Source: an optimization exercise on an open RTL-to-GDS flow (aim: small area). Production flows keep margins and buffers that such runs may drop. Only simulation tests tie the RTL to the original design; equivalence was not proved. Not every run is shown, and edits may drop behaviour that the tests do not exercise.

`flow/run.sh`:
```
#!/bin/bash
# Standard layout, with one change: the port buffers that the standard flow
# puts on every input and output are buf_1 cells instead of the default.
set -euo pipefail
export BUFFER_PORTS_ARGS="-buffer_cell sky130_fd_sc_hd__buf_1"
bash standard.sh > standard.log 2>&1
```
`config.mk`:
```
export PLATFORM = sky130hd
export DESIGN_NAME = fp_adder_tree
export DESIGN_NICKNAME = fp_adder_tree
export VERILOG_FILES = /design/flow/design.v
export SDC_FILE = /design/flow/constraint.sdc
export NUM_CORES = 4
export LEC_CHECK = 0
export CAP_MARGIN = 20
export CORE_MARGIN = 2
export CORE_UTILIZATION = 40
export CTS_BUF_LIST = sky130_fd_sc_hd__clkbuf_4 sky130_fd_sc_hd__clkbuf_8
export SLEW_MARGIN = 20
export SYNTH_HIERARCHICAL = 1
```
`standard.sh`:
```
#!/bin/bash
# synth_recipe.tcl (not shown) runs the flow's synth.tcl, then flattens the netlist and writes it again
# the make line also repeats each setting of config.mk as NAME=value (left out here)
make -C /OpenROAD-flow-scripts/flow DESIGN_CONFIG=/design/flow/config.mk WORK_HOME=/design/flow/orfs CLKGATE_MAP_FILE= SYNTH_SCRIPT=/design/flow/synth_recipe.tcl "${@:-finish}"
```
`constraint.sdc`:
```
create_clock -name core_clock -period 8.5 [get_ports {clk}]
set_input_delay 1.7000 -clock core_clock [delete_from_list [all_inputs] [get_ports {clk}]]
set_output_delay 1.7000 -clock core_clock [all_outputs]
set_load 0.01 [all_outputs]
```
`design.v`:
```
module c_o22ai (input a1, input a2, input b1, input b2, output y);
assign y = ~((a1 | a2) & (b1 | b2));
endmodule
module c_a22oi (input a1, input a2, input b1, input b2, output y);
assign y = ~((a1 & a2) | (b1 & b2));
endmodule
module c_a222oi (input a1, input a2, input b1, input b2, input c1, input c2, output y);
assign y = ~((a1 & a2) | (b1 & b2) | (c1 & c2));
endmodule
module c_nand2 (input a, input b, output y);
assign y = ~(a & b);
endmodule
module c_nor2 (input a, input b, output y);
assign y = ~(a | b);
endmodule
module c_inv (input a, output y);
assign y = ~a;
endmodule
module c_xor2 (input a, input b, output y);
assign y = a ^ b;
endmodule
module c_xnor2 (input a, input b, output y);
assign y = ~(a ^ b);
endmodule
module c_fa (input a, input b, input ci, output s, output co);
assign s  = a ^ b ^ ci;
assign co = (a & b) | (a & ci) | (b & ci);
endmodule
module c_ha (input a, input b, output s, output co);
assign s  = a ^ b;
assign co = a & b;
endmodule
module leading_zero_cnt (
    input  [49:0]      x,
    output logic [5:0] lz,
    output logic       zero
);
logic [63:0]      xp;
logic [15:0]      z4;
logic [15:0][1:0] c4;
logic [7:0]       z8;
logic [7:0][2:0]  c8;
logic [3:0]       z16;
logic [3:0][3:0]  c16;
logic [1:0]       z32;
logic [1:0][4:0]  c32;
always_comb begin
    xp = {x, 14'b0};
    for (int i = 0; i < 16; i++) begin
        logic [3:0] n;
        n = xp[4*i +: 4];
        z4[i] = ~|n;
        c4[i] = n[3] ? 2'd0 : n[2] ? 2'd1 : n[1] ? 2'd2 : 2'd3;
    end
    for (int i = 0; i < 8; i++) begin
        z8[i] = z4[2*i+1] & z4[2*i];
        c8[i] = z4[2*i+1] ? {1'b1, c4[2*i]} : {1'b0, c4[2*i+1]};
    end
    for (int i = 0; i < 4; i++) begin
        z16[i] = z8[2*i+1] & z8[2*i];
        c16[i] = z8[2*i+1] ? {1'b1, c8[2*i]} : {1'b0, c8[2*i+1]};
    end
    for (int i = 0; i < 2; i++) begin
        z32[i] = z16[2*i+1] & z16[2*i];
        c32[i] = z16[2*i+1] ? {1'b1, c16[2*i]} : {1'b0, c16[2*i+1]};
    end
    zero = z32[1] & z32[0];
    lz   = z32[1] ? {1'b1, c32[0]} : {1'b0, c32[1]};
end
endmodule
module fp32_converter (
    input  [50:0] t,
    input  [7:0]  xn,
    output [31:0] fp32
);
logic        sign;
logic [49:0] nz;      
logic [49:0] a;       
logic [5:0]  lz;
logic        zero;
logic        big;
logic [7:0]  exp_out;
logic [22:0] frac;
assign sign = ~t[50];
logic [48:0] po;
always_comb begin
    po = t[48:0];
    for (int st = 1; st < 49; st = st * 2)
        for (int i = 2*st - 1; i < 49; i += 2*st) po[i] = po[i] | po[i-st];
    for (int st = 16; st >= 1; st = st / 2)
        for (int i = 3*st - 1; i < 49; i += 2*st) po[i] = po[i] | po[i-st];
    nz = {po, 1'b0};
end
assign a = t[49:0] ^ ({50{sign}} & nz);
leading_zero_cnt lzc_inst (.x(a), .lz(lz), .zero(zero));
assign big = lz[5] | (lz[4] & lz[3] & (lz[2] | (lz[1] & lz[0])));
norm_shift norm_inst (.a(a[48:0]), .lz(lz[4:0]), .big(big), .f(frac));
assign exp_out = zero ? ~xn - 8'd46 : ~xn + 8'd3 - {2'b00, lz};
assign fp32 = {sign, exp_out, frac};
endmodule
module norm_shift (
    input  [48:0] a,
    input  [4:0]  lz,
    input         big,
    output [22:0] f
);
wire lzn0, lzn1, lzn2, lzn3, lzn4, n0_11, n0_12, n0_13, n0_14, n0_15, n0_16, n0_17, n0_18, n0_19, n0_20, n0_21, n0_22, n0_23, n0_24, n0_25, n0_26, n0_27, n0_28, n0_29, n0_30, n0_31, n0_32, n0_33, n0_34, n0_35, n0_36, n0_37, n0_38, n0_39, n0_40, n0_41, n0_42, n0_43, n0_44, n0_45, n0_46, n0_47, n0_48, n1_19, n1_20, n1_21, n1_22, n1_23, n1_24, n1_25, n1_26, n1_27, n1_28, n1_29, n1_30, n1_31, n1_32, n1_33, n1_34, n1_35, n1_36, n1_37, n1_38, n1_39, n1_40, n1_41, n1_42, n1_43, n1_44, n1_45, n1_46, n1_47, n1_48, n2_23, n2_24, n2_25, n2_26, n2_27, n2_28, n2_29, n2_30, n2_31, n2_32, n2_33, n2_34, n2_35, n2_36, n2_37, n2_38, n2_39, n2_40, n2_41, n2_42, n2_43, n2_44, n2_45, n2_46, n2_47, n2_48, n3_25, n3_26, n3_27, n3_28, n3_29, n3_30, n3_31, n3_32, n3_33, n3_34, n3_35, n3_36, n3_37, n3_38, n3_39, n3_40, n3_41, n3_42, n3_43, n3_44, n3_45, n3_46, n3_47, n3_48, n4_26, n4_27, n4_28, n4_29, n4_30, n4_31, n4_32, n4_33, n4_34, n4_35, n4_36, n4_37, n4_38, n4_39, n4_40, n4_41, n4_42, n4_43, n4_44, n4_45, n4_46, n4_47, n4_48;
c_inv i_lzn4 (.a(lz[4]), .y(lzn4));
c_nand2 u0_11 (.a(a[11]), .b(lzn4), .y(n0_11));
c_nand2 u0_12 (.a(a[12]), .b(lzn4), .y(n0_12));
c_nand2 u0_13 (.a(a[13]), .b(lzn4), .y(n0_13));
c_nand2 u0_14 (.a(a[14]), .b(lzn4), .y(n0_14));
c_nand2 u0_15 (.a(a[15]), .b(lzn4), .y(n0_15));
c_o22ai u0_16 (.a1(a[16]), .a2(lz[4]), .b1(a[0]), .b2(lzn4), .y(n0_16));
c_o22ai u0_17 (.a1(a[17]), .a2(lz[4]), .b1(a[1]), .b2(lzn4), .y(n0_17));
c_o22ai u0_18 (.a1(a[18]), .a2(lz[4]), .b1(a[2]), .b2(lzn4), .y(n0_18));
c_o22ai u0_19 (.a1(a[19]), .a2(lz[4]), .b1(a[3]), .b2(lzn4), .y(n0_19));
c_o22ai u0_20 (.a1(a[20]), .a2(lz[4]), .b1(a[4]), .b2(lzn4), .y(n0_20));
c_o22ai u0_21 (.a1(a[21]), .a2(lz[4]), .b1(a[5]), .b2(lzn4), .y(n0_21));
c_o22ai u0_22 (.a1(a[22]), .a2(lz[4]), .b1(a[6]), .b2(lzn4), .y(n0_22));
c_o22ai u0_23 (.a1(a[23]), .a2(lz[4]), .b1(a[7]), .b2(lzn4), .y(n0_23));
c_o22ai u0_24 (.a1(a[24]), .a2(lz[4]), .b1(a[8]), .b2(lzn4), .y(n0_24));
c_o22ai u0_25 (.a1(a[25]), .a2(lz[4]), .b1(a[9]), .b2(lzn4), .y(n0_25));
c_o22ai u0_26 (.a1(a[26]), .a2(lz[4]), .b1(a[10]), .b2(lzn4), .y(n0_26));
c_o22ai u0_27 (.a1(a[27]), .a2(lz[4]), .b1(a[11]), .b2(lzn4), .y(n0_27));
c_o22ai u0_28 (.a1(a[28]), .a2(lz[4]), .b1(a[12]), .b2(lzn4), .y(n0_28));
c_o22ai u0_29 (.a1(a[29]), .a2(lz[4]), .b1(a[13]), .b2(lzn4), .y(n0_29));
c_o22ai u0_30 (.a1(a[30]), .a2(lz[4]), .b1(a[14]), .b2(lzn4), .y(n0_30));
c_o22ai u0_31 (.a1(a[31]), .a2(lz[4]), .b1(a[15]), .b2(lzn4), .y(n0_31));
c_o22ai u0_32 (.a1(a[32]), .a2(lz[4]), .b1(a[16]), .b2(lzn4), .y(n0_32));
c_o22ai u0_33 (.a1(a[33]), .a2(lz[4]), .b1(a[17]), .b2(lzn4), .y(n0_33));
c_o22ai u0_34 (.a1(a[34]), .a2(lz[4]), .b1(a[18]), .b2(lzn4), .y(n0_34));
c_o22ai u0_35 (.a1(a[35]), .a2(lz[4]), .b1(a[19]), .b2(lzn4), .y(n0_35));
c_o22ai u0_36 (.a1(a[36]), .a2(lz[4]), .b1(a[20]), .b2(lzn4), .y(n0_36));
c_o22ai u0_37 (.a1(a[37]), .a2(lz[4]), .b1(a[21]), .b2(lzn4), .y(n0_37));
c_o22ai u0_38 (.a1(a[38]), .a2(lz[4]), .b1(a[22]), .b2(lzn4), .y(n0_38));
c_o22ai u0_39 (.a1(a[39]), .a2(lz[4]), .b1(a[23]), .b2(lzn4), .y(n0_39));
c_o22ai u0_40 (.a1(a[40]), .a2(lz[4]), .b1(a[24]), .b2(lzn4), .y(n0_40));
c_o22ai u0_41 (.a1(a[41]), .a2(lz[4]), .b1(a[25]), .b2(lzn4), .y(n0_41));
c_o22ai u0_42 (.a1(a[42]), .a2(lz[4]), .b1(a[26]), .b2(lzn4), .y(n0_42));
c_o22ai u0_43 (.a1(a[43]), .a2(lz[4]), .b1(a[27]), .b2(lzn4), .y(n0_43));
c_o22ai u0_44 (.a1(a[44]), .a2(lz[4]), .b1(a[28]), .b2(lzn4), .y(n0_44));
c_o22ai u0_45 (.a1(a[45]), .a2(lz[4]), .b1(a[29]), .b2(lzn4), .y(n0_45));
c_o22ai u0_46 (.a1(a[46]), .a2(lz[4]), .b1(a[30]), .b2(lzn4), .y(n0_46));
c_o22ai u0_47 (.a1(a[47]), .a2(lz[4]), .b1(a[31]), .b2(lzn4), .y(n0_47));
c_o22ai u0_48 (.a1(a[48]), .a2(lz[4]), .b1(a[32]), .b2(lzn4), .y(n0_48));
c_inv i_lzn3 (.a(lz[3]), .y(lzn3));
c_o22ai u1_19 (.a1(n0_19), .a2(lz[3]), .b1(n0_11), .b2(lzn3), .y(n1_19));
c_o22ai u1_20 (.a1(n0_20), .a2(lz[3]), .b1(n0_12), .b2(lzn3), .y(n1_20));
c_o22ai u1_21 (.a1(n0_21), .a2(lz[3]), .b1(n0_13), .b2(lzn3), .y(n1_21));
c_o22ai u1_22 (.a1(n0_22), .a2(lz[3]), .b1(n0_14), .b2(lzn3), .y(n1_22));
c_o22ai u1_23 (.a1(n0_23), .a2(lz[3]), .b1(n0_15), .b2(lzn3), .y(n1_23));
c_o22ai u1_24 (.a1(n0_24), .a2(lz[3]), .b1(n0_16), .b2(lzn3), .y(n1_24));
c_o22ai u1_25 (.a1(n0_25), .a2(lz[3]), .b1(n0_17), .b2(lzn3), .y(n1_25));
c_o22ai u1_26 (.a1(n0_26), .a2(lz[3]), .b1(n0_18), .b2(lzn3), .y(n1_26));
c_o22ai u1_27 (.a1(n0_27), .a2(lz[3]), .b1(n0_19), .b2(lzn3), .y(n1_27));
c_o22ai u1_28 (.a1(n0_28), .a2(lz[3]), .b1(n0_20), .b2(lzn3), .y(n1_28));
c_o22ai u1_29 (.a1(n0_29), .a2(lz[3]), .b1(n0_21), .b2(lzn3), .y(n1_29));
c_o22ai u1_30 (.a1(n0_30), .a2(lz[3]), .b1(n0_22), .b2(lzn3), .y(n1_30));
c_o22ai u1_31 (.a1(n0_31), .a2(lz[3]), .b1(n0_23), .b2(lzn3), .y(n1_31));
c_o22ai u1_32 (.a1(n0_32), .a2(lz[3]), .b1(n0_24), .b2(lzn3), .y(n1_32));
c_o22ai u1_33 (.a1(n0_33), .a2(lz[3]), .b1(n0_25), .b2(lzn3), .y(n1_33));
c_o22ai u1_34 (.a1(n0_34), .a2(lz[3]), .b1(n0_26), .b2(lzn3), .y(n1_34));
c_o22ai u1_35 (.a1(n0_35), .a2(lz[3]), .b1(n0_27), .b2(lzn3), .y(n1_35));
c_o22ai u1_36 (.a1(n0_36), .a2(lz[3]), .b1(n0_28), .b2(lzn3), .y(n1_36));
c_o22ai u1_37 (.a1(n0_37), .a2(lz[3]), .b1(n0_29), .b2(lzn3), .y(n1_37));
c_o22ai u1_38 (.a1(n0_38), .a2(lz[3]), .b1(n0_30), .b2(lzn3), .y(n1_38));
c_o22ai u1_39 (.a1(n0_39), .a2(lz[3]), .b1(n0_31), .b2(lzn3), .y(n1_39));
c_o22ai u1_40 (.a1(n0_40), .a2(lz[3]), .b1(n0_32), .b2(lzn3), .y(n1_40));
c_o22ai u1_41 (.a1(n0_41), .a2(lz[3]), .b1(n0_33), .b2(lzn3), .y(n1_41));
c_o22ai u1_42 (.a1(n0_42), .a2(lz[3]), .b1(n0_34), .b2(lzn3), .y(n1_42));
c_o22ai u1_43 (.a1(n0_43), .a2(lz[3]), .b1(n0_35), .b2(lzn3), .y(n1_43));
c_o22ai u1_44 (.a1(n0_44), .a2(lz[3]), .b1(n0_36), .b2(lzn3), .y(n1_44));
c_o22ai u1_45 (.a1(n0_45), .a2(lz[3]), .b1(n0_37), .b2(lzn3), .y(n1_45));
c_o22ai u1_46 (.a1(n0_46), .a2(lz[3]), .b1(n0_38), .b2(lzn3), .y(n1_46));
c_o22ai u1_47 (.a1(n0_47), .a2(lz[3]), .b1(n0_39), .b2(lzn3), .y(n1_47));
c_o22ai u1_48 (.a1(n0_48), .a2(lz[3]), .b1(n0_40), .b2(lzn3), .y(n1_48));
c_inv i_lzn2 (.a(lz[2]), .y(lzn2));
c_o22ai u2_23 (.a1(n1_23), .a2(lz[2]), .b1(n1_19), .b2(lzn2), .y(n2_23));
c_o22ai u2_24 (.a1(n1_24), .a2(lz[2]), .b1(n1_20), .b2(lzn2), .y(n2_24));
c_o22ai u2_25 (.a1(n1_25), .a2(lz[2]), .b1(n1_21), .b2(lzn2), .y(n2_25));
c_o22ai u2_26 (.a1(n1_26), .a2(lz[2]), .b1(n1_22), .b2(lzn2), .y(n2_26));
c_o22ai u2_27 (.a1(n1_27), .a2(lz[2]), .b1(n1_23), .b2(lzn2), .y(n2_27));
c_o22ai u2_28 (.a1(n1_28), .a2(lz[2]), .b1(n1_24), .b2(lzn2), .y(n2_28));
c_o22ai u2_29 (.a1(n1_29), .a2(lz[2]), .b1(n1_25), .b2(lzn2), .y(n2_29));
c_o22ai u2_30 (.a1(n1_30), .a2(lz[2]), .b1(n1_26), .b2(lzn2), .y(n2_30));
c_o22ai u2_31 (.a1(n1_31), .a2(lz[2]), .b1(n1_27), .b2(lzn2), .y(n2_31));
c_o22ai u2_32 (.a1(n1_32), .a2(lz[2]), .b1(n1_28), .b2(lzn2), .y(n2_32));
c_o22ai u2_33 (.a1(n1_33), .a2(lz[2]), .b1(n1_29), .b2(lzn2), .y(n2_33));
c_o22ai u2_34 (.a1(n1_34), .a2(lz[2]), .b1(n1_30), .b2(lzn2), .y(n2_34));
c_o22ai u2_35 (.a1(n1_35), .a2(lz[2]), .b1(n1_31), .b2(lzn2), .y(n2_35));
c_o22ai u2_36 (.a1(n1_36), .a2(lz[2]), .b1(n1_32), .b2(lzn2), .y(n2_36));
c_o22ai u2_37 (.a1(n1_37), .a2(lz[2]), .b1(n1_33), .b2(lzn2), .y(n2_37));
c_o22ai u2_38 (.a1(n1_38), .a2(lz[2]), .b1(n1_34), .b2(lzn2), .y(n2_38));
c_o22ai u2_39 (.a1(n1_39), .a2(lz[2]), .b1(n1_35), .b2(lzn2), .y(n2_39));
c_o22ai u2_40 (.a1(n1_40), .a2(lz[2]), .b1(n1_36), .b2(lzn2), .y(n2_40));
c_o22ai u2_41 (.a1(n1_41), .a2(lz[2]), .b1(n1_37), .b2(lzn2), .y(n2_41));
c_o22ai u2_42 (.a1(n1_42), .a2(lz[2]), .b1(n1_38), .b2(lzn2), .y(n2_42));
c_o22ai u2_43 (.a1(n1_43), .a2(lz[2]), .b1(n1_39), .b2(lzn2), .y(n2_43));
c_o22ai u2_44 (.a1(n1_44), .a2(lz[2]), .b1(n1_40), .b2(lzn2), .y(n2_44));
c_o22ai u2_45 (.a1(n1_45), .a2(lz[2]), .b1(n1_41), .b2(lzn2), .y(n2_45));
c_o22ai u2_46 (.a1(n1_46), .a2(lz[2]), .b1(n1_42), .b2(lzn2), .y(n2_46));
c_o22ai u2_47 (.a1(n1_47), .a2(lz[2]), .b1(n1_43), .b2(lzn2), .y(n2_47));
c_o22ai u2_48 (.a1(n1_48), .a2(lz[2]), .b1(n1_44), .b2(lzn2), .y(n2_48));
c_inv i_lzn1 (.a(lz[1]), .y(lzn1));
c_o22ai u3_25 (.a1(n2_25), .a2(lz[1]), .b1(n2_23), .b2(lzn1), .y(n3_25));
c_o22ai u3_26 (.a1(n2_26), .a2(lz[1]), .b1(n2_24), .b2(lzn1), .y(n3_26));
c_o22ai u3_27 (.a1(n2_27), .a2(lz[1]), .b1(n2_25), .b2(lzn1), .y(n3_27));
c_o22ai u3_28 (.a1(n2_28), .a2(lz[1]), .b1(n2_26), .b2(lzn1), .y(n3_28));
c_o22ai u3_29 (.a1(n2_29), .a2(lz[1]), .b1(n2_27), .b2(lzn1), .y(n3_29));
c_o22ai u3_30 (.a1(n2_30), .a2(lz[1]), .b1(n2_28), .b2(lzn1), .y(n3_30));
c_o22ai u3_31 (.a1(n2_31), .a2(lz[1]), .b1(n2_29), .b2(lzn1), .y(n3_31));
c_o22ai u3_32 (.a1(n2_32), .a2(lz[1]), .b1(n2_30), .b2(lzn1), .y(n3_32));
c_o22ai u3_33 (.a1(n2_33), .a2(lz[1]), .b1(n2_31), .b2(lzn1), .y(n3_33));
c_o22ai u3_34 (.a1(n2_34), .a2(lz[1]), .b1(n2_32), .b2(lzn1), .y(n3_34));
c_o22ai u3_35 (.a1(n2_35), .a2(lz[1]), .b1(n2_33), .b2(lzn1), .y(n3_35));
c_o22ai u3_36 (.a1(n2_36), .a2(lz[1]), .b1(n2_34), .b2(lzn1), .y(n3_36));
c_o22ai u3_37 (.a1(n2_37), .a2(lz[1]), .b1(n2_35), .b2(lzn1), .y(n3_37));
c_o22ai u3_38 (.a1(n2_38), .a2(lz[1]), .b1(n2_36), .b2(lzn1), .y(n3_38));
c_o22ai u3_39 (.a1(n2_39), .a2(lz[1]), .b1(n2_37), .b2(lzn1), .y(n3_39));
c_o22ai u3_40 (.a1(n2_40), .a2(lz[1]), .b1(n2_38), .b2(lzn1), .y(n3_40));
c_o22ai u3_41 (.a1(n2_41), .a2(lz[1]), .b1(n2_39), .b2(lzn1), .y(n3_41));
c_o22ai u3_42 (.a1(n2_42), .a2(lz[1]), .b1(n2_40), .b2(lzn1), .y(n3_42));
c_o22ai u3_43 (.a1(n2_43), .a2(lz[1]), .b1(n2_41), .b2(lzn1), .y(n3_43));
c_o22ai u3_44 (.a1(n2_44), .a2(lz[1]), .b1(n2_42), .b2(lzn1), .y(n3_44));
c_o22ai u3_45 (.a1(n2_45), .a2(lz[1]), .b1(n2_43), .b2(lzn1), .y(n3_45));
c_o22ai u3_46 (.a1(n2_46), .a2(lz[1]), .b1(n2_44), .b2(lzn1), .y(n3_46));
c_o22ai u3_47 (.a1(n2_47), .a2(lz[1]), .b1(n2_45), .b2(lzn1), .y(n3_47));
c_o22ai u3_48 (.a1(n2_48), .a2(lz[1]), .b1(n2_46), .b2(lzn1), .y(n3_48));
c_inv i_lzn0 (.a(lz[0]), .y(lzn0));
c_o22ai u4_26 (.a1(n3_26), .a2(lz[0]), .b1(n3_25), .b2(lzn0), .y(n4_26));
c_o22ai u4_27 (.a1(n3_27), .a2(lz[0]), .b1(n3_26), .b2(lzn0), .y(n4_27));
c_o22ai u4_28 (.a1(n3_28), .a2(lz[0]), .b1(n3_27), .b2(lzn0), .y(n4_28));
c_o22ai u4_29 (.a1(n3_29), .a2(lz[0]), .b1(n3_28), .b2(lzn0), .y(n4_29));
c_o22ai u4_30 (.a1(n3_30), .a2(lz[0]), .b1(n3_29), .b2(lzn0), .y(n4_30));
c_o22ai u4_31 (.a1(n3_31), .a2(lz[0]), .b1(n3_30), .b2(lzn0), .y(n4_31));
c_o22ai u4_32 (.a1(n3_32), .a2(lz[0]), .b1(n3_31), .b2(lzn0), .y(n4_32));
c_o22ai u4_33 (.a1(n3_33), .a2(lz[0]), .b1(n3_32), .b2(lzn0), .y(n4_33));
c_o22ai u4_34 (.a1(n3_34), .a2(lz[0]), .b1(n3_33), .b2(lzn0), .y(n4_34));
c_o22ai u4_35 (.a1(n3_35), .a2(lz[0]), .b1(n3_34), .b2(lzn0), .y(n4_35));
c_o22ai u4_36 (.a1(n3_36), .a2(lz[0]), .b1(n3_35), .b2(lzn0), .y(n4_36));
c_o22ai u4_37 (.a1(n3_37), .a2(lz[0]), .b1(n3_36), .b2(lzn0), .y(n4_37));
c_o22ai u4_38 (.a1(n3_38), .a2(lz[0]), .b1(n3_37), .b2(lzn0), .y(n4_38));
c_o22ai u4_39 (.a1(n3_39), .a2(lz[0]), .b1(n3_38), .b2(lzn0), .y(n4_39));
c_o22ai u4_40 (.a1(n3_40), .a2(lz[0]), .b1(n3_39), .b2(lzn0), .y(n4_40));
c_o22ai u4_41 (.a1(n3_41), .a2(lz[0]), .b1(n3_40), .b2(lzn0), .y(n4_41));
c_o22ai u4_42 (.a1(n3_42), .a2(lz[0]), .b1(n3_41), .b2(lzn0), .y(n4_42));
c_o22ai u4_43 (.a1(n3_43), .a2(lz[0]), .b1(n3_42), .b2(lzn0), .y(n4_43));
c_o22ai u4_44 (.a1(n3_44), .a2(lz[0]), .b1(n3_43), .b2(lzn0), .y(n4_44));
c_o22ai u4_45 (.a1(n3_45), .a2(lz[0]), .b1(n3_44), .b2(lzn0), .y(n4_45));
c_o22ai u4_46 (.a1(n3_46), .a2(lz[0]), .b1(n3_45), .b2(lzn0), .y(n4_46));
c_o22ai u4_47 (.a1(n3_47), .a2(lz[0]), .b1(n3_46), .b2(lzn0), .y(n4_47));
c_o22ai u4_48 (.a1(n3_48), .a2(lz[0]), .b1(n3_47), .b2(lzn0), .y(n4_48));
c_nor2 uf_26 (.a(n4_26), .b(big), .y(f[0]));
c_nor2 uf_27 (.a(n4_27), .b(big), .y(f[1]));
c_nor2 uf_28 (.a(n4_28), .b(big), .y(f[2]));
c_nor2 uf_29 (.a(n4_29), .b(big), .y(f[3]));
c_nor2 uf_30 (.a(n4_30), .b(big), .y(f[4]));
c_nor2 uf_31 (.a(n4_31), .b(big), .y(f[5]));
c_nor2 uf_32 (.a(n4_32), .b(big), .y(f[6]));
c_nor2 uf_33 (.a(n4_33), .b(big), .y(f[7]));
c_nor2 uf_34 (.a(n4_34), .b(big), .y(f[8]));
c_nor2 uf_35 (.a(n4_35), .b(big), .y(f[9]));
c_nor2 uf_36 (.a(n4_36), .b(big), .y(f[10]));
c_nor2 uf_37 (.a(n4_37), .b(big), .y(f[11]));
c_nor2 uf_38 (.a(n4_38), .b(big), .y(f[12]));
c_nor2 uf_39 (.a(n4_39), .b(big), .y(f[13]));
c_nor2 uf_40 (.a(n4_40), .b(big), .y(f[14]));
c_nor2 uf_41 (.a(n4_41), .b(big), .y(f[15]));
c_nor2 uf_42 (.a(n4_42), .b(big), .y(f[16]));
c_nor2 uf_43 (.a(n4_43), .b(big), .y(f[17]));
c_nor2 uf_44 (.a(n4_44), .b(big), .y(f[18]));
c_nor2 uf_45 (.a(n4_45), .b(big), .y(f[19]));
c_nor2 uf_46 (.a(n4_46), .b(big), .y(f[20]));
c_nor2 uf_47 (.a(n4_47), .b(big), .y(f[21]));
c_nor2 uf_48 (.a(n4_48), .b(big), .y(f[22]));
endmodule
module ge9 (
    input  [8:0] a,
    input  [8:0] b,
    output       ge
);
logic [8:0] g, e;
logic [2:0] gg, ee;
always_comb begin
    g = a & ~b;
    e = ~(a ^ b);
    for (int k = 0; k < 3; k++) begin
        gg[k] = g[3*k+2] | (e[3*k+2] & g[3*k+1]) | (e[3*k+2] & e[3*k+1] & g[3*k]);
        ee[k] = e[3*k+2] & e[3*k+1] & e[3*k];
    end
end
assign ge = gg[2] | (ee[2] & gg[1]) | (ee[2] & ee[1] & (gg[0] | ee[0]));
endmodule
module max9n (
    input  [8:0] a,
    input  [8:0] b,
    input        ge,
    output [8:0] y
);
wire gen;
c_inv i_gen (.a(ge), .y(gen));
for (genvar i = 0; i < 9; i++) begin : g_mux
    c_o22ai u (.a1(b[i]), .a2(ge), .b1(a[i]), .b2(gen), .y(y[i]));
end
endmodule
module dist_lo (
    input  [5:0] nx,
    input  [5:0] y,
    output [5:0] r,
    output       co
);
wire [5:0] c;
c_ha h0 (.a(nx[0]), .b(y[0]), .s(r[0]), .co(c[0]));
for (genvar i = 1; i < 6; i++) begin : g_fa
    c_fa f (.a(nx[i]), .b(y[i]), .ci(c[i-1]), .s(r[i]), .co(c[i]));
end
assign co = c[5];
endmodule
module dist_sat (
    input  [1:0] nx,
    input  [1:0] y,
    input        ci,
    input  [1:0] r54,
    output       keep
);
wire [1:0] r;       
wire       c6, c7;
c_fa f6 (.a(nx[0]), .b(y[0]), .ci(ci), .s(r[0]), .co(c6));
c_fa f7 (.a(nx[1]), .b(y[1]), .ci(c6), .s(r[1]), .co(c7));
assign keep = r[1] & r[0] & (r54[1] | r54[0]);
endmodule
module exp_max (
    input  [7:0][7:0]  e,
    output [7:0]       xn,
    output [7:0][5:0]  rl,
    output [7:0]       cl,
    output logic [7:0] hid      
);
logic [7:0][7:0] ex;
logic [7:0][8:0] q;
wire  [3:0][8:0] w1n;      
wire  [1:0][8:0] w2;       
wire  [8:0]      kn;       
wire  [3:0]      ge1;
wire  [1:0]      ge2;
wire             ge3;
always_comb begin
    for (int i = 0; i < 8; i++) begin
        ex[i]  = {e[i][7:1], e[i][0] | ~|e[i][7:1]};
        hid[i] = e[i][0] | |e[i][7:1];
        q[i]  = {~&e[i], ex[i]};
    end
end
for (genvar i = 0; i < 4; i++) begin : g_r1
    ge9   c (.a(q[2*i]), .b(q[2*i+1]), .ge(ge1[i]));
    max9n m (.a(q[2*i]), .b(q[2*i+1]), .ge(ge1[i]), .y(w1n[i]));
end
for (genvar i = 0; i < 2; i++) begin : g_r2
    ge9   c (.a(w1n[2*i+1]), .b(w1n[2*i]), .ge(ge2[i]));
    max9n m (.a(w1n[2*i]), .b(w1n[2*i+1]), .ge(ge2[i]), .y(w2[i]));
end
ge9   c3 (.a(w2[0]), .b(w2[1]), .ge(ge3));
max9n m3 (.a(w2[0]), .b(w2[1]), .ge(ge3), .y(kn));
assign xn = kn[7:0];
for (genvar i = 0; i < 8; i++) begin : g_dist
    dist_lo dd (.nx(kn[5:0]), .y(ex[i][5:0]), .r(rl[i]), .co(cl[i]));
end
endmodule
module csa_tree (
    input  [7:0][47:0] u,
    input  [3:0]       pc,
    output [50:0]      x,
    output [50:0]      y
);
wire w1, w2, w3, w4, w5, w6, w7, w8, w9, w10, w11, w12, w13, w14, w15, w16, w17, w18, w19, w20, w21, w22, w23, w24, w25, w26, w27, w28, w29, w30, w31, w32, w33, w34, w35, w36, w37, w38, w39, w40, w41, w42, w43, w44, w45, w46, w47, w48, w49, w50, w51, w52, w53, w54, w55, w56, w57, w58, w59, w60, w61, w62, w63, w64, w65, w66, w67, w68, w69, w70, w71, w72, w73, w74, w75, w76, w77, w78, w79, w80, w81, w82, w83, w84, w85, w86, w87, w88, w89, w90, w91, w92, w93, w94, w95, w96, w97, w98, w99, w100, w101, w102, w103, w104, w105, w106, w107, w108, w109, w110, w111, w112, w113, w114, w115, w116, w117, w118, w119, w120, w121, w122, w123, w124, w125, w126, w127, w128, w129, w130, w131, w132, w133, w134, w135, w136, w137, w138, w139, w140, w141, w142, w143, w144, w145, w146, w147, w148, w149, w150, w151, w152, w153, w154, w155, w156, w157, w158, w159, w160, w161, w162, w163, w164, w165, w166, w167, w168, w169, w170, w171, w172, w173, w174, w175, w176, w177, w178, w179, w180, w181, w182, w183, w184, w185, w186, w187, w188, w189, w190, w191, w192, w193, w194, w195, w196, w197, w198, w199, w200, w201, w202, w203, w204, w205, w206, w207, w208, w209, w210, w211, w212, w213, w214, w215, w216, w217, w218, w219, w220, w221, w222, w223, w224, w225, w226, w227, w228, w229, w230, w231, w232, w233, w234, w235, w236, w237, w238, w239, w240, w241, w242, w243, w244, w245, w246, w247, w248, w249, w250, w251, w252, w253, w254, w255, w256, w257, w258, w259, w260, w261, w262, w263, w264, w265, w266, w267, w268, w269, w270, w271, w272, w273, w274, w275, w276, w277, w278, w279, w280, w281, w282, w283, w284, w285, w286, w287, w288, w289, w290, w291, w292, w293, w294, w295, w296, w297, w298, w299, w300, w301, w302, w303, w304, w305, w306, w307, w308, w309, w310, w311, w312, w313, w314, w315, w316, w317, w318, w319, w320, w321, w322, w323, w324, w325, w326, w327, w328, w329, w330, w331, w332, w333, w334, w335, w336, w337, w338, w339, w340, w341, w342, w343, w344, w345, w346, w347, w348, w349, w350, w351, w352, w353, w354, w355, w356, w357, w358, w359, w360, w361, w362, w363, w364, w365, w366, w367, w368, w369, w370, w371, w372, w373, w374, w375, w376, w377, w378, w379, w380, w381, w382, w383, w384, w385, w386, w387, w388, w389, w390, w391, w392, w393, w394, w395, w396, w397, w398, w399, w400, w401, w402, w403, w404, w405, w406, w407, w408, w409, w410, w411, w412, w413, w414, w415, w416, w417, w418, w419, w420, w421, w422, w423, w424, w425, w426, w427, w428, w429, w430, w431, w432, w433, w434, w435, w436, w437, w438, w439, w440, w441, w442, w443, w444, w445, w446, w447, w448, w449, w450, w451, w452, w453, w454, w455, w456, w457, w458, w459, w460, w461, w462, w463, w464, w465, w466, w467, w468, w469, w470, w471, w472, w473, w474, w475, w476, w477, w478, w480, w481, w482, w483, w484, w485, w486, w487, w488, w489, w490, w491, w492, w493, w494, w495, w496, w497, w498, w499, w500, w501, w502, w503, w504, w505, w506, w507, w508, w509, w510, w511, w512, w513, w514, w515, w516, w517, w518, w519, w520, w521, w522, w523, w524, w525, w526, w527, w528, w529, w530, w531, w532, w533, w534, w535, w536, w537, w538, w539, w540, w541, w542, w543, w544, w545, w546, w547, w548, w549, w550, w551, w552, w553, w554, w555, w556, w557, w558, w559, w560, w561, w562, w563, w564, w565, w566, w567, w568, w569, w570, w571, w572, w573, w574, w575, w576;
c_fa f_w1 (.a(u[0][0]), .b(u[1][0]), .ci(u[2][0]), .s(w1), .co(w2));
c_ha h_w3 (.a(u[3][0]), .b(u[4][0]), .s(w3), .co(w4));
c_fa f_w5 (.a(u[0][1]), .b(u[1][1]), .ci(u[2][1]), .s(w5), .co(w6));
c_fa f_w7 (.a(u[3][1]), .b(u[4][1]), .ci(u[5][1]), .s(w7), .co(w8));
c_ha h_w9 (.a(u[6][1]), .b(u[7][1]), .s(w9), .co(w10));
c_fa f_w11 (.a(u[0][2]), .b(u[1][2]), .ci(u[2][2]), .s(w11), .co(w12));
c_fa f_w13 (.a(u[3][2]), .b(u[4][2]), .ci(u[5][2]), .s(w13), .co(w14));
c_fa f_w15 (.a(u[6][2]), .b(u[7][2]), .ci(pc[2]), .s(w15), .co(w16));
c_fa f_w17 (.a(u[0][3]), .b(u[1][3]), .ci(u[2][3]), .s(w17), .co(w18));
c_fa f_w19 (.a(u[3][3]), .b(u[4][3]), .ci(u[5][3]), .s(w19), .co(w20));
c_fa f_w21 (.a(u[6][3]), .b(u[7][3]), .ci(pc[3]), .s(w21), .co(w22));
c_fa f_w23 (.a(u[0][4]), .b(u[1][4]), .ci(u[2][4]), .s(w23), .co(w24));
c_fa f_w25 (.a(u[3][4]), .b(u[4][4]), .ci(u[5][4]), .s(w25), .co(w26));
c_ha h_w27 (.a(u[6][4]), .b(u[7][4]), .s(w27), .co(w28));
c_fa f_w29 (.a(u[0][5]), .b(u[1][5]), .ci(u[2][5]), .s(w29), .co(w30));
c_fa f_w31 (.a(u[3][5]), .b(u[4][5]), .ci(u[5][5]), .s(w31), .co(w32));
c_ha h_w33 (.a(u[6][5]), .b(u[7][5]), .s(w33), .co(w34));
c_fa f_w35 (.a(u[0][6]), .b(u[1][6]), .ci(u[2][6]), .s(w35), .co(w36));
c_fa f_w37 (.a(u[3][6]), .b(u[4][6]), .ci(u[5][6]), .s(w37), .co(w38));
c_ha h_w39 (.a(u[6][6]), .b(u[7][6]), .s(w39), .co(w40));
c_fa f_w41 (.a(u[0][7]), .b(u[1][7]), .ci(u[2][7]), .s(w41), .co(w42));
c_fa f_w43 (.a(u[3][7]), .b(u[4][7]), .ci(u[5][7]), .s(w43), .co(w44));
c_ha h_w45 (.a(u[6][7]), .b(u[7][7]), .s(w45), .co(w46));
c_fa f_w47 (.a(u[0][8]), .b(u[1][8]), .ci(u[2][8]), .s(w47), .co(w48));
c_fa f_w49 (.a(u[3][8]), .b(u[4][8]), .ci(u[5][8]), .s(w49), .co(w50));
c_ha h_w51 (.a(u[6][8]), .b(u[7][8]), .s(w51), .co(w52));
c_fa f_w53 (.a(u[0][9]), .b(u[1][9]), .ci(u[2][9]), .s(w53), .co(w54));
c_fa f_w55 (.a(u[3][9]), .b(u[4][9]), .ci(u[5][9]), .s(w55), .co(w56));
c_ha h_w57 (.a(u[6][9]), .b(u[7][9]), .s(w57), .co(w58));
c_fa f_w59 (.a(u[0][10]), .b(u[1][10]), .ci(u[2][10]), .s(w59), .co(w60));
c_fa f_w61 (.a(u[3][10]), .b(u[4][10]), .ci(u[5][10]), .s(w61), .co(w62));
c_ha h_w63 (.a(u[6][10]), .b(u[7][10]), .s(w63), .co(w64));
c_fa f_w65 (.a(u[0][11]), .b(u[1][11]), .ci(u[2][11]), .s(w65), .co(w66));
c_fa f_w67 (.a(u[3][11]), .b(u[4][11]), .ci(u[5][11]), .s(w67), .co(w68));
c_ha h_w69 (.a(u[6][11]), .b(u[7][11]), .s(w69), .co(w70));
c_fa f_w71 (.a(u[0][12]), .b(u[1][12]), .ci(u[2][12]), .s(w71), .co(w72));
c_fa f_w73 (.a(u[3][12]), .b(u[4][12]), .ci(u[5][12]), .s(w73), .co(w74));
c_ha h_w75 (.a(u[6][12]), .b(u[7][12]), .s(w75), .co(w76));
c_fa f_w77 (.a(u[0][13]), .b(u[1][13]), .ci(u[2][13]), .s(w77), .co(w78));
c_fa f_w79 (.a(u[3][13]), .b(u[4][13]), .ci(u[5][13]), .s(w79), .co(w80));
c_ha h_w81 (.a(u[6][13]), .b(u[7][13]), .s(w81), .co(w82));
c_fa f_w83 (.a(u[0][14]), .b(u[1][14]), .ci(u[2][14]), .s(w83), .co(w84));
c_fa f_w85 (.a(u[3][14]), .b(u[4][14]), .ci(u[5][14]), .s(w85), .co(w86));
c_ha h_w87 (.a(u[6][14]), .b(u[7][14]), .s(w87), .co(w88));
c_fa f_w89 (.a(u[0][15]), .b(u[1][15]), .ci(u[2][15]), .s(w89), .co(w90));
c_fa f_w91 (.a(u[3][15]), .b(u[4][15]), .ci(u[5][15]), .s(w91), .co(w92));
c_ha h_w93 (.a(u[6][15]), .b(u[7][15]), .s(w93), .co(w94));
c_fa f_w95 (.a(u[0][16]), .b(u[1][16]), .ci(u[2][16]), .s(w95), .co(w96));
c_fa f_w97 (.a(u[3][16]), .b(u[4][16]), .ci(u[5][16]), .s(w97), .co(w98));
c_ha h_w99 (.a(u[6][16]), .b(u[7][16]), .s(w99), .co(w100));
c_fa f_w101 (.a(u[0][17]), .b(u[1][17]), .ci(u[2][17]), .s(w101), .co(w102));
c_fa f_w103 (.a(u[3][17]), .b(u[4][17]), .ci(u[5][17]), .s(w103), .co(w104));
c_ha h_w105 (.a(u[6][17]), .b(u[7][17]), .s(w105), .co(w106));
c_fa f_w107 (.a(u[0][18]), .b(u[1][18]), .ci(u[2][18]), .s(w107), .co(w108));
c_fa f_w109 (.a(u[3][18]), .b(u[4][18]), .ci(u[5][18]), .s(w109), .co(w110));
c_ha h_w111 (.a(u[6][18]), .b(u[7][18]), .s(w111), .co(w112));
c_fa f_w113 (.a(u[0][19]), .b(u[1][19]), .ci(u[2][19]), .s(w113), .co(w114));
c_fa f_w115 (.a(u[3][19]), .b(u[4][19]), .ci(u[5][19]), .s(w115), .co(w116));
c_ha h_w117 (.a(u[6][19]), .b(u[7][19]), .s(w117), .co(w118));
c_fa f_w119 (.a(u[0][20]), .b(u[1][20]), .ci(u[2][20]), .s(w119), .co(w120));
c_fa f_w121 (.a(u[3][20]), .b(u[4][20]), .ci(u[5][20]), .s(w121), .co(w122));
c_ha h_w123 (.a(u[6][20]), .b(u[7][20]), .s(w123), .co(w124));
c_fa f_w125 (.a(u[0][21]), .b(u[1][21]), .ci(u[2][21]), .s(w125), .co(w126));
c_fa f_w127 (.a(u[3][21]), .b(u[4][21]), .ci(u[5][21]), .s(w127), .co(w128));
c_ha h_w129 (.a(u[6][21]), .b(u[7][21]), .s(w129), .co(w130));
c_fa f_w131 (.a(u[0][22]), .b(u[1][22]), .ci(u[2][22]), .s(w131), .co(w132));
c_fa f_w133 (.a(u[3][22]), .b(u[4][22]), .ci(u[5][22]), .s(w133), .co(w134));
c_ha h_w135 (.a(u[6][22]), .b(u[7][22]), .s(w135), .co(w136));
c_fa f_w137 (.a(u[0][23]), .b(u[1][23]), .ci(u[2][23]), .s(w137), .co(w138));
c_fa f_w139 (.a(u[3][23]), .b(u[4][23]), .ci(u[5][23]), .s(w139), .co(w140));
c_ha h_w141 (.a(u[6][23]), .b(u[7][23]), .s(w141), .co(w142));
c_fa f_w143 (.a(u[0][24]), .b(u[1][24]), .ci(u[2][24]), .s(w143), .co(w144));
c_fa f_w145 (.a(u[3][24]), .b(u[4][24]), .ci(u[5][24]), .s(w145), .co(w146));
c_ha h_w147 (.a(u[6][24]), .b(u[7][24]), .s(w147), .co(w148));
c_fa f_w149 (.a(u[0][25]), .b(u[1][25]), .ci(u[2][25]), .s(w149), .co(w150));
c_fa f_w151 (.a(u[3][25]), .b(u[4][25]), .ci(u[5][25]), .s(w151), .co(w152));
c_ha h_w153 (.a(u[6][25]), .b(u[7][25]), .s(w153), .co(w154));
c_fa f_w155 (.a(u[0][26]), .b(u[1][26]), .ci(u[2][26]), .s(w155), .co(w156));
c_fa f_w157 (.a(u[3][26]), .b(u[4][26]), .ci(u[5][26]), .s(w157), .co(w158));
c_ha h_w159 (.a(u[6][26]), .b(u[7][26]), .s(w159), .co(w160));
c_fa f_w161 (.a(u[0][27]), .b(u[1][27]), .ci(u[2][27]), .s(w161), .co(w162));
c_fa f_w163 (.a(u[3][27]), .b(u[4][27]), .ci(u[5][27]), .s(w163), .co(w164));
c_ha h_w165 (.a(u[6][27]), .b(u[7][27]), .s(w165), .co(w166));
c_fa f_w167 (.a(u[0][28]), .b(u[1][28]), .ci(u[2][28]), .s(w167), .co(w168));
c_fa f_w169 (.a(u[3][28]), .b(u[4][28]), .ci(u[5][28]), .s(w169), .co(w170));
c_ha h_w171 (.a(u[6][28]), .b(u[7][28]), .s(w171), .co(w172));
c_fa f_w173 (.a(u[0][29]), .b(u[1][29]), .ci(u[2][29]), .s(w173), .co(w174));
c_fa f_w175 (.a(u[3][29]), .b(u[4][29]), .ci(u[5][29]), .s(w175), .co(w176));
c_ha h_w177 (.a(u[6][29]), .b(u[7][29]), .s(w177), .co(w178));
c_fa f_w179 (.a(u[0][30]), .b(u[1][30]), .ci(u[2][30]), .s(w179), .co(w180));
c_fa f_w181 (.a(u[3][30]), .b(u[4][30]), .ci(u[5][30]), .s(w181), .co(w182));
c_ha h_w183 (.a(u[6][30]), .b(u[7][30]), .s(w183), .co(w184));
c_fa f_w185 (.a(u[0][31]), .b(u[1][31]), .ci(u[2][31]), .s(w185), .co(w186));
c_fa f_w187 (.a(u[3][31]), .b(u[4][31]), .ci(u[5][31]), .s(w187), .co(w188));
c_ha h_w189 (.a(u[6][31]), .b(u[7][31]), .s(w189), .co(w190));
c_fa f_w191 (.a(u[0][32]), .b(u[1][32]), .ci(u[2][32]), .s(w191), .co(w192));
c_fa f_w193 (.a(u[3][32]), .b(u[4][32]), .ci(u[5][32]), .s(w193), .co(w194));
c_ha h_w195 (.a(u[6][32]), .b(u[7][32]), .s(w195), .co(w196));
c_fa f_w197 (.a(u[0][33]), .b(u[1][33]), .ci(u[2][33]), .s(w197), .co(w198));
c_fa f_w199 (.a(u[3][33]), .b(u[4][33]), .ci(u[5][33]), .s(w199), .co(w200));
c_ha h_w201 (.a(u[6][33]), .b(u[7][33]), .s(w201), .co(w202));
c_fa f_w203 (.a(u[0][34]), .b(u[1][34]), .ci(u[2][34]), .s(w203), .co(w204));
c_fa f_w205 (.a(u[3][34]), .b(u[4][34]), .ci(u[5][34]), .s(w205), .co(w206));
c_ha h_w207 (.a(u[6][34]), .b(u[7][34]), .s(w207), .co(w208));
c_fa f_w209 (.a(u[0][35]), .b(u[1][35]), .ci(u[2][35]), .s(w209), .co(w210));
c_fa f_w211 (.a(u[3][35]), .b(u[4][35]), .ci(u[5][35]), .s(w211), .co(w212));
c_ha h_w213 (.a(u[6][35]), .b(u[7][35]), .s(w213), .co(w214));
c_fa f_w215 (.a(u[0][36]), .b(u[1][36]), .ci(u[2][36]), .s(w215), .co(w216));
c_fa f_w217 (.a(u[3][36]), .b(u[4][36]), .ci(u[5][36]), .s(w217), .co(w218));
c_ha h_w219 (.a(u[6][36]), .b(u[7][36]), .s(w219), .co(w220));
c_fa f_w221 (.a(u[0][37]), .b(u[1][37]), .ci(u[2][37]), .s(w221), .co(w222));
c_fa f_w223 (.a(u[3][37]), .b(u[4][37]), .ci(u[5][37]), .s(w223), .co(w224));
c_ha h_w225 (.a(u[6][37]), .b(u[7][37]), .s(w225), .co(w226));
c_fa f_w227 (.a(u[0][38]), .b(u[1][38]), .ci(u[2][38]), .s(w227), .co(w228));
c_fa f_w229 (.a(u[3][38]), .b(u[4][38]), .ci(u[5][38]), .s(w229), .co(w230));
c_ha h_w231 (.a(u[6][38]), .b(u[7][38]), .s(w231), .co(w232));
c_fa f_w233 (.a(u[0][39]), .b(u[1][39]), .ci(u[2][39]), .s(w233), .co(w234));
c_fa f_w235 (.a(u[3][39]), .b(u[4][39]), .ci(u[5][39]), .s(w235), .co(w236));
c_ha h_w237 (.a(u[6][39]), .b(u[7][39]), .s(w237), .co(w238));
c_fa f_w239 (.a(u[0][40]), .b(u[1][40]), .ci(u[2][40]), .s(w239), .co(w240));
c_fa f_w241 (.a(u[3][40]), .b(u[4][40]), .ci(u[5][40]), .s(w241), .co(w242));
c_ha h_w243 (.a(u[6][40]), .b(u[7][40]), .s(w243), .co(w244));
c_fa f_w245 (.a(u[0][41]), .b(u[1][41]), .ci(u[2][41]), .s(w245), .co(w246));
c_fa f_w247 (.a(u[3][41]), .b(u[4][41]), .ci(u[5][41]), .s(w247), .co(w248));
c_ha h_w249 (.a(u[6][41]), .b(u[7][41]), .s(w249), .co(w250));
c_fa f_w251 (.a(u[0][42]), .b(u[1][42]), .ci(u[2][42]), .s(w251), .co(w252));
c_fa f_w253 (.a(u[3][42]), .b(u[4][42]), .ci(u[5][42]), .s(w253), .co(w254));
c_ha h_w255 (.a(u[6][42]), .b(u[7][42]), .s(w255), .co(w256));
c_fa f_w257 (.a(u[0][43]), .b(u[1][43]), .ci(u[2][43]), .s(w257), .co(w258));
c_fa f_w259 (.a(u[3][43]), .b(u[4][43]), .ci(u[5][43]), .s(w259), .co(w260));
c_ha h_w261 (.a(u[6][43]), .b(u[7][43]), .s(w261), .co(w262));
c_fa f_w263 (.a(u[0][44]), .b(u[1][44]), .ci(u[2][44]), .s(w263), .co(w264));
c_fa f_w265 (.a(u[3][44]), .b(u[4][44]), .ci(u[5][44]), .s(w265), .co(w266));
c_ha h_w267 (.a(u[6][44]), .b(u[7][44]), .s(w267), .co(w268));
c_fa f_w269 (.a(u[0][45]), .b(u[1][45]), .ci(u[2][45]), .s(w269), .co(w270));
c_fa f_w271 (.a(u[3][45]), .b(u[4][45]), .ci(u[5][45]), .s(w271), .co(w272));
c_ha h_w273 (.a(u[6][45]), .b(u[7][45]), .s(w273), .co(w274));
c_fa f_w275 (.a(u[0][46]), .b(u[1][46]), .ci(u[2][46]), .s(w275), .co(w276));
c_fa f_w277 (.a(u[3][46]), .b(u[4][46]), .ci(u[5][46]), .s(w277), .co(w278));
c_ha h_w279 (.a(u[6][46]), .b(u[7][46]), .s(w279), .co(w280));
c_fa f_w281 (.a(u[0][47]), .b(u[1][47]), .ci(u[2][47]), .s(w281), .co(w282));
c_fa f_w283 (.a(u[3][47]), .b(u[4][47]), .ci(u[5][47]), .s(w283), .co(w284));
c_ha h_w285 (.a(u[6][47]), .b(u[7][47]), .s(w285), .co(w286));
c_fa f_w287 (.a(u[5][0]), .b(u[6][0]), .ci(u[7][0]), .s(w287), .co(w288));
c_fa f_w289 (.a(pc[1]), .b(w2), .ci(w4), .s(w289), .co(w290));
c_ha h_w291 (.a(w5), .b(w7), .s(w291), .co(w292));
c_fa f_w293 (.a(w6), .b(w8), .ci(w10), .s(w293), .co(w294));
c_fa f_w295 (.a(w11), .b(w13), .ci(w15), .s(w295), .co(w296));
c_fa f_w297 (.a(w12), .b(w14), .ci(w16), .s(w297), .co(w298));
c_fa f_w299 (.a(w17), .b(w19), .ci(w21), .s(w299), .co(w300));
c_fa f_w301 (.a(w18), .b(w20), .ci(w22), .s(w301), .co(w302));
c_fa f_w303 (.a(w23), .b(w25), .ci(w27), .s(w303), .co(w304));
c_fa f_w305 (.a(w24), .b(w26), .ci(w28), .s(w305), .co(w306));
c_fa f_w307 (.a(w29), .b(w31), .ci(w33), .s(w307), .co(w308));
c_fa f_w309 (.a(w30), .b(w32), .ci(w34), .s(w309), .co(w310));
c_fa f_w311 (.a(w35), .b(w37), .ci(w39), .s(w311), .co(w312));
c_fa f_w313 (.a(w36), .b(w38), .ci(w40), .s(w313), .co(w314));
c_fa f_w315 (.a(w41), .b(w43), .ci(w45), .s(w315), .co(w316));
c_fa f_w317 (.a(w42), .b(w44), .ci(w46), .s(w317), .co(w318));
c_fa f_w319 (.a(w47), .b(w49), .ci(w51), .s(w319), .co(w320));
c_fa f_w321 (.a(w48), .b(w50), .ci(w52), .s(w321), .co(w322));
c_fa f_w323 (.a(w53), .b(w55), .ci(w57), .s(w323), .co(w324));
c_fa f_w325 (.a(w54), .b(w56), .ci(w58), .s(w325), .co(w326));
c_fa f_w327 (.a(w59), .b(w61), .ci(w63), .s(w327), .co(w328));
c_fa f_w329 (.a(w60), .b(w62), .ci(w64), .s(w329), .co(w330));
c_fa f_w331 (.a(w65), .b(w67), .ci(w69), .s(w331), .co(w332));
c_fa f_w333 (.a(w66), .b(w68), .ci(w70), .s(w333), .co(w334));
c_fa f_w335 (.a(w71), .b(w73), .ci(w75), .s(w335), .co(w336));
c_fa f_w337 (.a(w72), .b(w74), .ci(w76), .s(w337), .co(w338));
c_fa f_w339 (.a(w77), .b(w79), .ci(w81), .s(w339), .co(w340));
c_fa f_w341 (.a(w78), .b(w80), .ci(w82), .s(w341), .co(w342));
c_fa f_w343 (.a(w83), .b(w85), .ci(w87), .s(w343), .co(w344));
c_fa f_w345 (.a(w84), .b(w86), .ci(w88), .s(w345), .co(w346));
c_fa f_w347 (.a(w89), .b(w91), .ci(w93), .s(w347), .co(w348));
c_fa f_w349 (.a(w90), .b(w92), .ci(w94), .s(w349), .co(w350));
c_fa f_w351 (.a(w95), .b(w97), .ci(w99), .s(w351), .co(w352));
c_fa f_w353 (.a(w96), .b(w98), .ci(w100), .s(w353), .co(w354));
c_fa f_w355 (.a(w101), .b(w103), .ci(w105), .s(w355), .co(w356));
c_fa f_w357 (.a(w102), .b(w104), .ci(w106), .s(w357), .co(w358));
c_fa f_w359 (.a(w107), .b(w109), .ci(w111), .s(w359), .co(w360));
c_fa f_w361 (.a(w108), .b(w110), .ci(w112), .s(w361), .co(w362));
c_fa f_w363 (.a(w113), .b(w115), .ci(w117), .s(w363), .co(w364));
c_fa f_w365 (.a(w114), .b(w116), .ci(w118), .s(w365), .co(w366));
c_fa f_w367 (.a(w119), .b(w121), .ci(w123), .s(w367), .co(w368));
c_fa f_w369 (.a(w120), .b(w122), .ci(w124), .s(w369), .co(w370));
c_fa f_w371 (.a(w125), .b(w127), .ci(w129), .s(w371), .co(w372));
c_fa f_w373 (.a(w126), .b(w128), .ci(w130), .s(w373), .co(w374));
c_fa f_w375 (.a(w131), .b(w133), .ci(w135), .s(w375), .co(w376));
c_fa f_w377 (.a(w132), .b(w134), .ci(w136), .s(w377), .co(w378));
c_fa f_w379 (.a(w137), .b(w139), .ci(w141), .s(w379), .co(w380));
c_fa f_w381 (.a(w138), .b(w140), .ci(w142), .s(w381), .co(w382));
c_fa f_w383 (.a(w143), .b(w145), .ci(w147), .s(w383), .co(w384));
c_fa f_w385 (.a(w144), .b(w146), .ci(w148), .s(w385), .co(w386));
c_fa f_w387 (.a(w149), .b(w151), .ci(w153), .s(w387), .co(w388));
c_fa f_w389 (.a(w150), .b(w152), .ci(w154), .s(w389), .co(w390));
c_fa f_w391 (.a(w155), .b(w157), .ci(w159), .s(w391), .co(w392));
c_fa f_w393 (.a(w156), .b(w158), .ci(w160), .s(w393), .co(w394));
c_fa f_w395 (.a(w161), .b(w163), .ci(w165), .s(w395), .co(w396));
c_fa f_w397 (.a(w162), .b(w164), .ci(w166), .s(w397), .co(w398));
c_fa f_w399 (.a(w167), .b(w169), .ci(w171), .s(w399), .co(w400));
c_fa f_w401 (.a(w168), .b(w170), .ci(w172), .s(w401), .co(w402));
c_fa f_w403 (.a(w173), .b(w175), .ci(w177), .s(w403), .co(w404));
c_fa f_w405 (.a(w174), .b(w176), .ci(w178), .s(w405), .co(w406));
c_fa f_w407 (.a(w179), .b(w181), .ci(w183), .s(w407), .co(w408));
c_fa f_w409 (.a(w180), .b(w182), .ci(w184), .s(w409), .co(w410));
c_fa f_w411 (.a(w185), .b(w187), .ci(w189), .s(w411), .co(w412));
c_fa f_w413 (.a(w186), .b(w188), .ci(w190), .s(w413), .co(w414));
c_fa f_w415 (.a(w191), .b(w193), .ci(w195), .s(w415), .co(w416));
c_fa f_w417 (.a(w192), .b(w194), .ci(w196), .s(w417), .co(w418));
c_fa f_w419 (.a(w197), .b(w199), .ci(w201), .s(w419), .co(w420));
c_fa f_w421 (.a(w198), .b(w200), .ci(w202), .s(w421), .co(w422));
c_fa f_w423 (.a(w203), .b(w205), .ci(w207), .s(w423), .co(w424));
c_fa f_w425 (.a(w204), .b(w206), .ci(w208), .s(w425), .co(w426));
c_fa f_w427 (.a(w209), .b(w211), .ci(w213), .s(w427), .co(w428));
c_fa f_w429 (.a(w210), .b(w212), .ci(w214), .s(w429), .co(w430));
c_fa f_w431 (.a(w215), .b(w217), .ci(w219), .s(w431), .co(w432));
c_fa f_w433 (.a(w216), .b(w218), .ci(w220), .s(w433), .co(w434));
c_fa f_w435 (.a(w221), .b(w223), .ci(w225), .s(w435), .co(w436));
c_fa f_w437 (.a(w222), .b(w224), .ci(w226), .s(w437), .co(w438));
c_fa f_w439 (.a(w227), .b(w229), .ci(w231), .s(w439), .co(w440));
c_fa f_w441 (.a(w228), .b(w230), .ci(w232), .s(w441), .co(w442));
c_fa f_w443 (.a(w233), .b(w235), .ci(w237), .s(w443), .co(w444));
c_fa f_w445 (.a(w234), .b(w236), .ci(w238), .s(w445), .co(w446));
c_fa f_w447 (.a(w239), .b(w241), .ci(w243), .s(w447), .co(w448));
c_fa f_w449 (.a(w240), .b(w242), .ci(w244), .s(w449), .co(w450));
c_fa f_w451 (.a(w245), .b(w247), .ci(w249), .s(w451), .co(w452));
c_fa f_w453 (.a(w246), .b(w248), .ci(w250), .s(w453), .co(w454));
c_fa f_w455 (.a(w251), .b(w253), .ci(w255), .s(w455), .co(w456));
c_fa f_w457 (.a(w252), .b(w254), .ci(w256), .s(w457), .co(w458));
c_fa f_w459 (.a(w257), .b(w259), .ci(w261), .s(w459), .co(w460));
c_fa f_w461 (.a(w258), .b(w260), .ci(w262), .s(w461), .co(w462));
c_fa f_w463 (.a(w263), .b(w265), .ci(w267), .s(w463), .co(w464));
c_fa f_w465 (.a(w264), .b(w266), .ci(w268), .s(w465), .co(w466));
c_fa f_w467 (.a(w269), .b(w271), .ci(w273), .s(w467), .co(w468));
c_fa f_w469 (.a(w270), .b(w272), .ci(w274), .s(w469), .co(w470));
c_fa f_w471 (.a(w275), .b(w277), .ci(w279), .s(w471), .co(w472));
c_fa f_w473 (.a(w276), .b(w278), .ci(w280), .s(w473), .co(w474));
c_fa f_w475 (.a(w281), .b(w283), .ci(w285), .s(w475), .co(w476));
c_ha h_w477 (.a(w282), .b(w284), .s(w477), .co(w478));
c_ha h_w479 (.a(pc[0]), .b(w1), .s(x[0]), .co(w480));
c_fa f_w481 (.a(w9), .b(w288), .ci(w289), .s(w481), .co(w482));
c_fa f_w483 (.a(w290), .b(w292), .ci(w293), .s(w483), .co(w484));
c_fa f_w485 (.a(w294), .b(w296), .ci(w297), .s(w485), .co(w486));
c_fa f_w487 (.a(w298), .b(w300), .ci(w301), .s(w487), .co(w488));
c_fa f_w489 (.a(w302), .b(w304), .ci(w305), .s(w489), .co(w490));
c_fa f_w491 (.a(w306), .b(w308), .ci(w309), .s(w491), .co(w492));
c_fa f_w493 (.a(w310), .b(w312), .ci(w313), .s(w493), .co(w494));
c_fa f_w495 (.a(w314), .b(w316), .ci(w317), .s(w495), .co(w496));
c_fa f_w497 (.a(w318), .b(w320), .ci(w321), .s(w497), .co(w498));
c_fa f_w499 (.a(w322), .b(w324), .ci(w325), .s(w499), .co(w500));
c_fa f_w501 (.a(w326), .b(w328), .ci(w329), .s(w501), .co(w502));
c_fa f_w503 (.a(w330), .b(w332), .ci(w333), .s(w503), .co(w504));
c_fa f_w505 (.a(w334), .b(w336), .ci(w337), .s(w505), .co(w506));
c_fa f_w507 (.a(w338), .b(w340), .ci(w341), .s(w507), .co(w508));
c_fa f_w509 (.a(w342), .b(w344), .ci(w345), .s(w509), .co(w510));
c_fa f_w511 (.a(w346), .b(w348), .ci(w349), .s(w511), .co(w512));
c_fa f_w513 (.a(w350), .b(w352), .ci(w353), .s(w513), .co(w514));
c_fa f_w515 (.a(w354), .b(w356), .ci(w357), .s(w515), .co(w516));
c_fa f_w517 (.a(w358), .b(w360), .ci(w361), .s(w517), .co(w518));
c_fa f_w519 (.a(w362), .b(w364), .ci(w365), .s(w519), .co(w520));
c_fa f_w521 (.a(w366), .b(w368), .ci(w369), .s(w521), .co(w522));
c_fa f_w523 (.a(w370), .b(w372), .ci(w373), .s(w523), .co(w524));
c_fa f_w525 (.a(w374), .b(w376), .ci(w377), .s(w525), .co(w526));
c_fa f_w527 (.a(w378), .b(w380), .ci(w381), .s(w527), .co(w528));
c_fa f_w529 (.a(w382), .b(w384), .ci(w385), .s(w529), .co(w530));
c_fa f_w531 (.a(w386), .b(w388), .ci(w389), .s(w531), .co(w532));
c_fa f_w533 (.a(w390), .b(w392), .ci(w393), .s(w533), .co(w534));
c_fa f_w535 (.a(w394), .b(w396), .ci(w397), .s(w535), .co(w536));
c_fa f_w537 (.a(w398), .b(w400), .ci(w401), .s(w537), .co(w538));
c_fa f_w539 (.a(w402), .b(w404), .ci(w405), .s(w539), .co(w540));
c_fa f_w541 (.a(w406), .b(w408), .ci(w409), .s(w541), .co(w542));
c_fa f_w543 (.a(w410), .b(w412), .ci(w413), .s(w543), .co(w544));
c_fa f_w545 (.a(w414), .b(w416), .ci(w417), .s(w545), .co(w546));
c_fa f_w547 (.a(w418), .b(w420), .ci(w421), .s(w547), .co(w548));
c_fa f_w549 (.a(w422), .b(w424), .ci(w425), .s(w549), .co(w550));
c_fa f_w551 (.a(w426), .b(w428), .ci(w429), .s(w551), .co(w552));
c_fa f_w553 (.a(w430), .b(w432), .ci(w433), .s(w553), .co(w554));
c_fa f_w555 (.a(w434), .b(w436), .ci(w437), .s(w555), .co(w556));
c_fa f_w557 (.a(w438), .b(w440), .ci(w441), .s(w557), .co(w558));
c_fa f_w559 (.a(w442), .b(w444), .ci(w445), .s(w559), .co(w560));
c_fa f_w561 (.a(w446), .b(w448), .ci(w449), .s(w561), .co(w562));
c_fa f_w563 (.a(w450), .b(w452), .ci(w453), .s(w563), .co(w564));
c_fa f_w565 (.a(w454), .b(w456), .ci(w457), .s(w565), .co(w566));
c_fa f_w567 (.a(w458), .b(w460), .ci(w461), .s(w567), .co(w568));
c_fa f_w569 (.a(w462), .b(w464), .ci(w465), .s(w569), .co(w570));
c_fa f_w571 (.a(w466), .b(w468), .ci(w469), .s(w571), .co(w572));
c_fa f_w573 (.a(w470), .b(w472), .ci(w473), .s(w573), .co(w574));
c_fa f_w575 (.a(w286), .b(w474), .ci(w476), .s(w575), .co(w576));
c_ha h_w577 (.a(w3), .b(w287), .s(y[0]), .co(x[1]));
c_fa f_w579 (.a(w291), .b(w480), .ci(w481), .s(y[1]), .co(x[2]));
c_fa f_w581 (.a(w295), .b(w482), .ci(w483), .s(y[2]), .co(x[3]));
c_fa f_w583 (.a(w299), .b(w484), .ci(w485), .s(y[3]), .co(x[4]));
c_fa f_w585 (.a(w303), .b(w486), .ci(w487), .s(y[4]), .co(x[5]));
c_fa f_w587 (.a(w307), .b(w488), .ci(w489), .s(y[5]), .co(x[6]));
c_fa f_w589 (.a(w311), .b(w490), .ci(w491), .s(y[6]), .co(x[7]));
c_fa f_w591 (.a(w315), .b(w492), .ci(w493), .s(y[7]), .co(x[8]));
c_fa f_w593 (.a(w319), .b(w494), .ci(w495), .s(y[8]), .co(x[9]));
c_fa f_w595 (.a(w323), .b(w496), .ci(w497), .s(y[9]), .co(x[10]));
c_fa f_w597 (.a(w327), .b(w498), .ci(w499), .s(y[10]), .co(x[11]));
c_fa f_w599 (.a(w331), .b(w500), .ci(w501), .s(y[11]), .co(x[12]));
c_fa f_w601 (.a(w335), .b(w502), .ci(w503), .s(y[12]), .co(x[13]));
c_fa f_w603 (.a(w339), .b(w504), .ci(w505), .s(y[13]), .co(x[14]));
c_fa f_w605 (.a(w343), .b(w506), .ci(w507), .s(y[14]), .co(x[15]));
c_fa f_w607 (.a(w347), .b(w508), .ci(w509), .s(y[15]), .co(x[16]));
c_fa f_w609 (.a(w351), .b(w510), .ci(w511), .s(y[16]), .co(x[17]));
c_fa f_w611 (.a(w355), .b(w512), .ci(w513), .s(y[17]), .co(x[18]));
c_fa f_w613 (.a(w359), .b(w514), .ci(w515), .s(y[18]), .co(x[19]));
c_fa f_w615 (.a(w363), .b(w516), .ci(w517), .s(y[19]), .co(x[20]));
c_fa f_w617 (.a(w367), .b(w518), .ci(w519), .s(y[20]), .co(x[21]));
c_fa f_w619 (.a(w371), .b(w520), .ci(w521), .s(y[21]), .co(x[22]));
c_fa f_w621 (.a(w375), .b(w522), .ci(w523), .s(y[22]), .co(x[23]));
c_fa f_w623 (.a(w379), .b(w524), .ci(w525), .s(y[23]), .co(x[24]));
c_fa f_w625 (.a(w383), .b(w526), .ci(w527), .s(y[24]), .co(x[25]));
c_fa f_w627 (.a(w387), .b(w528), .ci(w529), .s(y[25]), .co(x[26]));
c_fa f_w629 (.a(w391), .b(w530), .ci(w531), .s(y[26]), .co(x[27]));
c_fa f_w631 (.a(w395), .b(w532), .ci(w533), .s(y[27]), .co(x[28]));
c_fa f_w633 (.a(w399), .b(w534), .ci(w535), .s(y[28]), .co(x[29]));
c_fa f_w635 (.a(w403), .b(w536), .ci(w537), .s(y[29]), .co(x[30]));
c_fa f_w637 (.a(w407), .b(w538), .ci(w539), .s(y[30]), .co(x[31]));
c_fa f_w639 (.a(w411), .b(w540), .ci(w541), .s(y[31]), .co(x[32]));
c_fa f_w641 (.a(w415), .b(w542), .ci(w543), .s(y[32]), .co(x[33]));
c_fa f_w643 (.a(w419), .b(w544), .ci(w545), .s(y[33]), .co(x[34]));
c_fa f_w645 (.a(w423), .b(w546), .ci(w547), .s(y[34]), .co(x[35]));
c_fa f_w647 (.a(w427), .b(w548), .ci(w549), .s(y[35]), .co(x[36]));
c_fa f_w649 (.a(w431), .b(w550), .ci(w551), .s(y[36]), .co(x[37]));
c_fa f_w651 (.a(w435), .b(w552), .ci(w553), .s(y[37]), .co(x[38]));
c_fa f_w653 (.a(w439), .b(w554), .ci(w555), .s(y[38]), .co(x[39]));
c_fa f_w655 (.a(w443), .b(w556), .ci(w557), .s(y[39]), .co(x[40]));
c_fa f_w657 (.a(w447), .b(w558), .ci(w559), .s(y[40]), .co(x[41]));
c_fa f_w659 (.a(w451), .b(w560), .ci(w561), .s(y[41]), .co(x[42]));
c_fa f_w661 (.a(w455), .b(w562), .ci(w563), .s(y[42]), .co(x[43]));
c_fa f_w663 (.a(w459), .b(w564), .ci(w565), .s(y[43]), .co(x[44]));
c_fa f_w665 (.a(w463), .b(w566), .ci(w567), .s(y[44]), .co(x[45]));
c_fa f_w667 (.a(w467), .b(w568), .ci(w569), .s(y[45]), .co(x[46]));
c_fa f_w669 (.a(w471), .b(w570), .ci(w571), .s(y[46]), .co(x[47]));
c_fa f_w671 (.a(w475), .b(w572), .ci(w573), .s(y[47]), .co(x[48]));
c_fa f_w673 (.a(w477), .b(w574), .ci(w575), .s(y[48]), .co(x[49]));
c_ha h_w675 (.a(w478), .b(w576), .s(y[49]), .co(x[50]));
assign y[50] = 1'b0;
endmodule
module popcount8 (
    input  [7:0] s,
    output [3:0] pc
);
wire a0, a1, b0, b1, c0, c1, k, q1, q2, r2;
c_fa f0 (.a(s[0]), .b(s[1]), .ci(s[2]), .s(a0), .co(a1));
c_fa f1 (.a(s[3]), .b(s[4]), .ci(s[5]), .s(b0), .co(b1));
c_ha h0 (.a(s[6]), .b(s[7]), .s(c0), .co(c1));
c_fa f2 (.a(a0), .b(b0), .ci(c0), .s(pc[0]), .co(k));
c_fa f3 (.a(a1), .b(b1), .ci(c1), .s(q1), .co(q2));
c_ha h1 (.a(q1), .b(k), .s(pc[1]), .co(r2));
c_ha h2 (.a(q2), .b(r2), .s(pc[2]), .co(pc[3]));
endmodule
module cpa51 (
    input  [50:0]       a,
    input  [49:0]       b,
    output logic [50:0] s
);
localparam int W = 51;
logic [W-1:0] g, p, gg, pp;
always_comb begin
    g  = a & {1'b0, b};
    p  = a ^ {1'b0, b};
    gg = g;
    pp = p;
    for (int st = 1; st < W; st = st * 2)
        for (int i = 2*st - 1; i < W; i += 2*st) begin
            gg[i] = gg[i] | (pp[i] & gg[i-st]);
            pp[i] = pp[i] & pp[i-st];
        end
    for (int st = 16; st >= 1; st = st / 2)
        for (int i = 3*st - 1; i < W; i += 2*st) begin
            gg[i] = gg[i] | (pp[i] & gg[i-st]);
            pp[i] = pp[i] & pp[i-st];
        end
    s[0] = p[0];
    for (int i = 1; i < W; i++) s[i] = p[i] ^ gg[i-1];
end
endmodule
module align (
    input         s,
    input  [23:0] m,
    input  [5:0]  rl,      
    input         keep,    
    output [47:0] u
);
wire dh4, dh5, dhn4, dhn5, dl0, dl1, dl2, dl3, l0_22, l0_23, l0_24, l0_25, l0_26, l0_27, l0_28, l0_29, l0_30, l0_31, l0_32, l0_33, l0_34, l0_35, l0_36, l0_37, l0_38, l0_39, l0_40, l0_41, l0_42, l0_43, l0_44, l0_45, l0_46, l1_20, l1_21, l1_22, l1_23, l1_24, l1_25, l1_26, l1_27, l1_28, l1_29, l1_30, l1_31, l1_32, l1_33, l1_34, l1_35, l1_36, l1_37, l1_38, l1_39, l1_40, l1_41, l1_42, l1_43, l1_44, l1_45, l1_46, l2_16, l2_17, l2_18, l2_19, l2_20, l2_21, l2_22, l2_23, l2_24, l2_25, l2_26, l2_27, l2_28, l2_29, l2_30, l2_31, l2_32, l2_33, l2_34, l2_35, l2_36, l2_37, l2_38, l2_39, l2_40, l2_41, l2_42, l2_43, l2_44, l2_45, l2_46, l3_10, l3_11, l3_12, l3_13, l3_14, l3_15, l3_16, l3_17, l3_18, l3_19, l3_20, l3_21, l3_22, l3_23, l3_24, l3_25, l3_26, l3_27, l3_28, l3_29, l3_30, l3_31, l3_32, l3_33, l3_34, l3_35, l3_36, l3_37, l3_38, l3_39, l3_40, l3_41, l3_42, l3_43, l3_44, l3_45, l3_46, l3_8, l3_9, l4_0, l4_1, l4_10, l4_11, l4_12, l4_13, l4_14, l4_15, l4_16, l4_17, l4_18, l4_19, l4_2, l4_20, l4_21, l4_22, l4_23, l4_24, l4_25, l4_26, l4_27, l4_28, l4_29, l4_3, l4_30, l4_31, l4_32, l4_33, l4_34, l4_35, l4_36, l4_37, l4_38, l4_39, l4_4, l4_40, l4_41, l4_42, l4_43, l4_44, l4_45, l4_46, l4_5, l4_6, l4_7, l4_8, l4_9, l5_0, l5_1, l5_10, l5_11, l5_12, l5_13, l5_14, l5_15, l5_16, l5_17, l5_18, l5_19, l5_2, l5_20, l5_21, l5_22, l5_23, l5_24, l5_25, l5_26, l5_27, l5_28, l5_29, l5_3, l5_30, l5_31, l5_32, l5_33, l5_34, l5_35, l5_36, l5_37, l5_38, l5_39, l5_4, l5_40, l5_41, l5_42, l5_43, l5_44, l5_45, l5_46, l5_5, l5_6, l5_7, l5_8, l5_9;
c_inv i_dl0 (.a(rl[0]), .y(dl0));
c_nand2 u0_22 (.a(m[0]), .b(dl0), .y(l0_22));
c_o22ai u0_23 (.a1(m[0]), .a2(dl0), .b1(m[1]), .b2(rl[0]), .y(l0_23));
c_o22ai u0_24 (.a1(m[1]), .a2(dl0), .b1(m[2]), .b2(rl[0]), .y(l0_24));
c_o22ai u0_25 (.a1(m[2]), .a2(dl0), .b1(m[3]), .b2(rl[0]), .y(l0_25));
c_o22ai u0_26 (.a1(m[3]), .a2(dl0), .b1(m[4]), .b2(rl[0]), .y(l0_26));
c_o22ai u0_27 (.a1(m[4]), .a2(dl0), .b1(m[5]), .b2(rl[0]), .y(l0_27));
c_o22ai u0_28 (.a1(m[5]), .a2(dl0), .b1(m[6]), .b2(rl[0]), .y(l0_28));
c_o22ai u0_29 (.a1(m[6]), .a2(dl0), .b1(m[7]), .b2(rl[0]), .y(l0_29));
c_o22ai u0_30 (.a1(m[7]), .a2(dl0), .b1(m[8]), .b2(rl[0]), .y(l0_30));
c_o22ai u0_31 (.a1(m[8]), .a2(dl0), .b1(m[9]), .b2(rl[0]), .y(l0_31));
c_o22ai u0_32 (.a1(m[9]), .a2(dl0), .b1(m[10]), .b2(rl[0]), .y(l0_32));
c_o22ai u0_33 (.a1(m[10]), .a2(dl0), .b1(m[11]), .b2(rl[0]), .y(l0_33));
c_o22ai u0_34 (.a1(m[11]), .a2(dl0), .b1(m[12]), .b2(rl[0]), .y(l0_34));
c_o22ai u0_35 (.a1(m[12]), .a2(dl0), .b1(m[13]), .b2(rl[0]), .y(l0_35));
c_o22ai u0_36 (.a1(m[13]), .a2(dl0), .b1(m[14]), .b2(rl[0]), .y(l0_36));
c_o22ai u0_37 (.a1(m[14]), .a2(dl0), .b1(m[15]), .b2(rl[0]), .y(l0_37));
c_o22ai u0_38 (.a1(m[15]), .a2(dl0), .b1(m[16]), .b2(rl[0]), .y(l0_38));
c_o22ai u0_39 (.a1(m[16]), .a2(dl0), .b1(m[17]), .b2(rl[0]), .y(l0_39));
c_o22ai u0_40 (.a1(m[17]), .a2(dl0), .b1(m[18]), .b2(rl[0]), .y(l0_40));
c_o22ai u0_41 (.a1(m[18]), .a2(dl0), .b1(m[19]), .b2(rl[0]), .y(l0_41));
c_o22ai u0_42 (.a1(m[19]), .a2(dl0), .b1(m[20]), .b2(rl[0]), .y(l0_42));
c_o22ai u0_43 (.a1(m[20]), .a2(dl0), .b1(m[21]), .b2(rl[0]), .y(l0_43));
c_o22ai u0_44 (.a1(m[21]), .a2(dl0), .b1(m[22]), .b2(rl[0]), .y(l0_44));
c_o22ai u0_45 (.a1(m[22]), .a2(dl0), .b1(m[23]), .b2(rl[0]), .y(l0_45));
c_nand2 u0_46 (.a(m[23]), .b(rl[0]), .y(l0_46));
c_inv i_dl1 (.a(rl[1]), .y(dl1));
c_nor2 u1_20 (.a(l0_22), .b(rl[1]), .y(l1_20));
c_nor2 u1_21 (.a(l0_23), .b(rl[1]), .y(l1_21));
c_o22ai u1_22 (.a1(l0_22), .a2(dl1), .b1(l0_24), .b2(rl[1]), .y(l1_22));
c_o22ai u1_23 (.a1(l0_23), .a2(dl1), .b1(l0_25), .b2(rl[1]), .y(l1_23));
c_o22ai u1_24 (.a1(l0_24), .a2(dl1), .b1(l0_26), .b2(rl[1]), .y(l1_24));
c_o22ai u1_25 (.a1(l0_25), .a2(dl1), .b1(l0_27), .b2(rl[1]), .y(l1_25));
c_o22ai u1_26 (.a1(l0_26), .a2(dl1), .b1(l0_28), .b2(rl[1]), .y(l1_26));
c_o22ai u1_27 (.a1(l0_27), .a2(dl1), .b1(l0_29), .b2(rl[1]), .y(l1_27));
c_o22ai u1_28 (.a1(l0_28), .a2(dl1), .b1(l0_30), .b2(rl[1]), .y(l1_28));
c_o22ai u1_29 (.a1(l0_29), .a2(dl1), .b1(l0_31), .b2(rl[1]), .y(l1_29));
c_o22ai u1_30 (.a1(l0_30), .a2(dl1), .b1(l0_32), .b2(rl[1]), .y(l1_30));
c_o22ai u1_31 (.a1(l0_31), .a2(dl1), .b1(l0_33), .b2(rl[1]), .y(l1_31));
c_o22ai u1_32 (.a1(l0_32), .a2(dl1), .b1(l0_34), .b2(rl[1]), .y(l1_32));
c_o22ai u1_33 (.a1(l0_33), .a2(dl1), .b1(l0_35), .b2(rl[1]), .y(l1_33));
c_o22ai u1_34 (.a1(l0_34), .a2(dl1), .b1(l0_36), .b2(rl[1]), .y(l1_34));
c_o22ai u1_35 (.a1(l0_35), .a2(dl1), .b1(l0_37), .b2(rl[1]), .y(l1_35));
c_o22ai u1_36 (.a1(l0_36), .a2(dl1), .b1(l0_38), .b2(rl[1]), .y(l1_36));
c_o22ai u1_37 (.a1(l0_37), .a2(dl1), .b1(l0_39), .b2(rl[1]), .y(l1_37));
c_o22ai u1_38 (.a1(l0_38), .a2(dl1), .b1(l0_40), .b2(rl[1]), .y(l1_38));
c_o22ai u1_39 (.a1(l0_39), .a2(dl1), .b1(l0_41), .b2(rl[1]), .y(l1_39));
c_o22ai u1_40 (.a1(l0_40), .a2(dl1), .b1(l0_42), .b2(rl[1]), .y(l1_40));
c_o22ai u1_41 (.a1(l0_41), .a2(dl1), .b1(l0_43), .b2(rl[1]), .y(l1_41));
c_o22ai u1_42 (.a1(l0_42), .a2(dl1), .b1(l0_44), .b2(rl[1]), .y(l1_42));
c_o22ai u1_43 (.a1(l0_43), .a2(dl1), .b1(l0_45), .b2(rl[1]), .y(l1_43));
c_o22ai u1_44 (.a1(l0_44), .a2(dl1), .b1(l0_46), .b2(rl[1]), .y(l1_44));
c_nor2 u1_45 (.a(l0_45), .b(dl1), .y(l1_45));
c_nor2 u1_46 (.a(l0_46), .b(dl1), .y(l1_46));
c_inv i_dl2 (.a(rl[2]), .y(dl2));
c_nand2 u2_16 (.a(l1_20), .b(dl2), .y(l2_16));
c_nand2 u2_17 (.a(l1_21), .b(dl2), .y(l2_17));
c_nand2 u2_18 (.a(l1_22), .b(dl2), .y(l2_18));
c_nand2 u2_19 (.a(l1_23), .b(dl2), .y(l2_19));
c_o22ai u2_20 (.a1(l1_20), .a2(dl2), .b1(l1_24), .b2(rl[2]), .y(l2_20));
c_o22ai u2_21 (.a1(l1_21), .a2(dl2), .b1(l1_25), .b2(rl[2]), .y(l2_21));
c_o22ai u2_22 (.a1(l1_22), .a2(dl2), .b1(l1_26), .b2(rl[2]), .y(l2_22));
c_o22ai u2_23 (.a1(l1_23), .a2(dl2), .b1(l1_27), .b2(rl[2]), .y(l2_23));
c_o22ai u2_24 (.a1(l1_24), .a2(dl2), .b1(l1_28), .b2(rl[2]), .y(l2_24));
c_o22ai u2_25 (.a1(l1_25), .a2(dl2), .b1(l1_29), .b2(rl[2]), .y(l2_25));
c_o22ai u2_26 (.a1(l1_26), .a2(dl2), .b1(l1_30), .b2(rl[2]), .y(l2_26));
c_o22ai u2_27 (.a1(l1_27), .a2(dl2), .b1(l1_31), .b2(rl[2]), .y(l2_27));
c_o22ai u2_28 (.a1(l1_28), .a2(dl2), .b1(l1_32), .b2(rl[2]), .y(l2_28));
c_o22ai u2_29 (.a1(l1_29), .a2(dl2), .b1(l1_33), .b2(rl[2]), .y(l2_29));
c_o22ai u2_30 (.a1(l1_30), .a2(dl2), .b1(l1_34), .b2(rl[2]), .y(l2_30));
c_o22ai u2_31 (.a1(l1_31), .a2(dl2), .b1(l1_35), .b2(rl[2]), .y(l2_31));
c_o22ai u2_32 (.a1(l1_32), .a2(dl2), .b1(l1_36), .b2(rl[2]), .y(l2_32));
c_o22ai u2_33 (.a1(l1_33), .a2(dl2), .b1(l1_37), .b2(rl[2]), .y(l2_33));
c_o22ai u2_34 (.a1(l1_34), .a2(dl2), .b1(l1_38), .b2(rl[2]), .y(l2_34));
c_o22ai u2_35 (.a1(l1_35), .a2(dl2), .b1(l1_39), .b2(rl[2]), .y(l2_35));
c_o22ai u2_36 (.a1(l1_36), .a2(dl2), .b1(l1_40), .b2(rl[2]), .y(l2_36));
c_o22ai u2_37 (.a1(l1_37), .a2(dl2), .b1(l1_41), .b2(rl[2]), .y(l2_37));
c_o22ai u2_38 (.a1(l1_38), .a2(dl2), .b1(l1_42), .b2(rl[2]), .y(l2_38));
c_o22ai u2_39 (.a1(l1_39), .a2(dl2), .b1(l1_43), .b2(rl[2]), .y(l2_39));
c_o22ai u2_40 (.a1(l1_40), .a2(dl2), .b1(l1_44), .b2(rl[2]), .y(l2_40));
c_o22ai u2_41 (.a1(l1_41), .a2(dl2), .b1(l1_45), .b2(rl[2]), .y(l2_41));
c_o22ai u2_42 (.a1(l1_42), .a2(dl2), .b1(l1_46), .b2(rl[2]), .y(l2_42));
c_nand2 u2_43 (.a(l1_43), .b(rl[2]), .y(l2_43));
c_nand2 u2_44 (.a(l1_44), .b(rl[2]), .y(l2_44));
c_nand2 u2_45 (.a(l1_45), .b(rl[2]), .y(l2_45));
c_nand2 u2_46 (.a(l1_46), .b(rl[2]), .y(l2_46));
c_inv i_dl3 (.a(rl[3]), .y(dl3));
c_nor2 u3_8 (.a(l2_16), .b(rl[3]), .y(l3_8));
c_nor2 u3_9 (.a(l2_17), .b(rl[3]), .y(l3_9));
c_nor2 u3_10 (.a(l2_18), .b(rl[3]), .y(l3_10));
c_nor2 u3_11 (.a(l2_19), .b(rl[3]), .y(l3_11));
c_nor2 u3_12 (.a(l2_20), .b(rl[3]), .y(l3_12));
c_nor2 u3_13 (.a(l2_21), .b(rl[3]), .y(l3_13));
c_nor2 u3_14 (.a(l2_22), .b(rl[3]), .y(l3_14));
c_nor2 u3_15 (.a(l2_23), .b(rl[3]), .y(l3_15));
c_o22ai u3_16 (.a1(l2_16), .a2(dl3), .b1(l2_24), .b2(rl[3]), .y(l3_16));
c_o22ai u3_17 (.a1(l2_17), .a2(dl3), .b1(l2_25), .b2(rl[3]), .y(l3_17));
c_o22ai u3_18 (.a1(l2_18), .a2(dl3), .b1(l2_26), .b2(rl[3]), .y(l3_18));
c_o22ai u3_19 (.a1(l2_19), .a2(dl3), .b1(l2_27), .b2(rl[3]), .y(l3_19));
c_o22ai u3_20 (.a1(l2_20), .a2(dl3), .b1(l2_28), .b2(rl[3]), .y(l3_20));
c_o22ai u3_21 (.a1(l2_21), .a2(dl3), .b1(l2_29), .b2(rl[3]), .y(l3_21));
c_o22ai u3_22 (.a1(l2_22), .a2(dl3), .b1(l2_30), .b2(rl[3]), .y(l3_22));
c_o22ai u3_23 (.a1(l2_23), .a2(dl3), .b1(l2_31), .b2(rl[3]), .y(l3_23));
c_o22ai u3_24 (.a1(l2_24), .a2(dl3), .b1(l2_32), .b2(rl[3]), .y(l3_24));
c_o22ai u3_25 (.a1(l2_25), .a2(dl3), .b1(l2_33), .b2(rl[3]), .y(l3_25));
c_o22ai u3_26 (.a1(l2_26), .a2(dl3), .b1(l2_34), .b2(rl[3]), .y(l3_26));
c_o22ai u3_27 (.a1(l2_27), .a2(dl3), .b1(l2_35), .b2(rl[3]), .y(l3_27));
c_o22ai u3_28 (.a1(l2_28), .a2(dl3), .b1(l2_36), .b2(rl[3]), .y(l3_28));
c_o22ai u3_29 (.a1(l2_29), .a2(dl3), .b1(l2_37), .b2(rl[3]), .y(l3_29));
c_o22ai u3_30 (.a1(l2_30), .a2(dl3), .b1(l2_38), .b2(rl[3]), .y(l3_30));
c_o22ai u3_31 (.a1(l2_31), .a2(dl3), .b1(l2_39), .b2(rl[3]), .y(l3_31));
c_o22ai u3_32 (.a1(l2_32), .a2(dl3), .b1(l2_40), .b2(rl[3]), .y(l3_32));
c_o22ai u3_33 (.a1(l2_33), .a2(dl3), .b1(l2_41), .b2(rl[3]), .y(l3_33));
c_o22ai u3_34 (.a1(l2_34), .a2(dl3), .b1(l2_42), .b2(rl[3]), .y(l3_34));
c_o22ai u3_35 (.a1(l2_35), .a2(dl3), .b1(l2_43), .b2(rl[3]), .y(l3_35));
c_o22ai u3_36 (.a1(l2_36), .a2(dl3), .b1(l2_44), .b2(rl[3]), .y(l3_36));
c_o22ai u3_37 (.a1(l2_37), .a2(dl3), .b1(l2_45), .b2(rl[3]), .y(l3_37));
c_o22ai u3_38 (.a1(l2_38), .a2(dl3), .b1(l2_46), .b2(rl[3]), .y(l3_38));
c_nor2 u3_39 (.a(l2_39), .b(dl3), .y(l3_39));
c_nor2 u3_40 (.a(l2_40), .b(dl3), .y(l3_40));
c_nor2 u3_41 (.a(l2_41), .b(dl3), .y(l3_41));
c_nor2 u3_42 (.a(l2_42), .b(dl3), .y(l3_42));
c_nor2 u3_43 (.a(l2_43), .b(dl3), .y(l3_43));
c_nor2 u3_44 (.a(l2_44), .b(dl3), .y(l3_44));
c_nor2 u3_45 (.a(l2_45), .b(dl3), .y(l3_45));
c_nor2 u3_46 (.a(l2_46), .b(dl3), .y(l3_46));
c_nand2 i_dh4 (.a(rl[4]), .b(keep), .y(dh4));
c_inv i_dhn4 (.a(dh4), .y(dhn4));
c_nand2 u4_0 (.a(l3_16), .b(dh4), .y(l4_0));
c_nand2 u4_1 (.a(l3_17), .b(dh4), .y(l4_1));
c_nand2 u4_2 (.a(l3_18), .b(dh4), .y(l4_2));
c_nand2 u4_3 (.a(l3_19), .b(dh4), .y(l4_3));
c_nand2 u4_4 (.a(l3_20), .b(dh4), .y(l4_4));
c_nand2 u4_5 (.a(l3_21), .b(dh4), .y(l4_5));
c_nand2 u4_6 (.a(l3_22), .b(dh4), .y(l4_6));
c_nand2 u4_7 (.a(l3_23), .b(dh4), .y(l4_7));
c_o22ai u4_8 (.a1(l3_8), .a2(dh4), .b1(l3_24), .b2(dhn4), .y(l4_8));
c_o22ai u4_9 (.a1(l3_9), .a2(dh4), .b1(l3_25), .b2(dhn4), .y(l4_9));
c_o22ai u4_10 (.a1(l3_10), .a2(dh4), .b1(l3_26), .b2(dhn4), .y(l4_10));
c_o22ai u4_11 (.a1(l3_11), .a2(dh4), .b1(l3_27), .b2(dhn4), .y(l4_11));
c_o22ai u4_12 (.a1(l3_12), .a2(dh4), .b1(l3_28), .b2(dhn4), .y(l4_12));
c_o22ai u4_13 (.a1(l3_13), .a2(dh4), .b1(l3_29), .b2(dhn4), .y(l4_13));
c_o22ai u4_14 (.a1(l3_14), .a2(dh4), .b1(l3_30), .b2(dhn4), .y(l4_14));
c_o22ai u4_15 (.a1(l3_15), .a2(dh4), .b1(l3_31), .b2(dhn4), .y(l4_15));
c_o22ai u4_16 (.a1(l3_16), .a2(dh4), .b1(l3_32), .b2(dhn4), .y(l4_16));
c_o22ai u4_17 (.a1(l3_17), .a2(dh4), .b1(l3_33), .b2(dhn4), .y(l4_17));
c_o22ai u4_18 (.a1(l3_18), .a2(dh4), .b1(l3_34), .b2(dhn4), .y(l4_18));
c_o22ai u4_19 (.a1(l3_19), .a2(dh4), .b1(l3_35), .b2(dhn4), .y(l4_19));
c_o22ai u4_20 (.a1(l3_20), .a2(dh4), .b1(l3_36), .b2(dhn4), .y(l4_20));
c_o22ai u4_21 (.a1(l3_21), .a2(dh4), .b1(l3_37), .b2(dhn4), .y(l4_21));
c_o22ai u4_22 (.a1(l3_22), .a2(dh4), .b1(l3_38), .b2(dhn4), .y(l4_22));
c_o22ai u4_23 (.a1(l3_23), .a2(dh4), .b1(l3_39), .b2(dhn4), .y(l4_23));
c_o22ai u4_24 (.a1(l3_24), .a2(dh4), .b1(l3_40), .b2(dhn4), .y(l4_24));
c_o22ai u4_25 (.a1(l3_25), .a2(dh4), .b1(l3_41), .b2(dhn4), .y(l4_25));
c_o22ai u4_26 (.a1(l3_26), .a2(dh4), .b1(l3_42), .b2(dhn4), .y(l4_26));
c_o22ai u4_27 (.a1(l3_27), .a2(dh4), .b1(l3_43), .b2(dhn4), .y(l4_27));
c_o22ai u4_28 (.a1(l3_28), .a2(dh4), .b1(l3_44), .b2(dhn4), .y(l4_28));
c_o22ai u4_29 (.a1(l3_29), .a2(dh4), .b1(l3_45), .b2(dhn4), .y(l4_29));
c_o22ai u4_30 (.a1(l3_30), .a2(dh4), .b1(l3_46), .b2(dhn4), .y(l4_30));
c_nand2 u4_31 (.a(l3_31), .b(dhn4), .y(l4_31));
c_nand2 u4_32 (.a(l3_32), .b(dhn4), .y(l4_32));
c_nand2 u4_33 (.a(l3_33), .b(dhn4), .y(l4_33));
c_nand2 u4_34 (.a(l3_34), .b(dhn4), .y(l4_34));
c_nand2 u4_35 (.a(l3_35), .b(dhn4), .y(l4_35));
c_nand2 u4_36 (.a(l3_36), .b(dhn4), .y(l4_36));
c_nand2 u4_37 (.a(l3_37), .b(dhn4), .y(l4_37));
c_nand2 u4_38 (.a(l3_38), .b(dhn4), .y(l4_38));
c_nand2 u4_39 (.a(l3_39), .b(dhn4), .y(l4_39));
c_nand2 u4_40 (.a(l3_40), .b(dhn4), .y(l4_40));
c_nand2 u4_41 (.a(l3_41), .b(dhn4), .y(l4_41));
c_nand2 u4_42 (.a(l3_42), .b(dhn4), .y(l4_42));
c_nand2 u4_43 (.a(l3_43), .b(dhn4), .y(l4_43));
c_nand2 u4_44 (.a(l3_44), .b(dhn4), .y(l4_44));
c_nand2 u4_45 (.a(l3_45), .b(dhn4), .y(l4_45));
c_nand2 u4_46 (.a(l3_46), .b(dhn4), .y(l4_46));
c_nand2 i_dh5 (.a(rl[5]), .b(keep), .y(dh5));
c_inv i_dhn5 (.a(dh5), .y(dhn5));
c_o22ai u5_0 (.a1(l4_0), .a2(dh5), .b1(l4_32), .b2(dhn5), .y(l5_0));
c_o22ai u5_1 (.a1(l4_1), .a2(dh5), .b1(l4_33), .b2(dhn5), .y(l5_1));
c_o22ai u5_2 (.a1(l4_2), .a2(dh5), .b1(l4_34), .b2(dhn5), .y(l5_2));
c_o22ai u5_3 (.a1(l4_3), .a2(dh5), .b1(l4_35), .b2(dhn5), .y(l5_3));
c_o22ai u5_4 (.a1(l4_4), .a2(dh5), .b1(l4_36), .b2(dhn5), .y(l5_4));
c_o22ai u5_5 (.a1(l4_5), .a2(dh5), .b1(l4_37), .b2(dhn5), .y(l5_5));
c_o22ai u5_6 (.a1(l4_6), .a2(dh5), .b1(l4_38), .b2(dhn5), .y(l5_6));
c_o22ai u5_7 (.a1(l4_7), .a2(dh5), .b1(l4_39), .b2(dhn5), .y(l5_7));
c_o22ai u5_8 (.a1(l4_8), .a2(dh5), .b1(l4_40), .b2(dhn5), .y(l5_8));
c_o22ai u5_9 (.a1(l4_9), .a2(dh5), .b1(l4_41), .b2(dhn5), .y(l5_9));
c_o22ai u5_10 (.a1(l4_10), .a2(dh5), .b1(l4_42), .b2(dhn5), .y(l5_10));
c_o22ai u5_11 (.a1(l4_11), .a2(dh5), .b1(l4_43), .b2(dhn5), .y(l5_11));
c_o22ai u5_12 (.a1(l4_12), .a2(dh5), .b1(l4_44), .b2(dhn5), .y(l5_12));
c_o22ai u5_13 (.a1(l4_13), .a2(dh5), .b1(l4_45), .b2(dhn5), .y(l5_13));
c_o22ai u5_14 (.a1(l4_14), .a2(dh5), .b1(l4_46), .b2(dhn5), .y(l5_14));
c_nor2 u5_15 (.a(l4_15), .b(dh5), .y(l5_15));
c_nor2 u5_16 (.a(l4_16), .b(dh5), .y(l5_16));
c_nor2 u5_17 (.a(l4_17), .b(dh5), .y(l5_17));
c_nor2 u5_18 (.a(l4_18), .b(dh5), .y(l5_18));
c_nor2 u5_19 (.a(l4_19), .b(dh5), .y(l5_19));
c_nor2 u5_20 (.a(l4_20), .b(dh5), .y(l5_20));
c_nor2 u5_21 (.a(l4_21), .b(dh5), .y(l5_21));
c_nor2 u5_22 (.a(l4_22), .b(dh5), .y(l5_22));
c_nor2 u5_23 (.a(l4_23), .b(dh5), .y(l5_23));
c_nor2 u5_24 (.a(l4_24), .b(dh5), .y(l5_24));
c_nor2 u5_25 (.a(l4_25), .b(dh5), .y(l5_25));
c_nor2 u5_26 (.a(l4_26), .b(dh5), .y(l5_26));
c_nor2 u5_27 (.a(l4_27), .b(dh5), .y(l5_27));
c_nor2 u5_28 (.a(l4_28), .b(dh5), .y(l5_28));
c_nor2 u5_29 (.a(l4_29), .b(dh5), .y(l5_29));
c_nor2 u5_30 (.a(l4_30), .b(dh5), .y(l5_30));
c_nor2 u5_31 (.a(l4_31), .b(dh5), .y(l5_31));
c_nor2 u5_32 (.a(l4_32), .b(dh5), .y(l5_32));
c_nor2 u5_33 (.a(l4_33), .b(dh5), .y(l5_33));
c_nor2 u5_34 (.a(l4_34), .b(dh5), .y(l5_34));
c_nor2 u5_35 (.a(l4_35), .b(dh5), .y(l5_35));
c_nor2 u5_36 (.a(l4_36), .b(dh5), .y(l5_36));
c_nor2 u5_37 (.a(l4_37), .b(dh5), .y(l5_37));
c_nor2 u5_38 (.a(l4_38), .b(dh5), .y(l5_38));
c_nor2 u5_39 (.a(l4_39), .b(dh5), .y(l5_39));
c_nor2 u5_40 (.a(l4_40), .b(dh5), .y(l5_40));
c_nor2 u5_41 (.a(l4_41), .b(dh5), .y(l5_41));
c_nor2 u5_42 (.a(l4_42), .b(dh5), .y(l5_42));
c_nor2 u5_43 (.a(l4_43), .b(dh5), .y(l5_43));
c_nor2 u5_44 (.a(l4_44), .b(dh5), .y(l5_44));
c_nor2 u5_45 (.a(l4_45), .b(dh5), .y(l5_45));
c_nor2 u5_46 (.a(l4_46), .b(dh5), .y(l5_46));
c_xor2 ux_0 (.a(l5_0), .b(s), .y(u[0]));
c_xor2 ux_1 (.a(l5_1), .b(s), .y(u[1]));
c_xor2 ux_2 (.a(l5_2), .b(s), .y(u[2]));
c_xor2 ux_3 (.a(l5_3), .b(s), .y(u[3]));
c_xor2 ux_4 (.a(l5_4), .b(s), .y(u[4]));
c_xor2 ux_5 (.a(l5_5), .b(s), .y(u[5]));
c_xor2 ux_6 (.a(l5_6), .b(s), .y(u[6]));
c_xor2 ux_7 (.a(l5_7), .b(s), .y(u[7]));
c_xor2 ux_8 (.a(l5_8), .b(s), .y(u[8]));
c_xor2 ux_9 (.a(l5_9), .b(s), .y(u[9]));
c_xor2 ux_10 (.a(l5_10), .b(s), .y(u[10]));
c_xor2 ux_11 (.a(l5_11), .b(s), .y(u[11]));
c_xor2 ux_12 (.a(l5_12), .b(s), .y(u[12]));
c_xor2 ux_13 (.a(l5_13), .b(s), .y(u[13]));
c_xor2 ux_14 (.a(l5_14), .b(s), .y(u[14]));
c_xor2 ux_15 (.a(l5_15), .b(s), .y(u[15]));
c_xor2 ux_16 (.a(l5_16), .b(s), .y(u[16]));
c_xor2 ux_17 (.a(l5_17), .b(s), .y(u[17]));
c_xor2 ux_18 (.a(l5_18), .b(s), .y(u[18]));
c_xor2 ux_19 (.a(l5_19), .b(s), .y(u[19]));
c_xor2 ux_20 (.a(l5_20), .b(s), .y(u[20]));
c_xor2 ux_21 (.a(l5_21), .b(s), .y(u[21]));
c_xor2 ux_22 (.a(l5_22), .b(s), .y(u[22]));
c_xor2 ux_23 (.a(l5_23), .b(s), .y(u[23]));
c_xor2 ux_24 (.a(l5_24), .b(s), .y(u[24]));
c_xor2 ux_25 (.a(l5_25), .b(s), .y(u[25]));
c_xor2 ux_26 (.a(l5_26), .b(s), .y(u[26]));
c_xor2 ux_27 (.a(l5_27), .b(s), .y(u[27]));
c_xor2 ux_28 (.a(l5_28), .b(s), .y(u[28]));
c_xor2 ux_29 (.a(l5_29), .b(s), .y(u[29]));
c_xor2 ux_30 (.a(l5_30), .b(s), .y(u[30]));
c_xor2 ux_31 (.a(l5_31), .b(s), .y(u[31]));
c_xor2 ux_32 (.a(l5_32), .b(s), .y(u[32]));
c_xor2 ux_33 (.a(l5_33), .b(s), .y(u[33]));
c_xor2 ux_34 (.a(l5_34), .b(s), .y(u[34]));
c_xor2 ux_35 (.a(l5_35), .b(s), .y(u[35]));
c_xor2 ux_36 (.a(l5_36), .b(s), .y(u[36]));
c_xor2 ux_37 (.a(l5_37), .b(s), .y(u[37]));
c_xor2 ux_38 (.a(l5_38), .b(s), .y(u[38]));
c_xor2 ux_39 (.a(l5_39), .b(s), .y(u[39]));
c_xor2 ux_40 (.a(l5_40), .b(s), .y(u[40]));
c_xor2 ux_41 (.a(l5_41), .b(s), .y(u[41]));
c_xor2 ux_42 (.a(l5_42), .b(s), .y(u[42]));
c_xor2 ux_43 (.a(l5_43), .b(s), .y(u[43]));
c_xor2 ux_44 (.a(l5_44), .b(s), .y(u[44]));
c_xor2 ux_45 (.a(l5_45), .b(s), .y(u[45]));
c_xor2 ux_46 (.a(l5_46), .b(s), .y(u[46]));
c_inv u_sgn (.a(s), .y(u[47]));
endmodule
module fp_adder_tree #(
    parameter int unsigned N = 8
) (
    input clk,
    input rst_n,
    input            in_valid,
    input [32*N-1:0] fp_in,
    output           out_valid,
    output [31:0]    out
);
logic [N-1:0][7:0]  e;
logic [N-1:0][5:0]  rl;
logic [N-1:0]       cl;
logic [7:0]         xn;
always_comb
    for (int i = 0; i < N; i++) e[i] = fp_in[32*i+23 +: 8];
logic [N-1:0]       hid;
exp_max exp_max_inst (.e(e), .xn(xn), .rl(rl), .cl(cl), .hid(hid));
logic [N-1:0][23:0] m_r;
logic [N-1:0]       s_r;
logic [N-1:0][5:0]  rl_r;
logic [N-1:0]       cl_r;
logic [N-1:0][1:0]  eh_r;
logic [7:0]         xn_r;
logic               valid_r;
always_ff @(posedge clk) begin
    for (int i = 0; i < N; i++) begin
        m_r[i]  <= {hid[i], fp_in[32*i +: 23]};
        s_r[i]  <= fp_in[32*i+31];
        eh_r[i] <= e[i][7:6];
    end
    rl_r <= rl;
    cl_r <= cl;
    xn_r <= xn;
end
logic [N-1:0]       keep;
logic [N-1:0][47:0] u;
logic [3:0]         pc;
logic [50:0]        sum_x, sum_y, t;
for (genvar i = 0; i < N; i++) begin : g_align
    dist_sat dist_inst (.nx(xn_r[7:6]), .y(eh_r[i]), .ci(cl_r[i]), .r54(rl_r[i][5:4]), .keep(keep[i]));
    align align_inst (.s(s_r[i]), .m(m_r[i]), .rl(rl_r[i]), .keep(keep[i]), .u(u[i]));
end
popcount8 pc_inst (.s(s_r), .pc(pc));
csa_tree  csa_inst (.u(u), .pc(pc), .x(sum_x), .y(sum_y));
cpa51     cpa_inst (.a(sum_x), .b(sum_y[49:0]), .s(t));
logic [50:0] t_r;
logic [7:0]  xn_r2;
logic        valid_r2;
always_ff @(posedge clk) begin
    t_r     <= t;
    xn_r2   <= xn_r;
end
always_ff @(posedge clk) begin
    if (!rst_n) begin
        valid_r  <= 1'b0;
        valid_r2 <= 1'b0;
    end else begin
        valid_r  <= in_valid;
        valid_r2 <= valid_r;
    end
end
fp32_converter conv_inst (
    .t    (t_r),
    .xn   (xn_r2),
    .fp32 (out)
);
assign out_valid = valid_r2;
endmodule
```
run_1/final_ir_drop.png
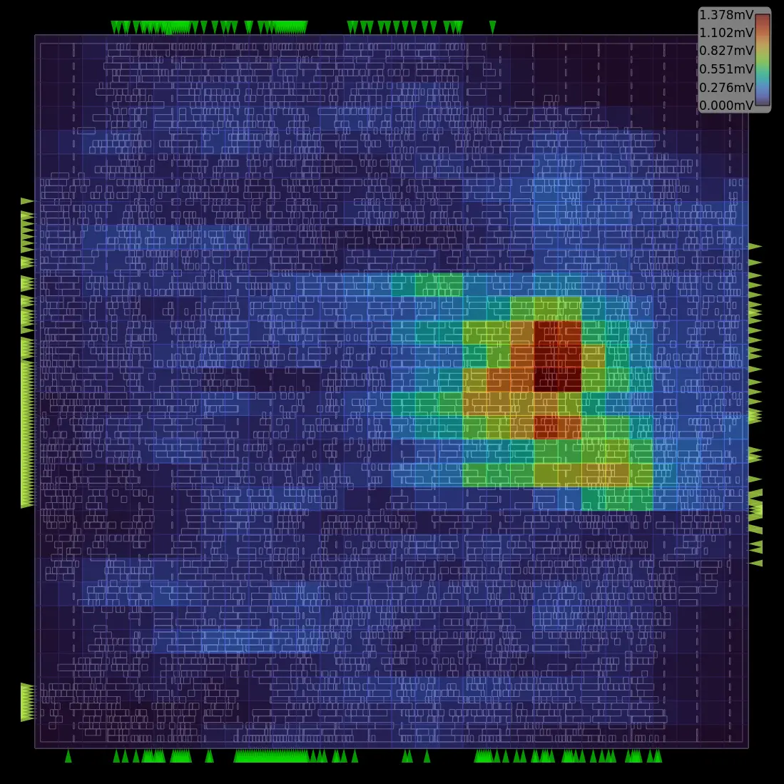

run_1/zoom.png
The bar under the picture is 10 um long. Window x 138 to 163, y 78 to 103 um. Cells in grey, sequential cells in the stronger grey; small squares are vias.
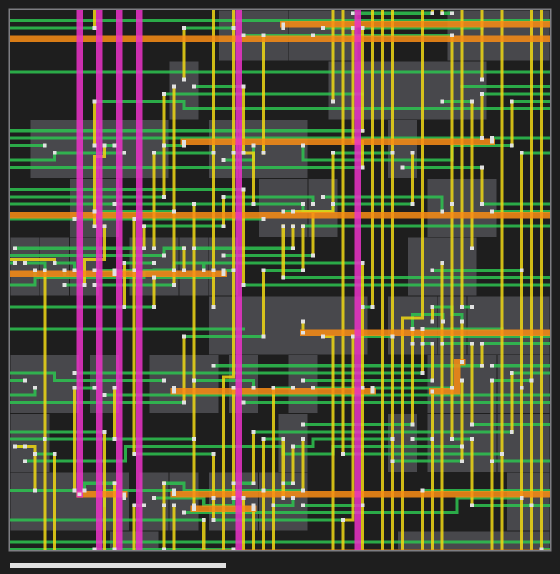
met3 -> orange
met2 -> yellow
met4 -> magenta
met1 -> green
most frequent = xor2_1 (13), nor2_1 (9), o22ai_1 (8)
cells with their middle in the window = 42
sequential cells in the window = 0

run_1/met3.png
Cells faint in the background.
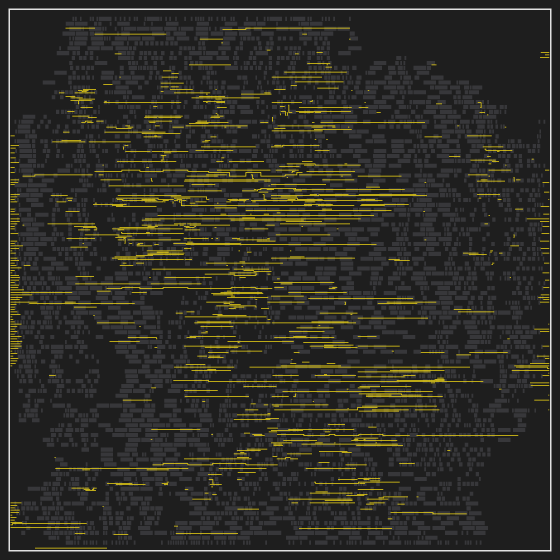
longest straight run = 153 um
main direction = horizontal

run 1: cells in the final DEF (no fill, tap or decap), drive strengths merged, types with 9 or more instances in the layout:
cell	instances
a21o	49
o21ai	28
xor2	430
xnor2	24
buf	460
nand3	28
nand4	24
clkbuf	86
ha	187
o22ai	1238
dfxtp	341
fa	373
nor3	28
inv	200
a21oi	72
nor4	33
a31oi	18
clkinv	14
nand2b	11
nand2	325
o211ai	16
nor2	491
or2	9
run 1: flip-flops by register name, summed over array words and instances (netlist names):
signal and cells:
cl_r 8, eh_r 16, m_r 192, rl_r 48
s_r 8, t_r 51, valid_r 1, valid_r2 1
xn_r 8, xn_r2 8
run 1: path summary, 6_finish.rpt:
path | depth (start not counted) | endpoint | slack, ns
max | 21 | out[30] | 0.42
min reg2reg | 1 | valid_r2$_SDFF_PN0_ | 0.43
min | 1 | valid_r2$_SDFF_PN0_ | 0.43
max reg2reg | 26 | t_r[31]$_DFF_P_ | 0.47
run 1: through the flow:
stage / worst slack, ns / hold WS [ns] / instances / utilization
2_1_floorplan: 0.242 / 0.310 / 4017 / -
3_3_place_gp: 0.0582 / 0.414 / 5620 / 0.449
3_5_place_dp: 0.00175 / 0.422 / 5620 / 0.449
4_1_cts: 0.0874 / 0.438 / 5732 / 0.465
5_1_grt: -0.00869 / 0.458 / 5736 / 0.467
6_report: 0.416 / 0.434 / 5737 / 0.467
run 1: timing repair:
| item | in CTS | in global routing |
|---|---|---|
| gates resized for setup | 0 | 21 |
| setup buffers | 0 | 1 |
| endpoints found under the setup margin | 0 | 1 |
| hold buffers | 0 | 0 |
run 1: worst register-to-register path: stages, from the launching register on:
cell,delay [ns]
dfxtp_1,0.50
fa_1,0.54
fa_1,0.49
o211a_1,0.16
nand2_1,0.24
inv_1,0.24
buf_4,0.26
nand2_1,0.11
o22ai_1,0.17
xor2_1,0.41
fa_1,0.56
fa_1,0.47
fa_1,0.48
fa_1,0.48
ha_1,0.34
a21oi_1,0.19
nand2_1,0.10
o21ai_2,0.21
nand2_1,0.10
o21bai_1,0.26
o21a_1,0.23
o21ai_0,0.12
buf_4,0.19
a21o_1,0.18
a21o_1,0.18
fa_1,0.37
xor2_1,0.31
run 1: layout make-up:
cell class	count	area, um2
multi-input combinational	3467	27600
sequential	341	6840
inverter	198	743
clock buffer	86	1110
fill	8756	46200
tap	1155	1450
clock inverter	26	330
timing repair buffer	460	2410
antenna	4	10.0
==> impl_metrics.toml, run 1 <==
[global_routing]
grt_busiest_layer = "met2"
grt_overflow_total = 0
antenna_found_initial = 10
grt_max_degree = 49

[timing]
fin_skew_ns = 0.0350
fmax_mhz = 124
hold_violations = 0
worst_pin_slew_ns = 1.06

[run_status]
outcome = "finished clean"

[clocking]
cts_made_buffers = 59
clk_pin_slew_ns = 0.07
cts_htree_levels = 2
clockRootBuffer = "clkbuf_8"

[placed_design]
portBuffers = 291
gp_congestion = 1.04

[worst_setup_path]
max_stage_delay_ns = 0.64
critPathTopFamily = "compound AO/OA/AOI/OAI gates"
cp_data_arrival_time_ns = 6.38
criticalPathCategory = "register to output pin"
cp.required_ns = 6.80
slowest_stage = "nor4_1"
path_common_cell = "a21oi_1"
path_buf_inv = 4

[logic_synthesis]
syn_area_per_cell_um2 = 8.73
syn_inst = 4017
synth_nets = 4836

[die]
core_area_um2 = 86800
rows = 108
io_pins = 292

[hold_path]
worstHoldStart = "valid_r$_SDFF_PN0_"

[route]
drt-pass1-iter-count = 6
met3WireLength_um = 9020
ant_nets = 0

[cells_and_area]
nNetsFinal = 5346

[job]
drv_cap = 0
run_1/port_nets.png
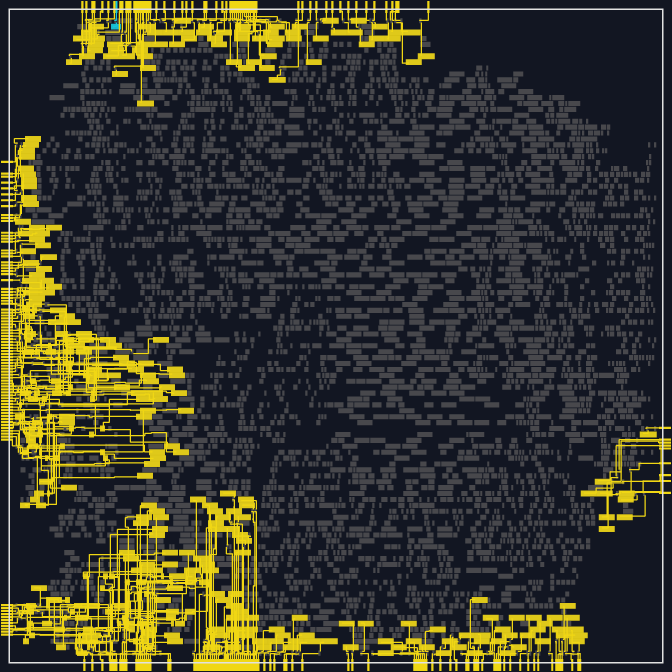

==> inputs of run 2 (changes only) <==
--- a/config.mk
+++ b/config.mk
@@ -8,6 +8,7 @@
 export CAP_MARGIN = 20
 export CORE_MARGIN = 2
 export CORE_UTILIZATION = 40
-export CTS_BUF_LIST = sky130_fd_sc_hd__clkbuf_4 sky130_fd_sc_hd__clkbuf_8
+export CTS_CLUSTER_DIAMETER = 100
+export CTS_CLUSTER_SIZE = 30
 export SLEW_MARGIN = 20
 export SYNTH_HIERARCHICAL = 1
run_2/port_nets.png
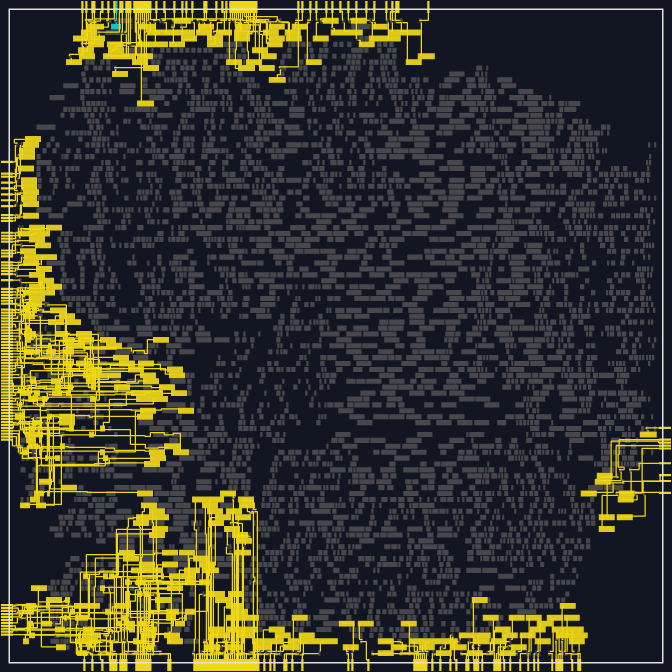
fp_in -> yellow  # direction input, edge 99 bottom, 86 left, 62 top, 9 right, end cells 380, buffers 305, wire 10400 um
rst_n -> cyan  # direction input, edge top, end cells 2, buffers 1, wire 8.90 um

==> run 2 against run 1 <==
Against the previous run: still clean; count of clock-buffer cells in the layout fell by 65; clock skew is 0.0098 ns lower; flip-flop and latch count did not move; hold slack better by 0.010 ns.
==> impl_metrics.toml, run 2 <==
[logic_synthesis]
syn_area_per_cell_um2 = 8.73
syn_inst = 4017
syn_area_um2 = 35100
synth_nets = 4836

[worst_setup_path]
path_buf_inv = 3
end_kind = "register"
path_common_cell = "fa_1"
ff2ff_setup_slack_ns = 0.46
cp.required_ns = 8.98
critPathTopFamily = "adder cells"
slowest_stage = "fa_1"
criticalPathCategory = "register to register"
max_stage_delay_ns = 0.57
path_max_fanout = 19
cp_data_arrival_time_ns = 8.52

[cells_and_area]
nNetsFinal = 5308
largest_register_ffs = 192
area.growth.synth_to_final_pct = 13.4
final_cell_mix = "o22ai_1, nor2_1, xor2_1"
n_fill_cell = 8797
final_util = 0.458
final_common_cell = "o22ai_1"
drive_gt1_frac = 0.0644
reg.largest.list = "m_r x192, t_r x51, rl_r x48"
largest_register = "m_r"

[job]
drv_cap = 0

[route]
ant_nets = 0
via_per_inst = 5.96
drtIter0Drc = 3198
wl_per_cell_um = 24.4
num_vias = 33700
drt-pass1-iter-count = 6

[global_routing]
antenna_found_initial = 7
grt_overflow_total = 0
grt_pass1_wl_um = 201000
grt_max_degree = 49

[clocking]
cts_made_buffers = 21
clockBufferDepth = 3
cts_sinks = 341
cts_htree_levels = 1
clockRootBuffer = "clkbuf_16"
clk_pin_slew_ns = 0.11

[placed_design]
portBuffers = 291
dpl.hpwl_um = 117000
gp_congestion = 1.04
post_dp_cell_area_um2 = 38900

[timing]
fin_skew_ns = 0.0252
hold-worst-slack_ns = 0.444
hold_violations = 0
fmax_mhz = 124
fin_crit_ns = 8.04
setup_viol = 0
worst_pin_slew_ns = 1.07

[die]
core_area_um2 = 86800
io_pins = 292
die_h_um = 300
die-area_um2 = 90000
rows = 108

[run_status]
outcome = "finished clean"
run_2/final_ir_drop.png
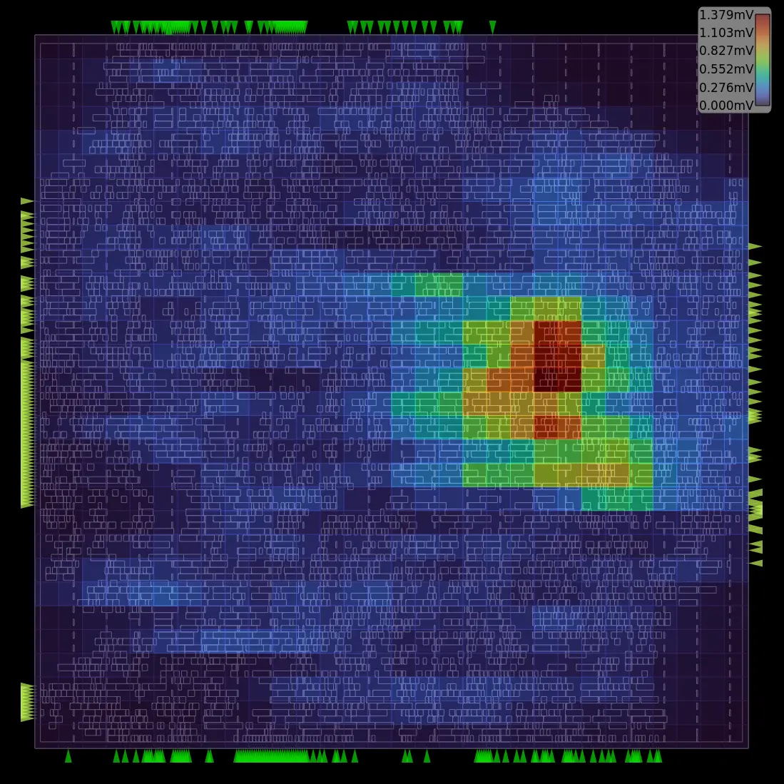

[run 2: per-layer routing]
layer | wire length [um] | track usage | vias to the layer above
li1 | - | - | 16100
met2 | 63100 | 0.483 | 1274
met4 | 5210 | 0.100 | 2
met3 | 9370 | 0.0346 | 145
met1 | 60000 | 0.408 | 16200
met5 | 13 | 0 | -
[run 2: cell type report]
cell class | count | area [um2] | share of cell area
Clock inverter | 14 | 255 | 0.00642
Inverter | 198 | 743 | 0.0187
Tap cell | 1155 | 1450 | 0.0363
Antenna cell | 1 | 2.50 | 0.0000629
Clock buffer | 21 | 526 | 0.0132
Sequential cell | 341 | 6840 | 0.172
Timing Repair Buffer | 460 | 2410 | 0.0606
Multi-Input combinational cell | 3467 | 27500 | 0.693
[run 2: what timing repair did]
action / CTS / global route
setup buffers: 0 / 1
resized for setup: 0 / 10
endpoints found under the setup margin: 0 / 1
hold buffers: 0 / 0
[run 2: worst reg2reg max path, delay by kind of cell (launching register included)]
family          cells  cell delay [ns]
fa+ha+maj           8             3.80
compound gates     10             1.71
xor+xnor            2             0.72
buf+inv             3             0.69
flops               1             0.53
simple gates        3             0.45
[run 2: per-stage QoR]
stage / instances / worst slack [ns] / setup TNS (ns)
final: 5657 / 0.458 / 0
after CTS: 5655 / 0.216 / 0
after floorplan: 4017 / 0.242 / 0
after detailed placement: 5620 / 0.00175 / 0
after global routing: 5656 / -0.0281 / -0.0281
after global placement: 5620 / 0.0582 / 0
[run 2: path summary, 6_finish.rpt]
check | startpoint | to | cells after the start
worst max register to register | xn_r[6]$_DFF_P_ | t_r[31]$_DFF_P_ | 26
worst max-delay path | xn_r[6]$_DFF_P_ | t_r[31]$_DFF_P_ | 26
worst min-delay path | valid_r$_SDFF_PN0_ | valid_r2$_SDFF_PN0_ | 1
worst min register to register | valid_r$_SDFF_PN0_ | valid_r2$_SDFF_PN0_ | 1
run_2/met3.png
Cells faint in the background.
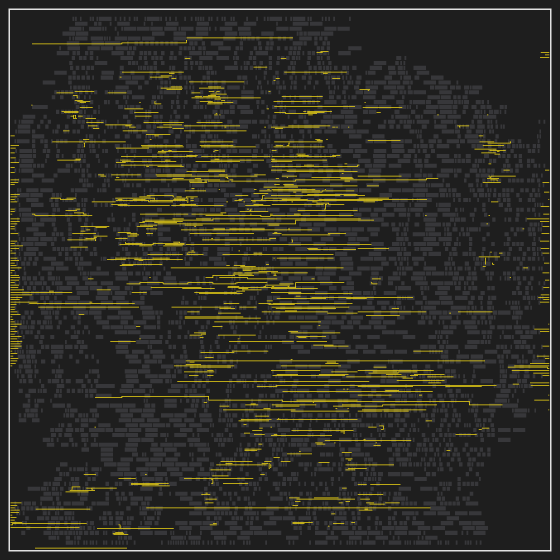

==> inputs of run 3 (changes only) <==
--- a/config.mk
+++ b/config.mk
@@ -8,7 +8,5 @@
 export CAP_MARGIN = 20
 export CORE_MARGIN = 2
 export CORE_UTILIZATION = 40
-export CTS_CLUSTER_DIAMETER = 100
-export CTS_CLUSTER_SIZE = 30
 export SLEW_MARGIN = 20
 export SYNTH_HIERARCHICAL = 1
run_3/met3.png
Cells faint in the background.
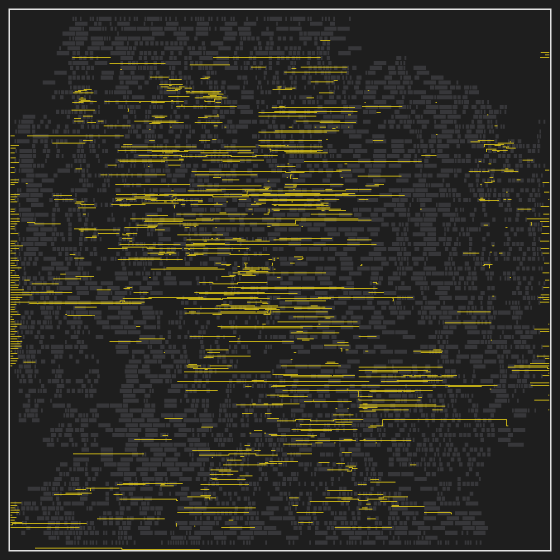
longest straight run = 125 um
wire length on this layer = 9150 um
main direction = horizontal
share of all routed wire = 6.6%

run_3/registers.png
Other sequential cells in the stronger grey, the rest of the logic in the fainter grey.
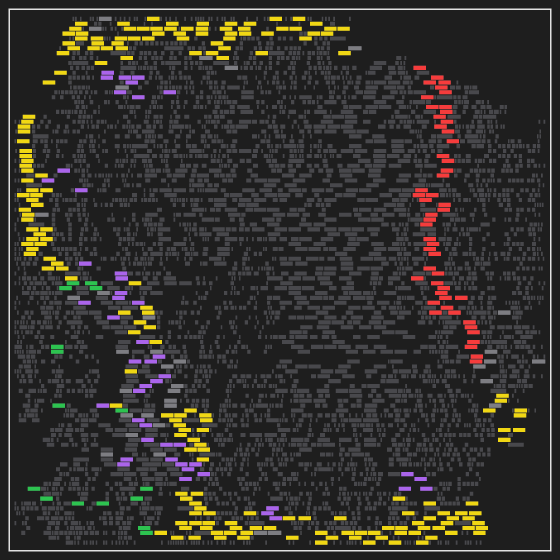
rl_r -> purple  # flops 48
eh_r -> green  # flops 16, where lower left
t_r -> red  # flops 51
m_r -> yellow  # flops 192, where widely spread
not coloured = 34

==> run 3 against run 2 <==
Against the previous run: hold slack worse by 0.012 ns; clock skew up 0.0058 ns; non-clock buffer count unchanged; wire length up 0.53%; synthesized area unchanged; register-to-register slack better by 0.04 ns; core utilization up 0.67 points; cell count up 0.72%; worst setup slack worse by 0.15 ns; flip-flop and latch count unchanged; maximum frequency down 1.8%.
==> impl_metrics.toml, run 3 <==
[die]
die-area_um2 = 90000
core_area_um2 = 86800

[timing]
fin_tns_setup_ns = 0
setup_viol = 0
fmax_mhz = 122
fin_crit_ns = 8.19
hold_violations = 0

[logic_synthesis]
syn_area_um2 = 35100
syn_inst = 4017

[clocking]
cts_made_buffers = 41
cts_hold_buffers = 0
clockRootBuffer = "clkbuf_16"
cts_htree_levels = 2
clk_pin_slew_ns = 0.06

[job]
drv_cap = 0

[global_routing]
grt_max_degree = 49
antenna_found_initial = 8

[worst_setup_path]
cp_data_arrival_time_ns = 6.49
rr_worst_depth = 23

[cells_and_area]
drive_gt1_frac = 0.0713
nNetsFinal = 5328
largest_register = "m_r"
reg.largest.list = "m_r x192, t_r x51, rl_r x48"

[run_status]
outcome = "finished clean"

[route]
wl_per_cell_um = 24.3
drtIter0Drc = 3232

[placed_design]
portBuffers = 291

[hold_path]
whs_path_depth = 1
[run 3: layout make-up]
type / instances / area, um2
fill: 8755 / 46400
multi-input combinational: 3467 / 27500
sequential: 341 / 6840
timing repair buffer: 460 / 2410
tap: 1155 / 1450
clock buffer: 51 / 1140
inverter: 198 / 743
clock inverter: 25 / 248
antenna: 1 / 2.50
[run 3: timing repair]
action                     4_1_cts  5_1_grt
setup endpoints to repair        0        1
gates resized for setup          0        4
setup buffers                    0        1
[run 3: metrics by stage]
step / hold WS [ns] / setup WS (ns) / cell area, um2 / instances / utilization
final: 0.433 / 0.311 / 40300 / 5698 / 0.465
after global routing: 0.457 / 0.00956 / 40300 / 5697 / 0.465
after CTS: 0.436 / 0.257 / 40300 / 5696 / 0.465
after detailed placement: 0.422 / 0.00175 / 38900 / 5620 / 0.449
after global placement: 0.414 / 0.0582 / 38900 / 5620 / 0.449
after floorplan: 0.310 / 0.242 / 35100 / 4017 / -
[run 3: layer usage]
layer | share of wire | vias up | track usage
met4 | 0.043 | 2 | 0.117
met2 | 0.45 | 1246 | 0.481
met3 | 0.066 | 192 | 0.0425
li1 | - | 16200 | -
met5 | 0.000094 | - | 0
met1 | 0.44 | 16200 | 0.405
[run 3: critical path: stages, from the launching register on]
cell and delay, ns:
dfxtp_1 0.33, nor4_2 0.49, nand2_4 0.16, nor4_4 0.28
buf_4 0.29, a21oi_1 0.12, xor2_1 0.25, nor4_1 0.48
nand2_1 0.19, nor4_1 0.30, o311ai_0 0.34, a31oi_2 0.33
inv_1 0.09, ha_1 0.28, ha_1 0.22, fa_1 0.48
a211oi_1 0.23, nor2_1 0.10, o31ai_1 0.23, mux2_2 0.37
xnor2_1 0.16, buf_1 0.18
[run 3: path summary, 6_finish.rpt]
path | startpoint | end | slack (ns)
hold / removal | valid_r$_SDFF_PN0_ | valid_r2$_SDFF_PN0_ | 0.43
setup / recovery | t_r[6]$_DFF_P_ | out[30] | 0.31
setup reg to reg | xn_r[6]$_DFF_P_ | t_r[39]$_DFF_P_ | 0.50
hold reg to reg | valid_r$_SDFF_PN0_ | valid_r2$_SDFF_PN0_ | 0.43
run_3/final_ir_drop.png
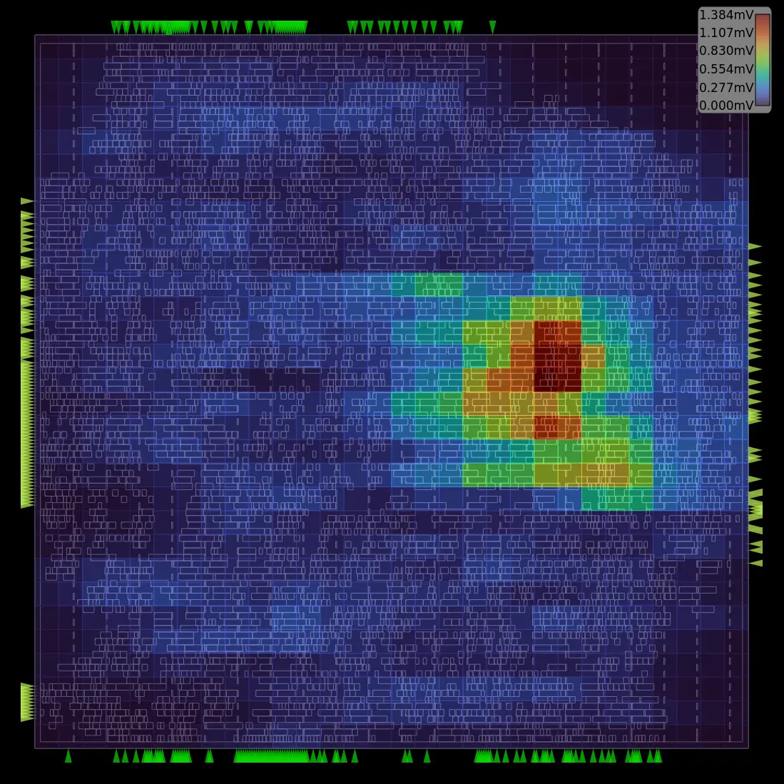

==> inputs of run 4 (changes only) <==
--- a/config.mk
+++ b/config.mk
@@ -8,5 +8,6 @@
 export CAP_MARGIN = 20
 export CORE_MARGIN = 2
 export CORE_UTILIZATION = 40
+export CTS_BUF_LIST = sky130_fd_sc_hd__clkbuf_4
 export SLEW_MARGIN = 20
 export SYNTH_HIERARCHICAL = 1
run_4/final_ir_drop.png
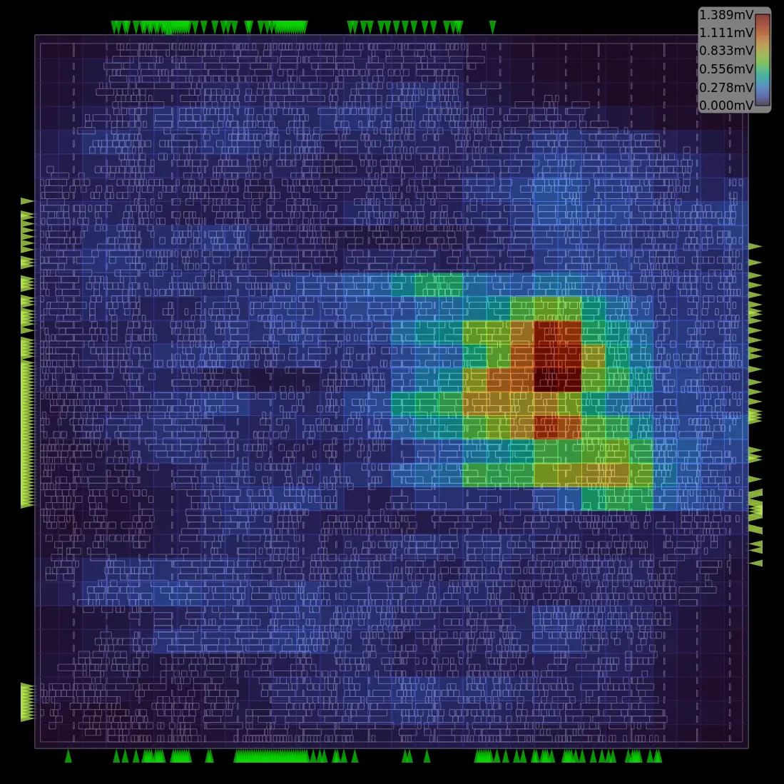

==> run 4 against run 3 <==
Against the previous run: cell area fell by 0.11%; die area did not move; cell count rose by 1.6%; flip-flop and latch count did not move; synthesized cell count did not move; sequential share of layout area barely moved.
==> impl_metrics.toml, run 4 <==
[clocking]
clk_pin_slew_ns = 0.06
cts_made_buffers = 90
cts_hold_buffers = 0
clockRootBuffer = "clkbuf_4"
clockBufferDepth = 3

[timing]
slew_headroom = 0.289
fmax_mhz = 122
hold-worst-slack_ns = 0.434
setup_viol = 0
hold_violations = 0
fin_tns_setup_ns = 0
worst_pin_slew_ns = 1.06
fin_crit_ns = 8.19
fin_skew_ns = 0.0505

[cells_and_area]
reg.largest.list = "m_r x192, t_r x51, rl_r x48"
finalInstanceArea_um2 = 40300
ff_latch_area_um2 = 6840
largest_register_ffs = 192
n_fill_cell = 8813
nNetsFinal = 5383
multi_input_area_um2 = 27700
drive_gt1_frac = 0.0886
final_common_cell = "o22ai_1"
largest_register = "m_r"
area.growth.synth_to_final_pct = 14.9
final_cell_mix = "o22ai_1, nor2_1, xor2_1"

[placed_design]
post_dp_cell_area_um2 = 38900
dpl.hpwl_um = 117000
portBuffers = 291
gp_congestion = 1.04

[die]
core_area_um2 = 86800
io_pins = 292
rows = 108
die-area_um2 = 90000

[route]
num_vias = 34200
via_per_inst = 5.91
drtIter0Drc = 3268
ant_nets = 0
wl_per_cell_um = 24.0

[worst_setup_path]
path_buf_inv = 4
crit_chain = "nor4_4 > buf_4 > nand2_4 > nor4_4 > buf_6 > a21oi_1 > xor2_1 > nor4_2 > nand2_1 > nor4_1 > o311ai_1 > a31oi_2 > inv_1 > ha_1 > ha_1 > fa_1 > a211oi_1 > nor2_1 > o31ai_1 > mux2_2 > xnor2_1 > buf_1"
slowest_stage = "fa_1"
cp.required_ns = 6.80
cp_data_arrival_time_ns = 6.49
end_kind = "output pin"
criticalPathCategory = "register to output pin"
path_max_fanout = 22
max_stage_delay_ns = 0.48

[global_routing]
antenna_found_initial = 12
grt_pass1_wl_um = 203000
grt_pass1_vias = 32300
grt_overflow_total = 0

[run_status]
outcome = "finished clean"

[logic_synthesis]
syn_inst = 4017
syn_area_um2 = 35100
synth_nets = 4836

[job]
drv_cap = 0
run_4/zoom.png
The bar under the picture is 10 um long. Window x 138 to 163, y 78 to 103 um. Cells in grey, sequential cells in the stronger grey; small squares are vias.
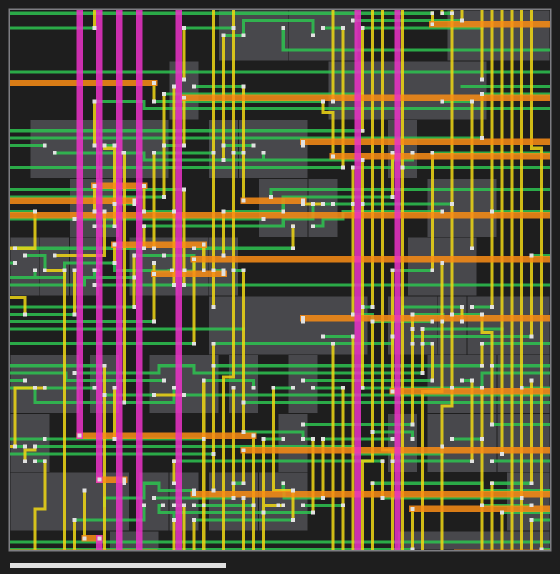
met2 -> yellow
met1 -> green
met3 -> orange
met4 -> magenta
cells with their middle in the window = 42
most frequent = xor2_1 (13), nor2_1 (9), o22ai_1 (8)
sequential cells in the window = 0

## run 4: cell type report
class / instances / share of cell area
flip-flops and latches: 341 / 0.170
clock inverters: 37 / 0.00546
diodes: 8 / 0.000497
inverters: 198 / 0.0184
multi-input cells: 3467 / 0.687
well taps: 1155 / 0.0359
clock buffers: 116 / 0.0216
repair buffers: 466 / 0.0610
## run 4: path summary, 6_finish.rpt
kind                            depth (start not counted)                from  slack [ns]             endpoint
worst min-delay path                                    1  valid_r$_SDFF_PN0_        0.43  valid_r2$_SDFF_PN0_
worst max-delay path                                   22      t_r[2]$_DFF_P_        0.31              out[30]
worst min register to register                          1  valid_r$_SDFF_PN0_        0.43  valid_r2$_SDFF_PN0_
worst max register to register                         26     xn_r[6]$_DFF_P_        0.56      t_r[31]$_DFF_P_
## run 4: repair_timing
action / in CTS / in global routing
endpoints found under the setup margin: 1 / 25
hold endpoints to repair: 0 / 0
buffers inserted: 0 / 7
resized for setup: 3 / 30
pin swaps: 0 / 8
cloned: 0 / 0
## run 4: stage by stage
stage,std cells,worst slack [ns],utilization
6_report,5788,0.314,0.464
5_1_grt,5785,-0.0196,0.464
4_1_cts,5773,0.0172,0.461
3_5_place_dp,5620,0.00175,0.449
3_3_place_gp,5620,0.0582,0.449
2_1_floorplan,4017,0.242,-
## run 4: layer usage
layer / wire length, um / track usage / vias to the layer above
li1: - / - / 16400
met1: 60100 / 0.405 / 16400
met2: 63100 / 0.480 / 1301
met3: 9380 / 0.0463 / 193
met4: 6060 / 0.125 / 2
met5: 13 / 0 / -
## run 4: worst reg2reg max path, stage by stage, from the launching register on
cell	delay, ns
dfxtp_1	0.50
fa_1	0.54
fa_1	0.49
o211a_1	0.16
nand2_1	0.24
inv_1	0.24
buf_4	0.26
nand2_1	0.11
o22ai_1	0.18
xor2_1	0.41
fa_1	0.56
fa_1	0.47
fa_1	0.57
fa_1	0.48
ha_1	0.32
o21ai_1	0.21
a211oi_2	0.10
o21ai_2	0.11
nand2_1	0.10
o21bai_1	0.25
o21a_1	0.23
o21ai_0	0.12
buf_4	0.19
a21o_1	0.18
a21o_1	0.18
fa_1	0.37
xor2_1	0.28
run_4/registers.png
Other sequential cells in the stronger grey, the rest of the logic in the fainter grey.
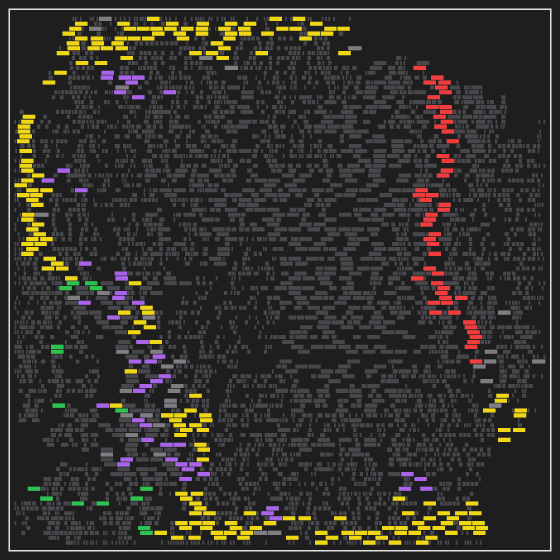

==> inputs of run 5 (changes only) <==
==> config.mk (replaced) <==
export PLATFORM = sky130hd
export DESIGN_NAME = fp_adder_tree
export DESIGN_NICKNAME = fp_adder_tree
export VERILOG_FILES = /design/flow/design.v
export SDC_FILE = /design/flow/constraint.sdc
export NUM_CORES = 4
export LEC_CHECK = 0
export CAP_MARGIN = 5
export CORE_MARGIN = 2
export CORE_UTILIZATION = 40
export CTS_CLUSTER_DIAMETER = 100
export CTS_CLUSTER_SIZE = 30
export SLEW_MARGIN = 5
export SYNTH_HIERARCHICAL = 1
run_5/registers.png
Other sequential cells in the stronger grey, the rest of the logic in the fainter grey.
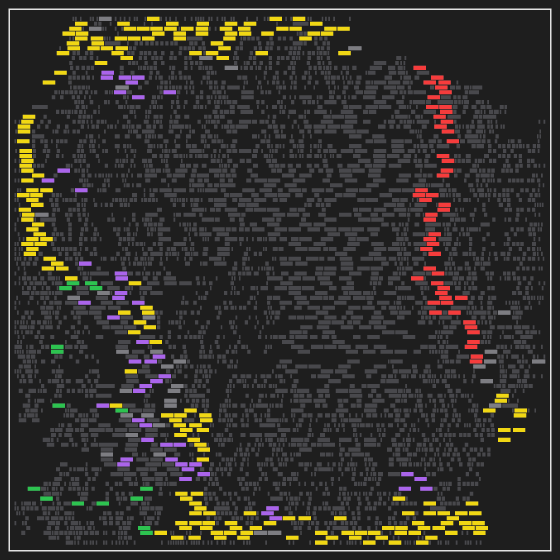
eh_r -> green  # flops 16, where lower left
m_r -> yellow  # flops 192, where widely spread
rl_r -> purple  # flops 48
t_r -> red  # flops 51
not coloured = 34

run_5/zoom.png
The bar under the picture is 10 um long. Window x 138 to 163, y 78 to 103 um. Cells in grey, sequential cells in the stronger grey; small squares are vias.
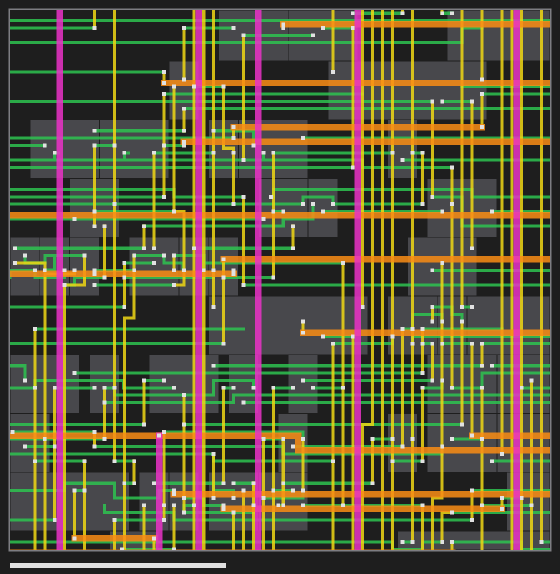
met2 -> yellow
met1 -> green
met4 -> magenta
met3 -> orange
cells with their middle in the window = 42
sequential cells in the window = 0
most frequent = xor2_1 (13), nor2_1 (9), o22ai_1 (8)

==> run 5 against run 4 <==
Against the previous run: first-iteration DRC count is 2.1% lower; non-clock buffer count is 6 lower; hold slack better by 0.011 ns; via count is 1.5% lower; sequential share of layout area is 0.23 points higher; register-to-register slack worse by 0.10 ns.
==> impl_metrics.toml, run 5 <==
[route]
via_per_inst = 5.96
num_vias = 33700
wl_per_cell_um = 24.4
drt-pass1-iter-count = 6
ant_nets = 0

[clocking]
clk_pin_slew_ns = 0.11
cts_sinks = 341
clockBufferDepth = 3
cts_made_buffers = 21
clockRootBuffer = "clkbuf_16"

[timing]
fin_tns_setup_ns = 0
slew_headroom = 0.286
worst_pin_slew_ns = 1.07
fin_crit_ns = 8.04
fin_skew_ns = 0.0252
drv_slew = 0
setup_viol = 0
hold_violations = 0
fmax_mhz = 124

[placed_design]
portBuffers = 291
dpl.hpwl_um = 117000
placedCellCount = 5620
gp_congestion = 1.04

[die]
die_h_um = 300
core_area_um2 = 86800
io_pins = 292
die-area_um2 = 90000
rows = 108

[logic_synthesis]
syn_area_um2 = 35100
syn_inst = 4017
synth_nets = 4836
syn_area_per_cell_um2 = 8.73

[worst_setup_path]
slowest_stage = "fa_1"
path_common_cell = "fa_1"
crit-reg2reg-capture = "t_r[31]$_DFF_P_"
crit_end = "t_r[31]$_DFF_P_"
cp_data_arrival_time_ns = 8.52
r2r-start = "xn_r[6]$_DFF_P_"
path_max_fanout = 19
cp.required_ns = 8.98
end_kind = "register"
max_stage_delay_ns = 0.57
critPathTopFamily = "adder cells"
cp-startpoint = "xn_r[6]$_DFF_P_"

[cells_and_area]
n_fill_cell = 8797
largest_register = "m_r"
final_util = 0.458
reg.largest.list = "m_r x192, t_r x51, rl_r x48"
final_cell_mix = "o22ai_1, nor2_1, xor2_1"
nNetsFinal = 5308
largest_register_ffs = 192

[run_status]
outcome = "finished clean"

[job]
drv_cap = 0

[global_routing]
grt_overflow_total = 0
grt_max_degree = 49
grt_pass1_vias = 31600

[hold_path]
worstHoldStart = "valid_r$_SDFF_PN0_"
-- run 5: through the flow --
step                setup WS [ns]  hold slack (ns)
detailed placement        0.00175            0.422
global placement           0.0582            0.414
CTS                         0.216            0.448
global route              -0.0281            0.470
floorplan                   0.242            0.310
finish                      0.458            0.444
-- run 5: timing repair --
action / in CTS / in global routing
hold buffers: 0 / 0
resized for setup: 0 / 10
setup buffers: 0 / 1
setup endpoints to repair: 0 / 1
-- run 5: worst min-delay path by stage --
| stage | to | slack (ns) | depth (start not counted) |
|---|---|---|---|
| 2_1_floorplan | xn_r2[0]$_DFF_P_ | 0.31 | 0 |
| 3_3_place_gp | valid_r2$_SDFF_PN0_ | 0.41 | 1 |
| 3_5_place_dp | valid_r2$_SDFF_PN0_ | 0.42 | 1 |
| 4_1_cts | valid_r2$_SDFF_PN0_ | 0.45 | 1 |
| 5_1_grt | valid_r2$_SDFF_PN0_ | 0.47 | 1 |
| 6_report | valid_r2$_SDFF_PN0_ | 0.44 | 1 |
-- run 5: layer usage --
metal  part of all wire  routed length, um  track usage
met1               0.44              60000        0.408
met2               0.46              63100        0.483
met3              0.068               9370       0.0346
met4              0.038               5210        0.100
met5           0.000094                 13            0
-- run 5: final cells by class --
type | instances | area, um2 | share of cell area
sequential | 341 | 6840 | 0.172
tap | 1155 | 1450 | 0.0363
inverter | 198 | 743 | 0.0187
clock inverter | 14 | 255 | 0.00642
clock buffer | 21 | 526 | 0.0132
timing repair buffer | 460 | 2410 | 0.0606
antenna | 1 | 2.50 | 0.0000629
multi-input combinational | 3467 | 27500 | 0.693
==> inputs of run 6 (changes only) <==
--- a/design.v
+++ b/design.v
@@ -304,37 +304,28 @@
     c_o22ai u (.a1(b[i]), .a2(ge), .b1(a[i]), .b2(gen), .y(y[i]));
 end
 endmodule
-module dist_lo (
-    input  [5:0] nx,
-    input  [5:0] y,
+module shift_dist (
+    input  [7:0] nx,
+    input  [7:0] y,
     output [5:0] r,
-    output       co
+    output       keep
 );
 wire [5:0] c;
+wire [1:0] p;       
+wire       hi_ones;
 c_ha h0 (.a(nx[0]), .b(y[0]), .s(r[0]), .co(c[0]));
 for (genvar i = 1; i < 6; i++) begin : g_fa
     c_fa f (.a(nx[i]), .b(y[i]), .ci(c[i-1]), .s(r[i]), .co(c[i]));
 end
-assign co = c[5];
-endmodule
-module dist_sat (
-    input  [1:0] nx,
-    input  [1:0] y,
-    input        ci,
-    input  [1:0] r54,
-    output       keep
-);
-wire [1:0] r;       
-wire       c6, c7;
-c_fa f6 (.a(nx[0]), .b(y[0]), .ci(ci), .s(r[0]), .co(c6));
-c_fa f7 (.a(nx[1]), .b(y[1]), .ci(c6), .s(r[1]), .co(c7));
-assign keep = r[1] & r[0] & (r54[1] | r54[0]);
+assign p       = nx[7:6] + y[7:6];
+assign hi_ones = c[5] ? (p == 2'd2) : (p == 2'd3);
+assign keep    = hi_ones & (r[5] | r[4]);
 endmodule
 module exp_max (
     input  [7:0][7:0]  e,
     output [7:0]       xn,
     output [7:0][5:0]  rl,
-    output [7:0]       cl,
+    output [7:0]       keep,
     output logic [7:0] hid      
 );
 logic [7:0][7:0] ex;
@@ -364,7 +355,7 @@
 max9n m3 (.a(w2[0]), .b(w2[1]), .ge(ge3), .y(kn));
 assign xn = kn[7:0];
 for (genvar i = 0; i < 8; i++) begin : g_dist
-    dist_lo dd (.nx(kn[5:0]), .y(ex[i][5:0]), .r(rl[i]), .co(cl[i]));
+    shift_dist dd (.nx(kn[7:0]), .y(ex[i]), .r(rl[i]), .keep(keep[i]));
 end
 endmodule
 module csa_tree (
@@ -1046,36 +1037,32 @@
 );
 logic [N-1:0][7:0]  e;
 logic [N-1:0][5:0]  rl;
-logic [N-1:0]       cl;
+logic [N-1:0]       keep;
 logic [7:0]         xn;
 always_comb
     for (int i = 0; i < N; i++) e[i] = fp_in[32*i+23 +: 8];
 logic [N-1:0]       hid;
-exp_max exp_max_inst (.e(e), .xn(xn), .rl(rl), .cl(cl), .hid(hid));
+exp_max exp_max_inst (.e(e), .xn(xn), .rl(rl), .keep(keep), .hid(hid));
 logic [N-1:0][23:0] m_r;
 logic [N-1:0]       s_r;
 logic [N-1:0][5:0]  rl_r;
-logic [N-1:0]       cl_r;
-logic [N-1:0][1:0]  eh_r;
+logic [N-1:0]       keep_r;
 logic [7:0]         xn_r;
 logic               valid_r;
 always_ff @(posedge clk) begin
     for (int i = 0; i < N; i++) begin
         m_r[i]  <= {hid[i], fp_in[32*i +: 23]};
         s_r[i]  <= fp_in[32*i+31];
-        eh_r[i] <= e[i][7:6];
     end
     rl_r <= rl;
-    cl_r <= cl;
+    keep_r <= keep;
     xn_r <= xn;
 end
-logic [N-1:0]       keep;
 logic [N-1:0][47:0] u;
 logic [3:0]         pc;
 logic [50:0]        sum_x, sum_y, t;
 for (genvar i = 0; i < N; i++) begin : g_align
-    dist_sat dist_inst (.nx(xn_r[7:6]), .y(eh_r[i]), .ci(cl_r[i]), .r54(rl_r[i][5:4]), .keep(keep[i]));
-    align align_inst (.s(s_r[i]), .m(m_r[i]), .rl(rl_r[i]), .keep(keep[i]), .u(u[i]));
+    align align_inst (.s(s_r[i]), .m(m_r[i]), .rl(rl_r[i]), .keep(keep_r[i]), .u(u[i]));
 end
 popcount8 pc_inst (.s(s_r), .pc(pc));
 csa_tree  csa_inst (.u(u), .pc(pc), .x(sum_x), .y(sum_y));
--- a/config.mk
+++ b/config.mk
@@ -5,10 +5,10 @@
 export SDC_FILE = /design/flow/constraint.sdc
 export NUM_CORES = 4
 export LEC_CHECK = 0
-export CAP_MARGIN = 5
+export CAP_MARGIN = 20
 export CORE_MARGIN = 2
 export CORE_UTILIZATION = 40
 export CTS_CLUSTER_DIAMETER = 100
 export CTS_CLUSTER_SIZE = 30
-export SLEW_MARGIN = 5
+export SLEW_MARGIN = 20
 export SYNTH_HIERARCHICAL = 1
run_6/final_ir_drop.png
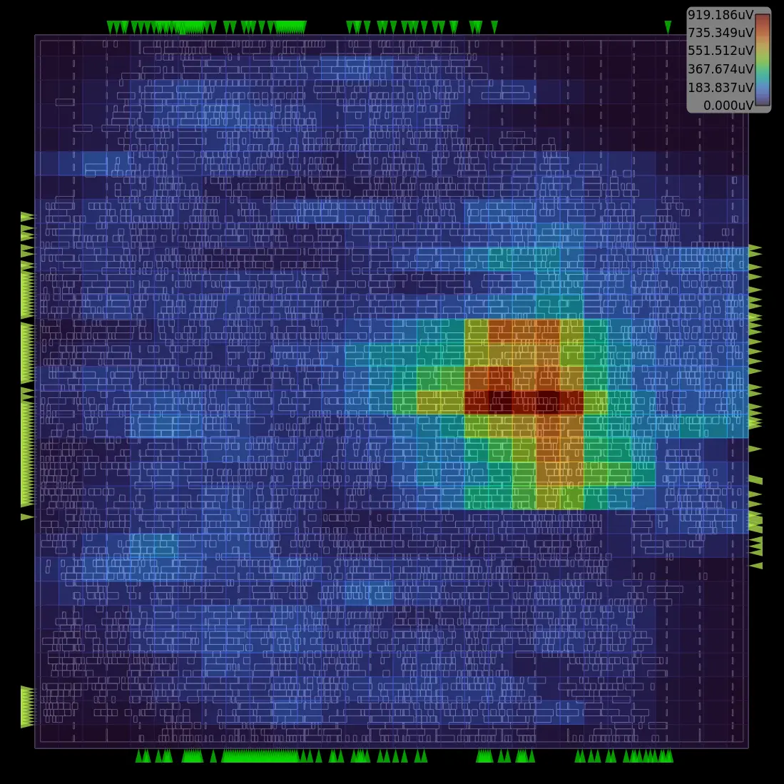

run_6/port_nets.png
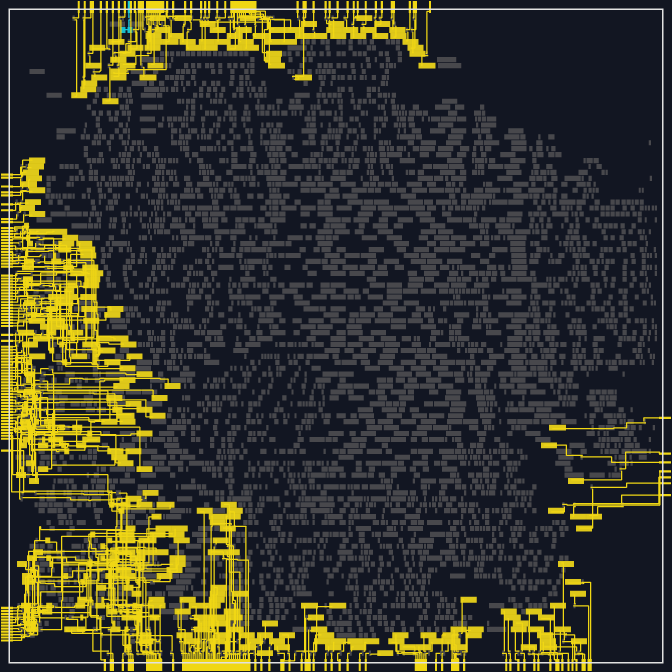
rst_n -> cyan  # direction input, edge top, end cells 2, buffers 1, wire 11.4 um
fp_in -> yellow  # direction input, edge 97 bottom, 88 left, 64 top, 7 right, end cells 380, buffers 316, wire 11200 um

==> run 6 against run 5 <==
Against the previous run: core utilization shrank 0.25 points; critical path depth grew 5; register-to-register slack gained 0.49 ns; hold slack lost 0.096 ns; via count shrank 0.26%; critical endpoint is now keep_r[7]$_DFF_P_; largest cell class unchanged; highest routed layer is now met4.
==> impl_metrics.toml, run 6 <==
[clocking]
cts_sinks = 325
cts_hold_buffers = 0
cts_made_buffers = 18
clockRootBuffer = "clkbuf_16"
cts_htree_levels = 1

[route]
num_vias = 33600
ant_nets = 0
drt-pass1-iter-count = 6

[hold_path]
whs_path_depth = 0
hold-path-endpoint = "xn_r2[2]$_DFF_P_"

[worst_setup_path]
ff2ff_setup_slack_ns = 0.95
cp.required_ns = 9.02
path_max_fanout = 9
slowest_stage = "fa_1"
end_kind = "register"
rr_worst_depth = 22

[die]
core_area_um2 = 86500
io_pins = 292

[global_routing]
grt_overflow_total = 0

[cells_and_area]
largest_register_ffs = 192
nNetsFinal = 5310
ff_latch_area_um2 = 6520
diodes = 0
multi_input_area_um2 = 27600
final_common_cell = "o22ai_1"
final_cell_mix = "o22ai_1, nor2_1, xor2_1"

[run_status]
outcome = "finished clean"

[placed_design]
dpl.hpwl_um = 113000

[job]
drv_cap = 0

[timing]
fin_crit_ns = 8.02
fmax_mhz = 125
## run 6: per-layer routing
| layer | global-route usage | part of all wire | routed length (um) | vias up |
|---|---|---|---|---|
| met5 | 0 | 0 | 0 | - |
| met4 | 0.163 | 0.065 | 8670 | 0 |
| met3 | 0.0467 | 0.077 | 10300 | 234 |
| met2 | 0.448 | 0.44 | 58500 | 1326 |
| met1 | 0.387 | 0.42 | 56300 | 15900 |
| li1 | - | - | - | 16200 |
## run 6: timing repair
action	4_1_cts	5_1_grt
endpoints found under the setup margin	0	19
gates resized for setup	0	7
buffers inserted	0	3
endpoints found under the hold margin	0	0
## run 6: worst max path at each step
stage / startpoint / endpoint / slack, ns / cells past startpoint
floorplan: fp_in[188] / keep_r[0]$_DFF_P_ / 0.03 / 30
global placement: fp_in[188] / keep_r[5]$_DFF_P_ / 0.04 / 33
detailed placement: fp_in[124] / keep_r[7]$_DFF_P_ / -0.14 / 31
CTS: t_r[16]$_DFF_P_ / out[30] / 0.31 / 20
global route: t_r[6]$_DFF_P_ / out[30] / 0.06 / 21
finish: fp_in[124] / keep_r[7]$_DFF_P_ / 0.48 / 31
## run 6: layout make-up
class,instances,area share
Clock buffer,19,0.0115
Multi-Input combinational cell,3474,0.699
Clock inverter,10,0.00413
Tap cell,1155,0.0367
Inverter,197,0.0188
Sequential cell,325,0.165
Timing Repair Buffer,483,0.0646
## run 6: metrics by stage
step | setup TNS [ns] | hold WS (ns) | cell area, um2 | std cells
final | 0 | 0.348 | 39400 | 5663
after global placement | 0 | 0.311 | 38800 | 5631
after CTS | 0 | 0.354 | 39400 | 5660
after detailed placement | -0.848 | 0.332 | 38800 | 5631
after global routing | 0 | 0.362 | 39400 | 5663
after floorplan | 0 | 0.310 | 34800 | 4007
## run 6: worst max-delay path: cells and delay by family
family	cells	cell delay (ns)
adder cells (fa/ha/maj)	9	3.18
AND/OR/NAND/NOR	3	0.67
AO/OA/AOI/OAI	13	2.11
buffers and inverters	6	0.88
run_6/zoom.png
The bar under the picture is 10 um long. Window x 137 to 162, y 77 to 102 um. Cells in grey, sequential cells in the stronger grey; small squares are vias.
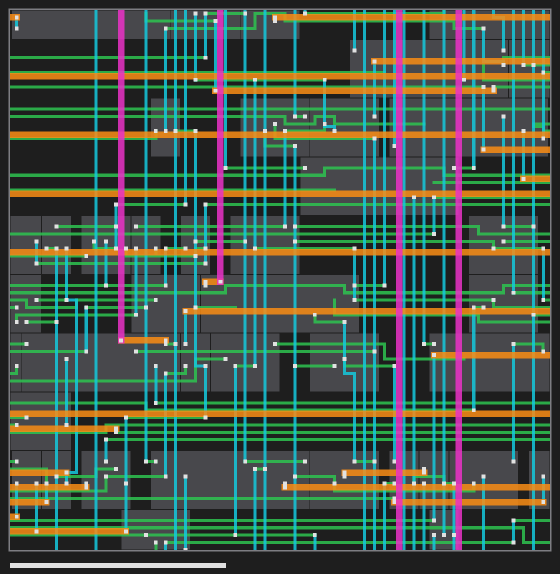

## Run 7: large edit since run 6, in outline
design.v: 1092 -> 1053 lines; modules unchanged: 17
  fp32_converter: edited, 30 -> 31 lines
  csa_tree: edited, 347 -> 297 lines
  popcount7: new, 13 lines
  cpa51: edited, 26 -> 29 lines
  fp_adder_tree: edited, 65 -> 72 lines
  removed: popcount8
==> module fp_adder_tree as of run 7 <==
module fp_adder_tree #(
    parameter int unsigned N = 8
) (
    input clk,
    input rst_n,
    input            in_valid,
    input [32*N-1:0] fp_in,
    output           out_valid,
    output [31:0]    out
);
logic [N-1:0][7:0]  e;
logic [N-1:0][5:0]  rl;
logic [N-1:0]       keep;
logic [7:0]         xn;
always_comb
    for (int i = 0; i < N; i++) e[i] = fp_in[32*i+23 +: 8];
logic [N-1:0]       hid;
exp_max exp_max_inst (.e(e), .xn(xn), .rl(rl), .keep(keep), .hid(hid));
logic [N-1:0][23:0] m_r;
logic [N-1:0]       s_r;
logic [N-1:0][5:0]  rl_r;
logic [N-1:0]       keep_r;
logic [7:0]         xn_r;
logic               valid_r;
always_ff @(posedge clk) begin
    for (int i = 0; i < N; i++) begin
        m_r[i]  <= {hid[i], fp_in[32*i +: 23]};
        s_r[i]  <= fp_in[32*i+31];
    end
    rl_r <= rl;
    keep_r <= keep;
    xn_r <= xn;
end
logic               allneg;
logic [N-1:0]       sp;
logic [N-1:0][47:0] u;
logic [2:0]         pc;
logic [50:0]        sum_x, sum_y, t;
assign allneg = &s_r;
assign sp     = s_r & ~{N{allneg}};
for (genvar i = 0; i < N; i++) begin : g_align
    align align_inst (.s(sp[i]), .m(m_r[i]), .rl(rl_r[i]), .keep(keep_r[i]), .u(u[i]));
end
popcount7 pc_inst (.s(sp), .pc(pc));
csa_tree  csa_inst (.u(u), .pc(pc), .x(sum_x), .y(sum_y));
cpa51     cpa_inst (.a(sum_x[49:0]), .b(sum_y[49:0]), .ci(pc[0]), .s(t));
logic [50:0] t_r;
logic [7:0]  xn_r2;
logic        allneg_r2;
logic        valid_r2;
always_ff @(posedge clk) begin
    t_r       <= t;
    xn_r2     <= xn_r;
    allneg_r2 <= allneg;
end
always_ff @(posedge clk) begin
    if (!rst_n) begin
        valid_r  <= 1'b0;
        valid_r2 <= 1'b0;
    end else begin
        valid_r  <= in_valid;
        valid_r2 <= valid_r;
    end
end
fp32_converter conv_inst (
    .t      (t_r),
    .xn     (xn_r2),
    .allneg (allneg_r2),
    .fp32   (out)
);
assign out_valid = valid_r2;
endmodule
==> module popcount7 as of run 7 <==
module popcount7 (
    input  [7:0] s,
    output [2:0] pc
);
wire a0, a1, b0, b1, c0, c1, k, q1, q2, r2;
c_fa f0 (.a(s[0]), .b(s[1]), .ci(s[2]), .s(a0), .co(a1));
c_fa f1 (.a(s[3]), .b(s[4]), .ci(s[5]), .s(b0), .co(b1));
c_ha h0 (.a(s[6]), .b(s[7]), .s(c0), .co(c1));
c_fa f2 (.a(a0), .b(b0), .ci(c0), .s(pc[0]), .co(k));
c_fa f3 (.a(a1), .b(b1), .ci(c1), .s(q1), .co(q2));
c_ha h1 (.a(q1), .b(k), .s(pc[1]), .co(r2));
assign pc[2] = q2 | r2;      
endmodule
==> module cpa51 as of run 7 <==
module cpa51 (
    input  [49:0]       a,
    input  [49:0]       b,
    input               ci,
    output logic [50:0] s
);
localparam int W = 50;
logic [W-1:0] g, p, gg, pp;
always_comb begin
    g  = a & b;
    p  = a ^ b;
    gg = g;
    gg[0] = g[0] | (p[0] & ci);
    pp = p;
    for (int st = 1; st < W; st = st * 2)
        for (int i = 2*st - 1; i < W; i += 2*st) begin
            gg[i] = gg[i] | (pp[i] & gg[i-st]);
            pp[i] = pp[i] & pp[i-st];
        end
    for (int st = 16; st >= 1; st = st / 2)
        for (int i = 3*st - 1; i < W; i += 2*st) begin
            gg[i] = gg[i] | (pp[i] & gg[i-st]);
            pp[i] = pp[i] & pp[i-st];
        end
    s[0] = p[0] ^ ci;
    for (int i = 1; i < W; i++) s[i] = p[i] ^ gg[i-1];
    s[W] = gg[W-1];
end
endmodule
==> module fp32_converter as of run 7 <==
module fp32_converter (
    input  [50:0] t,
    input  [7:0]  xn,
    input         allneg,
    output [31:0] fp32
);
logic        sign;
logic [49:0] nz;      
logic [49:0] a;       
logic [5:0]  lz;
logic        zero;
logic        big;
logic [7:0]  exp_out;
logic [22:0] frac;
assign sign = ~t[50];
logic [48:0] po;
always_comb begin
    po = t[48:0];
    for (int st = 1; st < 49; st = st * 2)
        for (int i = 2*st - 1; i < 49; i += 2*st) po[i] = po[i] | po[i-st];
    for (int st = 16; st >= 1; st = st / 2)
        for (int i = 3*st - 1; i < 49; i += 2*st) po[i] = po[i] | po[i-st];
    nz = {po, 1'b0};
end
assign a = t[49:0] ^ ({50{sign}} & nz);
leading_zero_cnt lzc_inst (.x(a), .lz(lz), .zero(zero));
assign big = lz[5] | (lz[4] & lz[3] & (lz[2] | (lz[1] & lz[0])));
norm_shift norm_inst (.a(a[48:0]), .lz(lz[4:0]), .big(big), .f(frac));
assign exp_out = zero ? ~xn - 8'd46 : ~xn + 8'd3 - {2'b00, lz};
assign fp32 = {allneg ? ~zero : sign, exp_out, frac};
endmodule
run_7/zoom.png
The bar under the picture is 10 um long. Window x 136 to 161, y 77 to 102 um. Cells in grey, sequential cells in the stronger grey; small squares are vias.
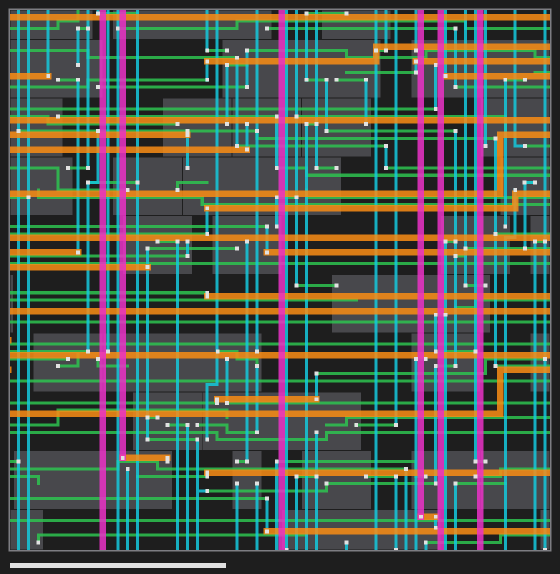
met2 -> cyan
met4 -> magenta
met3 -> orange
met1 -> green
cells with their middle in the window = 24
most frequent = xor2_1 (14), fa_1 (9), nor2_1 (1)
sequential cells in the window = 0

==> run 7 against run 6 <==
Against the previous run: still clean on timing, DRC and antenna; count of clock-buffer cells in the layout grew 3; sequential share of layout area grew 0.10 points; hold slack lost 0.025 ns.
==> impl_metrics.toml, run 7 <==
[hold_path]
hold_path.class = "register to register"

[route]
via_per_inst = 5.90
drc = 0
wl_per_cell_um = 23.0
drtIter0Drc = 3256
drt-pass1-iter-count = 6
num_vias = 33400
ant_nets = 0

[worst_setup_path]
end_kind = "output pin"
cp.required_ns = 6.80
criticalPathCategory = "register to output pin"

[timing]
hold_violations = 0
fin_tns_setup_ns = 0
setup_viol = 0
hold-worst-slack_ns = 0.324
grt_setup_unrepaired = "false"
fin_crit_ns = 8.02
fmax_mhz = 125
slew_headroom = 0.275
fin_skew_ns = 0.0433
worst_pin_slew_ns = 1.09

[clocking]
post_cts_buffers = 0
cts_made_buffers = 19
clockRootBuffer = "clkbuf_16"
cts.repair.resized = 0
cts_sinks = 326
cts_htree_levels = 1
clockBufferDepth = 3
cts_hold_buffers = 0

[die]
io_pins = 292
die_h_um = 297
core_area_um2 = 85100
rows = 107
die-area_um2 = 88200

[cells_and_area]
reg.largest.list = "m_r x192, t_r x51, rl_r x48"
final_util = 0.461
diodes = 0
final_common_cell = "o22ai_1"
largest_register_ffs = 192
drive_gt1_frac = 0.0714
nNetsFinal = 5256
area.growth.synth_to_final_pct = 14.2

[placed_design]
dpl.hpwl_um = 111000
dp_slack_ns = -0.0488

[global_routing]
grt_pass1_vias = 31100
grt_overflow_total = 0

[run_status]
outcome = "finished clean"

[logic_synthesis]
syn_area_um2 = 34400
syn_area_per_cell_um2 = 8.60
syn_inst = 3993
synth_nets = 4751

[job]
drv_cap = 0
run_7/registers.png
Other sequential cells in the stronger grey, the rest of the logic in the fainter grey.
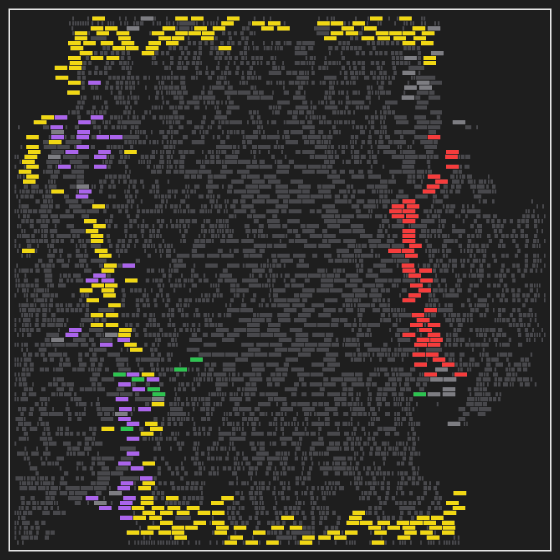
t_r -> red  # flops 51, where middle right
m_r -> yellow  # flops 192, where widely spread
rl_r -> purple  # flops 48, where a column on the left
xn_r -> green  # flops 8
not coloured = 27

-- run 7: worst max-delay path: stages (launching register included) --
cell,delay (ns)
dfxtp_1,0.35
nor4_1,0.48
nand4_1,0.30
nor3_4,0.54
a31oi_1,0.18
xor2_1,0.51
nor4_4,0.13
nand2_1,0.13
a21oi_1,0.06
a2111oi_1,0.80
a2bb2oi_2,0.29
inv_1,0.08
ha_1,0.18
ha_1,0.23
fa_1,0.47
a21o_1,0.19
a211oi_1,0.39
a211oi_1,0.09
nor3_1,0.18
buf_1,0.17
-- run 7: layout make-up --
cell class                 count  area, um2  area share
sequential                   326       6530       0.166
inverter                     209        785      0.0200
clock inverter                10        231     0.00590
tap                         1144       1430      0.0365
timing repair buffer         497       2700      0.0688
clock buffer                  22        487      0.0124
multi-input combinational   3445      27100       0.690
-- run 7: metrics by stage --
stage               area, um2  cells
floorplan               34400   3993
global placement        38500   5621
detailed placement      38500   5621
CTS                     39200   5653
global route            39200   5653
finish                  39200   5653
-- run 7: worst paths after layout --
check | start | end | slack [ns] | cells past startpoint
setup / recovery | t_r[22]$_DFF_P_ | out[30] | 0.48 | 19
hold / removal | xn_r[0]$_DFF_P_ | xn_r2[0]$_DFF_P_ | 0.32 | 0
setup reg to reg | rl_r[6]$_DFF_P_ | t_r[49]$_DFF_P_ | 0.60 | 24
hold reg to reg | xn_r[0]$_DFF_P_ | xn_r2[0]$_DFF_P_ | 0.32 | 0
-- run 7: metal layers --
| metal | up-vias | wire length (um) | global-route usage |
|---|---|---|---|
| met2 | 1302 | 58000 | 0.447 |
| met4 | 0 | 6750 | 0.133 |
| li1 | 16100 | - | - |
| met5 | - | 0 | 0 |
| met3 | 184 | 9600 | 0.0402 |
| met1 | 15700 | 55500 | 0.383 |
run_7/port_nets.png
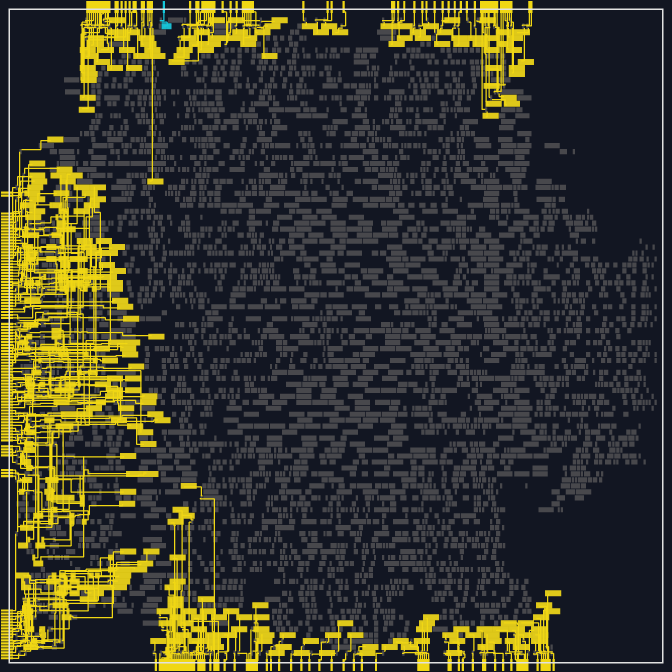

==> inputs of run 8 (changes only) <==
--- a/design.v
+++ b/design.v
@@ -83,14 +83,14 @@
 logic [7:0]  exp_out;
 logic [22:0] frac;
 assign sign = ~t[50];
-logic [48:0] po;
+logic [49:0] po;
 always_comb begin
-    po = t[48:0];
-    for (int st = 1; st < 49; st = st * 2)
-        for (int i = 2*st - 1; i < 49; i += 2*st) po[i] = po[i] | po[i-st];
+    po = {t[48:0], allneg};
+    for (int st = 1; st < 50; st = st * 2)
+        for (int i = 2*st - 1; i < 50; i += 2*st) po[i] = po[i] | po[i-st];
     for (int st = 16; st >= 1; st = st / 2)
-        for (int i = 3*st - 1; i < 49; i += 2*st) po[i] = po[i] | po[i-st];
-    nz = {po, 1'b0};
+        for (int i = 3*st - 1; i < 50; i += 2*st) po[i] = po[i] | po[i-st];
+    nz = po;
 end
 assign a = t[49:0] ^ ({50{sign}} & nz);
 leading_zero_cnt lzc_inst (.x(a), .lz(lz), .zero(zero));
@@ -1018,9 +1018,9 @@
 logic [2:0]         pc;
 logic [50:0]        sum_x, sum_y, t;
 assign allneg = &s_r;
-assign sp     = s_r & ~{N{allneg}};
+assign sp     = {s_r[N-1] & ~allneg, s_r[N-2:0]};
 for (genvar i = 0; i < N; i++) begin : g_align
-    align align_inst (.s(sp[i]), .m(m_r[i]), .rl(rl_r[i]), .keep(keep_r[i]), .u(u[i]));
+    align align_inst (.s(s_r[i]), .m(m_r[i]), .rl(rl_r[i]), .keep(keep_r[i]), .u(u[i]));
 end
 popcount7 pc_inst (.s(sp), .pc(pc));
 csa_tree  csa_inst (.u(u), .pc(pc), .x(sum_x), .y(sum_y));
--- a/config.mk
+++ b/config.mk
@@ -10,5 +10,6 @@
 export CORE_UTILIZATION = 40
 export CTS_CLUSTER_DIAMETER = 100
 export CTS_CLUSTER_SIZE = 30
+export PLACE_DENSITY = 0.72
 export SLEW_MARGIN = 20
 export SYNTH_HIERARCHICAL = 1
run_8/port_nets.png
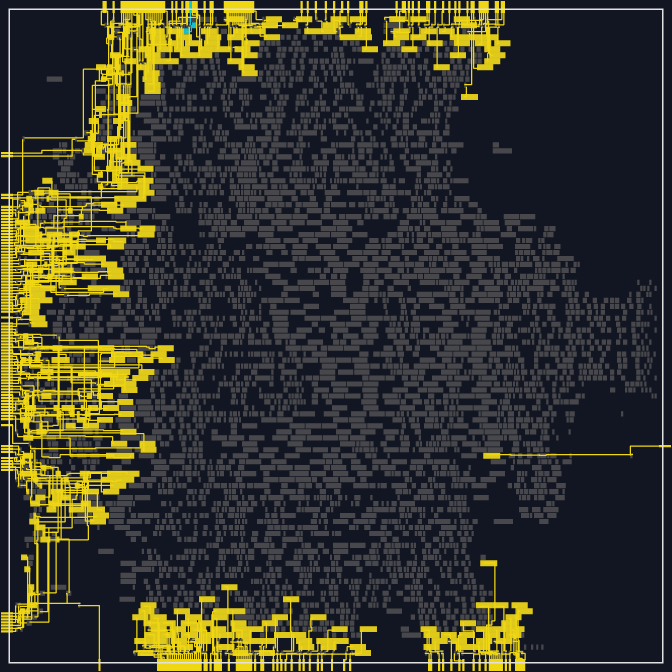
fp_in -> yellow  # direction input, edge 90 left, 86 top, 79 bottom, 1 right, end cells 380, buffers 316, wire 10000 um
rst_n -> cyan  # direction input, edge top, end cells 2, buffers 1, wire 12.5 um

==> run 8 against run 7 <==
Against the previous run: still clean on timing, DRC and antenna; via count rose by 1.2%; worst setup slack improved by 0.031 ns; wire length fell by 2.9%; synthesized area fell by 0.27%; hold slack improved by 0.062 ns; largest cell class unchanged.
==> impl_metrics.toml, run 8 <==
[run_status]
outcome = "finished clean"

[clocking]
clk_pin_slew_ns = 0.10
clockBufferDepth = 3

[route]
ant_nets = 0
num_vias = 33700
drtIter0Drc = 4025
via_per_inst = 5.98

[cells_and_area]
diodes = 0
drive_gt1_frac = 0.0698
nNetsFinal = 5248
finalInstanceArea_um2 = 38900

[worst_setup_path]
criticalPathCategory = "input port to register"
cp_data_arrival_time_ns = 8.49
path_buf_inv = 5
end_kind = "register"

[placed_design]
portBuffers = 291
placedCellCount = 5616
dpl.hpwl_um = 106000
gp_congestion = 1.04

[logic_synthesis]
synth_nets = 4751

[hold_path]
hold_path.class = "register to register"

[timing]
setup_viol = 0
drv_slew = 0

[die]
die_h_um = 297
die-area_um2 = 88000

[global_routing]
grt_overflow_total = 0
grt_max_degree = 52

[job]
drv_cap = 0
run_8/zoom.png
The bar under the picture is 10 um long. Window x 136 to 161, y 76 to 101 um. Cells in grey, sequential cells in the stronger grey; small squares are vias.
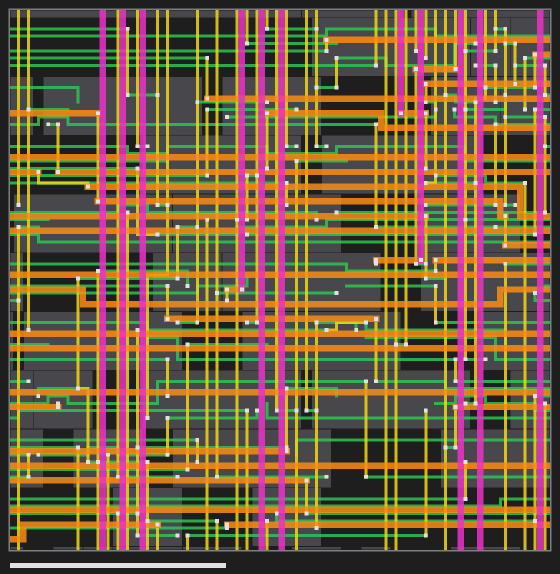
met3 -> orange
met2 -> yellow
met4 -> magenta
met1 -> green
sequential cells in the window = 0
most frequent = fa_1 (13), xor2_1 (6), ha_1 (3)
cells with their middle in the window = 27

run 8: cell types whose count changed in the layout (fill, tap and decap cells not counted), sizes merged, moves of 3 or more:
cell,change
a21boi,-8
a21oi,-7
nor3,+7
a31oi,+5
a41oi,+5
buf,-5
clkbuf,-4
clkinv,-4
inv,+4
xor2,+4
nand3,+3
nor2,+3
run 8: routing by layer:
metal,up-vias,GRT usage,share of wire
met5,-,0,0.00010
met4,2,0.146,0.060
met3,261,0.0439,0.085
met2,1528,0.440,0.44
met1,15800,0.366,0.41
li1,16100,-,-
run 8: stage by stage:
step	worst slack [ns]	util	hold WS (ns)	TNS, ns
6_report	0.507	0.457	0.386	0
4_1_cts	0.359	0.457	0.386	0
2_1_floorplan	0.0320	-	0.310	0
3_3_place_gp	0.0613	0.451	0.315	0
5_1_grt	-0.00724	0.457	0.396	-0.00724
3_5_place_dp	-0.125	0.451	0.339	-0.755
run 8: final timing paths:
kind / start / to / slack (ns) / cells after the start
worst max-delay path: fp_in[92] / keep_r[1]$_DFF_P_ / 0.51 / 30
worst min-delay path: xn_r[0]$_DFF_P_ / xn_r2[0]$_DFF_P_ / 0.39 / 0
worst max register to register: rl_r[12]$_DFF_P_ / t_r[49]$_DFF_P_ / 0.62 / 23
worst min register to register: xn_r[0]$_DFF_P_ / xn_r2[0]$_DFF_P_ / 0.39 / 0
run 8: area by class of cell:
type	instances	area, um2	area share
repair buffers	492	2640	0.0679
clock inverters	7	77.6	0.00200
flip-flops and latches	326	6540	0.168
inverters	210	788	0.0203
clock buffers	18	429	0.0110
multi-input cells	3444	27000	0.694
well taps	1144	1430	0.0368
run 8: worst register-to-register path: cells and delay by family, from the launching register on:
| kind | cells | cell delay (ns) |
|---|---|---|
| fa+ha+maj | 6 | 2.83 |
| compound gates | 11 | 2.68 |
| simple gates | 3 | 0.77 |
| flops | 1 | 0.68 |
| buf+inv | 1 | 0.47 |
| xor+xnor | 2 | 0.33 |
run 8: repair_timing:
action | in CTS | in global routing
endpoints found under the setup margin | 0 | 6
endpoints found under the hold margin | 0 | 0
setup buffers | 0 | 0
gates resized for setup | 0 | 6
run_8/registers.png
Other sequential cells in the stronger grey, the rest of the logic in the fainter grey.
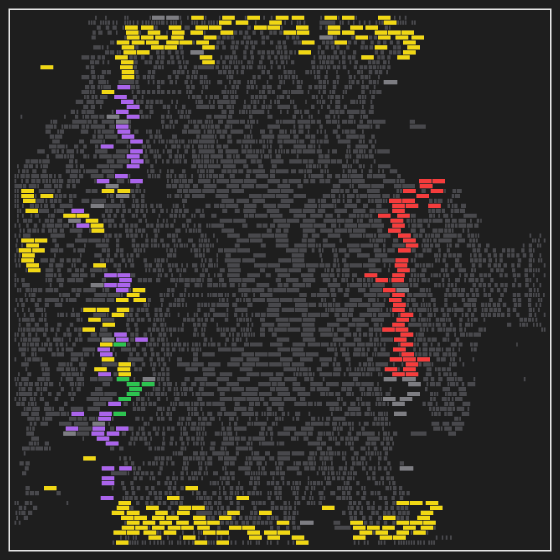

==> inputs of run 9 (changes only) <==
--- a/config.mk
+++ b/config.mk
@@ -10,6 +10,5 @@
 export CORE_UTILIZATION = 40
 export CTS_CLUSTER_DIAMETER = 100
 export CTS_CLUSTER_SIZE = 30
-export PLACE_DENSITY = 0.72
 export SLEW_MARGIN = 20
 export SYNTH_HIERARCHICAL = 1
run_9/registers.png
Other sequential cells in the stronger grey, the rest of the logic in the fainter grey.
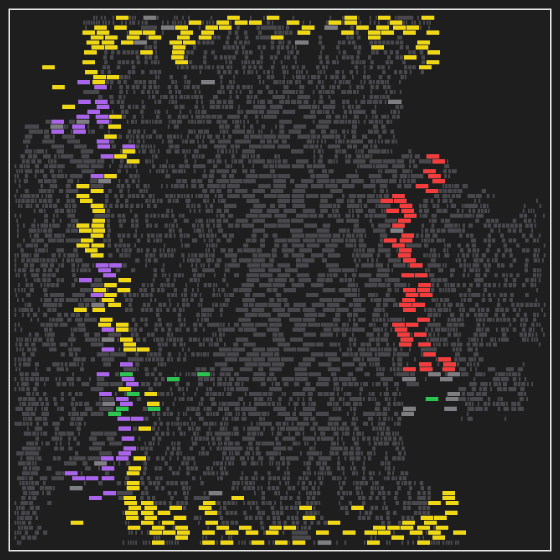
t_r -> red  # flops 51, where middle right
rl_r -> purple  # flops 48, where a column on the left
m_r -> yellow  # flops 192, where widely spread
xn_r -> green  # flops 8
not coloured = 27

run_9/met3.png
Cells faint in the background.
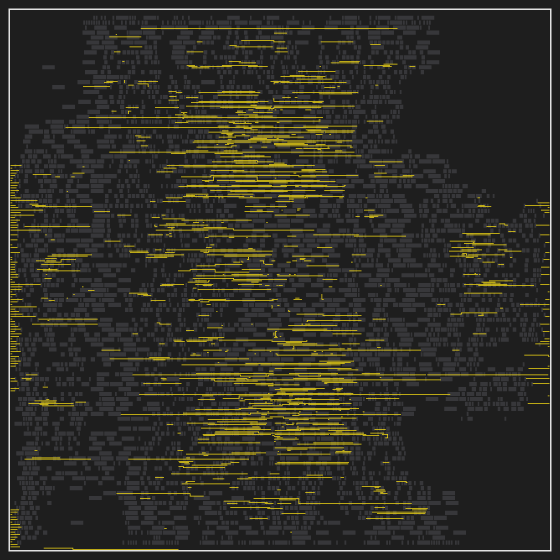
nets with wire on the layer = 653
share of all routed wire = 8.0%
longest straight run = 171 um
main direction = horizontal
wire length on this layer = 10200 um

==> run 9 against run 8 <==
Against the previous run: synthesized area unchanged; register-to-register slack better by 0.09 ns; critical path depth up 1.
==> impl_metrics.toml, run 9 <==
[global_routing]
grt_pass1_wl_um = 186000
antenna_found_initial = 3
grt_overflow_total = 0

[die]
core_area_um2 = 85000
io_pins = 292

[hold_path]
whs_path_depth = 0
worstHoldStart = "xn_r[2]$_DFF_P_"
hold_path.class = "register to register"
hold-path-endpoint = "xn_r2[2]$_DFF_P_"

[worst_setup_path]
r2r-start = "rl_r[6]$_DFF_P_"
path_max_fanout = 9
criticalPathCategory = "input port to register"
slowest_stage = "fa_1"
max_stage_delay_ns = 0.52

[cells_and_area]
final_common_cell = "o22ai_1"
area.growth.synth_to_final_pct = 13.7

[route]
via_per_inst = 5.94
ant_nets = 0
wl_per_cell_um = 22.6
drtIter0Drc = 3401

[placed_design]
placedCellCount = 5618

[clocking]
cts_made_buffers = 17

[logic_synthesis]
syn_inst = 3993

[run_status]
outcome = "finished clean"

[timing]
slew_headroom = 0.295
==> run 9: cell count changes in the layout (fill, tap and decap cells not counted), sizes merged <==
cell      before  now
buf          492  495
inv          215  212
clkinv         2    4
clkinvlp       0    2
diode          0    1
==> run 9: metal layers <==
layer	wire length, um	track usage	up-vias
met5	0	0	-
met1	54300	0.381	15900
met3	10200	0.0451	203
met2	56100	0.438	1345
met4	7010	0.140	0
li1	-	-	16100
==> run 9: through the flow <==
stage	TNS (ns)	hold slack, ns	cell area (um2)	utilization
after floorplan	0	0.310	34300	-
after global placement	0	0.319	38300	0.451
after detailed placement	-0.207	0.318	38300	0.451
after CTS	0	0.343	38900	0.458
after global routing	0	0.359	38900	0.458
final	0	0.341	38900	0.458
==> run 9: final cells by class <==
type | count | area share
antenna | 1 | 0.0000643
clock buffer | 18 | 0.0113
clock inverter | 7 | 0.00315
inverter | 210 | 0.0203
multi-input combinational | 3444 | 0.692
sequential | 326 | 0.168
tap | 1144 | 0.0368
timing repair buffer | 495 | 0.0682
timing repair inverter | 1 | 0.000193
==> run 9: what timing repair did <==
| item | CTS | global route |
|---|---|---|
| endpoints found under the setup margin | 0 | 24 |
| hold buffers | 0 | 0 |
| setup buffers | 0 | 0 |
| gates resized for setup | 0 | 3 |
==> run 9: worst max-delay path by stage <==
stage | start | to | slack (ns)
CTS | allneg_r2$_DFF_P_ | out[30] | 0.41
floorplan | fp_in[188] | keep_r[0]$_DFF_P_ | 0.03
global route | t_r[13]$_DFF_P_ | out[30] | 0.01
detailed placement | fp_in[29] | keep_r[2]$_DFF_P_ | -0.06
finish | fp_in[123] | keep_r[2]$_DFF_P_ | 0.50
global placement | fp_in[123] | keep_r[1]$_DFF_P_ | 0.1
run_9/final_ir_drop.png
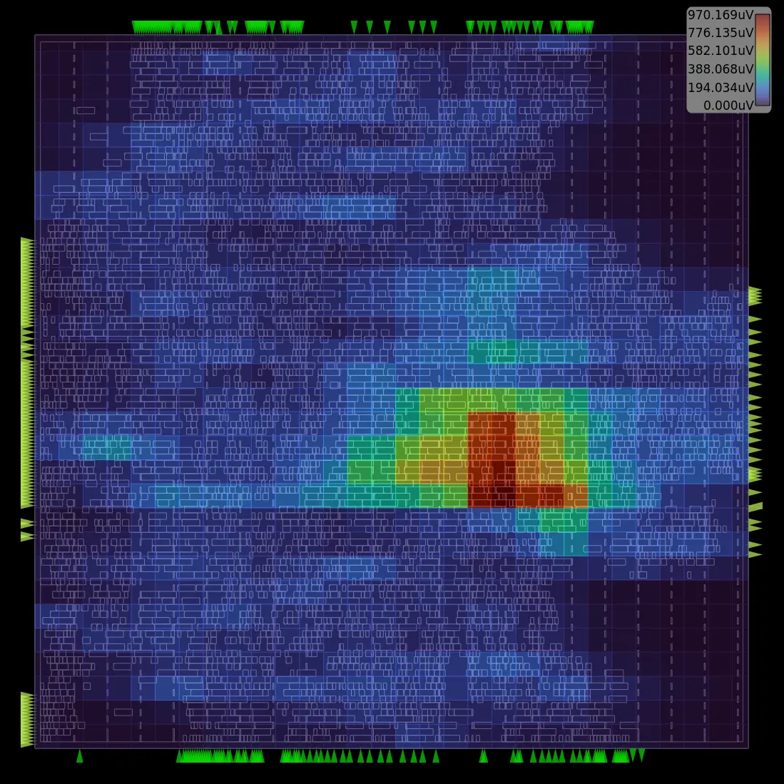

==> run 10: too many edits to list; what changed since run 9 <==
design.v: 1053 -> 1068 lines; modules unchanged: 18
  csa_tree: edited, 297 -> 299 lines
  cpa51: edited, 29 -> 43 lines
  align: edited, 281 -> 280 lines
  fp_adder_tree: edited, 72 -> 72 lines
==> module fp_adder_tree as of run 10 <==
module fp_adder_tree #(
    parameter int unsigned N = 8
) (
    input clk,
    input rst_n,
    input            in_valid,
    input [32*N-1:0] fp_in,
    output           out_valid,
    output [31:0]    out
);
logic [N-1:0][7:0]  e;
logic [N-1:0][5:0]  rl;
logic [N-1:0]       keep;
logic [7:0]         xn;
always_comb
    for (int i = 0; i < N; i++) e[i] = fp_in[32*i+23 +: 8];
logic [N-1:0]       hid;
exp_max exp_max_inst (.e(e), .xn(xn), .rl(rl), .keep(keep), .hid(hid));
logic [N-1:0][23:0] m_r;
logic [N-1:0]       s_r;
logic [N-1:0][5:0]  rl_r;
logic [N-1:0]       keep_r;
logic [7:0]         xn_r;
logic               valid_r;
always_ff @(posedge clk) begin
    for (int i = 0; i < N; i++) begin
        m_r[i]  <= {hid[i], fp_in[32*i +: 23]};
        s_r[i]  <= fp_in[32*i+31];
    end
    rl_r <= rl;
    keep_r <= keep;
    xn_r <= xn;
end
logic               allneg;
logic [N-1:0]       sp;
logic [N-1:0][46:0] u;
logic [2:0]         pc;
logic [50:0]        sum_x, sum_y, t;
assign allneg = &s_r;
assign sp     = {s_r[N-1] & ~allneg, s_r[N-2:0]};
for (genvar i = 0; i < N; i++) begin : g_align
    align align_inst (.s(s_r[i]), .m(m_r[i]), .rl(rl_r[i]), .keep(keep_r[i]), .u(u[i]));
end
popcount7 pc_inst (.s(sp), .pc(pc));
csa_tree  csa_inst (.u(u), .pc(pc), .allneg(allneg), .x(sum_x), .y(sum_y));
cpa51     cpa_inst (.a(sum_x[49:0]), .b(sum_y[49:0]), .ci(pc[0]), .s(t));
logic [50:0] t_r;
logic [7:0]  xn_r2;
logic        allneg_r2;
logic        valid_r2;
always_ff @(posedge clk) begin
    t_r       <= t;
    xn_r2     <= xn_r;
    allneg_r2 <= allneg;
end
always_ff @(posedge clk) begin
    if (!rst_n) begin
        valid_r  <= 1'b0;
        valid_r2 <= 1'b0;
    end else begin
        valid_r  <= in_valid;
        valid_r2 <= valid_r;
    end
end
fp32_converter conv_inst (
    .t      (t_r),
    .xn     (xn_r2),
    .allneg (allneg_r2),
    .fp32   (out)
);
assign out_valid = valid_r2;
endmodule
==> module cpa51 as of run 10 <==
module cpa51 (
    input  [49:0]       a,
    input  [49:0]       b,
    input               ci,
    output logic [50:0] s
);
localparam int W = 50;
localparam int NG = 13;
logic [W-1:0]  g, p;
logic [NG-1:0] gg, pg, ggs, pgs;
logic [W:0]    c;
always_comb begin
    g = a & b;
    p = a ^ b;
    for (int k = 0; k < NG; k++) begin
        gg[k] = 1'b0;
        pg[k] = 1'b1;
        for (int i = 4*k; i < 4*k + 4 && i < W; i++) begin
            gg[k] = g[i] | (p[i] & gg[k]);
            pg[k] = pg[k] & p[i];
        end
    end
    gg[0] = gg[0] | (pg[0] & ci);
    ggs = gg;
    pgs = pg;
    for (int st = 1; st < NG; st = st * 2)
        for (int i = 2*st - 1; i < NG; i += 2*st) begin
            ggs[i] = ggs[i] | (pgs[i] & ggs[i-st]);
            pgs[i] = pgs[i] & pgs[i-st];
        end
    for (int st = 4; st >= 1; st = st / 2)
        for (int i = 3*st - 1; i < NG; i += 2*st) begin
            ggs[i] = ggs[i] | (pgs[i] & ggs[i-st]);
            pgs[i] = pgs[i] & pgs[i-st];
        end
    for (int k = 0; k < NG; k++) begin
        c[4*k] = (k == 0) ? ci : ggs[k-1];
        for (int i = 4*k; i < 4*k + 4 && i < W; i++) c[i+1] = g[i] | (p[i] & c[i]);
    end
    for (int i = 0; i < W; i++) s[i] = p[i] ^ c[i];
    s[W] = ggs[NG-1];
end
endmodule
run_10/final_ir_drop.png
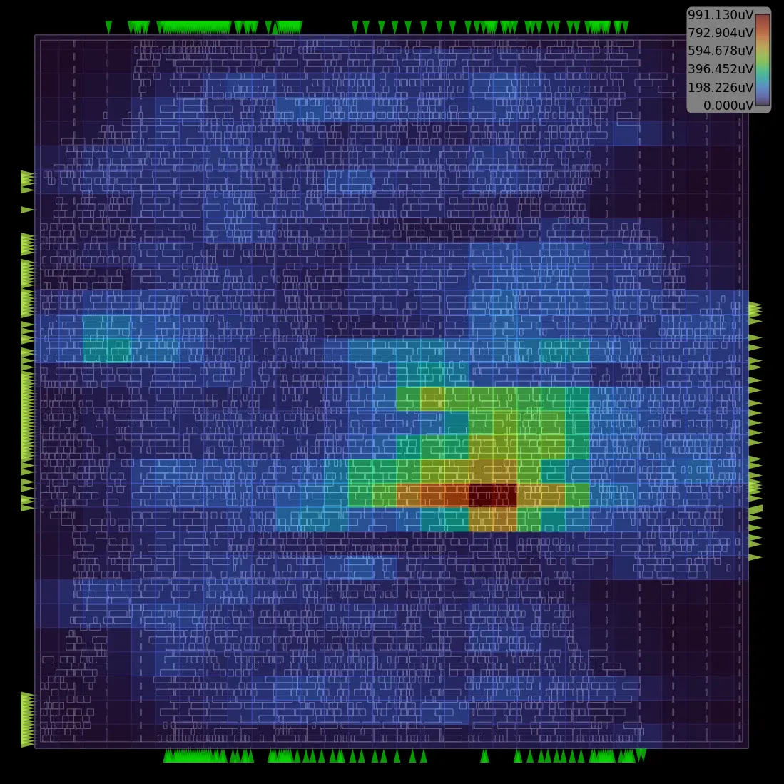

==> run 10 against run 9 <==
Against the previous run: wire length is 0.93% higher; synthesized area is 0.51% lower; critical path depth is 7 lower; worst setup slack worse by 0.066 ns; largest cell class unchanged; maximum frequency is 0.82% lower; clock skew is 0.0029 ns lower; count of clock-buffer cells in the layout is 2 higher; still clean; core utilization hardly changed.
==> impl_metrics.toml, run 10 <==
[worst_setup_path]
slowest_stage = "fa_1"
path_common_cell = "fa_1"
path_buf_inv = 3
path_max_fanout = 24
cp.depth = 24
ff2ff_setup_slack_ns = 0.44
cp_data_arrival_time_ns = 8.54
crit_chain = "inv_1 > o22ai_1 > o22ai_1 > o22ai_1 > o22ai_1 > o22ai_1 > o22ai_1 > xor2_1 > fa_1 > fa_1 > fa_1 > fa_1 > ha_1 > nand4_1 > inv_1 > a221o_1 > a22oi_2 > a21oi_1 > a21oi_1 > inv_1 > fa_1 > fa_1 > fa_1 > xor2_1"
critPathTopFamily = "adder cells"

[logic_synthesis]
syn_area_per_cell_um2 = 8.67

[timing]
setup_viol = 0
setup_ws_ns = 0.438
fmax_mhz = 124
worst_pin_slew_ns = 1.04
fin_skew_ns = 0.0255

[hold_path]
whs_path_depth = 0

[route]
ant_nets = 0
wl_per_cell_um = 23.1

[cells_and_area]
final_common_cell = "o22ai_1"

[global_routing]
antenna_found_initial = 5
grt_busiest_layer = "met2"
grt_overflow_total = 0

[placed_design]
portBuffers = 291

[die]
die_h_um = 296
die-area_um2 = 87600
rows = 107

[clocking]
clk_pin_slew_ns = 0.10

[run_status]
outcome = "finished clean"
run_10/zoom.png
The bar under the picture is 10 um long. Window x 135 to 160, y 76 to 101 um. Cells in grey, sequential cells in the stronger grey; small squares are vias.
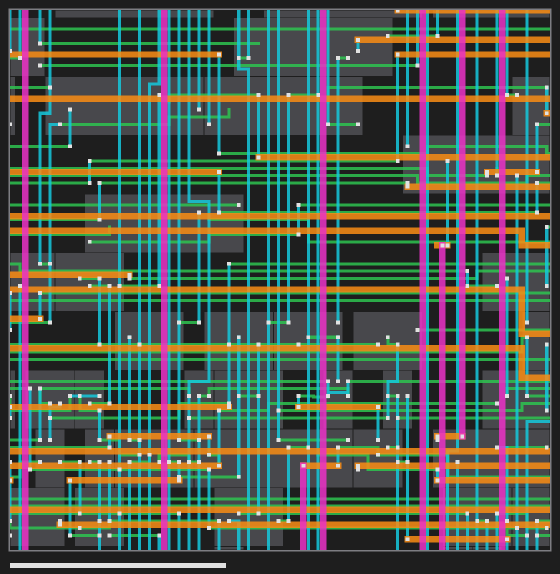
met1 -> green
met4 -> magenta
met2 -> cyan
met3 -> orange
most frequent = xor2_1 (10), fa_1 (7), o22ai_1 (5)
sequential cells in the window = 0
cells with their middle in the window = 29

[run 10: worst paths after layout]
check,from,endpoint
hold / removal,xn_r[3]$_DFF_P_,xn_r2[3]$_DFF_P_
hold reg to reg,xn_r[3]$_DFF_P_,xn_r2[3]$_DFF_P_
setup / recovery,rl_r[6]$_DFF_P_,t_r[35]$_DFF_P_
setup reg to reg,rl_r[6]$_DFF_P_,t_r[35]$_DFF_P_
[run 10: worst register-to-register path, stage by stage, from the launching register on]
cell and delay, ns:
dfxtp_1 0.42, inv_1 0.51, o22ai_1 0.24, o22ai_1 0.25
o22ai_1 0.14, o22ai_1 0.28, o22ai_1 0.14, o22ai_1 0.19
xor2_1 0.50, fa_1 0.64, fa_1 0.46, fa_1 0.48
fa_1 0.67, ha_1 0.31, nand4_1 0.16, inv_1 0.06
a221o_1 0.34, a22oi_2 0.28, a21oi_1 0.14, a21oi_1 0.23
inv_1 0.08, fa_1 0.38, fa_1 0.39, fa_1 0.38
xor2_1 0.28
[run 10: final cells by class]
class,instances,area [um2]
Antenna cell,3,7.51
Clock buffer,20,489
Clock inverter,12,210
Fill cell,8533,45900
Inverter,180,676
Multi-Input combinational cell,3414,26900
Sequential cell,326,6540
Tap cell,1144,1430
Timing Repair Buffer,484,2580
[run 10: per-stage QoR]
stage	area, um2	util	TNS (ns)	cells
after global routing	38800	0.458	0	5582
after CTS	38800	0.458	0	5580
after detailed placement	38100	0.450	-0.635	5548
after global placement	38100	0.450	0	5548
after floorplan	34100	-	0	3933
final	38800	0.458	0	5583
[run 10: layer usage]
| layer | wire (um) | up-vias |
|---|---|---|
| li1 | - | 15900 |
| met5 | 0 | - |
| met2 | 57500 | 1218 |
| met3 | 9160 | 188 |
| met4 | 6440 | 0 |
| met1 | 55800 | 15600 |
run_10/port_nets.png
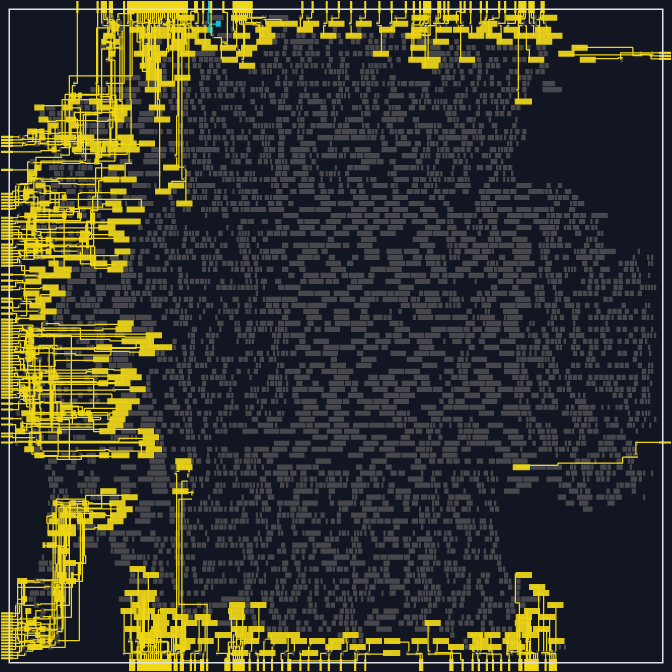

==> inputs of run 11 (changes only) <==
==> flow/run.sh (replaced) <==
#!/bin/bash
# Standard layout, with two changes: the port buffers that the standard flow
# puts on every input and output are buf_1 cells instead of the default, and
# timing-driven global placement does not keep the buffers its timing
# estimate inserts (timing is repaired after clock tree synthesis instead).
set -euo pipefail
export BUFFER_PORTS_ARGS="-buffer_cell sky130_fd_sc_hd__buf_1"
export GPL_KEEP_OVERFLOW=0
bash standard.sh > standard.log 2>&1
run_11/port_nets.png
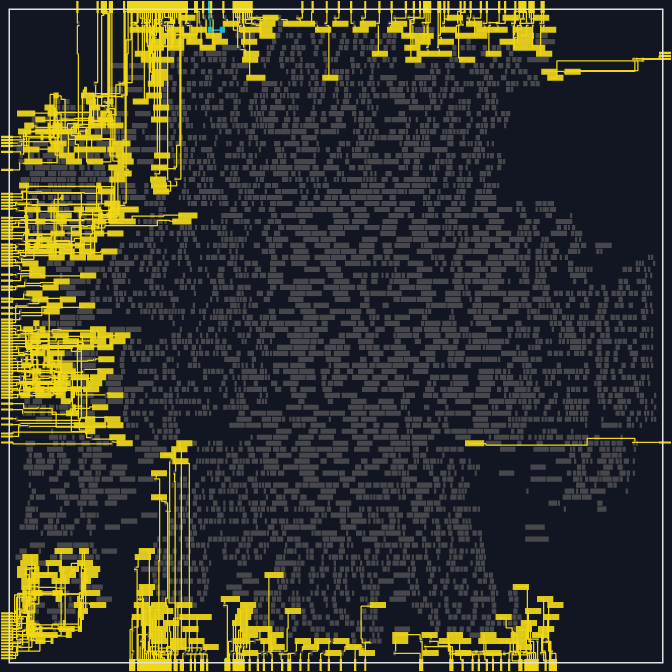
fp_in -> yellow  # direction input, edge 89 top, 86 left, 77 bottom, 4 right, end cells 380, buffers 256, wire 9920 um
rst_n -> cyan  # direction input, edge top, end cells 2, buffers 1, wire 13.0 um

run_11/met3.png
Cells faint in the background.
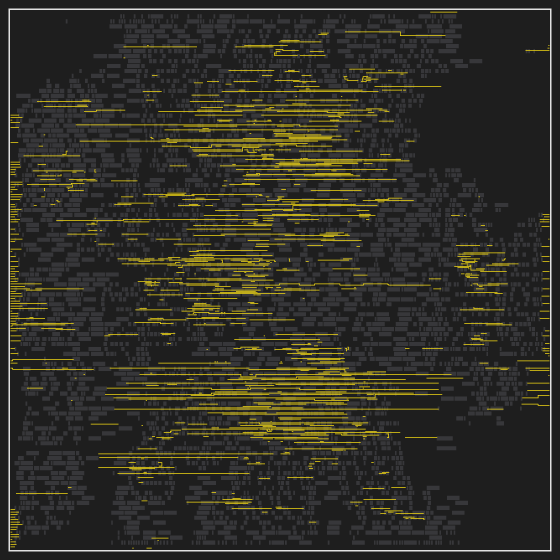
main direction = horizontal
nets with wire on the layer = 638
share of all routed wire = 8.3%
wire length on this layer = 10700 um

==> run 11 against run 10 <==
Against the previous run: still clean; sequential share of layout area about the same; cell count decreased by 2.0%; count of clock-buffer cells in the layout increased by 4; first-iteration DRC count increased by 8.8%; worst setup slack got worse by 0.22 ns; non-clock buffer count decreased by 115; global-route usage decreased by 0.094 points; synthesized cell count unchanged.
==> impl_metrics.toml, run 11 <==
[route]
via_per_inst = 6.03
num_vias = 33000
ant_nets = 0

[clocking]
cts_made_buffers = 18
clk_pin_slew_ns = 0.10
cts_sinks = 326
clockRootBuffer = "clkbuf_16"
clockBufferDepth = 3

[worst_setup_path]
slowest_stage = "fa_1"
criticalPathCategory = "input port to register"
path_max_fanout = 7
path_common_cell = "fa_1"

[job]
drv_cap = 0

[timing]
drv_slew = 0
fin_skew_ns = 0.0330
slew_headroom = 0.245

[logic_synthesis]
syn_area_um2 = 34100

[placed_design]
post_dp_cell_area_um2 = 37200
dp_slack_ns = -1.58

[global_routing]
antenna_found_initial = 8
grt_pass1_vias = 30100
grt_pass1_wl_um = 187000

[run_status]
outcome = "finished clean"

[cells_and_area]
final_util = 0.462
final_cell_mix = "o22ai_1, nor2_1, xor2_1"
area.growth.synth_to_final_pct = 14.9
n_fill_cell = 8426
largest_register_ffs = 192
drive_gt1_frac = 0.0784

[die]
die_h_um = 296
run 11: critical path: cells and delay by family:
family,cells,cell delay [ns]
AO/OA/AOI/OAI,10,1.95
adder cells (fa/ha/maj),9,3.19
buffers and inverters,5,0.94
AND/OR/NAND/NOR,6,0.98
run 11: metrics by stage:
stage / setup TNS (ns) / hold slack, ns
final: 0 / 0.335
after global routing: -0.252 / 0.344
after CTS: 0 / 0.336
after detailed placement: -38.87 / 0.312
after global placement: -72.75 / 0.312
after floorplan: 0 / 0.310
run 11: what timing repair did:
item | in CTS | in global routing
cloned | 1 | 4
gates resized for setup | 42 | 134
hold endpoints to repair | 0 | 0
setup endpoints to repair | 30 | 55
buffers inserted | 11 | 38
pin swaps | 6 | 37
run 11: area by class of cell:
type | instances | area [um2] | share of cell area
antenna | 4 | 10.0 | 0.000256
clock buffer | 24 | 524 | 0.0134
clock inverter | 8 | 135 | 0.00345
inverter | 180 | 704 | 0.0180
multi-input combinational | 3417 | 27700 | 0.708
sequential | 326 | 6580 | 0.168
tap | 1144 | 1430 | 0.0366
timing repair buffer | 369 | 2050 | 0.0524
timing repair inverter | 2 | 15.0 | 0.000383
run 11: metal layers:
layer / GRT usage / part of all wire / up-vias
li1: - / - / 15700
met1: 0.386 / 0.42 / 15800
met2: 0.447 / 0.44 / 1302
met3: 0.0474 / 0.083 / 191
met4: 0.127 / 0.052 / 0
met5: 0 / 0 / -
run 11: final timing paths:
| check | depth (start not counted) | startpoint | end | slack, ns |
|---|---|---|---|---|
| min reg2reg | 0 | xn_r[0]$_DFF_P_ | xn_r2[0]$_DFF_P_ | 0.33 |
| max reg2reg | 21 | rl_r[15]$_DFF_P_ | t_r[39]$_DFF_P_ | 0.36 |
| min | 0 | xn_r[0]$_DFF_P_ | xn_r2[0]$_DFF_P_ | 0.33 |
| max | 30 | fp_in[91] | keep_r[0]$_DFF_P_ | 0.22 |
run_11/zoom.png
The bar under the picture is 10 um long. Window x 135 to 160, y 76 to 101 um. Cells in grey, sequential cells in the stronger grey; small squares are vias.
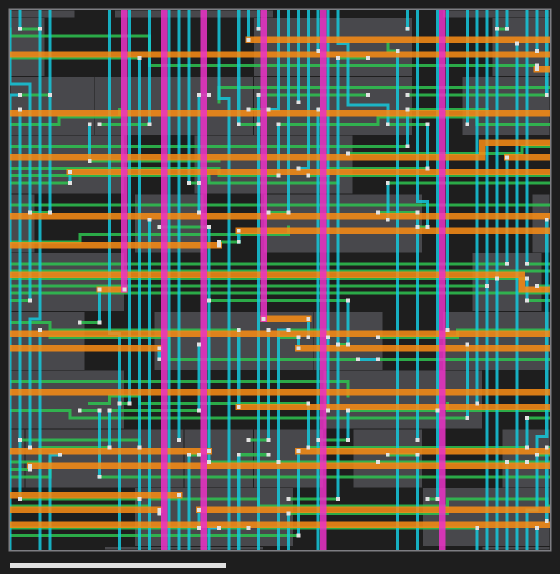

==> inputs of run 12 (changes only) <==
==> flow/run.sh (replaced) <==
#!/bin/bash
# Standard layout, with two changes: the port buffers that the standard flow
# puts on every input and output are buf_1 cells instead of the default, and
# clock tree synthesis adds no dummy loads at the leaves of the clock tree.
set -euo pipefail
export BUFFER_PORTS_ARGS="-buffer_cell sky130_fd_sc_hd__buf_1"
export CTS_ARGS="-sink_clustering_enable -repair_clock_nets -sink_clustering_size 30 -sink_clustering_max_diameter 100 -dont_use_dummy_load"
bash standard.sh > standard.log 2>&1
run_12/zoom.png
The bar under the picture is 10 um long. Window x 135 to 160, y 76 to 101 um. Cells in grey, sequential cells in the stronger grey; small squares are vias.
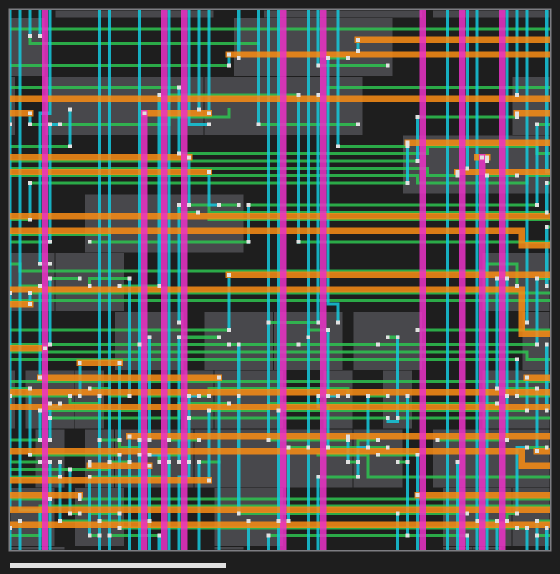
met2 -> cyan
met3 -> orange
met1 -> green
met4 -> magenta
cells with their middle in the window = 29
most frequent = xor2_1 (10), fa_1 (7), o22ai_1 (5)
sequential cells in the window = 0

run_12/met3.png
Cells faint in the background.
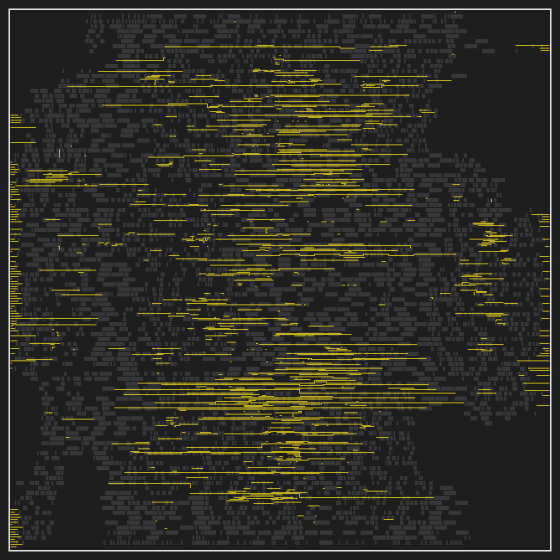
share of all routed wire = 7.5%
longest straight run = 171 um

==> run 12 against run 11 <==
Against the previous run: synthesized cell count is the same; die area is the same; maximum frequency grew 2.8%; cell count grew 1.8%; global-route usage grew 0.080 points; via count shrank 0.22%; critical path depth shrank 6; register-to-register slack gained 0.08 ns.
==> impl_metrics.toml, run 12 <==
[run_status]
outcome = "finished clean"

[job]
drv_cap = 0

[cells_and_area]
final_util = 0.455
final_cell_mix = "o22ai_1, nor2_1, xor2_1"
n_fill_cell = 8550
ff_latch_area_um2 = 6540
drive_gt1_frac = 0.0669
largest_register_ffs = 192
reg.largest.list = "m_r x192, t_r x51, rl_r x48"
area.growth.synth_to_final_pct = 13.2
nNetsFinal = 5192
multi_input_area_um2 = 26900

[clocking]
cts_hold_buffers = 0
post_cts_buffers = 0

[route]
num_vias = 32900
drtIter0Drc = 3214
drt-pass1-iter-count = 8
wl_per_cell_um = 23.1
ant_nets = 0

[worst_setup_path]
path_common_cell = "fa_1"
max_stage_delay_ns = 0.64
crit_chain = "inv_1 > o22ai_1 > o22ai_1 > o22ai_1 > o22ai_1 > o22ai_1 > o22ai_1 > xor2_1 > fa_1 > fa_1 > fa_1 > fa_1 > ha_1 > nand4_1 > inv_1 > a221o_1 > a22oi_2 > a21oi_1 > a21oi_1 > inv_1 > fa_1 > fa_1 > fa_1 > xor2_1"
rr_worst_depth = 24
criticalPathCategory = "register to register"
slowest_stage = "fa_1"
cp_data_arrival_time_ns = 8.53
cp.required_ns = 8.97

[die]
die-area_um2 = 87600
io_pins = 292
core_area_um2 = 84700

[timing]
fmax_mhz = 124
setup_viol = 0
drv_slew = 0
grt_setup_unrepaired = "false"
fin_crit_ns = 8.06

[global_routing]
grt_overflow_total = 0
met2_usage = 0.446
use_met1 = 0.389

[logic_synthesis]
syn_inst = 3933
syn_area_um2 = 34100

[placed_design]
dpl.hpwl_um = 109000
portBuffers = 291
gp_congestion = 1.06
## run 12: changes by cell type in the layout (fill, tap and decap cells not counted), moves of 11 or more
cell,previous run,this run
buf_1,265,291
buf_4,46,190
buf_6,12,0
clkbuf_2,21,0
dfxtp_1,299,318
dfxtp_2,19,8
inv_1,163,179
nand2_1,297,310
nand2_2,13,0
o22ai_1,1180,1233
o22ai_2,29,5
o22ai_4,30,0
## run 12: stage by stage
step	worst slack [ns]	instance area [um2]	TNS, ns	std cells
3_3_place_gp	0.119	38100	0	5548
2_1_floorplan	0.0320	34100	0	3933
6_report	0.441	38600	0	5571
3_5_place_dp	-0.103	38100	-0.635	5548
4_1_cts	0.405	38600	0	5567
5_1_grt	0.0185	38600	0	5569
## run 12: final cells by class
cell class,instances,area share
multi-input cells,3414,0.697
flip-flops and latches,326,0.169
repair buffers,484,0.0668
well taps,1144,0.0371
inverters,180,0.0175
clock buffers,19,0.0123
diodes,4,0.000259
## run 12: final timing paths
kind,start,to,slack [ns]
worst max-delay path,rl_r[6]$_DFF_P_,t_r[35]$_DFF_P_,0.44
worst min-delay path,xn_r[3]$_DFF_P_,xn_r2[3]$_DFF_P_,0.34
worst max register to register,rl_r[6]$_DFF_P_,t_r[35]$_DFF_P_,0.44
worst min register to register,xn_r[3]$_DFF_P_,xn_r2[3]$_DFF_P_,0.34
## run 12: layer usage
layer / vias up / part of all wire
met4: 0 / 0.051
li1: 15900 / -
met3: 172 / 0.075
met2: 1257 / 0.44
met5: - / 0
met1: 15600 / 0.43
## run 12: critical path, delay by kind of cell (launching register included)
kind / cells / cell delay [ns]
adders and majority gates: 8 / 3.73
AOI/OAI and AO/OA: 10 / 2.21
xor gates and xnor gates: 2 / 0.77
buffers and inverters: 3 / 0.64
DFF: 1 / 0.41
and+or+nand+nor: 1 / 0.16
run_12/port_nets.png
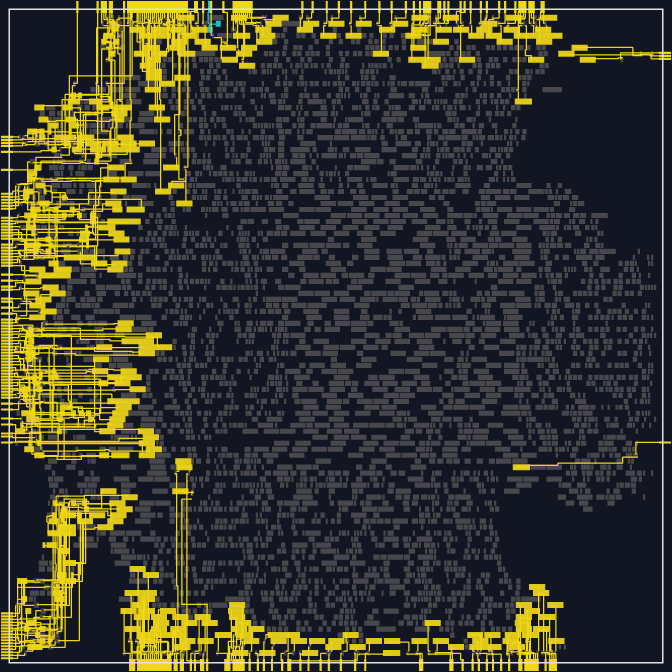

==> inputs of run 13 (changes only) <==
--- a/config.mk
+++ b/config.mk
@@ -7,7 +7,7 @@
 export LEC_CHECK = 0
 export CAP_MARGIN = 20
 export CORE_MARGIN = 2
-export CORE_UTILIZATION = 40
+export CORE_UTILIZATION = 50
 export CTS_CLUSTER_DIAMETER = 100
 export CTS_CLUSTER_SIZE = 30
 export SLEW_MARGIN = 20
run_13/port_nets.png
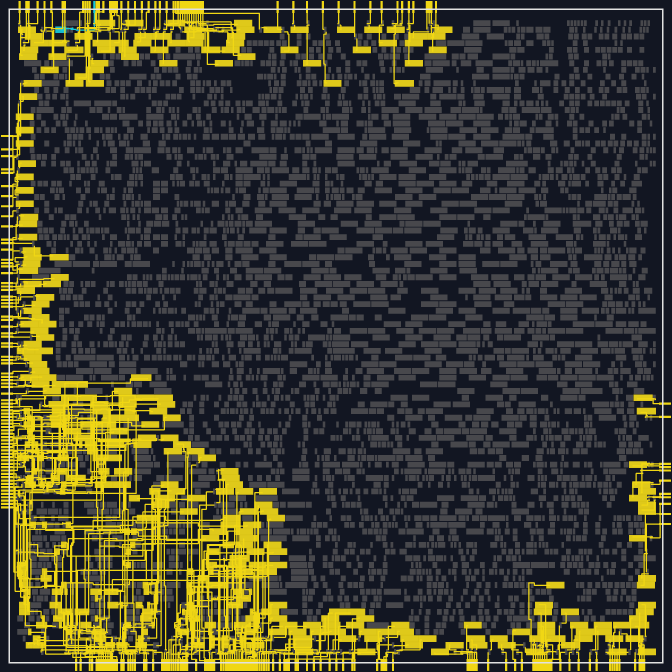
fp_in -> yellow  # direction input, edge 115 bottom, 73 left, 57 top, 11 right, end cells 380, buffers 314, wire 10900 um
rst_n -> cyan  # direction input, edge top, end cells 2, buffers 1, wire 25.2 um

==> run 13 against run 12 <==
Against the previous run: critical path depth is 8 higher; still clean on timing, DRC and antenna; global-route usage is 6.9 points higher; die area is 20% lower; clock skew is 0.018 ns higher; highest routed layer is now met5; synthesized cell count stayed put; non-clock buffer count is 12 lower; via count is 1.2% higher.
==> impl_metrics.toml, run 13 <==
[run_status]
outcome = "finished clean"

[cells_and_area]
largest_register = "m_r"
area.growth.synth_to_final_pct = 11.8
reg.largest.list = "m_r x192, t_r x51, rl_r x48"
n_fill_cell = 6458
largest_register_ffs = 192
final_cell_mix = "o22ai_1, nor2_1, xor2_1"
drive_gt1_frac = 0.0642
final_common_cell = "o22ai_1"

[route]
ant_nets = 0
drtIter0Drc = 4029
via_per_inst = 6.30
wl_per_cell_um = 24.0
drt-pass1-iter-count = 6
drc = 0
num_vias = 33300

[job]
drv_cap = 0

[clocking]
cts_made_buffers = 18
clockRootBuffer = "clkbuf_16"
cts.repair.resized = 0
clockBufferDepth = 3
clk_pin_slew_ns = 0.08
cts_htree_levels = 1
post_cts_buffers = 0
cts_hold_buffers = 0

[timing]
slew_headroom = 0.307
fin_skew_ns = 0.0659
hold_violations = 0
grt_setup_unrepaired = "false"
fmax_mhz = 125
setup_viol = 0
fin_crit_ns = 8.01

[die]
core_area_um2 = 67300
die_h_um = 265
die-area_um2 = 70300

[placed_design]
dpl.hpwl_um = 108000
gp_congestion = 1.08
portBuffers = 291

[worst_setup_path]
cp.required_ns = 8.97
cp_data_arrival_time_ns = 8.47
max_stage_delay_ns = 0.51
criticalPathCategory = "input port to register"
slowest_stage = "fa_1"
path_max_fanout = 9

[global_routing]
grt_pass1_vias = 31100
grt_overflow_total = 0
grt_max_degree = 52
antenna_found_initial = 4

[logic_synthesis]
syn_area_um2 = 34100
synth_nets = 4700
syn_area_per_cell_um2 = 8.67
syn_inst = 3933

[hold_path]
hold_path.class = "register to register"
run_13/registers.png
Other sequential cells in the stronger grey, the rest of the logic in the fainter grey.
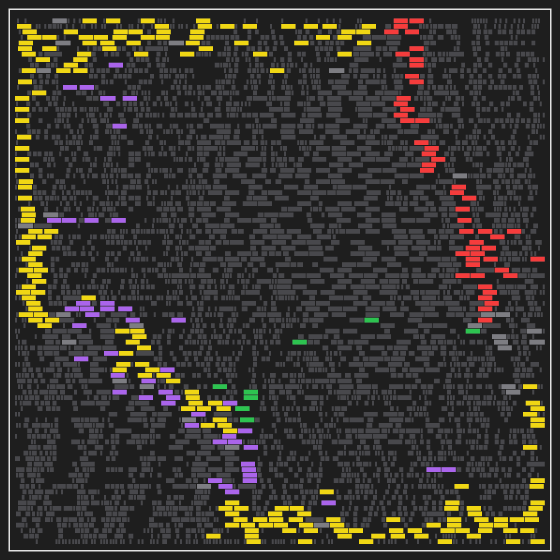
rl_r -> purple  # flops 48
m_r -> yellow  # flops 192, where widely spread
t_r -> red  # flops 51
xn_r -> green  # flops 8
not coloured = 27

[run 13: worst paths after layout]
path | startpoint | end | slack, ns | cells past startpoint
worst max-delay path | fp_in[62] | keep_r[2]$_DFF_P_ | 0.49 | 32
worst min-delay path | xn_r[2]$_DFF_P_ | xn_r2[2]$_DFF_P_ | 0.34 | 0
worst max register to register | rl_r[12]$_DFF_P_ | t_r[39]$_DFF_P_ | 0.55 | 25
worst min register to register | xn_r[2]$_DFF_P_ | xn_r2[2]$_DFF_P_ | 0.34 | 0
[run 13: through the flow]
stage / hold slack (ns) / TNS [ns] / worst slack, ns / cell area, um2
2_1_floorplan: 0.310 / 0 / 0.0320 / 34100
3_3_place_gp: 0.317 / 0 / 0.109 / 37600
3_5_place_dp: 0.325 / -0.110 / -0.0362 / 37600
4_1_cts: 0.343 / 0 / 0.455 / 38100
5_1_grt: 0.340 / 0 / 0.0794 / 38100
6_report: 0.342 / 0 / 0.495 / 38100
[run 13: layout make-up]
class	instances	area, um2	area share
well taps	873	1090	0.0287
flip-flops and latches	326	6540	0.172
clock buffers	18	450	0.0118
diodes	1	2.50	0.0000657
inverters	180	676	0.0177
repair buffers	472	2460	0.0646
multi-input cells	3414	26900	0.706
[run 13: layer usage]
layer  GRT usage  share of wire  vias to the layer above
met4       0.123          0.042                        2
met5           0       0.000087                        -
met2       0.565           0.45                     1486
li1            -              -                    15900
met3      0.0605          0.087                      176
met1       0.489           0.42                    15800
[run 13: worst max-delay path: cells and delay by family]
kind / cells / cell delay (ns)
and+or+nand+nor: 3 / 0.51
buffers and inverters: 7 / 0.95
AOI/OAI and AO/OA: 13 / 2.10
adders and majority gates: 9 / 3.18
run_13/met3.png
Cells faint in the background.
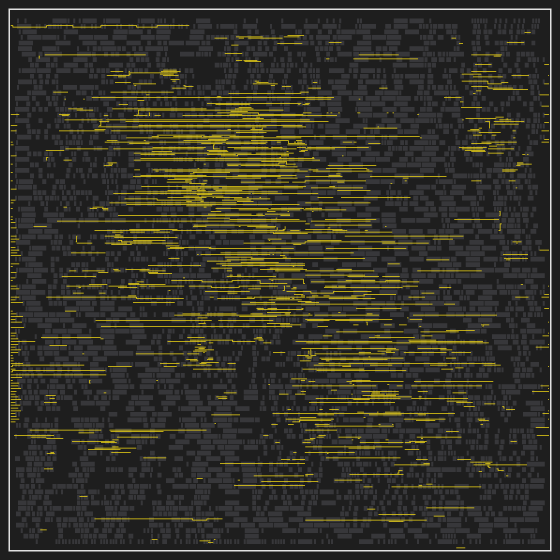

==> inputs of run 14 (changes only) <==
==> flow/run.sh (replaced) <==
#!/bin/bash
# Standard layout, with two changes: the port buffers that the standard flow
# puts on every input and output are buf_1 cells instead of the default, and
# clock tree synthesis adds no dummy loads at the leaves of the clock tree.
set -euo pipefail
export BUFFER_PORTS_ARGS="-buffer_cell sky130_fd_sc_hd__buf_1"
export CTS_ARGS="-sink_clustering_enable -repair_clock_nets -sink_clustering_size 20 -sink_clustering_max_diameter 80 -sink_clustering_buffer sky130_fd_sc_hd__clkbuf_8 -dont_use_dummy_load"
bash standard.sh > standard.log 2>&1
--- a/config.mk
+++ b/config.mk
@@ -7,7 +7,7 @@
 export LEC_CHECK = 0
 export CAP_MARGIN = 20
 export CORE_MARGIN = 2
-export CORE_UTILIZATION = 50
+export CORE_UTILIZATION = 40
 export CTS_CLUSTER_DIAMETER = 100
 export CTS_CLUSTER_SIZE = 30
 export SLEW_MARGIN = 20
run_14/met3.png
Cells faint in the background.
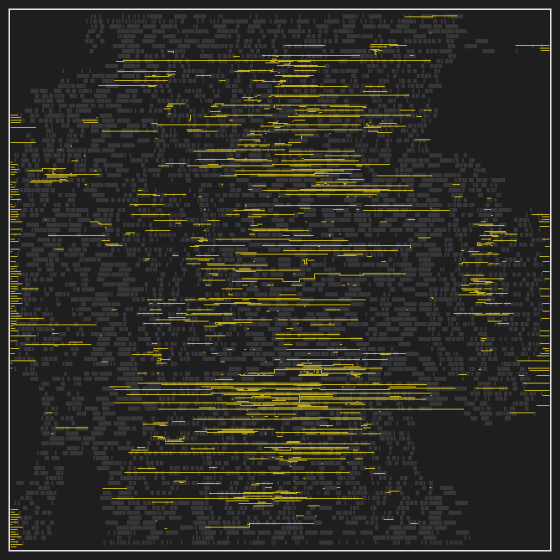
share of all routed wire = 7.1%
nets with wire on the layer = 603
longest straight run = 168 um

run_14/zoom.png
The bar under the picture is 10 um long. Window x 135 to 160, y 76 to 101 um. Cells in grey, sequential cells in the stronger grey; small squares are vias.
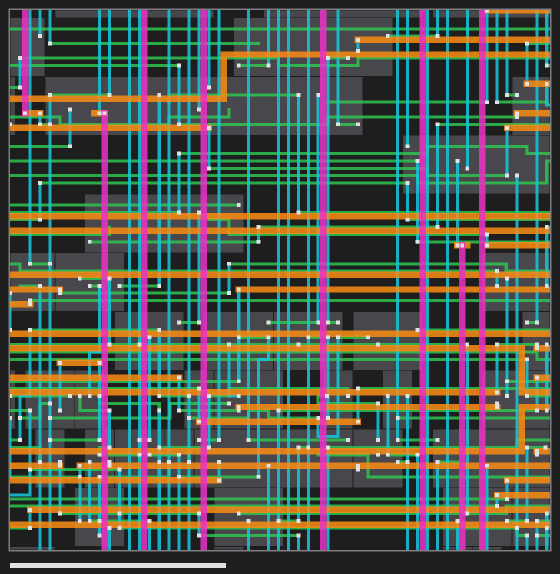
met1 -> green
met4 -> magenta
met3 -> orange
met2 -> cyan
most frequent = xor2_1 (10), fa_1 (7), o22ai_1 (5)
cells with their middle in the window = 29
sequential cells in the window = 0

==> run 14 against run 13 <==
Against the previous run: first-iteration DRC count shrank 16%; cell area increased by 0.97%; non-clock buffer count up 12; worst setup slack got worse by 0.051 ns; critical path depth down 12; synthesized area stayed put; clock skew fell by 0.0032 ns.
==> impl_metrics.toml, run 14 <==
[clocking]
cts_sinks = 326
post_cts_buffers = 0
cts_made_buffers = 24
cts.repair.resized = 0
clk_pin_slew_ns = 0.10
cts_hold_buffers = 0
cts_htree_levels = 1
insertion_delay_ns = 0.56
clockRootBuffer = "clkbuf_16"

[cells_and_area]
largest_register = "m_r"
area.growth.synth_to_final_pct = 12.9
largest_register_ffs = 192
final_cell_mix = "o22ai_1, nor2_1, xor2_1"
finalInstanceArea_um2 = 38500
final_common_cell = "o22ai_1"
reg.largest.list = "m_r x192, t_r x51, rl_r x48"
nNetsFinal = 5197
drive_gt1_frac = 0.0680

[timing]
worst_pin_slew_ns = 1.06
fmax_mhz = 124
setup_viol = 0
hold_violations = 0
slew_headroom = 0.296
fin_crit_ns = 8.06
grt_setup_unrepaired = "false"
fin_skew_ns = 0.0626
drv_slew = 0

[placed_design]
gp_congestion = 1.06
post_dp_cell_area_um2 = 38100
dpl.hpwl_um = 109000

[worst_setup_path]
cp_data_arrival_time_ns = 6.36
end_kind = "output pin"
path_max_fanout = 27
criticalPathCategory = "register to output pin"
cp.required_ns = 6.80

[global_routing]
grt_max_degree = 52
antenna_found_initial = 5
grt_pass1_wl_um = 188000
grt_overflow_total = 0
grt_pass1_vias = 30200

[die]
rows = 107
die_h_um = 296
core_area_um2 = 84700
die-area_um2 = 87600
io_pins = 292

[logic_synthesis]
syn_area_um2 = 34100
synth_nets = 4700
syn_inst = 3933
syn_area_per_cell_um2 = 8.67

[route]
wl_per_cell_um = 23.1
via_per_inst = 5.93
drc = 0
num_vias = 33100
ant_nets = 0
drt-pass1-iter-count = 8

[job]
drv_cap = 0

[run_status]
outcome = "finished clean"
[run 14: per-stage QoR]
step | util | hold WS, ns | worst slack, ns | std cells | TNS [ns]
finish | 0.454 | 0.340 | 0.443 | 5574 | 0
global route | 0.454 | 0.362 | 0.0380 | 5574 | 0
CTS | 0.454 | 0.341 | 0.414 | 5572 | 0
detailed placement | 0.450 | 0.317 | -0.103 | 5548 | -0.635
global placement | 0.450 | 0.314 | 0.119 | 5548 | 0
floorplan | - | 0.310 | 0.0320 | 3933 | 0
[run 14: final timing paths]
check,startpoint,endpoint,cells past startpoint
setup / recovery,t_r[5]$_DFF_P_,out[30],20
hold / removal,xn_r[3]$_DFF_P_,xn_r2[3]$_DFF_P_,0
setup reg to reg,rl_r[6]$_DFF_P_,t_r[35]$_DFF_P_,24
hold reg to reg,xn_r[3]$_DFF_P_,xn_r2[3]$_DFF_P_,0
[run 14: area by class of cell]
type / count / area [um2]
Fill cell: 8568 / 46300
Multi-Input combinational cell: 3414 / 26900
Sequential cell: 326 / 6540
Timing Repair Buffer: 484 / 2580
Tap cell: 1144 / 1430
Inverter: 180 / 676
Clock buffer: 24 / 364
Antenna cell: 2 / 5.00
[run 14: metal layers]
layer,routed length [um],up-vias,part of all wire,GRT usage
li1,-,15900,-,-
met4,7000,0,0.054,0.141
met2,57100,1259,0.44,0.446
met1,55600,15700,0.43,0.388
met5,0,-,0,0
met3,9170,199,0.071,0.0424
[run 14: critical path, stage by stage, from the launching register on]
cell and delay, ns:
dfxtp_1 0.35, nor3_1 0.45, nand3_2 0.27, nor4b_2 0.41
a21oi_1 0.13, xor2_1 0.61, nor4_1 0.17, nand2_1 0.19
nor4_1 0.08, o311ai_0 0.79, a31oi_2 0.06, buf_4 0.26
inv_1 0.10, ha_1 0.23, ha_1 0.22, fa_1 0.48
a21o_1 0.20, a211oi_1 0.36, a211oi_1 0.09, nor3_1 0.19
buf_1 0.18
run_14/registers.png
Other sequential cells in the stronger grey, the rest of the logic in the fainter grey.
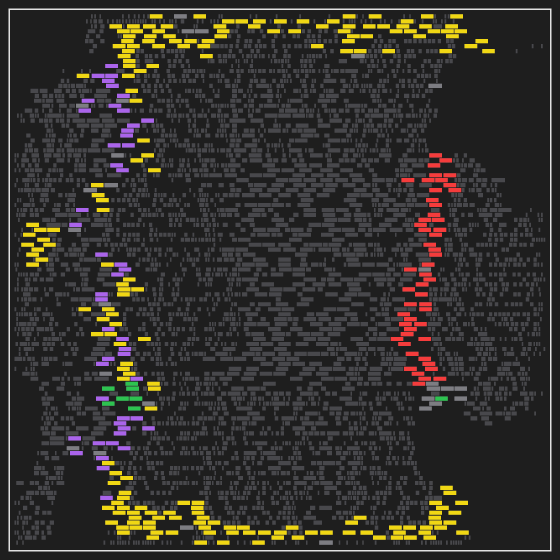

==> inputs of run 15 (changes only) <==
--- a/config.mk
+++ b/config.mk
@@ -7,7 +7,7 @@
 export LEC_CHECK = 0
 export CAP_MARGIN = 20
 export CORE_MARGIN = 2
-export CORE_UTILIZATION = 40
+export CORE_UTILIZATION = 50
 export CTS_CLUSTER_DIAMETER = 100
 export CTS_CLUSTER_SIZE = 30
 export SLEW_MARGIN = 20
run_15/registers.png
Other sequential cells in the stronger grey, the rest of the logic in the fainter grey.
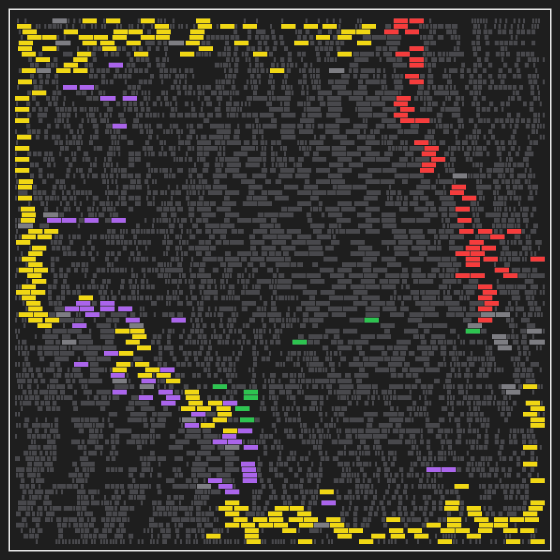
t_r -> red  # flops 51
m_r -> yellow  # flops 192, where widely spread
xn_r -> green  # flops 8
rl_r -> purple  # flops 48

run_15/final_ir_drop.png
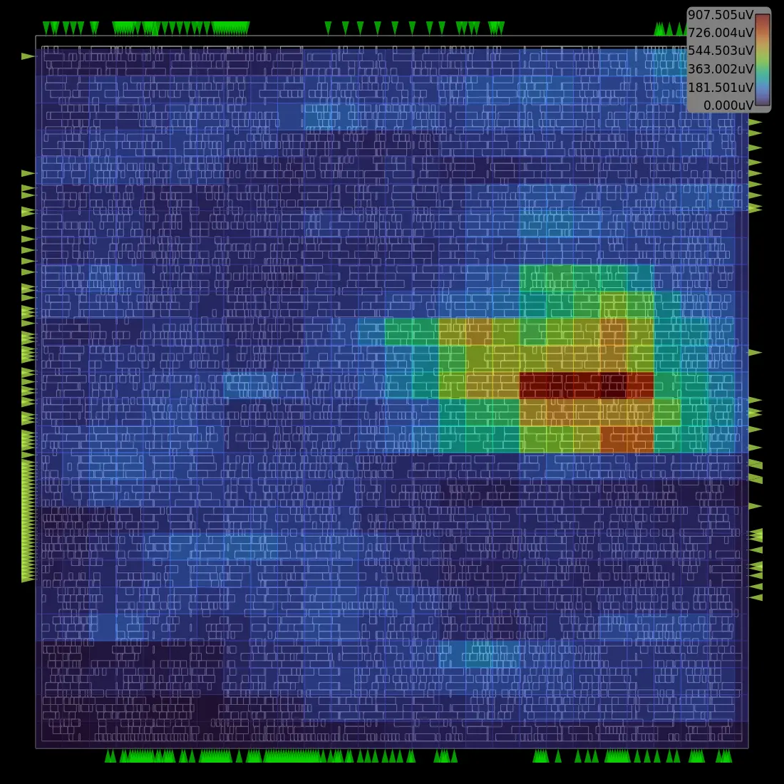

==> run 15 against run 14 <==
Against the previous run: flip-flop and latch count stayed put; first-iteration DRC count is 18% higher; synthesized cell count stayed put; cell area is 1.1% lower; die area is 20% lower; core utilization is 11 points higher; via count is 0.94% higher.
==> impl_metrics.toml, run 15 <==
[run_status]
outcome = "finished clean"

[timing]
slew_headroom = 0.310
grt_setup_unrepaired = "false"
fmax_mhz = 125

[cells_and_area]
finalNonFillerCells = 5292
finalInstanceArea_um2 = 38100
area.growth.synth_to_final_pct = 11.7
largest_register = "m_r"
reg.largest.list = "m_r x192, t_r x51, rl_r x48"
final_cell_mix = "o22ai_1, nor2_1, xor2_1"
nNetsFinal = 5187
final_util = 0.566

[route]
ant_nets = 0
met3WireLength_um = 11100
highest_layer = "met5"
drc = 0
wl_per_cell_um = 24.1

[placed_design]
placedCellCount = 5265
post_dp_cell_area_um2 = 37600
gp_congestion = 1.08

[job]
drv_cap = 0

[logic_synthesis]
syn_area_um2 = 34100
syn_area_per_cell_um2 = 8.67
syn_inst = 3933

[worst_setup_path]
r2r-start = "rl_r[12]$_DFF_P_"
slowest_stage = "fa_1"
cp-startpoint = "fp_in[62]"

[die]
die-area_um2 = 70300
die_h_um = 265

[clocking]
insertion_delay_ns = 0.59

[hold_path]
whs_path_depth = 0
run 15: layout make-up:
class | count | area, um2 | share of cell area
clock buffers | 26 | 392 | 0.0103
inverters | 180 | 676 | 0.0178
multi-input cells | 3414 | 26900 | 0.707
flip-flops and latches | 326 | 6540 | 0.172
well taps | 873 | 1090 | 0.0287
repair buffers | 472 | 2460 | 0.0647
diodes | 1 | 2.50 | 0.0000658
run 15: worst max path at each step:
stage                        end  depth (start not counted)
6_report       keep_r[7]$_DFF_P_                         32
5_1_grt        keep_r[7]$_DFF_P_                         32
4_1_cts          t_r[39]$_DFF_P_                         23
3_5_place_dp   keep_r[6]$_DFF_P_                         32
3_3_place_gp   keep_r[2]$_DFF_P_                         32
2_1_floorplan  keep_r[0]$_DFF_P_                         30
run 15: routing by layer:
layer / track usage / vias up
met2: 0.563 / 1442
met1: 0.484 / 15800
met4: 0.133 / 2
li1: - / 15900
met3: 0.0669 / 208
met5: 0 / -
run 15: critical path: cells and delay by family:
family                   cells  cell delay [ns]
AO/OA/AOI/OAI               13             2.11
adder cells (fa/ha/maj)      9             3.19
buffers and inverters        7             0.97
AND/OR/NAND/NOR              3             0.51
run 15: per-stage QoR:
step / setup WS (ns) / setup TNS, ns / hold WS, ns
6_report: 0.477 / 0 / 0.342
5_1_grt: 0.123 / 0 / 0.343
4_1_cts: 0.447 / 0 / 0.344
3_5_place_dp: -0.0362 / -0.110 / 0.325
3_3_place_gp: 0.109 / 0 / 0.317
2_1_floorplan: 0.0320 / 0 / 0.310
==> inputs of run 16 (changes only) <==
==> flow/run.sh (replaced) <==
#!/bin/bash
# Standard layout, with two changes: the port buffers that the standard flow
# puts on every input and output are buf_1 cells instead of the default, and
# clock tree synthesis clusters up to 20 sinks on a clkbuf_8 and adds no
# dummy loads at the leaves of the clock tree.
set -euo pipefail
export BUFFER_PORTS_ARGS="-buffer_cell sky130_fd_sc_hd__buf_1"
export CTS_ARGS="-sink_clustering_enable -repair_clock_nets -sink_clustering_size 20 -sink_clustering_max_diameter 80 -sink_clustering_buffer sky130_fd_sc_hd__clkbuf_8 -dont_use_dummy_load"
bash standard.sh > standard.log 2>&1
run_16/met3.png
Cells faint in the background.
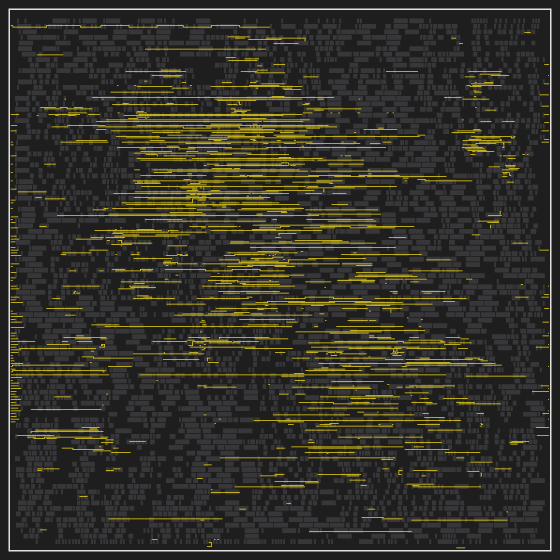
wire length on this layer = 11100 um
nets with wire on the layer = 672
share of all routed wire = 8.7%
longest straight run = 150 um

run_16/port_nets.png
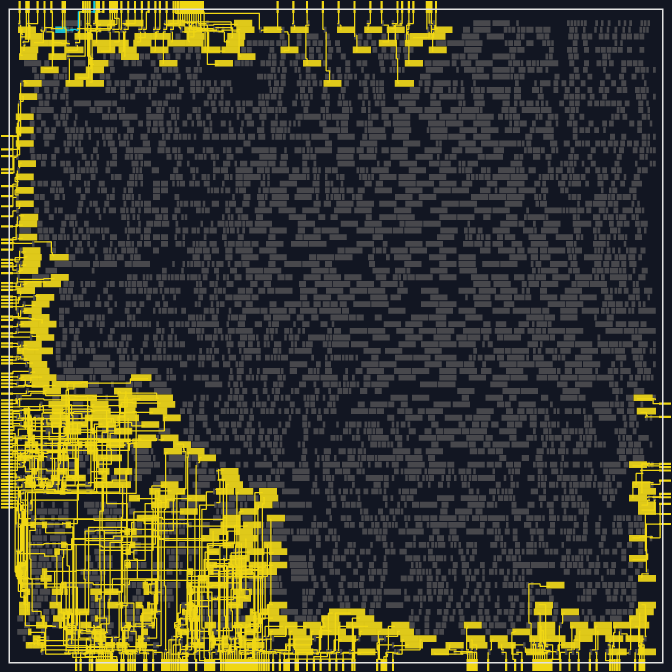
fp_in -> yellow  # direction input, edge 115 bottom, 73 left, 57 top, 11 right, end cells 380, buffers 314, wire 10900 um
rst_n -> cyan  # direction input, edge top, end cells 2, buffers 1, wire 24.6 um

==> run 16 against run 15 <==
Against the previous run: clock skew stayed put; sequential share of layout area did not move; global-route usage is the same; first-iteration DRC count unchanged; core utilization did not move.
==> impl_metrics.toml, run 16 <==
[global_routing]
antenna_found_initial = 6
grt_overflow_total = 0

[worst_setup_path]
path_max_fanout = 9
end_kind = "register"
crit-reg2reg-capture = "t_r[39]$_DFF_P_"
cp_data_arrival_time_ns = 8.50
criticalPathCategory = "input port to register"
slowest_stage = "fa_1"

[route]
drt-pass1-iter-count = 6

[timing]
drv_slew = 0
hold_violations = 0
hold-worst-slack_ns = 0.342
fin_skew_ns = 0.119

[cells_and_area]
largest_register = "m_r"
final_util = 0.566
drive_gt1_frac = 0.0659

[placed_design]
post_dp_cell_area_um2 = 37600
portBuffers = 291

[die]
io_pins = 292
rows = 95
core_area_um2 = 67300

[logic_synthesis]
syn_area_per_cell_um2 = 8.67
syn_area_um2 = 34100

[clocking]
cts_htree_levels = 1
insertion_delay_ns = 0.59

[run_status]
outcome = "finished clean"
run 16: worst max-delay path by stage:
stage / depth (start not counted) / from / to
5_1_grt: 32 / fp_in[62] / keep_r[7]$_DFF_P_
3_3_place_gp: 32 / fp_in[60] / keep_r[2]$_DFF_P_
2_1_floorplan: 30 / fp_in[188] / keep_r[0]$_DFF_P_
3_5_place_dp: 32 / fp_in[60] / keep_r[6]$_DFF_P_
4_1_cts: 23 / rl_r[13]$_DFF_P_ / t_r[39]$_DFF_P_
6_report: 32 / fp_in[62] / keep_r[7]$_DFF_P_
run 16: routing by layer:
| layer | global-route usage | wire length [um] | up-vias |
|---|---|---|---|
| li1 | - | - | 15900 |
| met1 | 0.484 | 53900 | 15800 |
| met2 | 0.563 | 56600 | 1442 |
| met3 | 0.0669 | 11100 | 208 |
| met4 | 0.133 | 5750 | 2 |
| met5 | 0 | 11 | - |
run 16: repair_timing:
action	CTS	global route
setup endpoints to repair	0	4
gates resized for setup	0	1
buffers inserted	0	0
hold buffers	0	0
endpoints found under the hold margin	0	0
run 16: cell type report:
class                      count  area (um2)
fill                        6468       29200
multi-input combinational   3414       26900
sequential                   326        6540
timing repair buffer         472        2460
tap                          873        1090
inverter                     180         676
clock buffer                  26         392
antenna                        1        2.50
run 16: worst max-delay path, delay by kind of cell:
family	cells	cell delay, ns
AO/OA/AOI/OAI	13	2.11
adder cells (fa/ha/maj)	9	3.19
buffers and inverters	7	0.97
AND/OR/NAND/NOR	3	0.51
run 16: per-stage QoR:
step                      worst slack (ns)  TNS (ns)
after detailed placement           -0.0362    -0.110
after global placement               0.109         0
final                                0.477         0
after global routing                 0.123         0
after CTS                            0.447         0
after floorplan                     0.0320         0
run_16/zoom.png
The bar under the picture is 10 um long. Window x 120 to 145, y 67 to 92 um. Cells in grey, sequential cells in the stronger grey; small squares are vias.
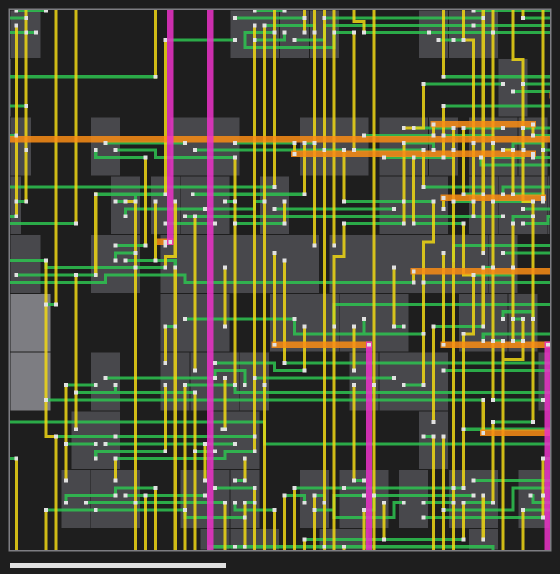

==> inputs of run 17 (changes only) <==
--- a/design.v
+++ b/design.v
@@ -31,9 +31,8 @@
 assign co = a & b;
 endmodule
 module leading_zero_cnt (
-    input  [49:0]      x,
-    output logic [5:0] lz,
-    output logic       zero
+    input  [49:1]      x,
+    output logic [5:0] lz
 );
 logic [63:0]      xp;
 logic [15:0]      z4;
@@ -45,7 +44,7 @@
 logic [1:0]       z32;
 logic [1:0][4:0]  c32;
 always_comb begin
-    xp = {x, 14'b0};
+    xp = {x, 1'b1, 14'b0};
     for (int i = 0; i < 16; i++) begin
         logic [3:0] n;
         n = xp[4*i +: 4];
@@ -64,8 +63,7 @@
         z32[i] = z16[2*i+1] & z16[2*i];
         c32[i] = z16[2*i+1] ? {1'b1, c16[2*i]} : {1'b0, c16[2*i+1]};
     end
-    zero = z32[1] & z32[0];
-    lz   = z32[1] ? {1'b1, c32[0]} : {1'b0, c32[1]};
+    lz = z32[1] ? {1'b1, c32[0]} : {1'b0, c32[1]};
 end
 endmodule
 module fp32_converter (
@@ -93,10 +91,11 @@
     nz = po;
 end
 assign a = t[49:0] ^ ({50{sign}} & nz);
-leading_zero_cnt lzc_inst (.x(a), .lz(lz), .zero(zero));
+leading_zero_cnt lzc_inst (.x(a[49:1]), .lz(lz));
+assign zero = (lz == 6'd49) & ~a[0];
 assign big = lz[5] | (lz[4] & lz[3] & (lz[2] | (lz[1] & lz[0])));
 norm_shift norm_inst (.a(a[48:0]), .lz(lz[4:0]), .big(big), .f(frac));
-assign exp_out = zero ? ~xn - 8'd46 : ~xn + 8'd3 - {2'b00, lz};
+assign exp_out = ~xn + 8'd3 - {2'b00, lz};
 assign fp32 = {allneg ? ~zero : sign, exp_out, frac};
 endmodule
 module norm_shift (
run_17/zoom.png
The bar under the picture is 10 um long. Window x 119 to 144, y 67 to 92 um. Cells in grey, sequential cells in the stronger grey; small squares are vias.
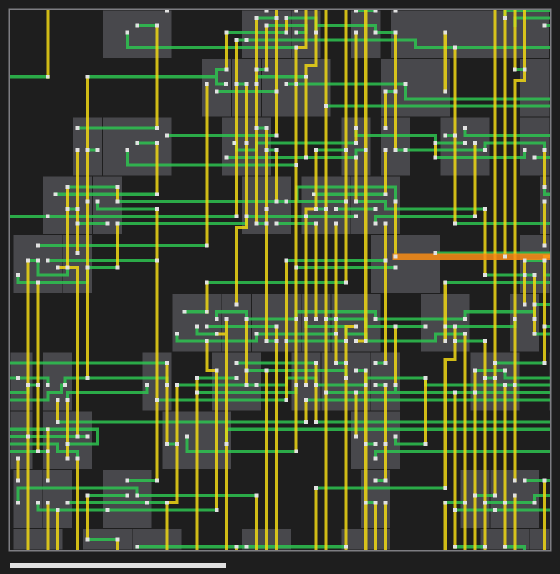
met2 -> yellow
met3 -> orange
met1 -> green
most frequent = o22ai_1 (20), nor2_1 (16)
cells with their middle in the window = 49
sequential cells in the window = 0

==> run 17 against run 16 <==
Against the previous run: cell area decreased by 0.93%; synthesized cell count decreased by 1.0%; critical endpoint is now out[30]; still clean on timing, DRC and antenna; synthesized area decreased by 0.84%; largest cell class unchanged; flip-flop and latch count unchanged; sequential share of layout area increased by 0.16 points; clock skew decreased by 0.047 ns; non-clock buffer count decreased by 11; register-to-register slack about the same.
==> impl_metrics.toml, run 17 <==
[run_status]
outcome = "finished clean"

[cells_and_area]
final_common_cell = "o22ai_1"
reg.largest.list = "m_r x192, t_r x51, rl_r x48"
final_cell_mix = "o22ai_1, nor2_1, xor2_1"
largest_register = "m_r"

[global_routing]
grt_pass1_vias = 31000
grt_pass1_wl_um = 188000
antenna_found_initial = 11
grt_max_degree = 49

[clocking]
clk_pin_slew_ns = 0.12

[logic_synthesis]
synth_nets = 4659
syn_area_per_cell_um2 = 8.68

[worst_setup_path]
crit-reg2reg-capture = "t_r[27]$_DFF_P_"
ff2ff_setup_slack_ns = 0.54
path_max_fanout = 5

[timing]
setup_viol = 0
fin_tns_setup_ns = 0
worst_pin_slew_ns = 1.05
fin_crit_ns = 8.10

[route]
drtIter0Drc = 3718
num_vias = 33300
via_per_inst = 6.35
ant_nets = 0

[die]
rows = 95

[hold_path]
hold_path.class = "register to register"
worstHoldStart = "xn_r[4]$_DFF_P_"
run_17/port_nets.png
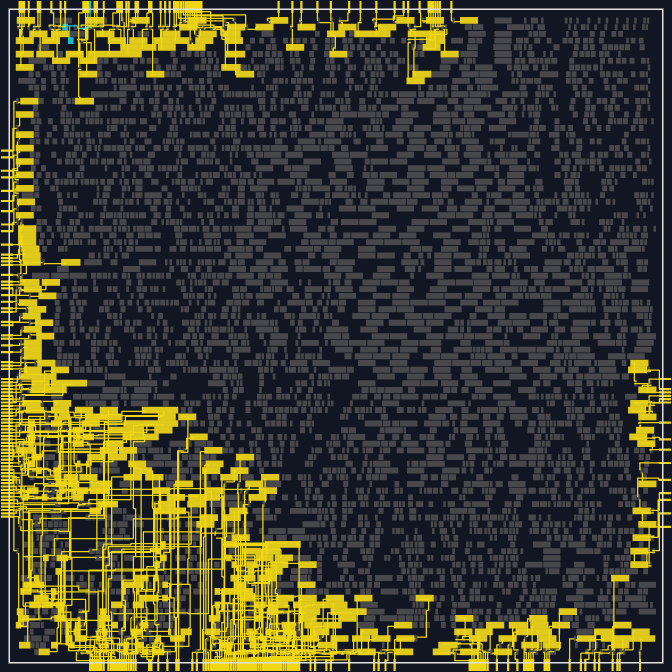
rst_n -> cyan  # direction input, edge top, end cells 2, buffers 1, wire 25.1 um
fp_in -> yellow  # direction input, edge 109 bottom, 73 left, 59 top, 15 right, end cells 380, buffers 312, wire 10500 um

-- run 17: cell type report --
type	instances	area [um2]	share of cell area
antenna	6	15.0	0.000398
clock buffer	24	364	0.00966
inverter	173	649	0.0172
multi-input combinational	3385	26700	0.707
sequential	326	6540	0.173
tap	873	1090	0.0290
timing repair buffer	461	2380	0.0632
-- run 17: what timing repair did --
item	4_1_cts	5_1_grt
resized for setup	0	3
endpoints found under the setup margin	0	4
setup buffers	0	0
-- run 17: per-stage QoR --
step,hold slack (ns),util
2_1_floorplan,0.310,-
3_3_place_gp,0.310,0.556
3_5_place_dp,0.318,0.556
4_1_cts,0.345,0.562
5_1_grt,0.349,0.562
6_report,0.342,0.562
-- run 17: worst max-delay path, stage by stage, from the launching register on --
cell	delay [ns]
dfxtp_1	0.35
nor4_1	0.48
nand3_1	0.34
nor3_1	0.47
nor2_1	0.10
xnor2_1	0.58
nor4_1	0.10
a2111oi_0	0.62
nor3_1	0.12
a211oi_2	0.25
inv_1	0.20
ha_1	0.32
ha_1	0.21
fa_1	0.47
a21o_1	0.17
a21oi_1	0.21
o21bai_1	0.09
a21oi_1	0.37
xnor2_1	0.19
buf_1	0.17
-- run 17: layer usage --
metal | wire [um] | GRT usage | up-vias
met4 | 6820 | 0.160 | 2
met5 | 8 | 0 | -
li1 | - | - | 15700
met1 | 53600 | 0.478 | 15900
met3 | 10700 | 0.0713 | 251
met2 | 56300 | 0.557 | 1433
-- run 17: worst max path at each step --
stage | cells after the start | start | to
4_1_cts | 19 | t_r[9]$_DFF_P_ | out[30]
3_3_place_gp | 32 | fp_in[60] | keep_r[5]$_DFF_P_
2_1_floorplan | 30 | fp_in[188] | keep_r[0]$_DFF_P_
6_report | 19 | t_r[9]$_DFF_P_ | out[30]
5_1_grt | 32 | fp_in[62] | keep_r[3]$_DFF_P_
3_5_place_dp | 30 | fp_in[91] | keep_r[3]$_DFF_P_
run_17/registers.png
Other sequential cells in the stronger grey, the rest of the logic in the fainter grey.
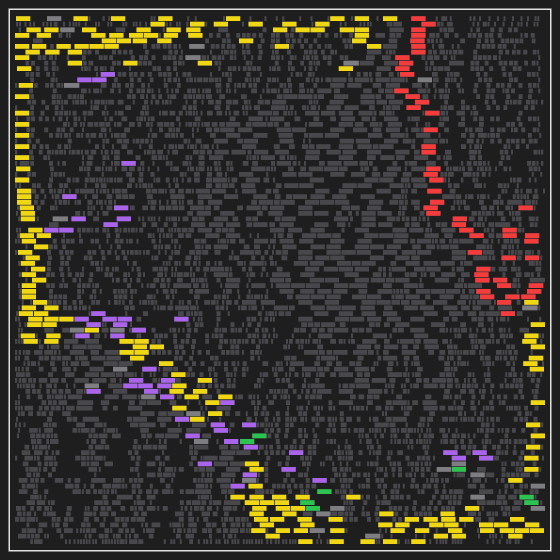

==> inputs of run 18 (changes only) <==
==> flow/run.sh (replaced) <==
#!/bin/bash
# Standard layout, with two changes: the port buffers that the standard flow
# puts on every input and output are buf_1 cells instead of the default, and
# clock tree synthesis adds no dummy loads at the leaves of the clock tree.
set -euo pipefail
export BUFFER_PORTS_ARGS="-buffer_cell sky130_fd_sc_hd__buf_1"
export CTS_ARGS="-sink_clustering_enable -repair_clock_nets -sink_clustering_size 30 -sink_clustering_max_diameter 100 -dont_use_dummy_load"
bash standard.sh > standard.log 2>&1
run_18/registers.png
Other sequential cells in the stronger grey, the rest of the logic in the fainter grey.
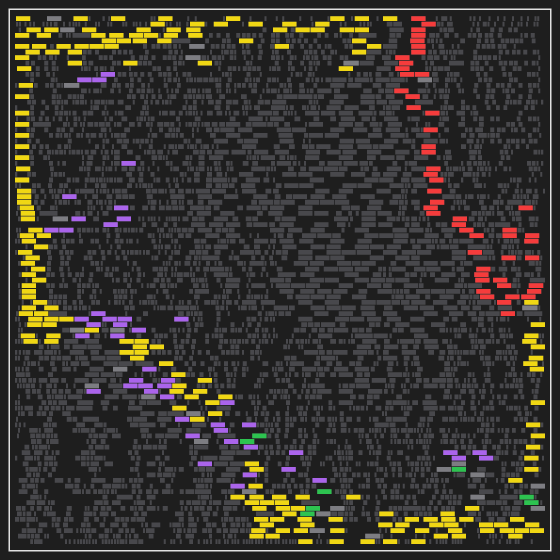
xn_r -> green  # flops 8
m_r -> yellow  # flops 192, where widely spread
rl_r -> purple  # flops 48
t_r -> red  # flops 51
not coloured = 27

==> run 18 against run 17 <==
Against the previous run: non-clock buffer count stayed put; largest cell class unchanged; clock skew fell by 0.027 ns; sequential share of layout area barely moved; count of clock-buffer cells in the layout fell by 6; critical endpoint unchanged; wire length decreased by 0.33%; flip-flop and latch count stayed put; core utilization increased by 0.12 points; maximum frequency grew 0.20%.
==> impl_metrics.toml, run 18 <==
[timing]
fin_crit_ns = 8.09
setup_viol = 0
worst_pin_slew_ns = 1.05
hold_violations = 0
fin_skew_ns = 0.0442
drv_slew = 0
fmax_mhz = 124

[cells_and_area]
largest_register = "m_r"
n_fill_cell = 6528
reg.largest.list = "m_r x192, t_r x51, rl_r x48"
final_common_cell = "o22ai_1"
multi_input_area_um2 = 26700
final_cell_mix = "o22ai_1, nor2_1, xor2_1"
area.growth.synth_to_final_pct = 11.8
drive_gt1_frac = 0.0621
largest_register_ffs = 192
ff_latch_area_um2 = 6540

[clocking]
insertion_delay_ns = 0.56
cts_made_buffers = 18
cts_sinks = 326
clockRootBuffer = "clkbuf_16"
cts_htree_levels = 1
clockBufferDepth = 3
clk_pin_slew_ns = 0.09

[worst_setup_path]
cp_data_arrival_time_ns = 6.39
cp.required_ns = 6.80
path_max_fanout = 5
crit_chain = "nor4_1 > nand3_1 > nor3_1 > nor2_1 > xnor2_1 > nor4_1 > a2111oi_0 > nor3_1 > a211oi_2 > inv_1 > ha_1 > ha_1 > fa_1 > a21o_1 > a21oi_1 > o21bai_1 > a21oi_1 > xnor2_1 > buf_1"
criticalPathCategory = "register to output pin"
slowest_stage = "a2111oi_0"

[logic_synthesis]
syn_inst = 3893
syn_area_per_cell_um2 = 8.68
synth_nets = 4659
syn_area_um2 = 33800

[die]
io_pins = 292
die_h_um = 264
core_area_um2 = 67000

[global_routing]
antenna_found_initial = 10
grt_pass1_vias = 31000
grt_overflow_total = 0
grt_pass1_wl_um = 188000

[run_status]
outcome = "finished clean"

[placed_design]
dpl.hpwl_um = 108000
gp_congestion = 1.08

[route]
wl_per_cell_um = 24.2
drc = 0
ant_nets = 0
via_per_inst = 6.35
drtIter0Drc = 3694

[job]
drv_cap = 0

[hold_path]
hold_path.class = "register to register"
run_18/met3.png
Cells faint in the background.
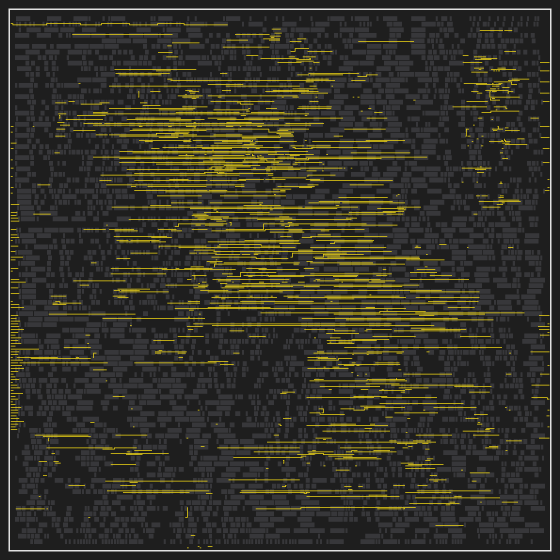
share of all routed wire = 9.2%
main direction = horizontal

## run 18: per-stage QoR
step / hold slack (ns) / cell area, um2 / instances / setup slack (ns)
2_1_floorplan: 0.310 / 33800 / 3893 / 0.0320
3_3_place_gp: 0.310 / 37300 / 5218 / 0.148
3_5_place_dp: 0.318 / 37300 / 5218 / 0.00339
4_1_cts: 0.310 / 37800 / 5236 / 0.285
5_1_grt: 0.318 / 37800 / 5240 / -0.00920
6_report: 0.311 / 37800 / 5241 / 0.414
## run 18: repair_timing
action                     in CTS  in global routing
buffers inserted                0                  0
gates resized for setup         0                  3
setup endpoints to repair       0                  4
hold buffers                    0                  0
## run 18: final timing paths
path,start,endpoint,slack (ns),cells after the start
max,t_r[13]$_DFF_P_,out[30],0.41,19
min,xn_r[6]$_DFF_P_,xn_r2[6]$_DFF_P_,0.31,0
max reg2reg,rl_r[43]$_DFF_P_,t_r[31]$_DFF_P_,0.60,22
min reg2reg,xn_r[6]$_DFF_P_,xn_r2[6]$_DFF_P_,0.31,0
## run 18: per-layer routing
metal	share of wire	track usage	vias up	wire length (um)
met5	0.00017	0	-	22
met4	0.052	0.157	4	6550
met3	0.092	0.0724	246	11600
met2	0.44	0.559	1490	56500
met1	0.41	0.474	15800	52300
li1	-	-	15700	-
## run 18: layout make-up
type	instances	area share
Antenna cell	5	0.000331
Clock buffer	18	0.0119
Multi-Input combinational cell	3385	0.706
Timing Repair Buffer	461	0.0630
Tap cell	873	0.0289
Inverter	173	0.0172
Sequential cell	326	0.173

==> layout pictures side by side <==
The metal 3 layer.
Cells faint in the background.
Plate I
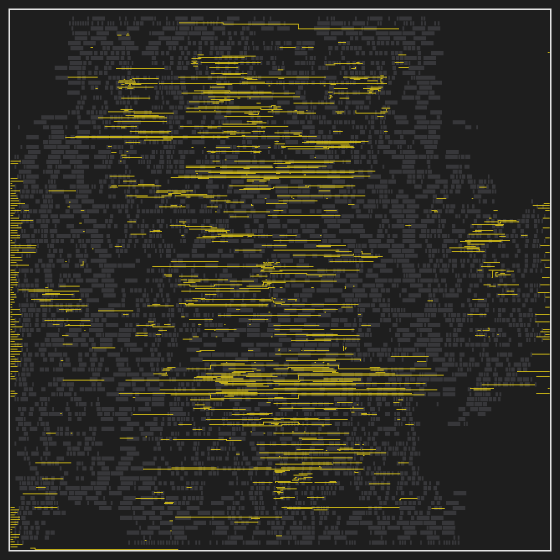
Plate II
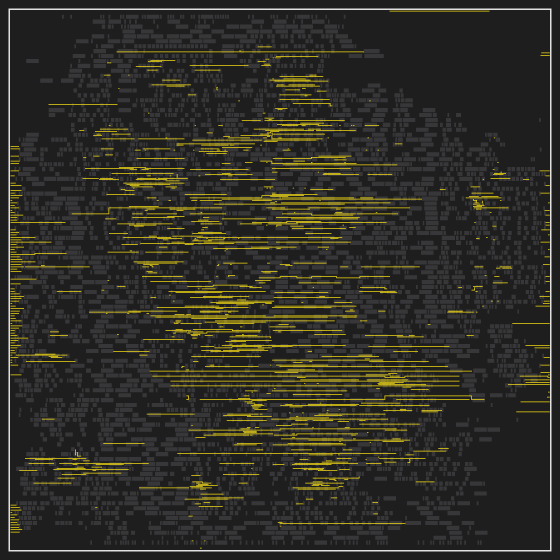
Plate III
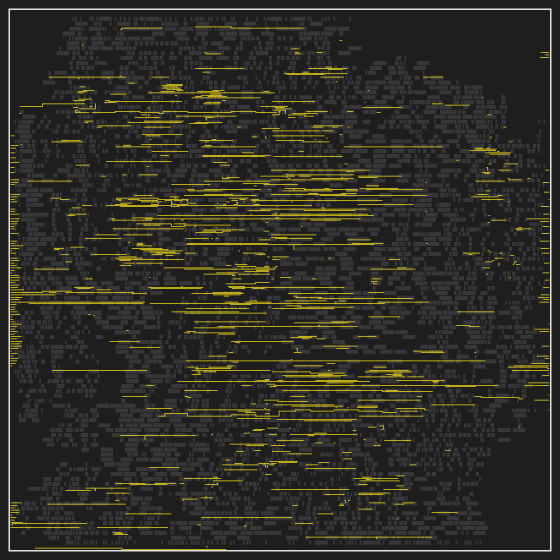
Plate IV
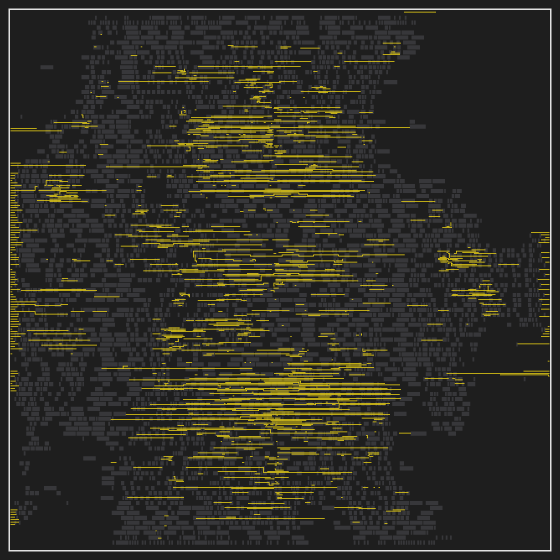
Plate V
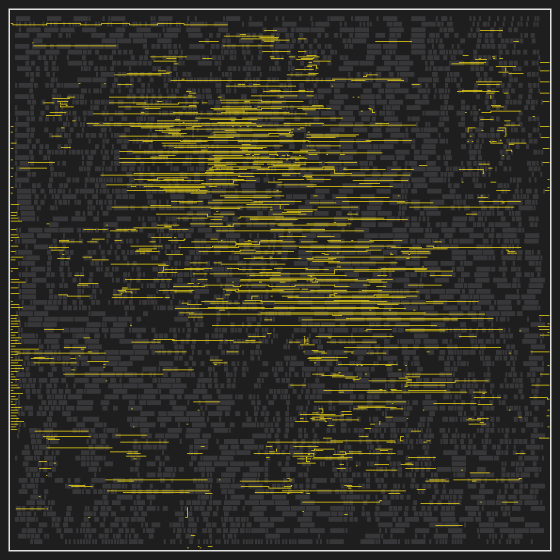
Plate VI
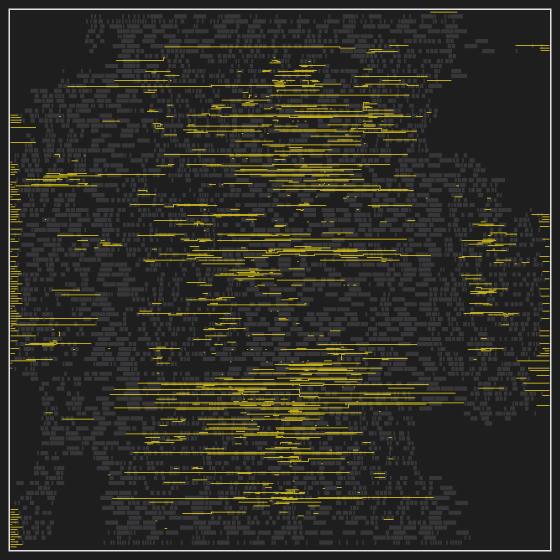
- Plate II = run 6
- Plate V = run 17
- Plate VI = run 10
- Plate III = run 4
- Plate IV = run 8
- Plate I = run 7

Key to Plate VI:
longest straight run = 169 um
share of all routed wire = 7.1%

## afterwards: timing with drivers on the ports
The flow's constraints put no driver on any port. The routed layouts listed below were extracted and timed again, unchanged, in two steps.
Step 1 sets driving cells, clkbuf_16 on the clock port and buf_2 on the other inputs (assumed; they add their load-dependent delay and slew).
Step 2, shift: input delay + t, output delay - t, t = (earliest + latest rising clock arrival at the registers) / 2. This alone moves slack from input paths to output paths.
Three values: ideal ports, drivers, drivers and shift; two values: the first two.
run | t (ns) | slack for setup (ns) | worst setup path at the end | worst data-port slew with drivers (ns) | pins driven straight from the clock port
run 1 | 0.780 | 0.416 / 0.351 / -0.052 | input to register | 0.08 | 1
run 2 | 0.679 | 0.458 / 0.426 / -0.024 | input to register | 0.07 | 1
run 3 | 0.661 | 0.311 / 0.242 / -0.022 | input to register | 0.08 | 1
run 4 | 0.947 | 0.314 / 0.251 / -0.056 | input to register | 0.08 | 1
run 5 | 0.679 | 0.458 / 0.426 / -0.024 | input to register | 0.07 | 1
run 6 | 0.655 | 0.483 / 0.502 / -0.133 | input to register | 0.07 | 1
run 7 | 0.632 | 0.476 / 0.411 / -0.042 | input to register | 0.08 | 1
run 8 | 0.629 | 0.507 / 0.514 / -0.082 | input to register | 0.07 | 1
run 9 | 0.646 | 0.505 / 0.507 / -0.094 | input to register | 0.09 | 1
run 10 | 0.648 | 0.438 / 0.411 / -0.021 | input to register | 0.09 | 1
run 11 | 0.631 | 0.218 / 0.261 / -0.371 | input to register | 0.10 | 1
run 12 | 0.625 | 0.441 / 0.386 / -0.013 | input to register | 0.09 | 1
run 13 | 0.596 | 0.495 / 0.543 / -0.053 | input to register | 0.08 | 1
run 14 | 0.603 | 0.443 / 0.374 / -0.073 | input to register | 0.09 | 1
run 15 | 0.592 | 0.477 / 0.522 / -0.070 | input to register | 0.08 | 1
run 16 | 0.592 | 0.477 / 0.522 / -0.070 | input to register | 0.08 | 1
run 17 | 0.598 | 0.397 / 0.331 / -0.053 | input to register | 0.09 | 1
run 18 | 0.609 | 0.414 / 0.346 / -0.021 | input to register | 0.09 | 1
With both steps, setup timing fails in every run listed, where it was met with ideal ports. For run 6, which loses most, drivers alone change the setup slack by +0.019 ns; drivers and shift together by -0.616 ns.
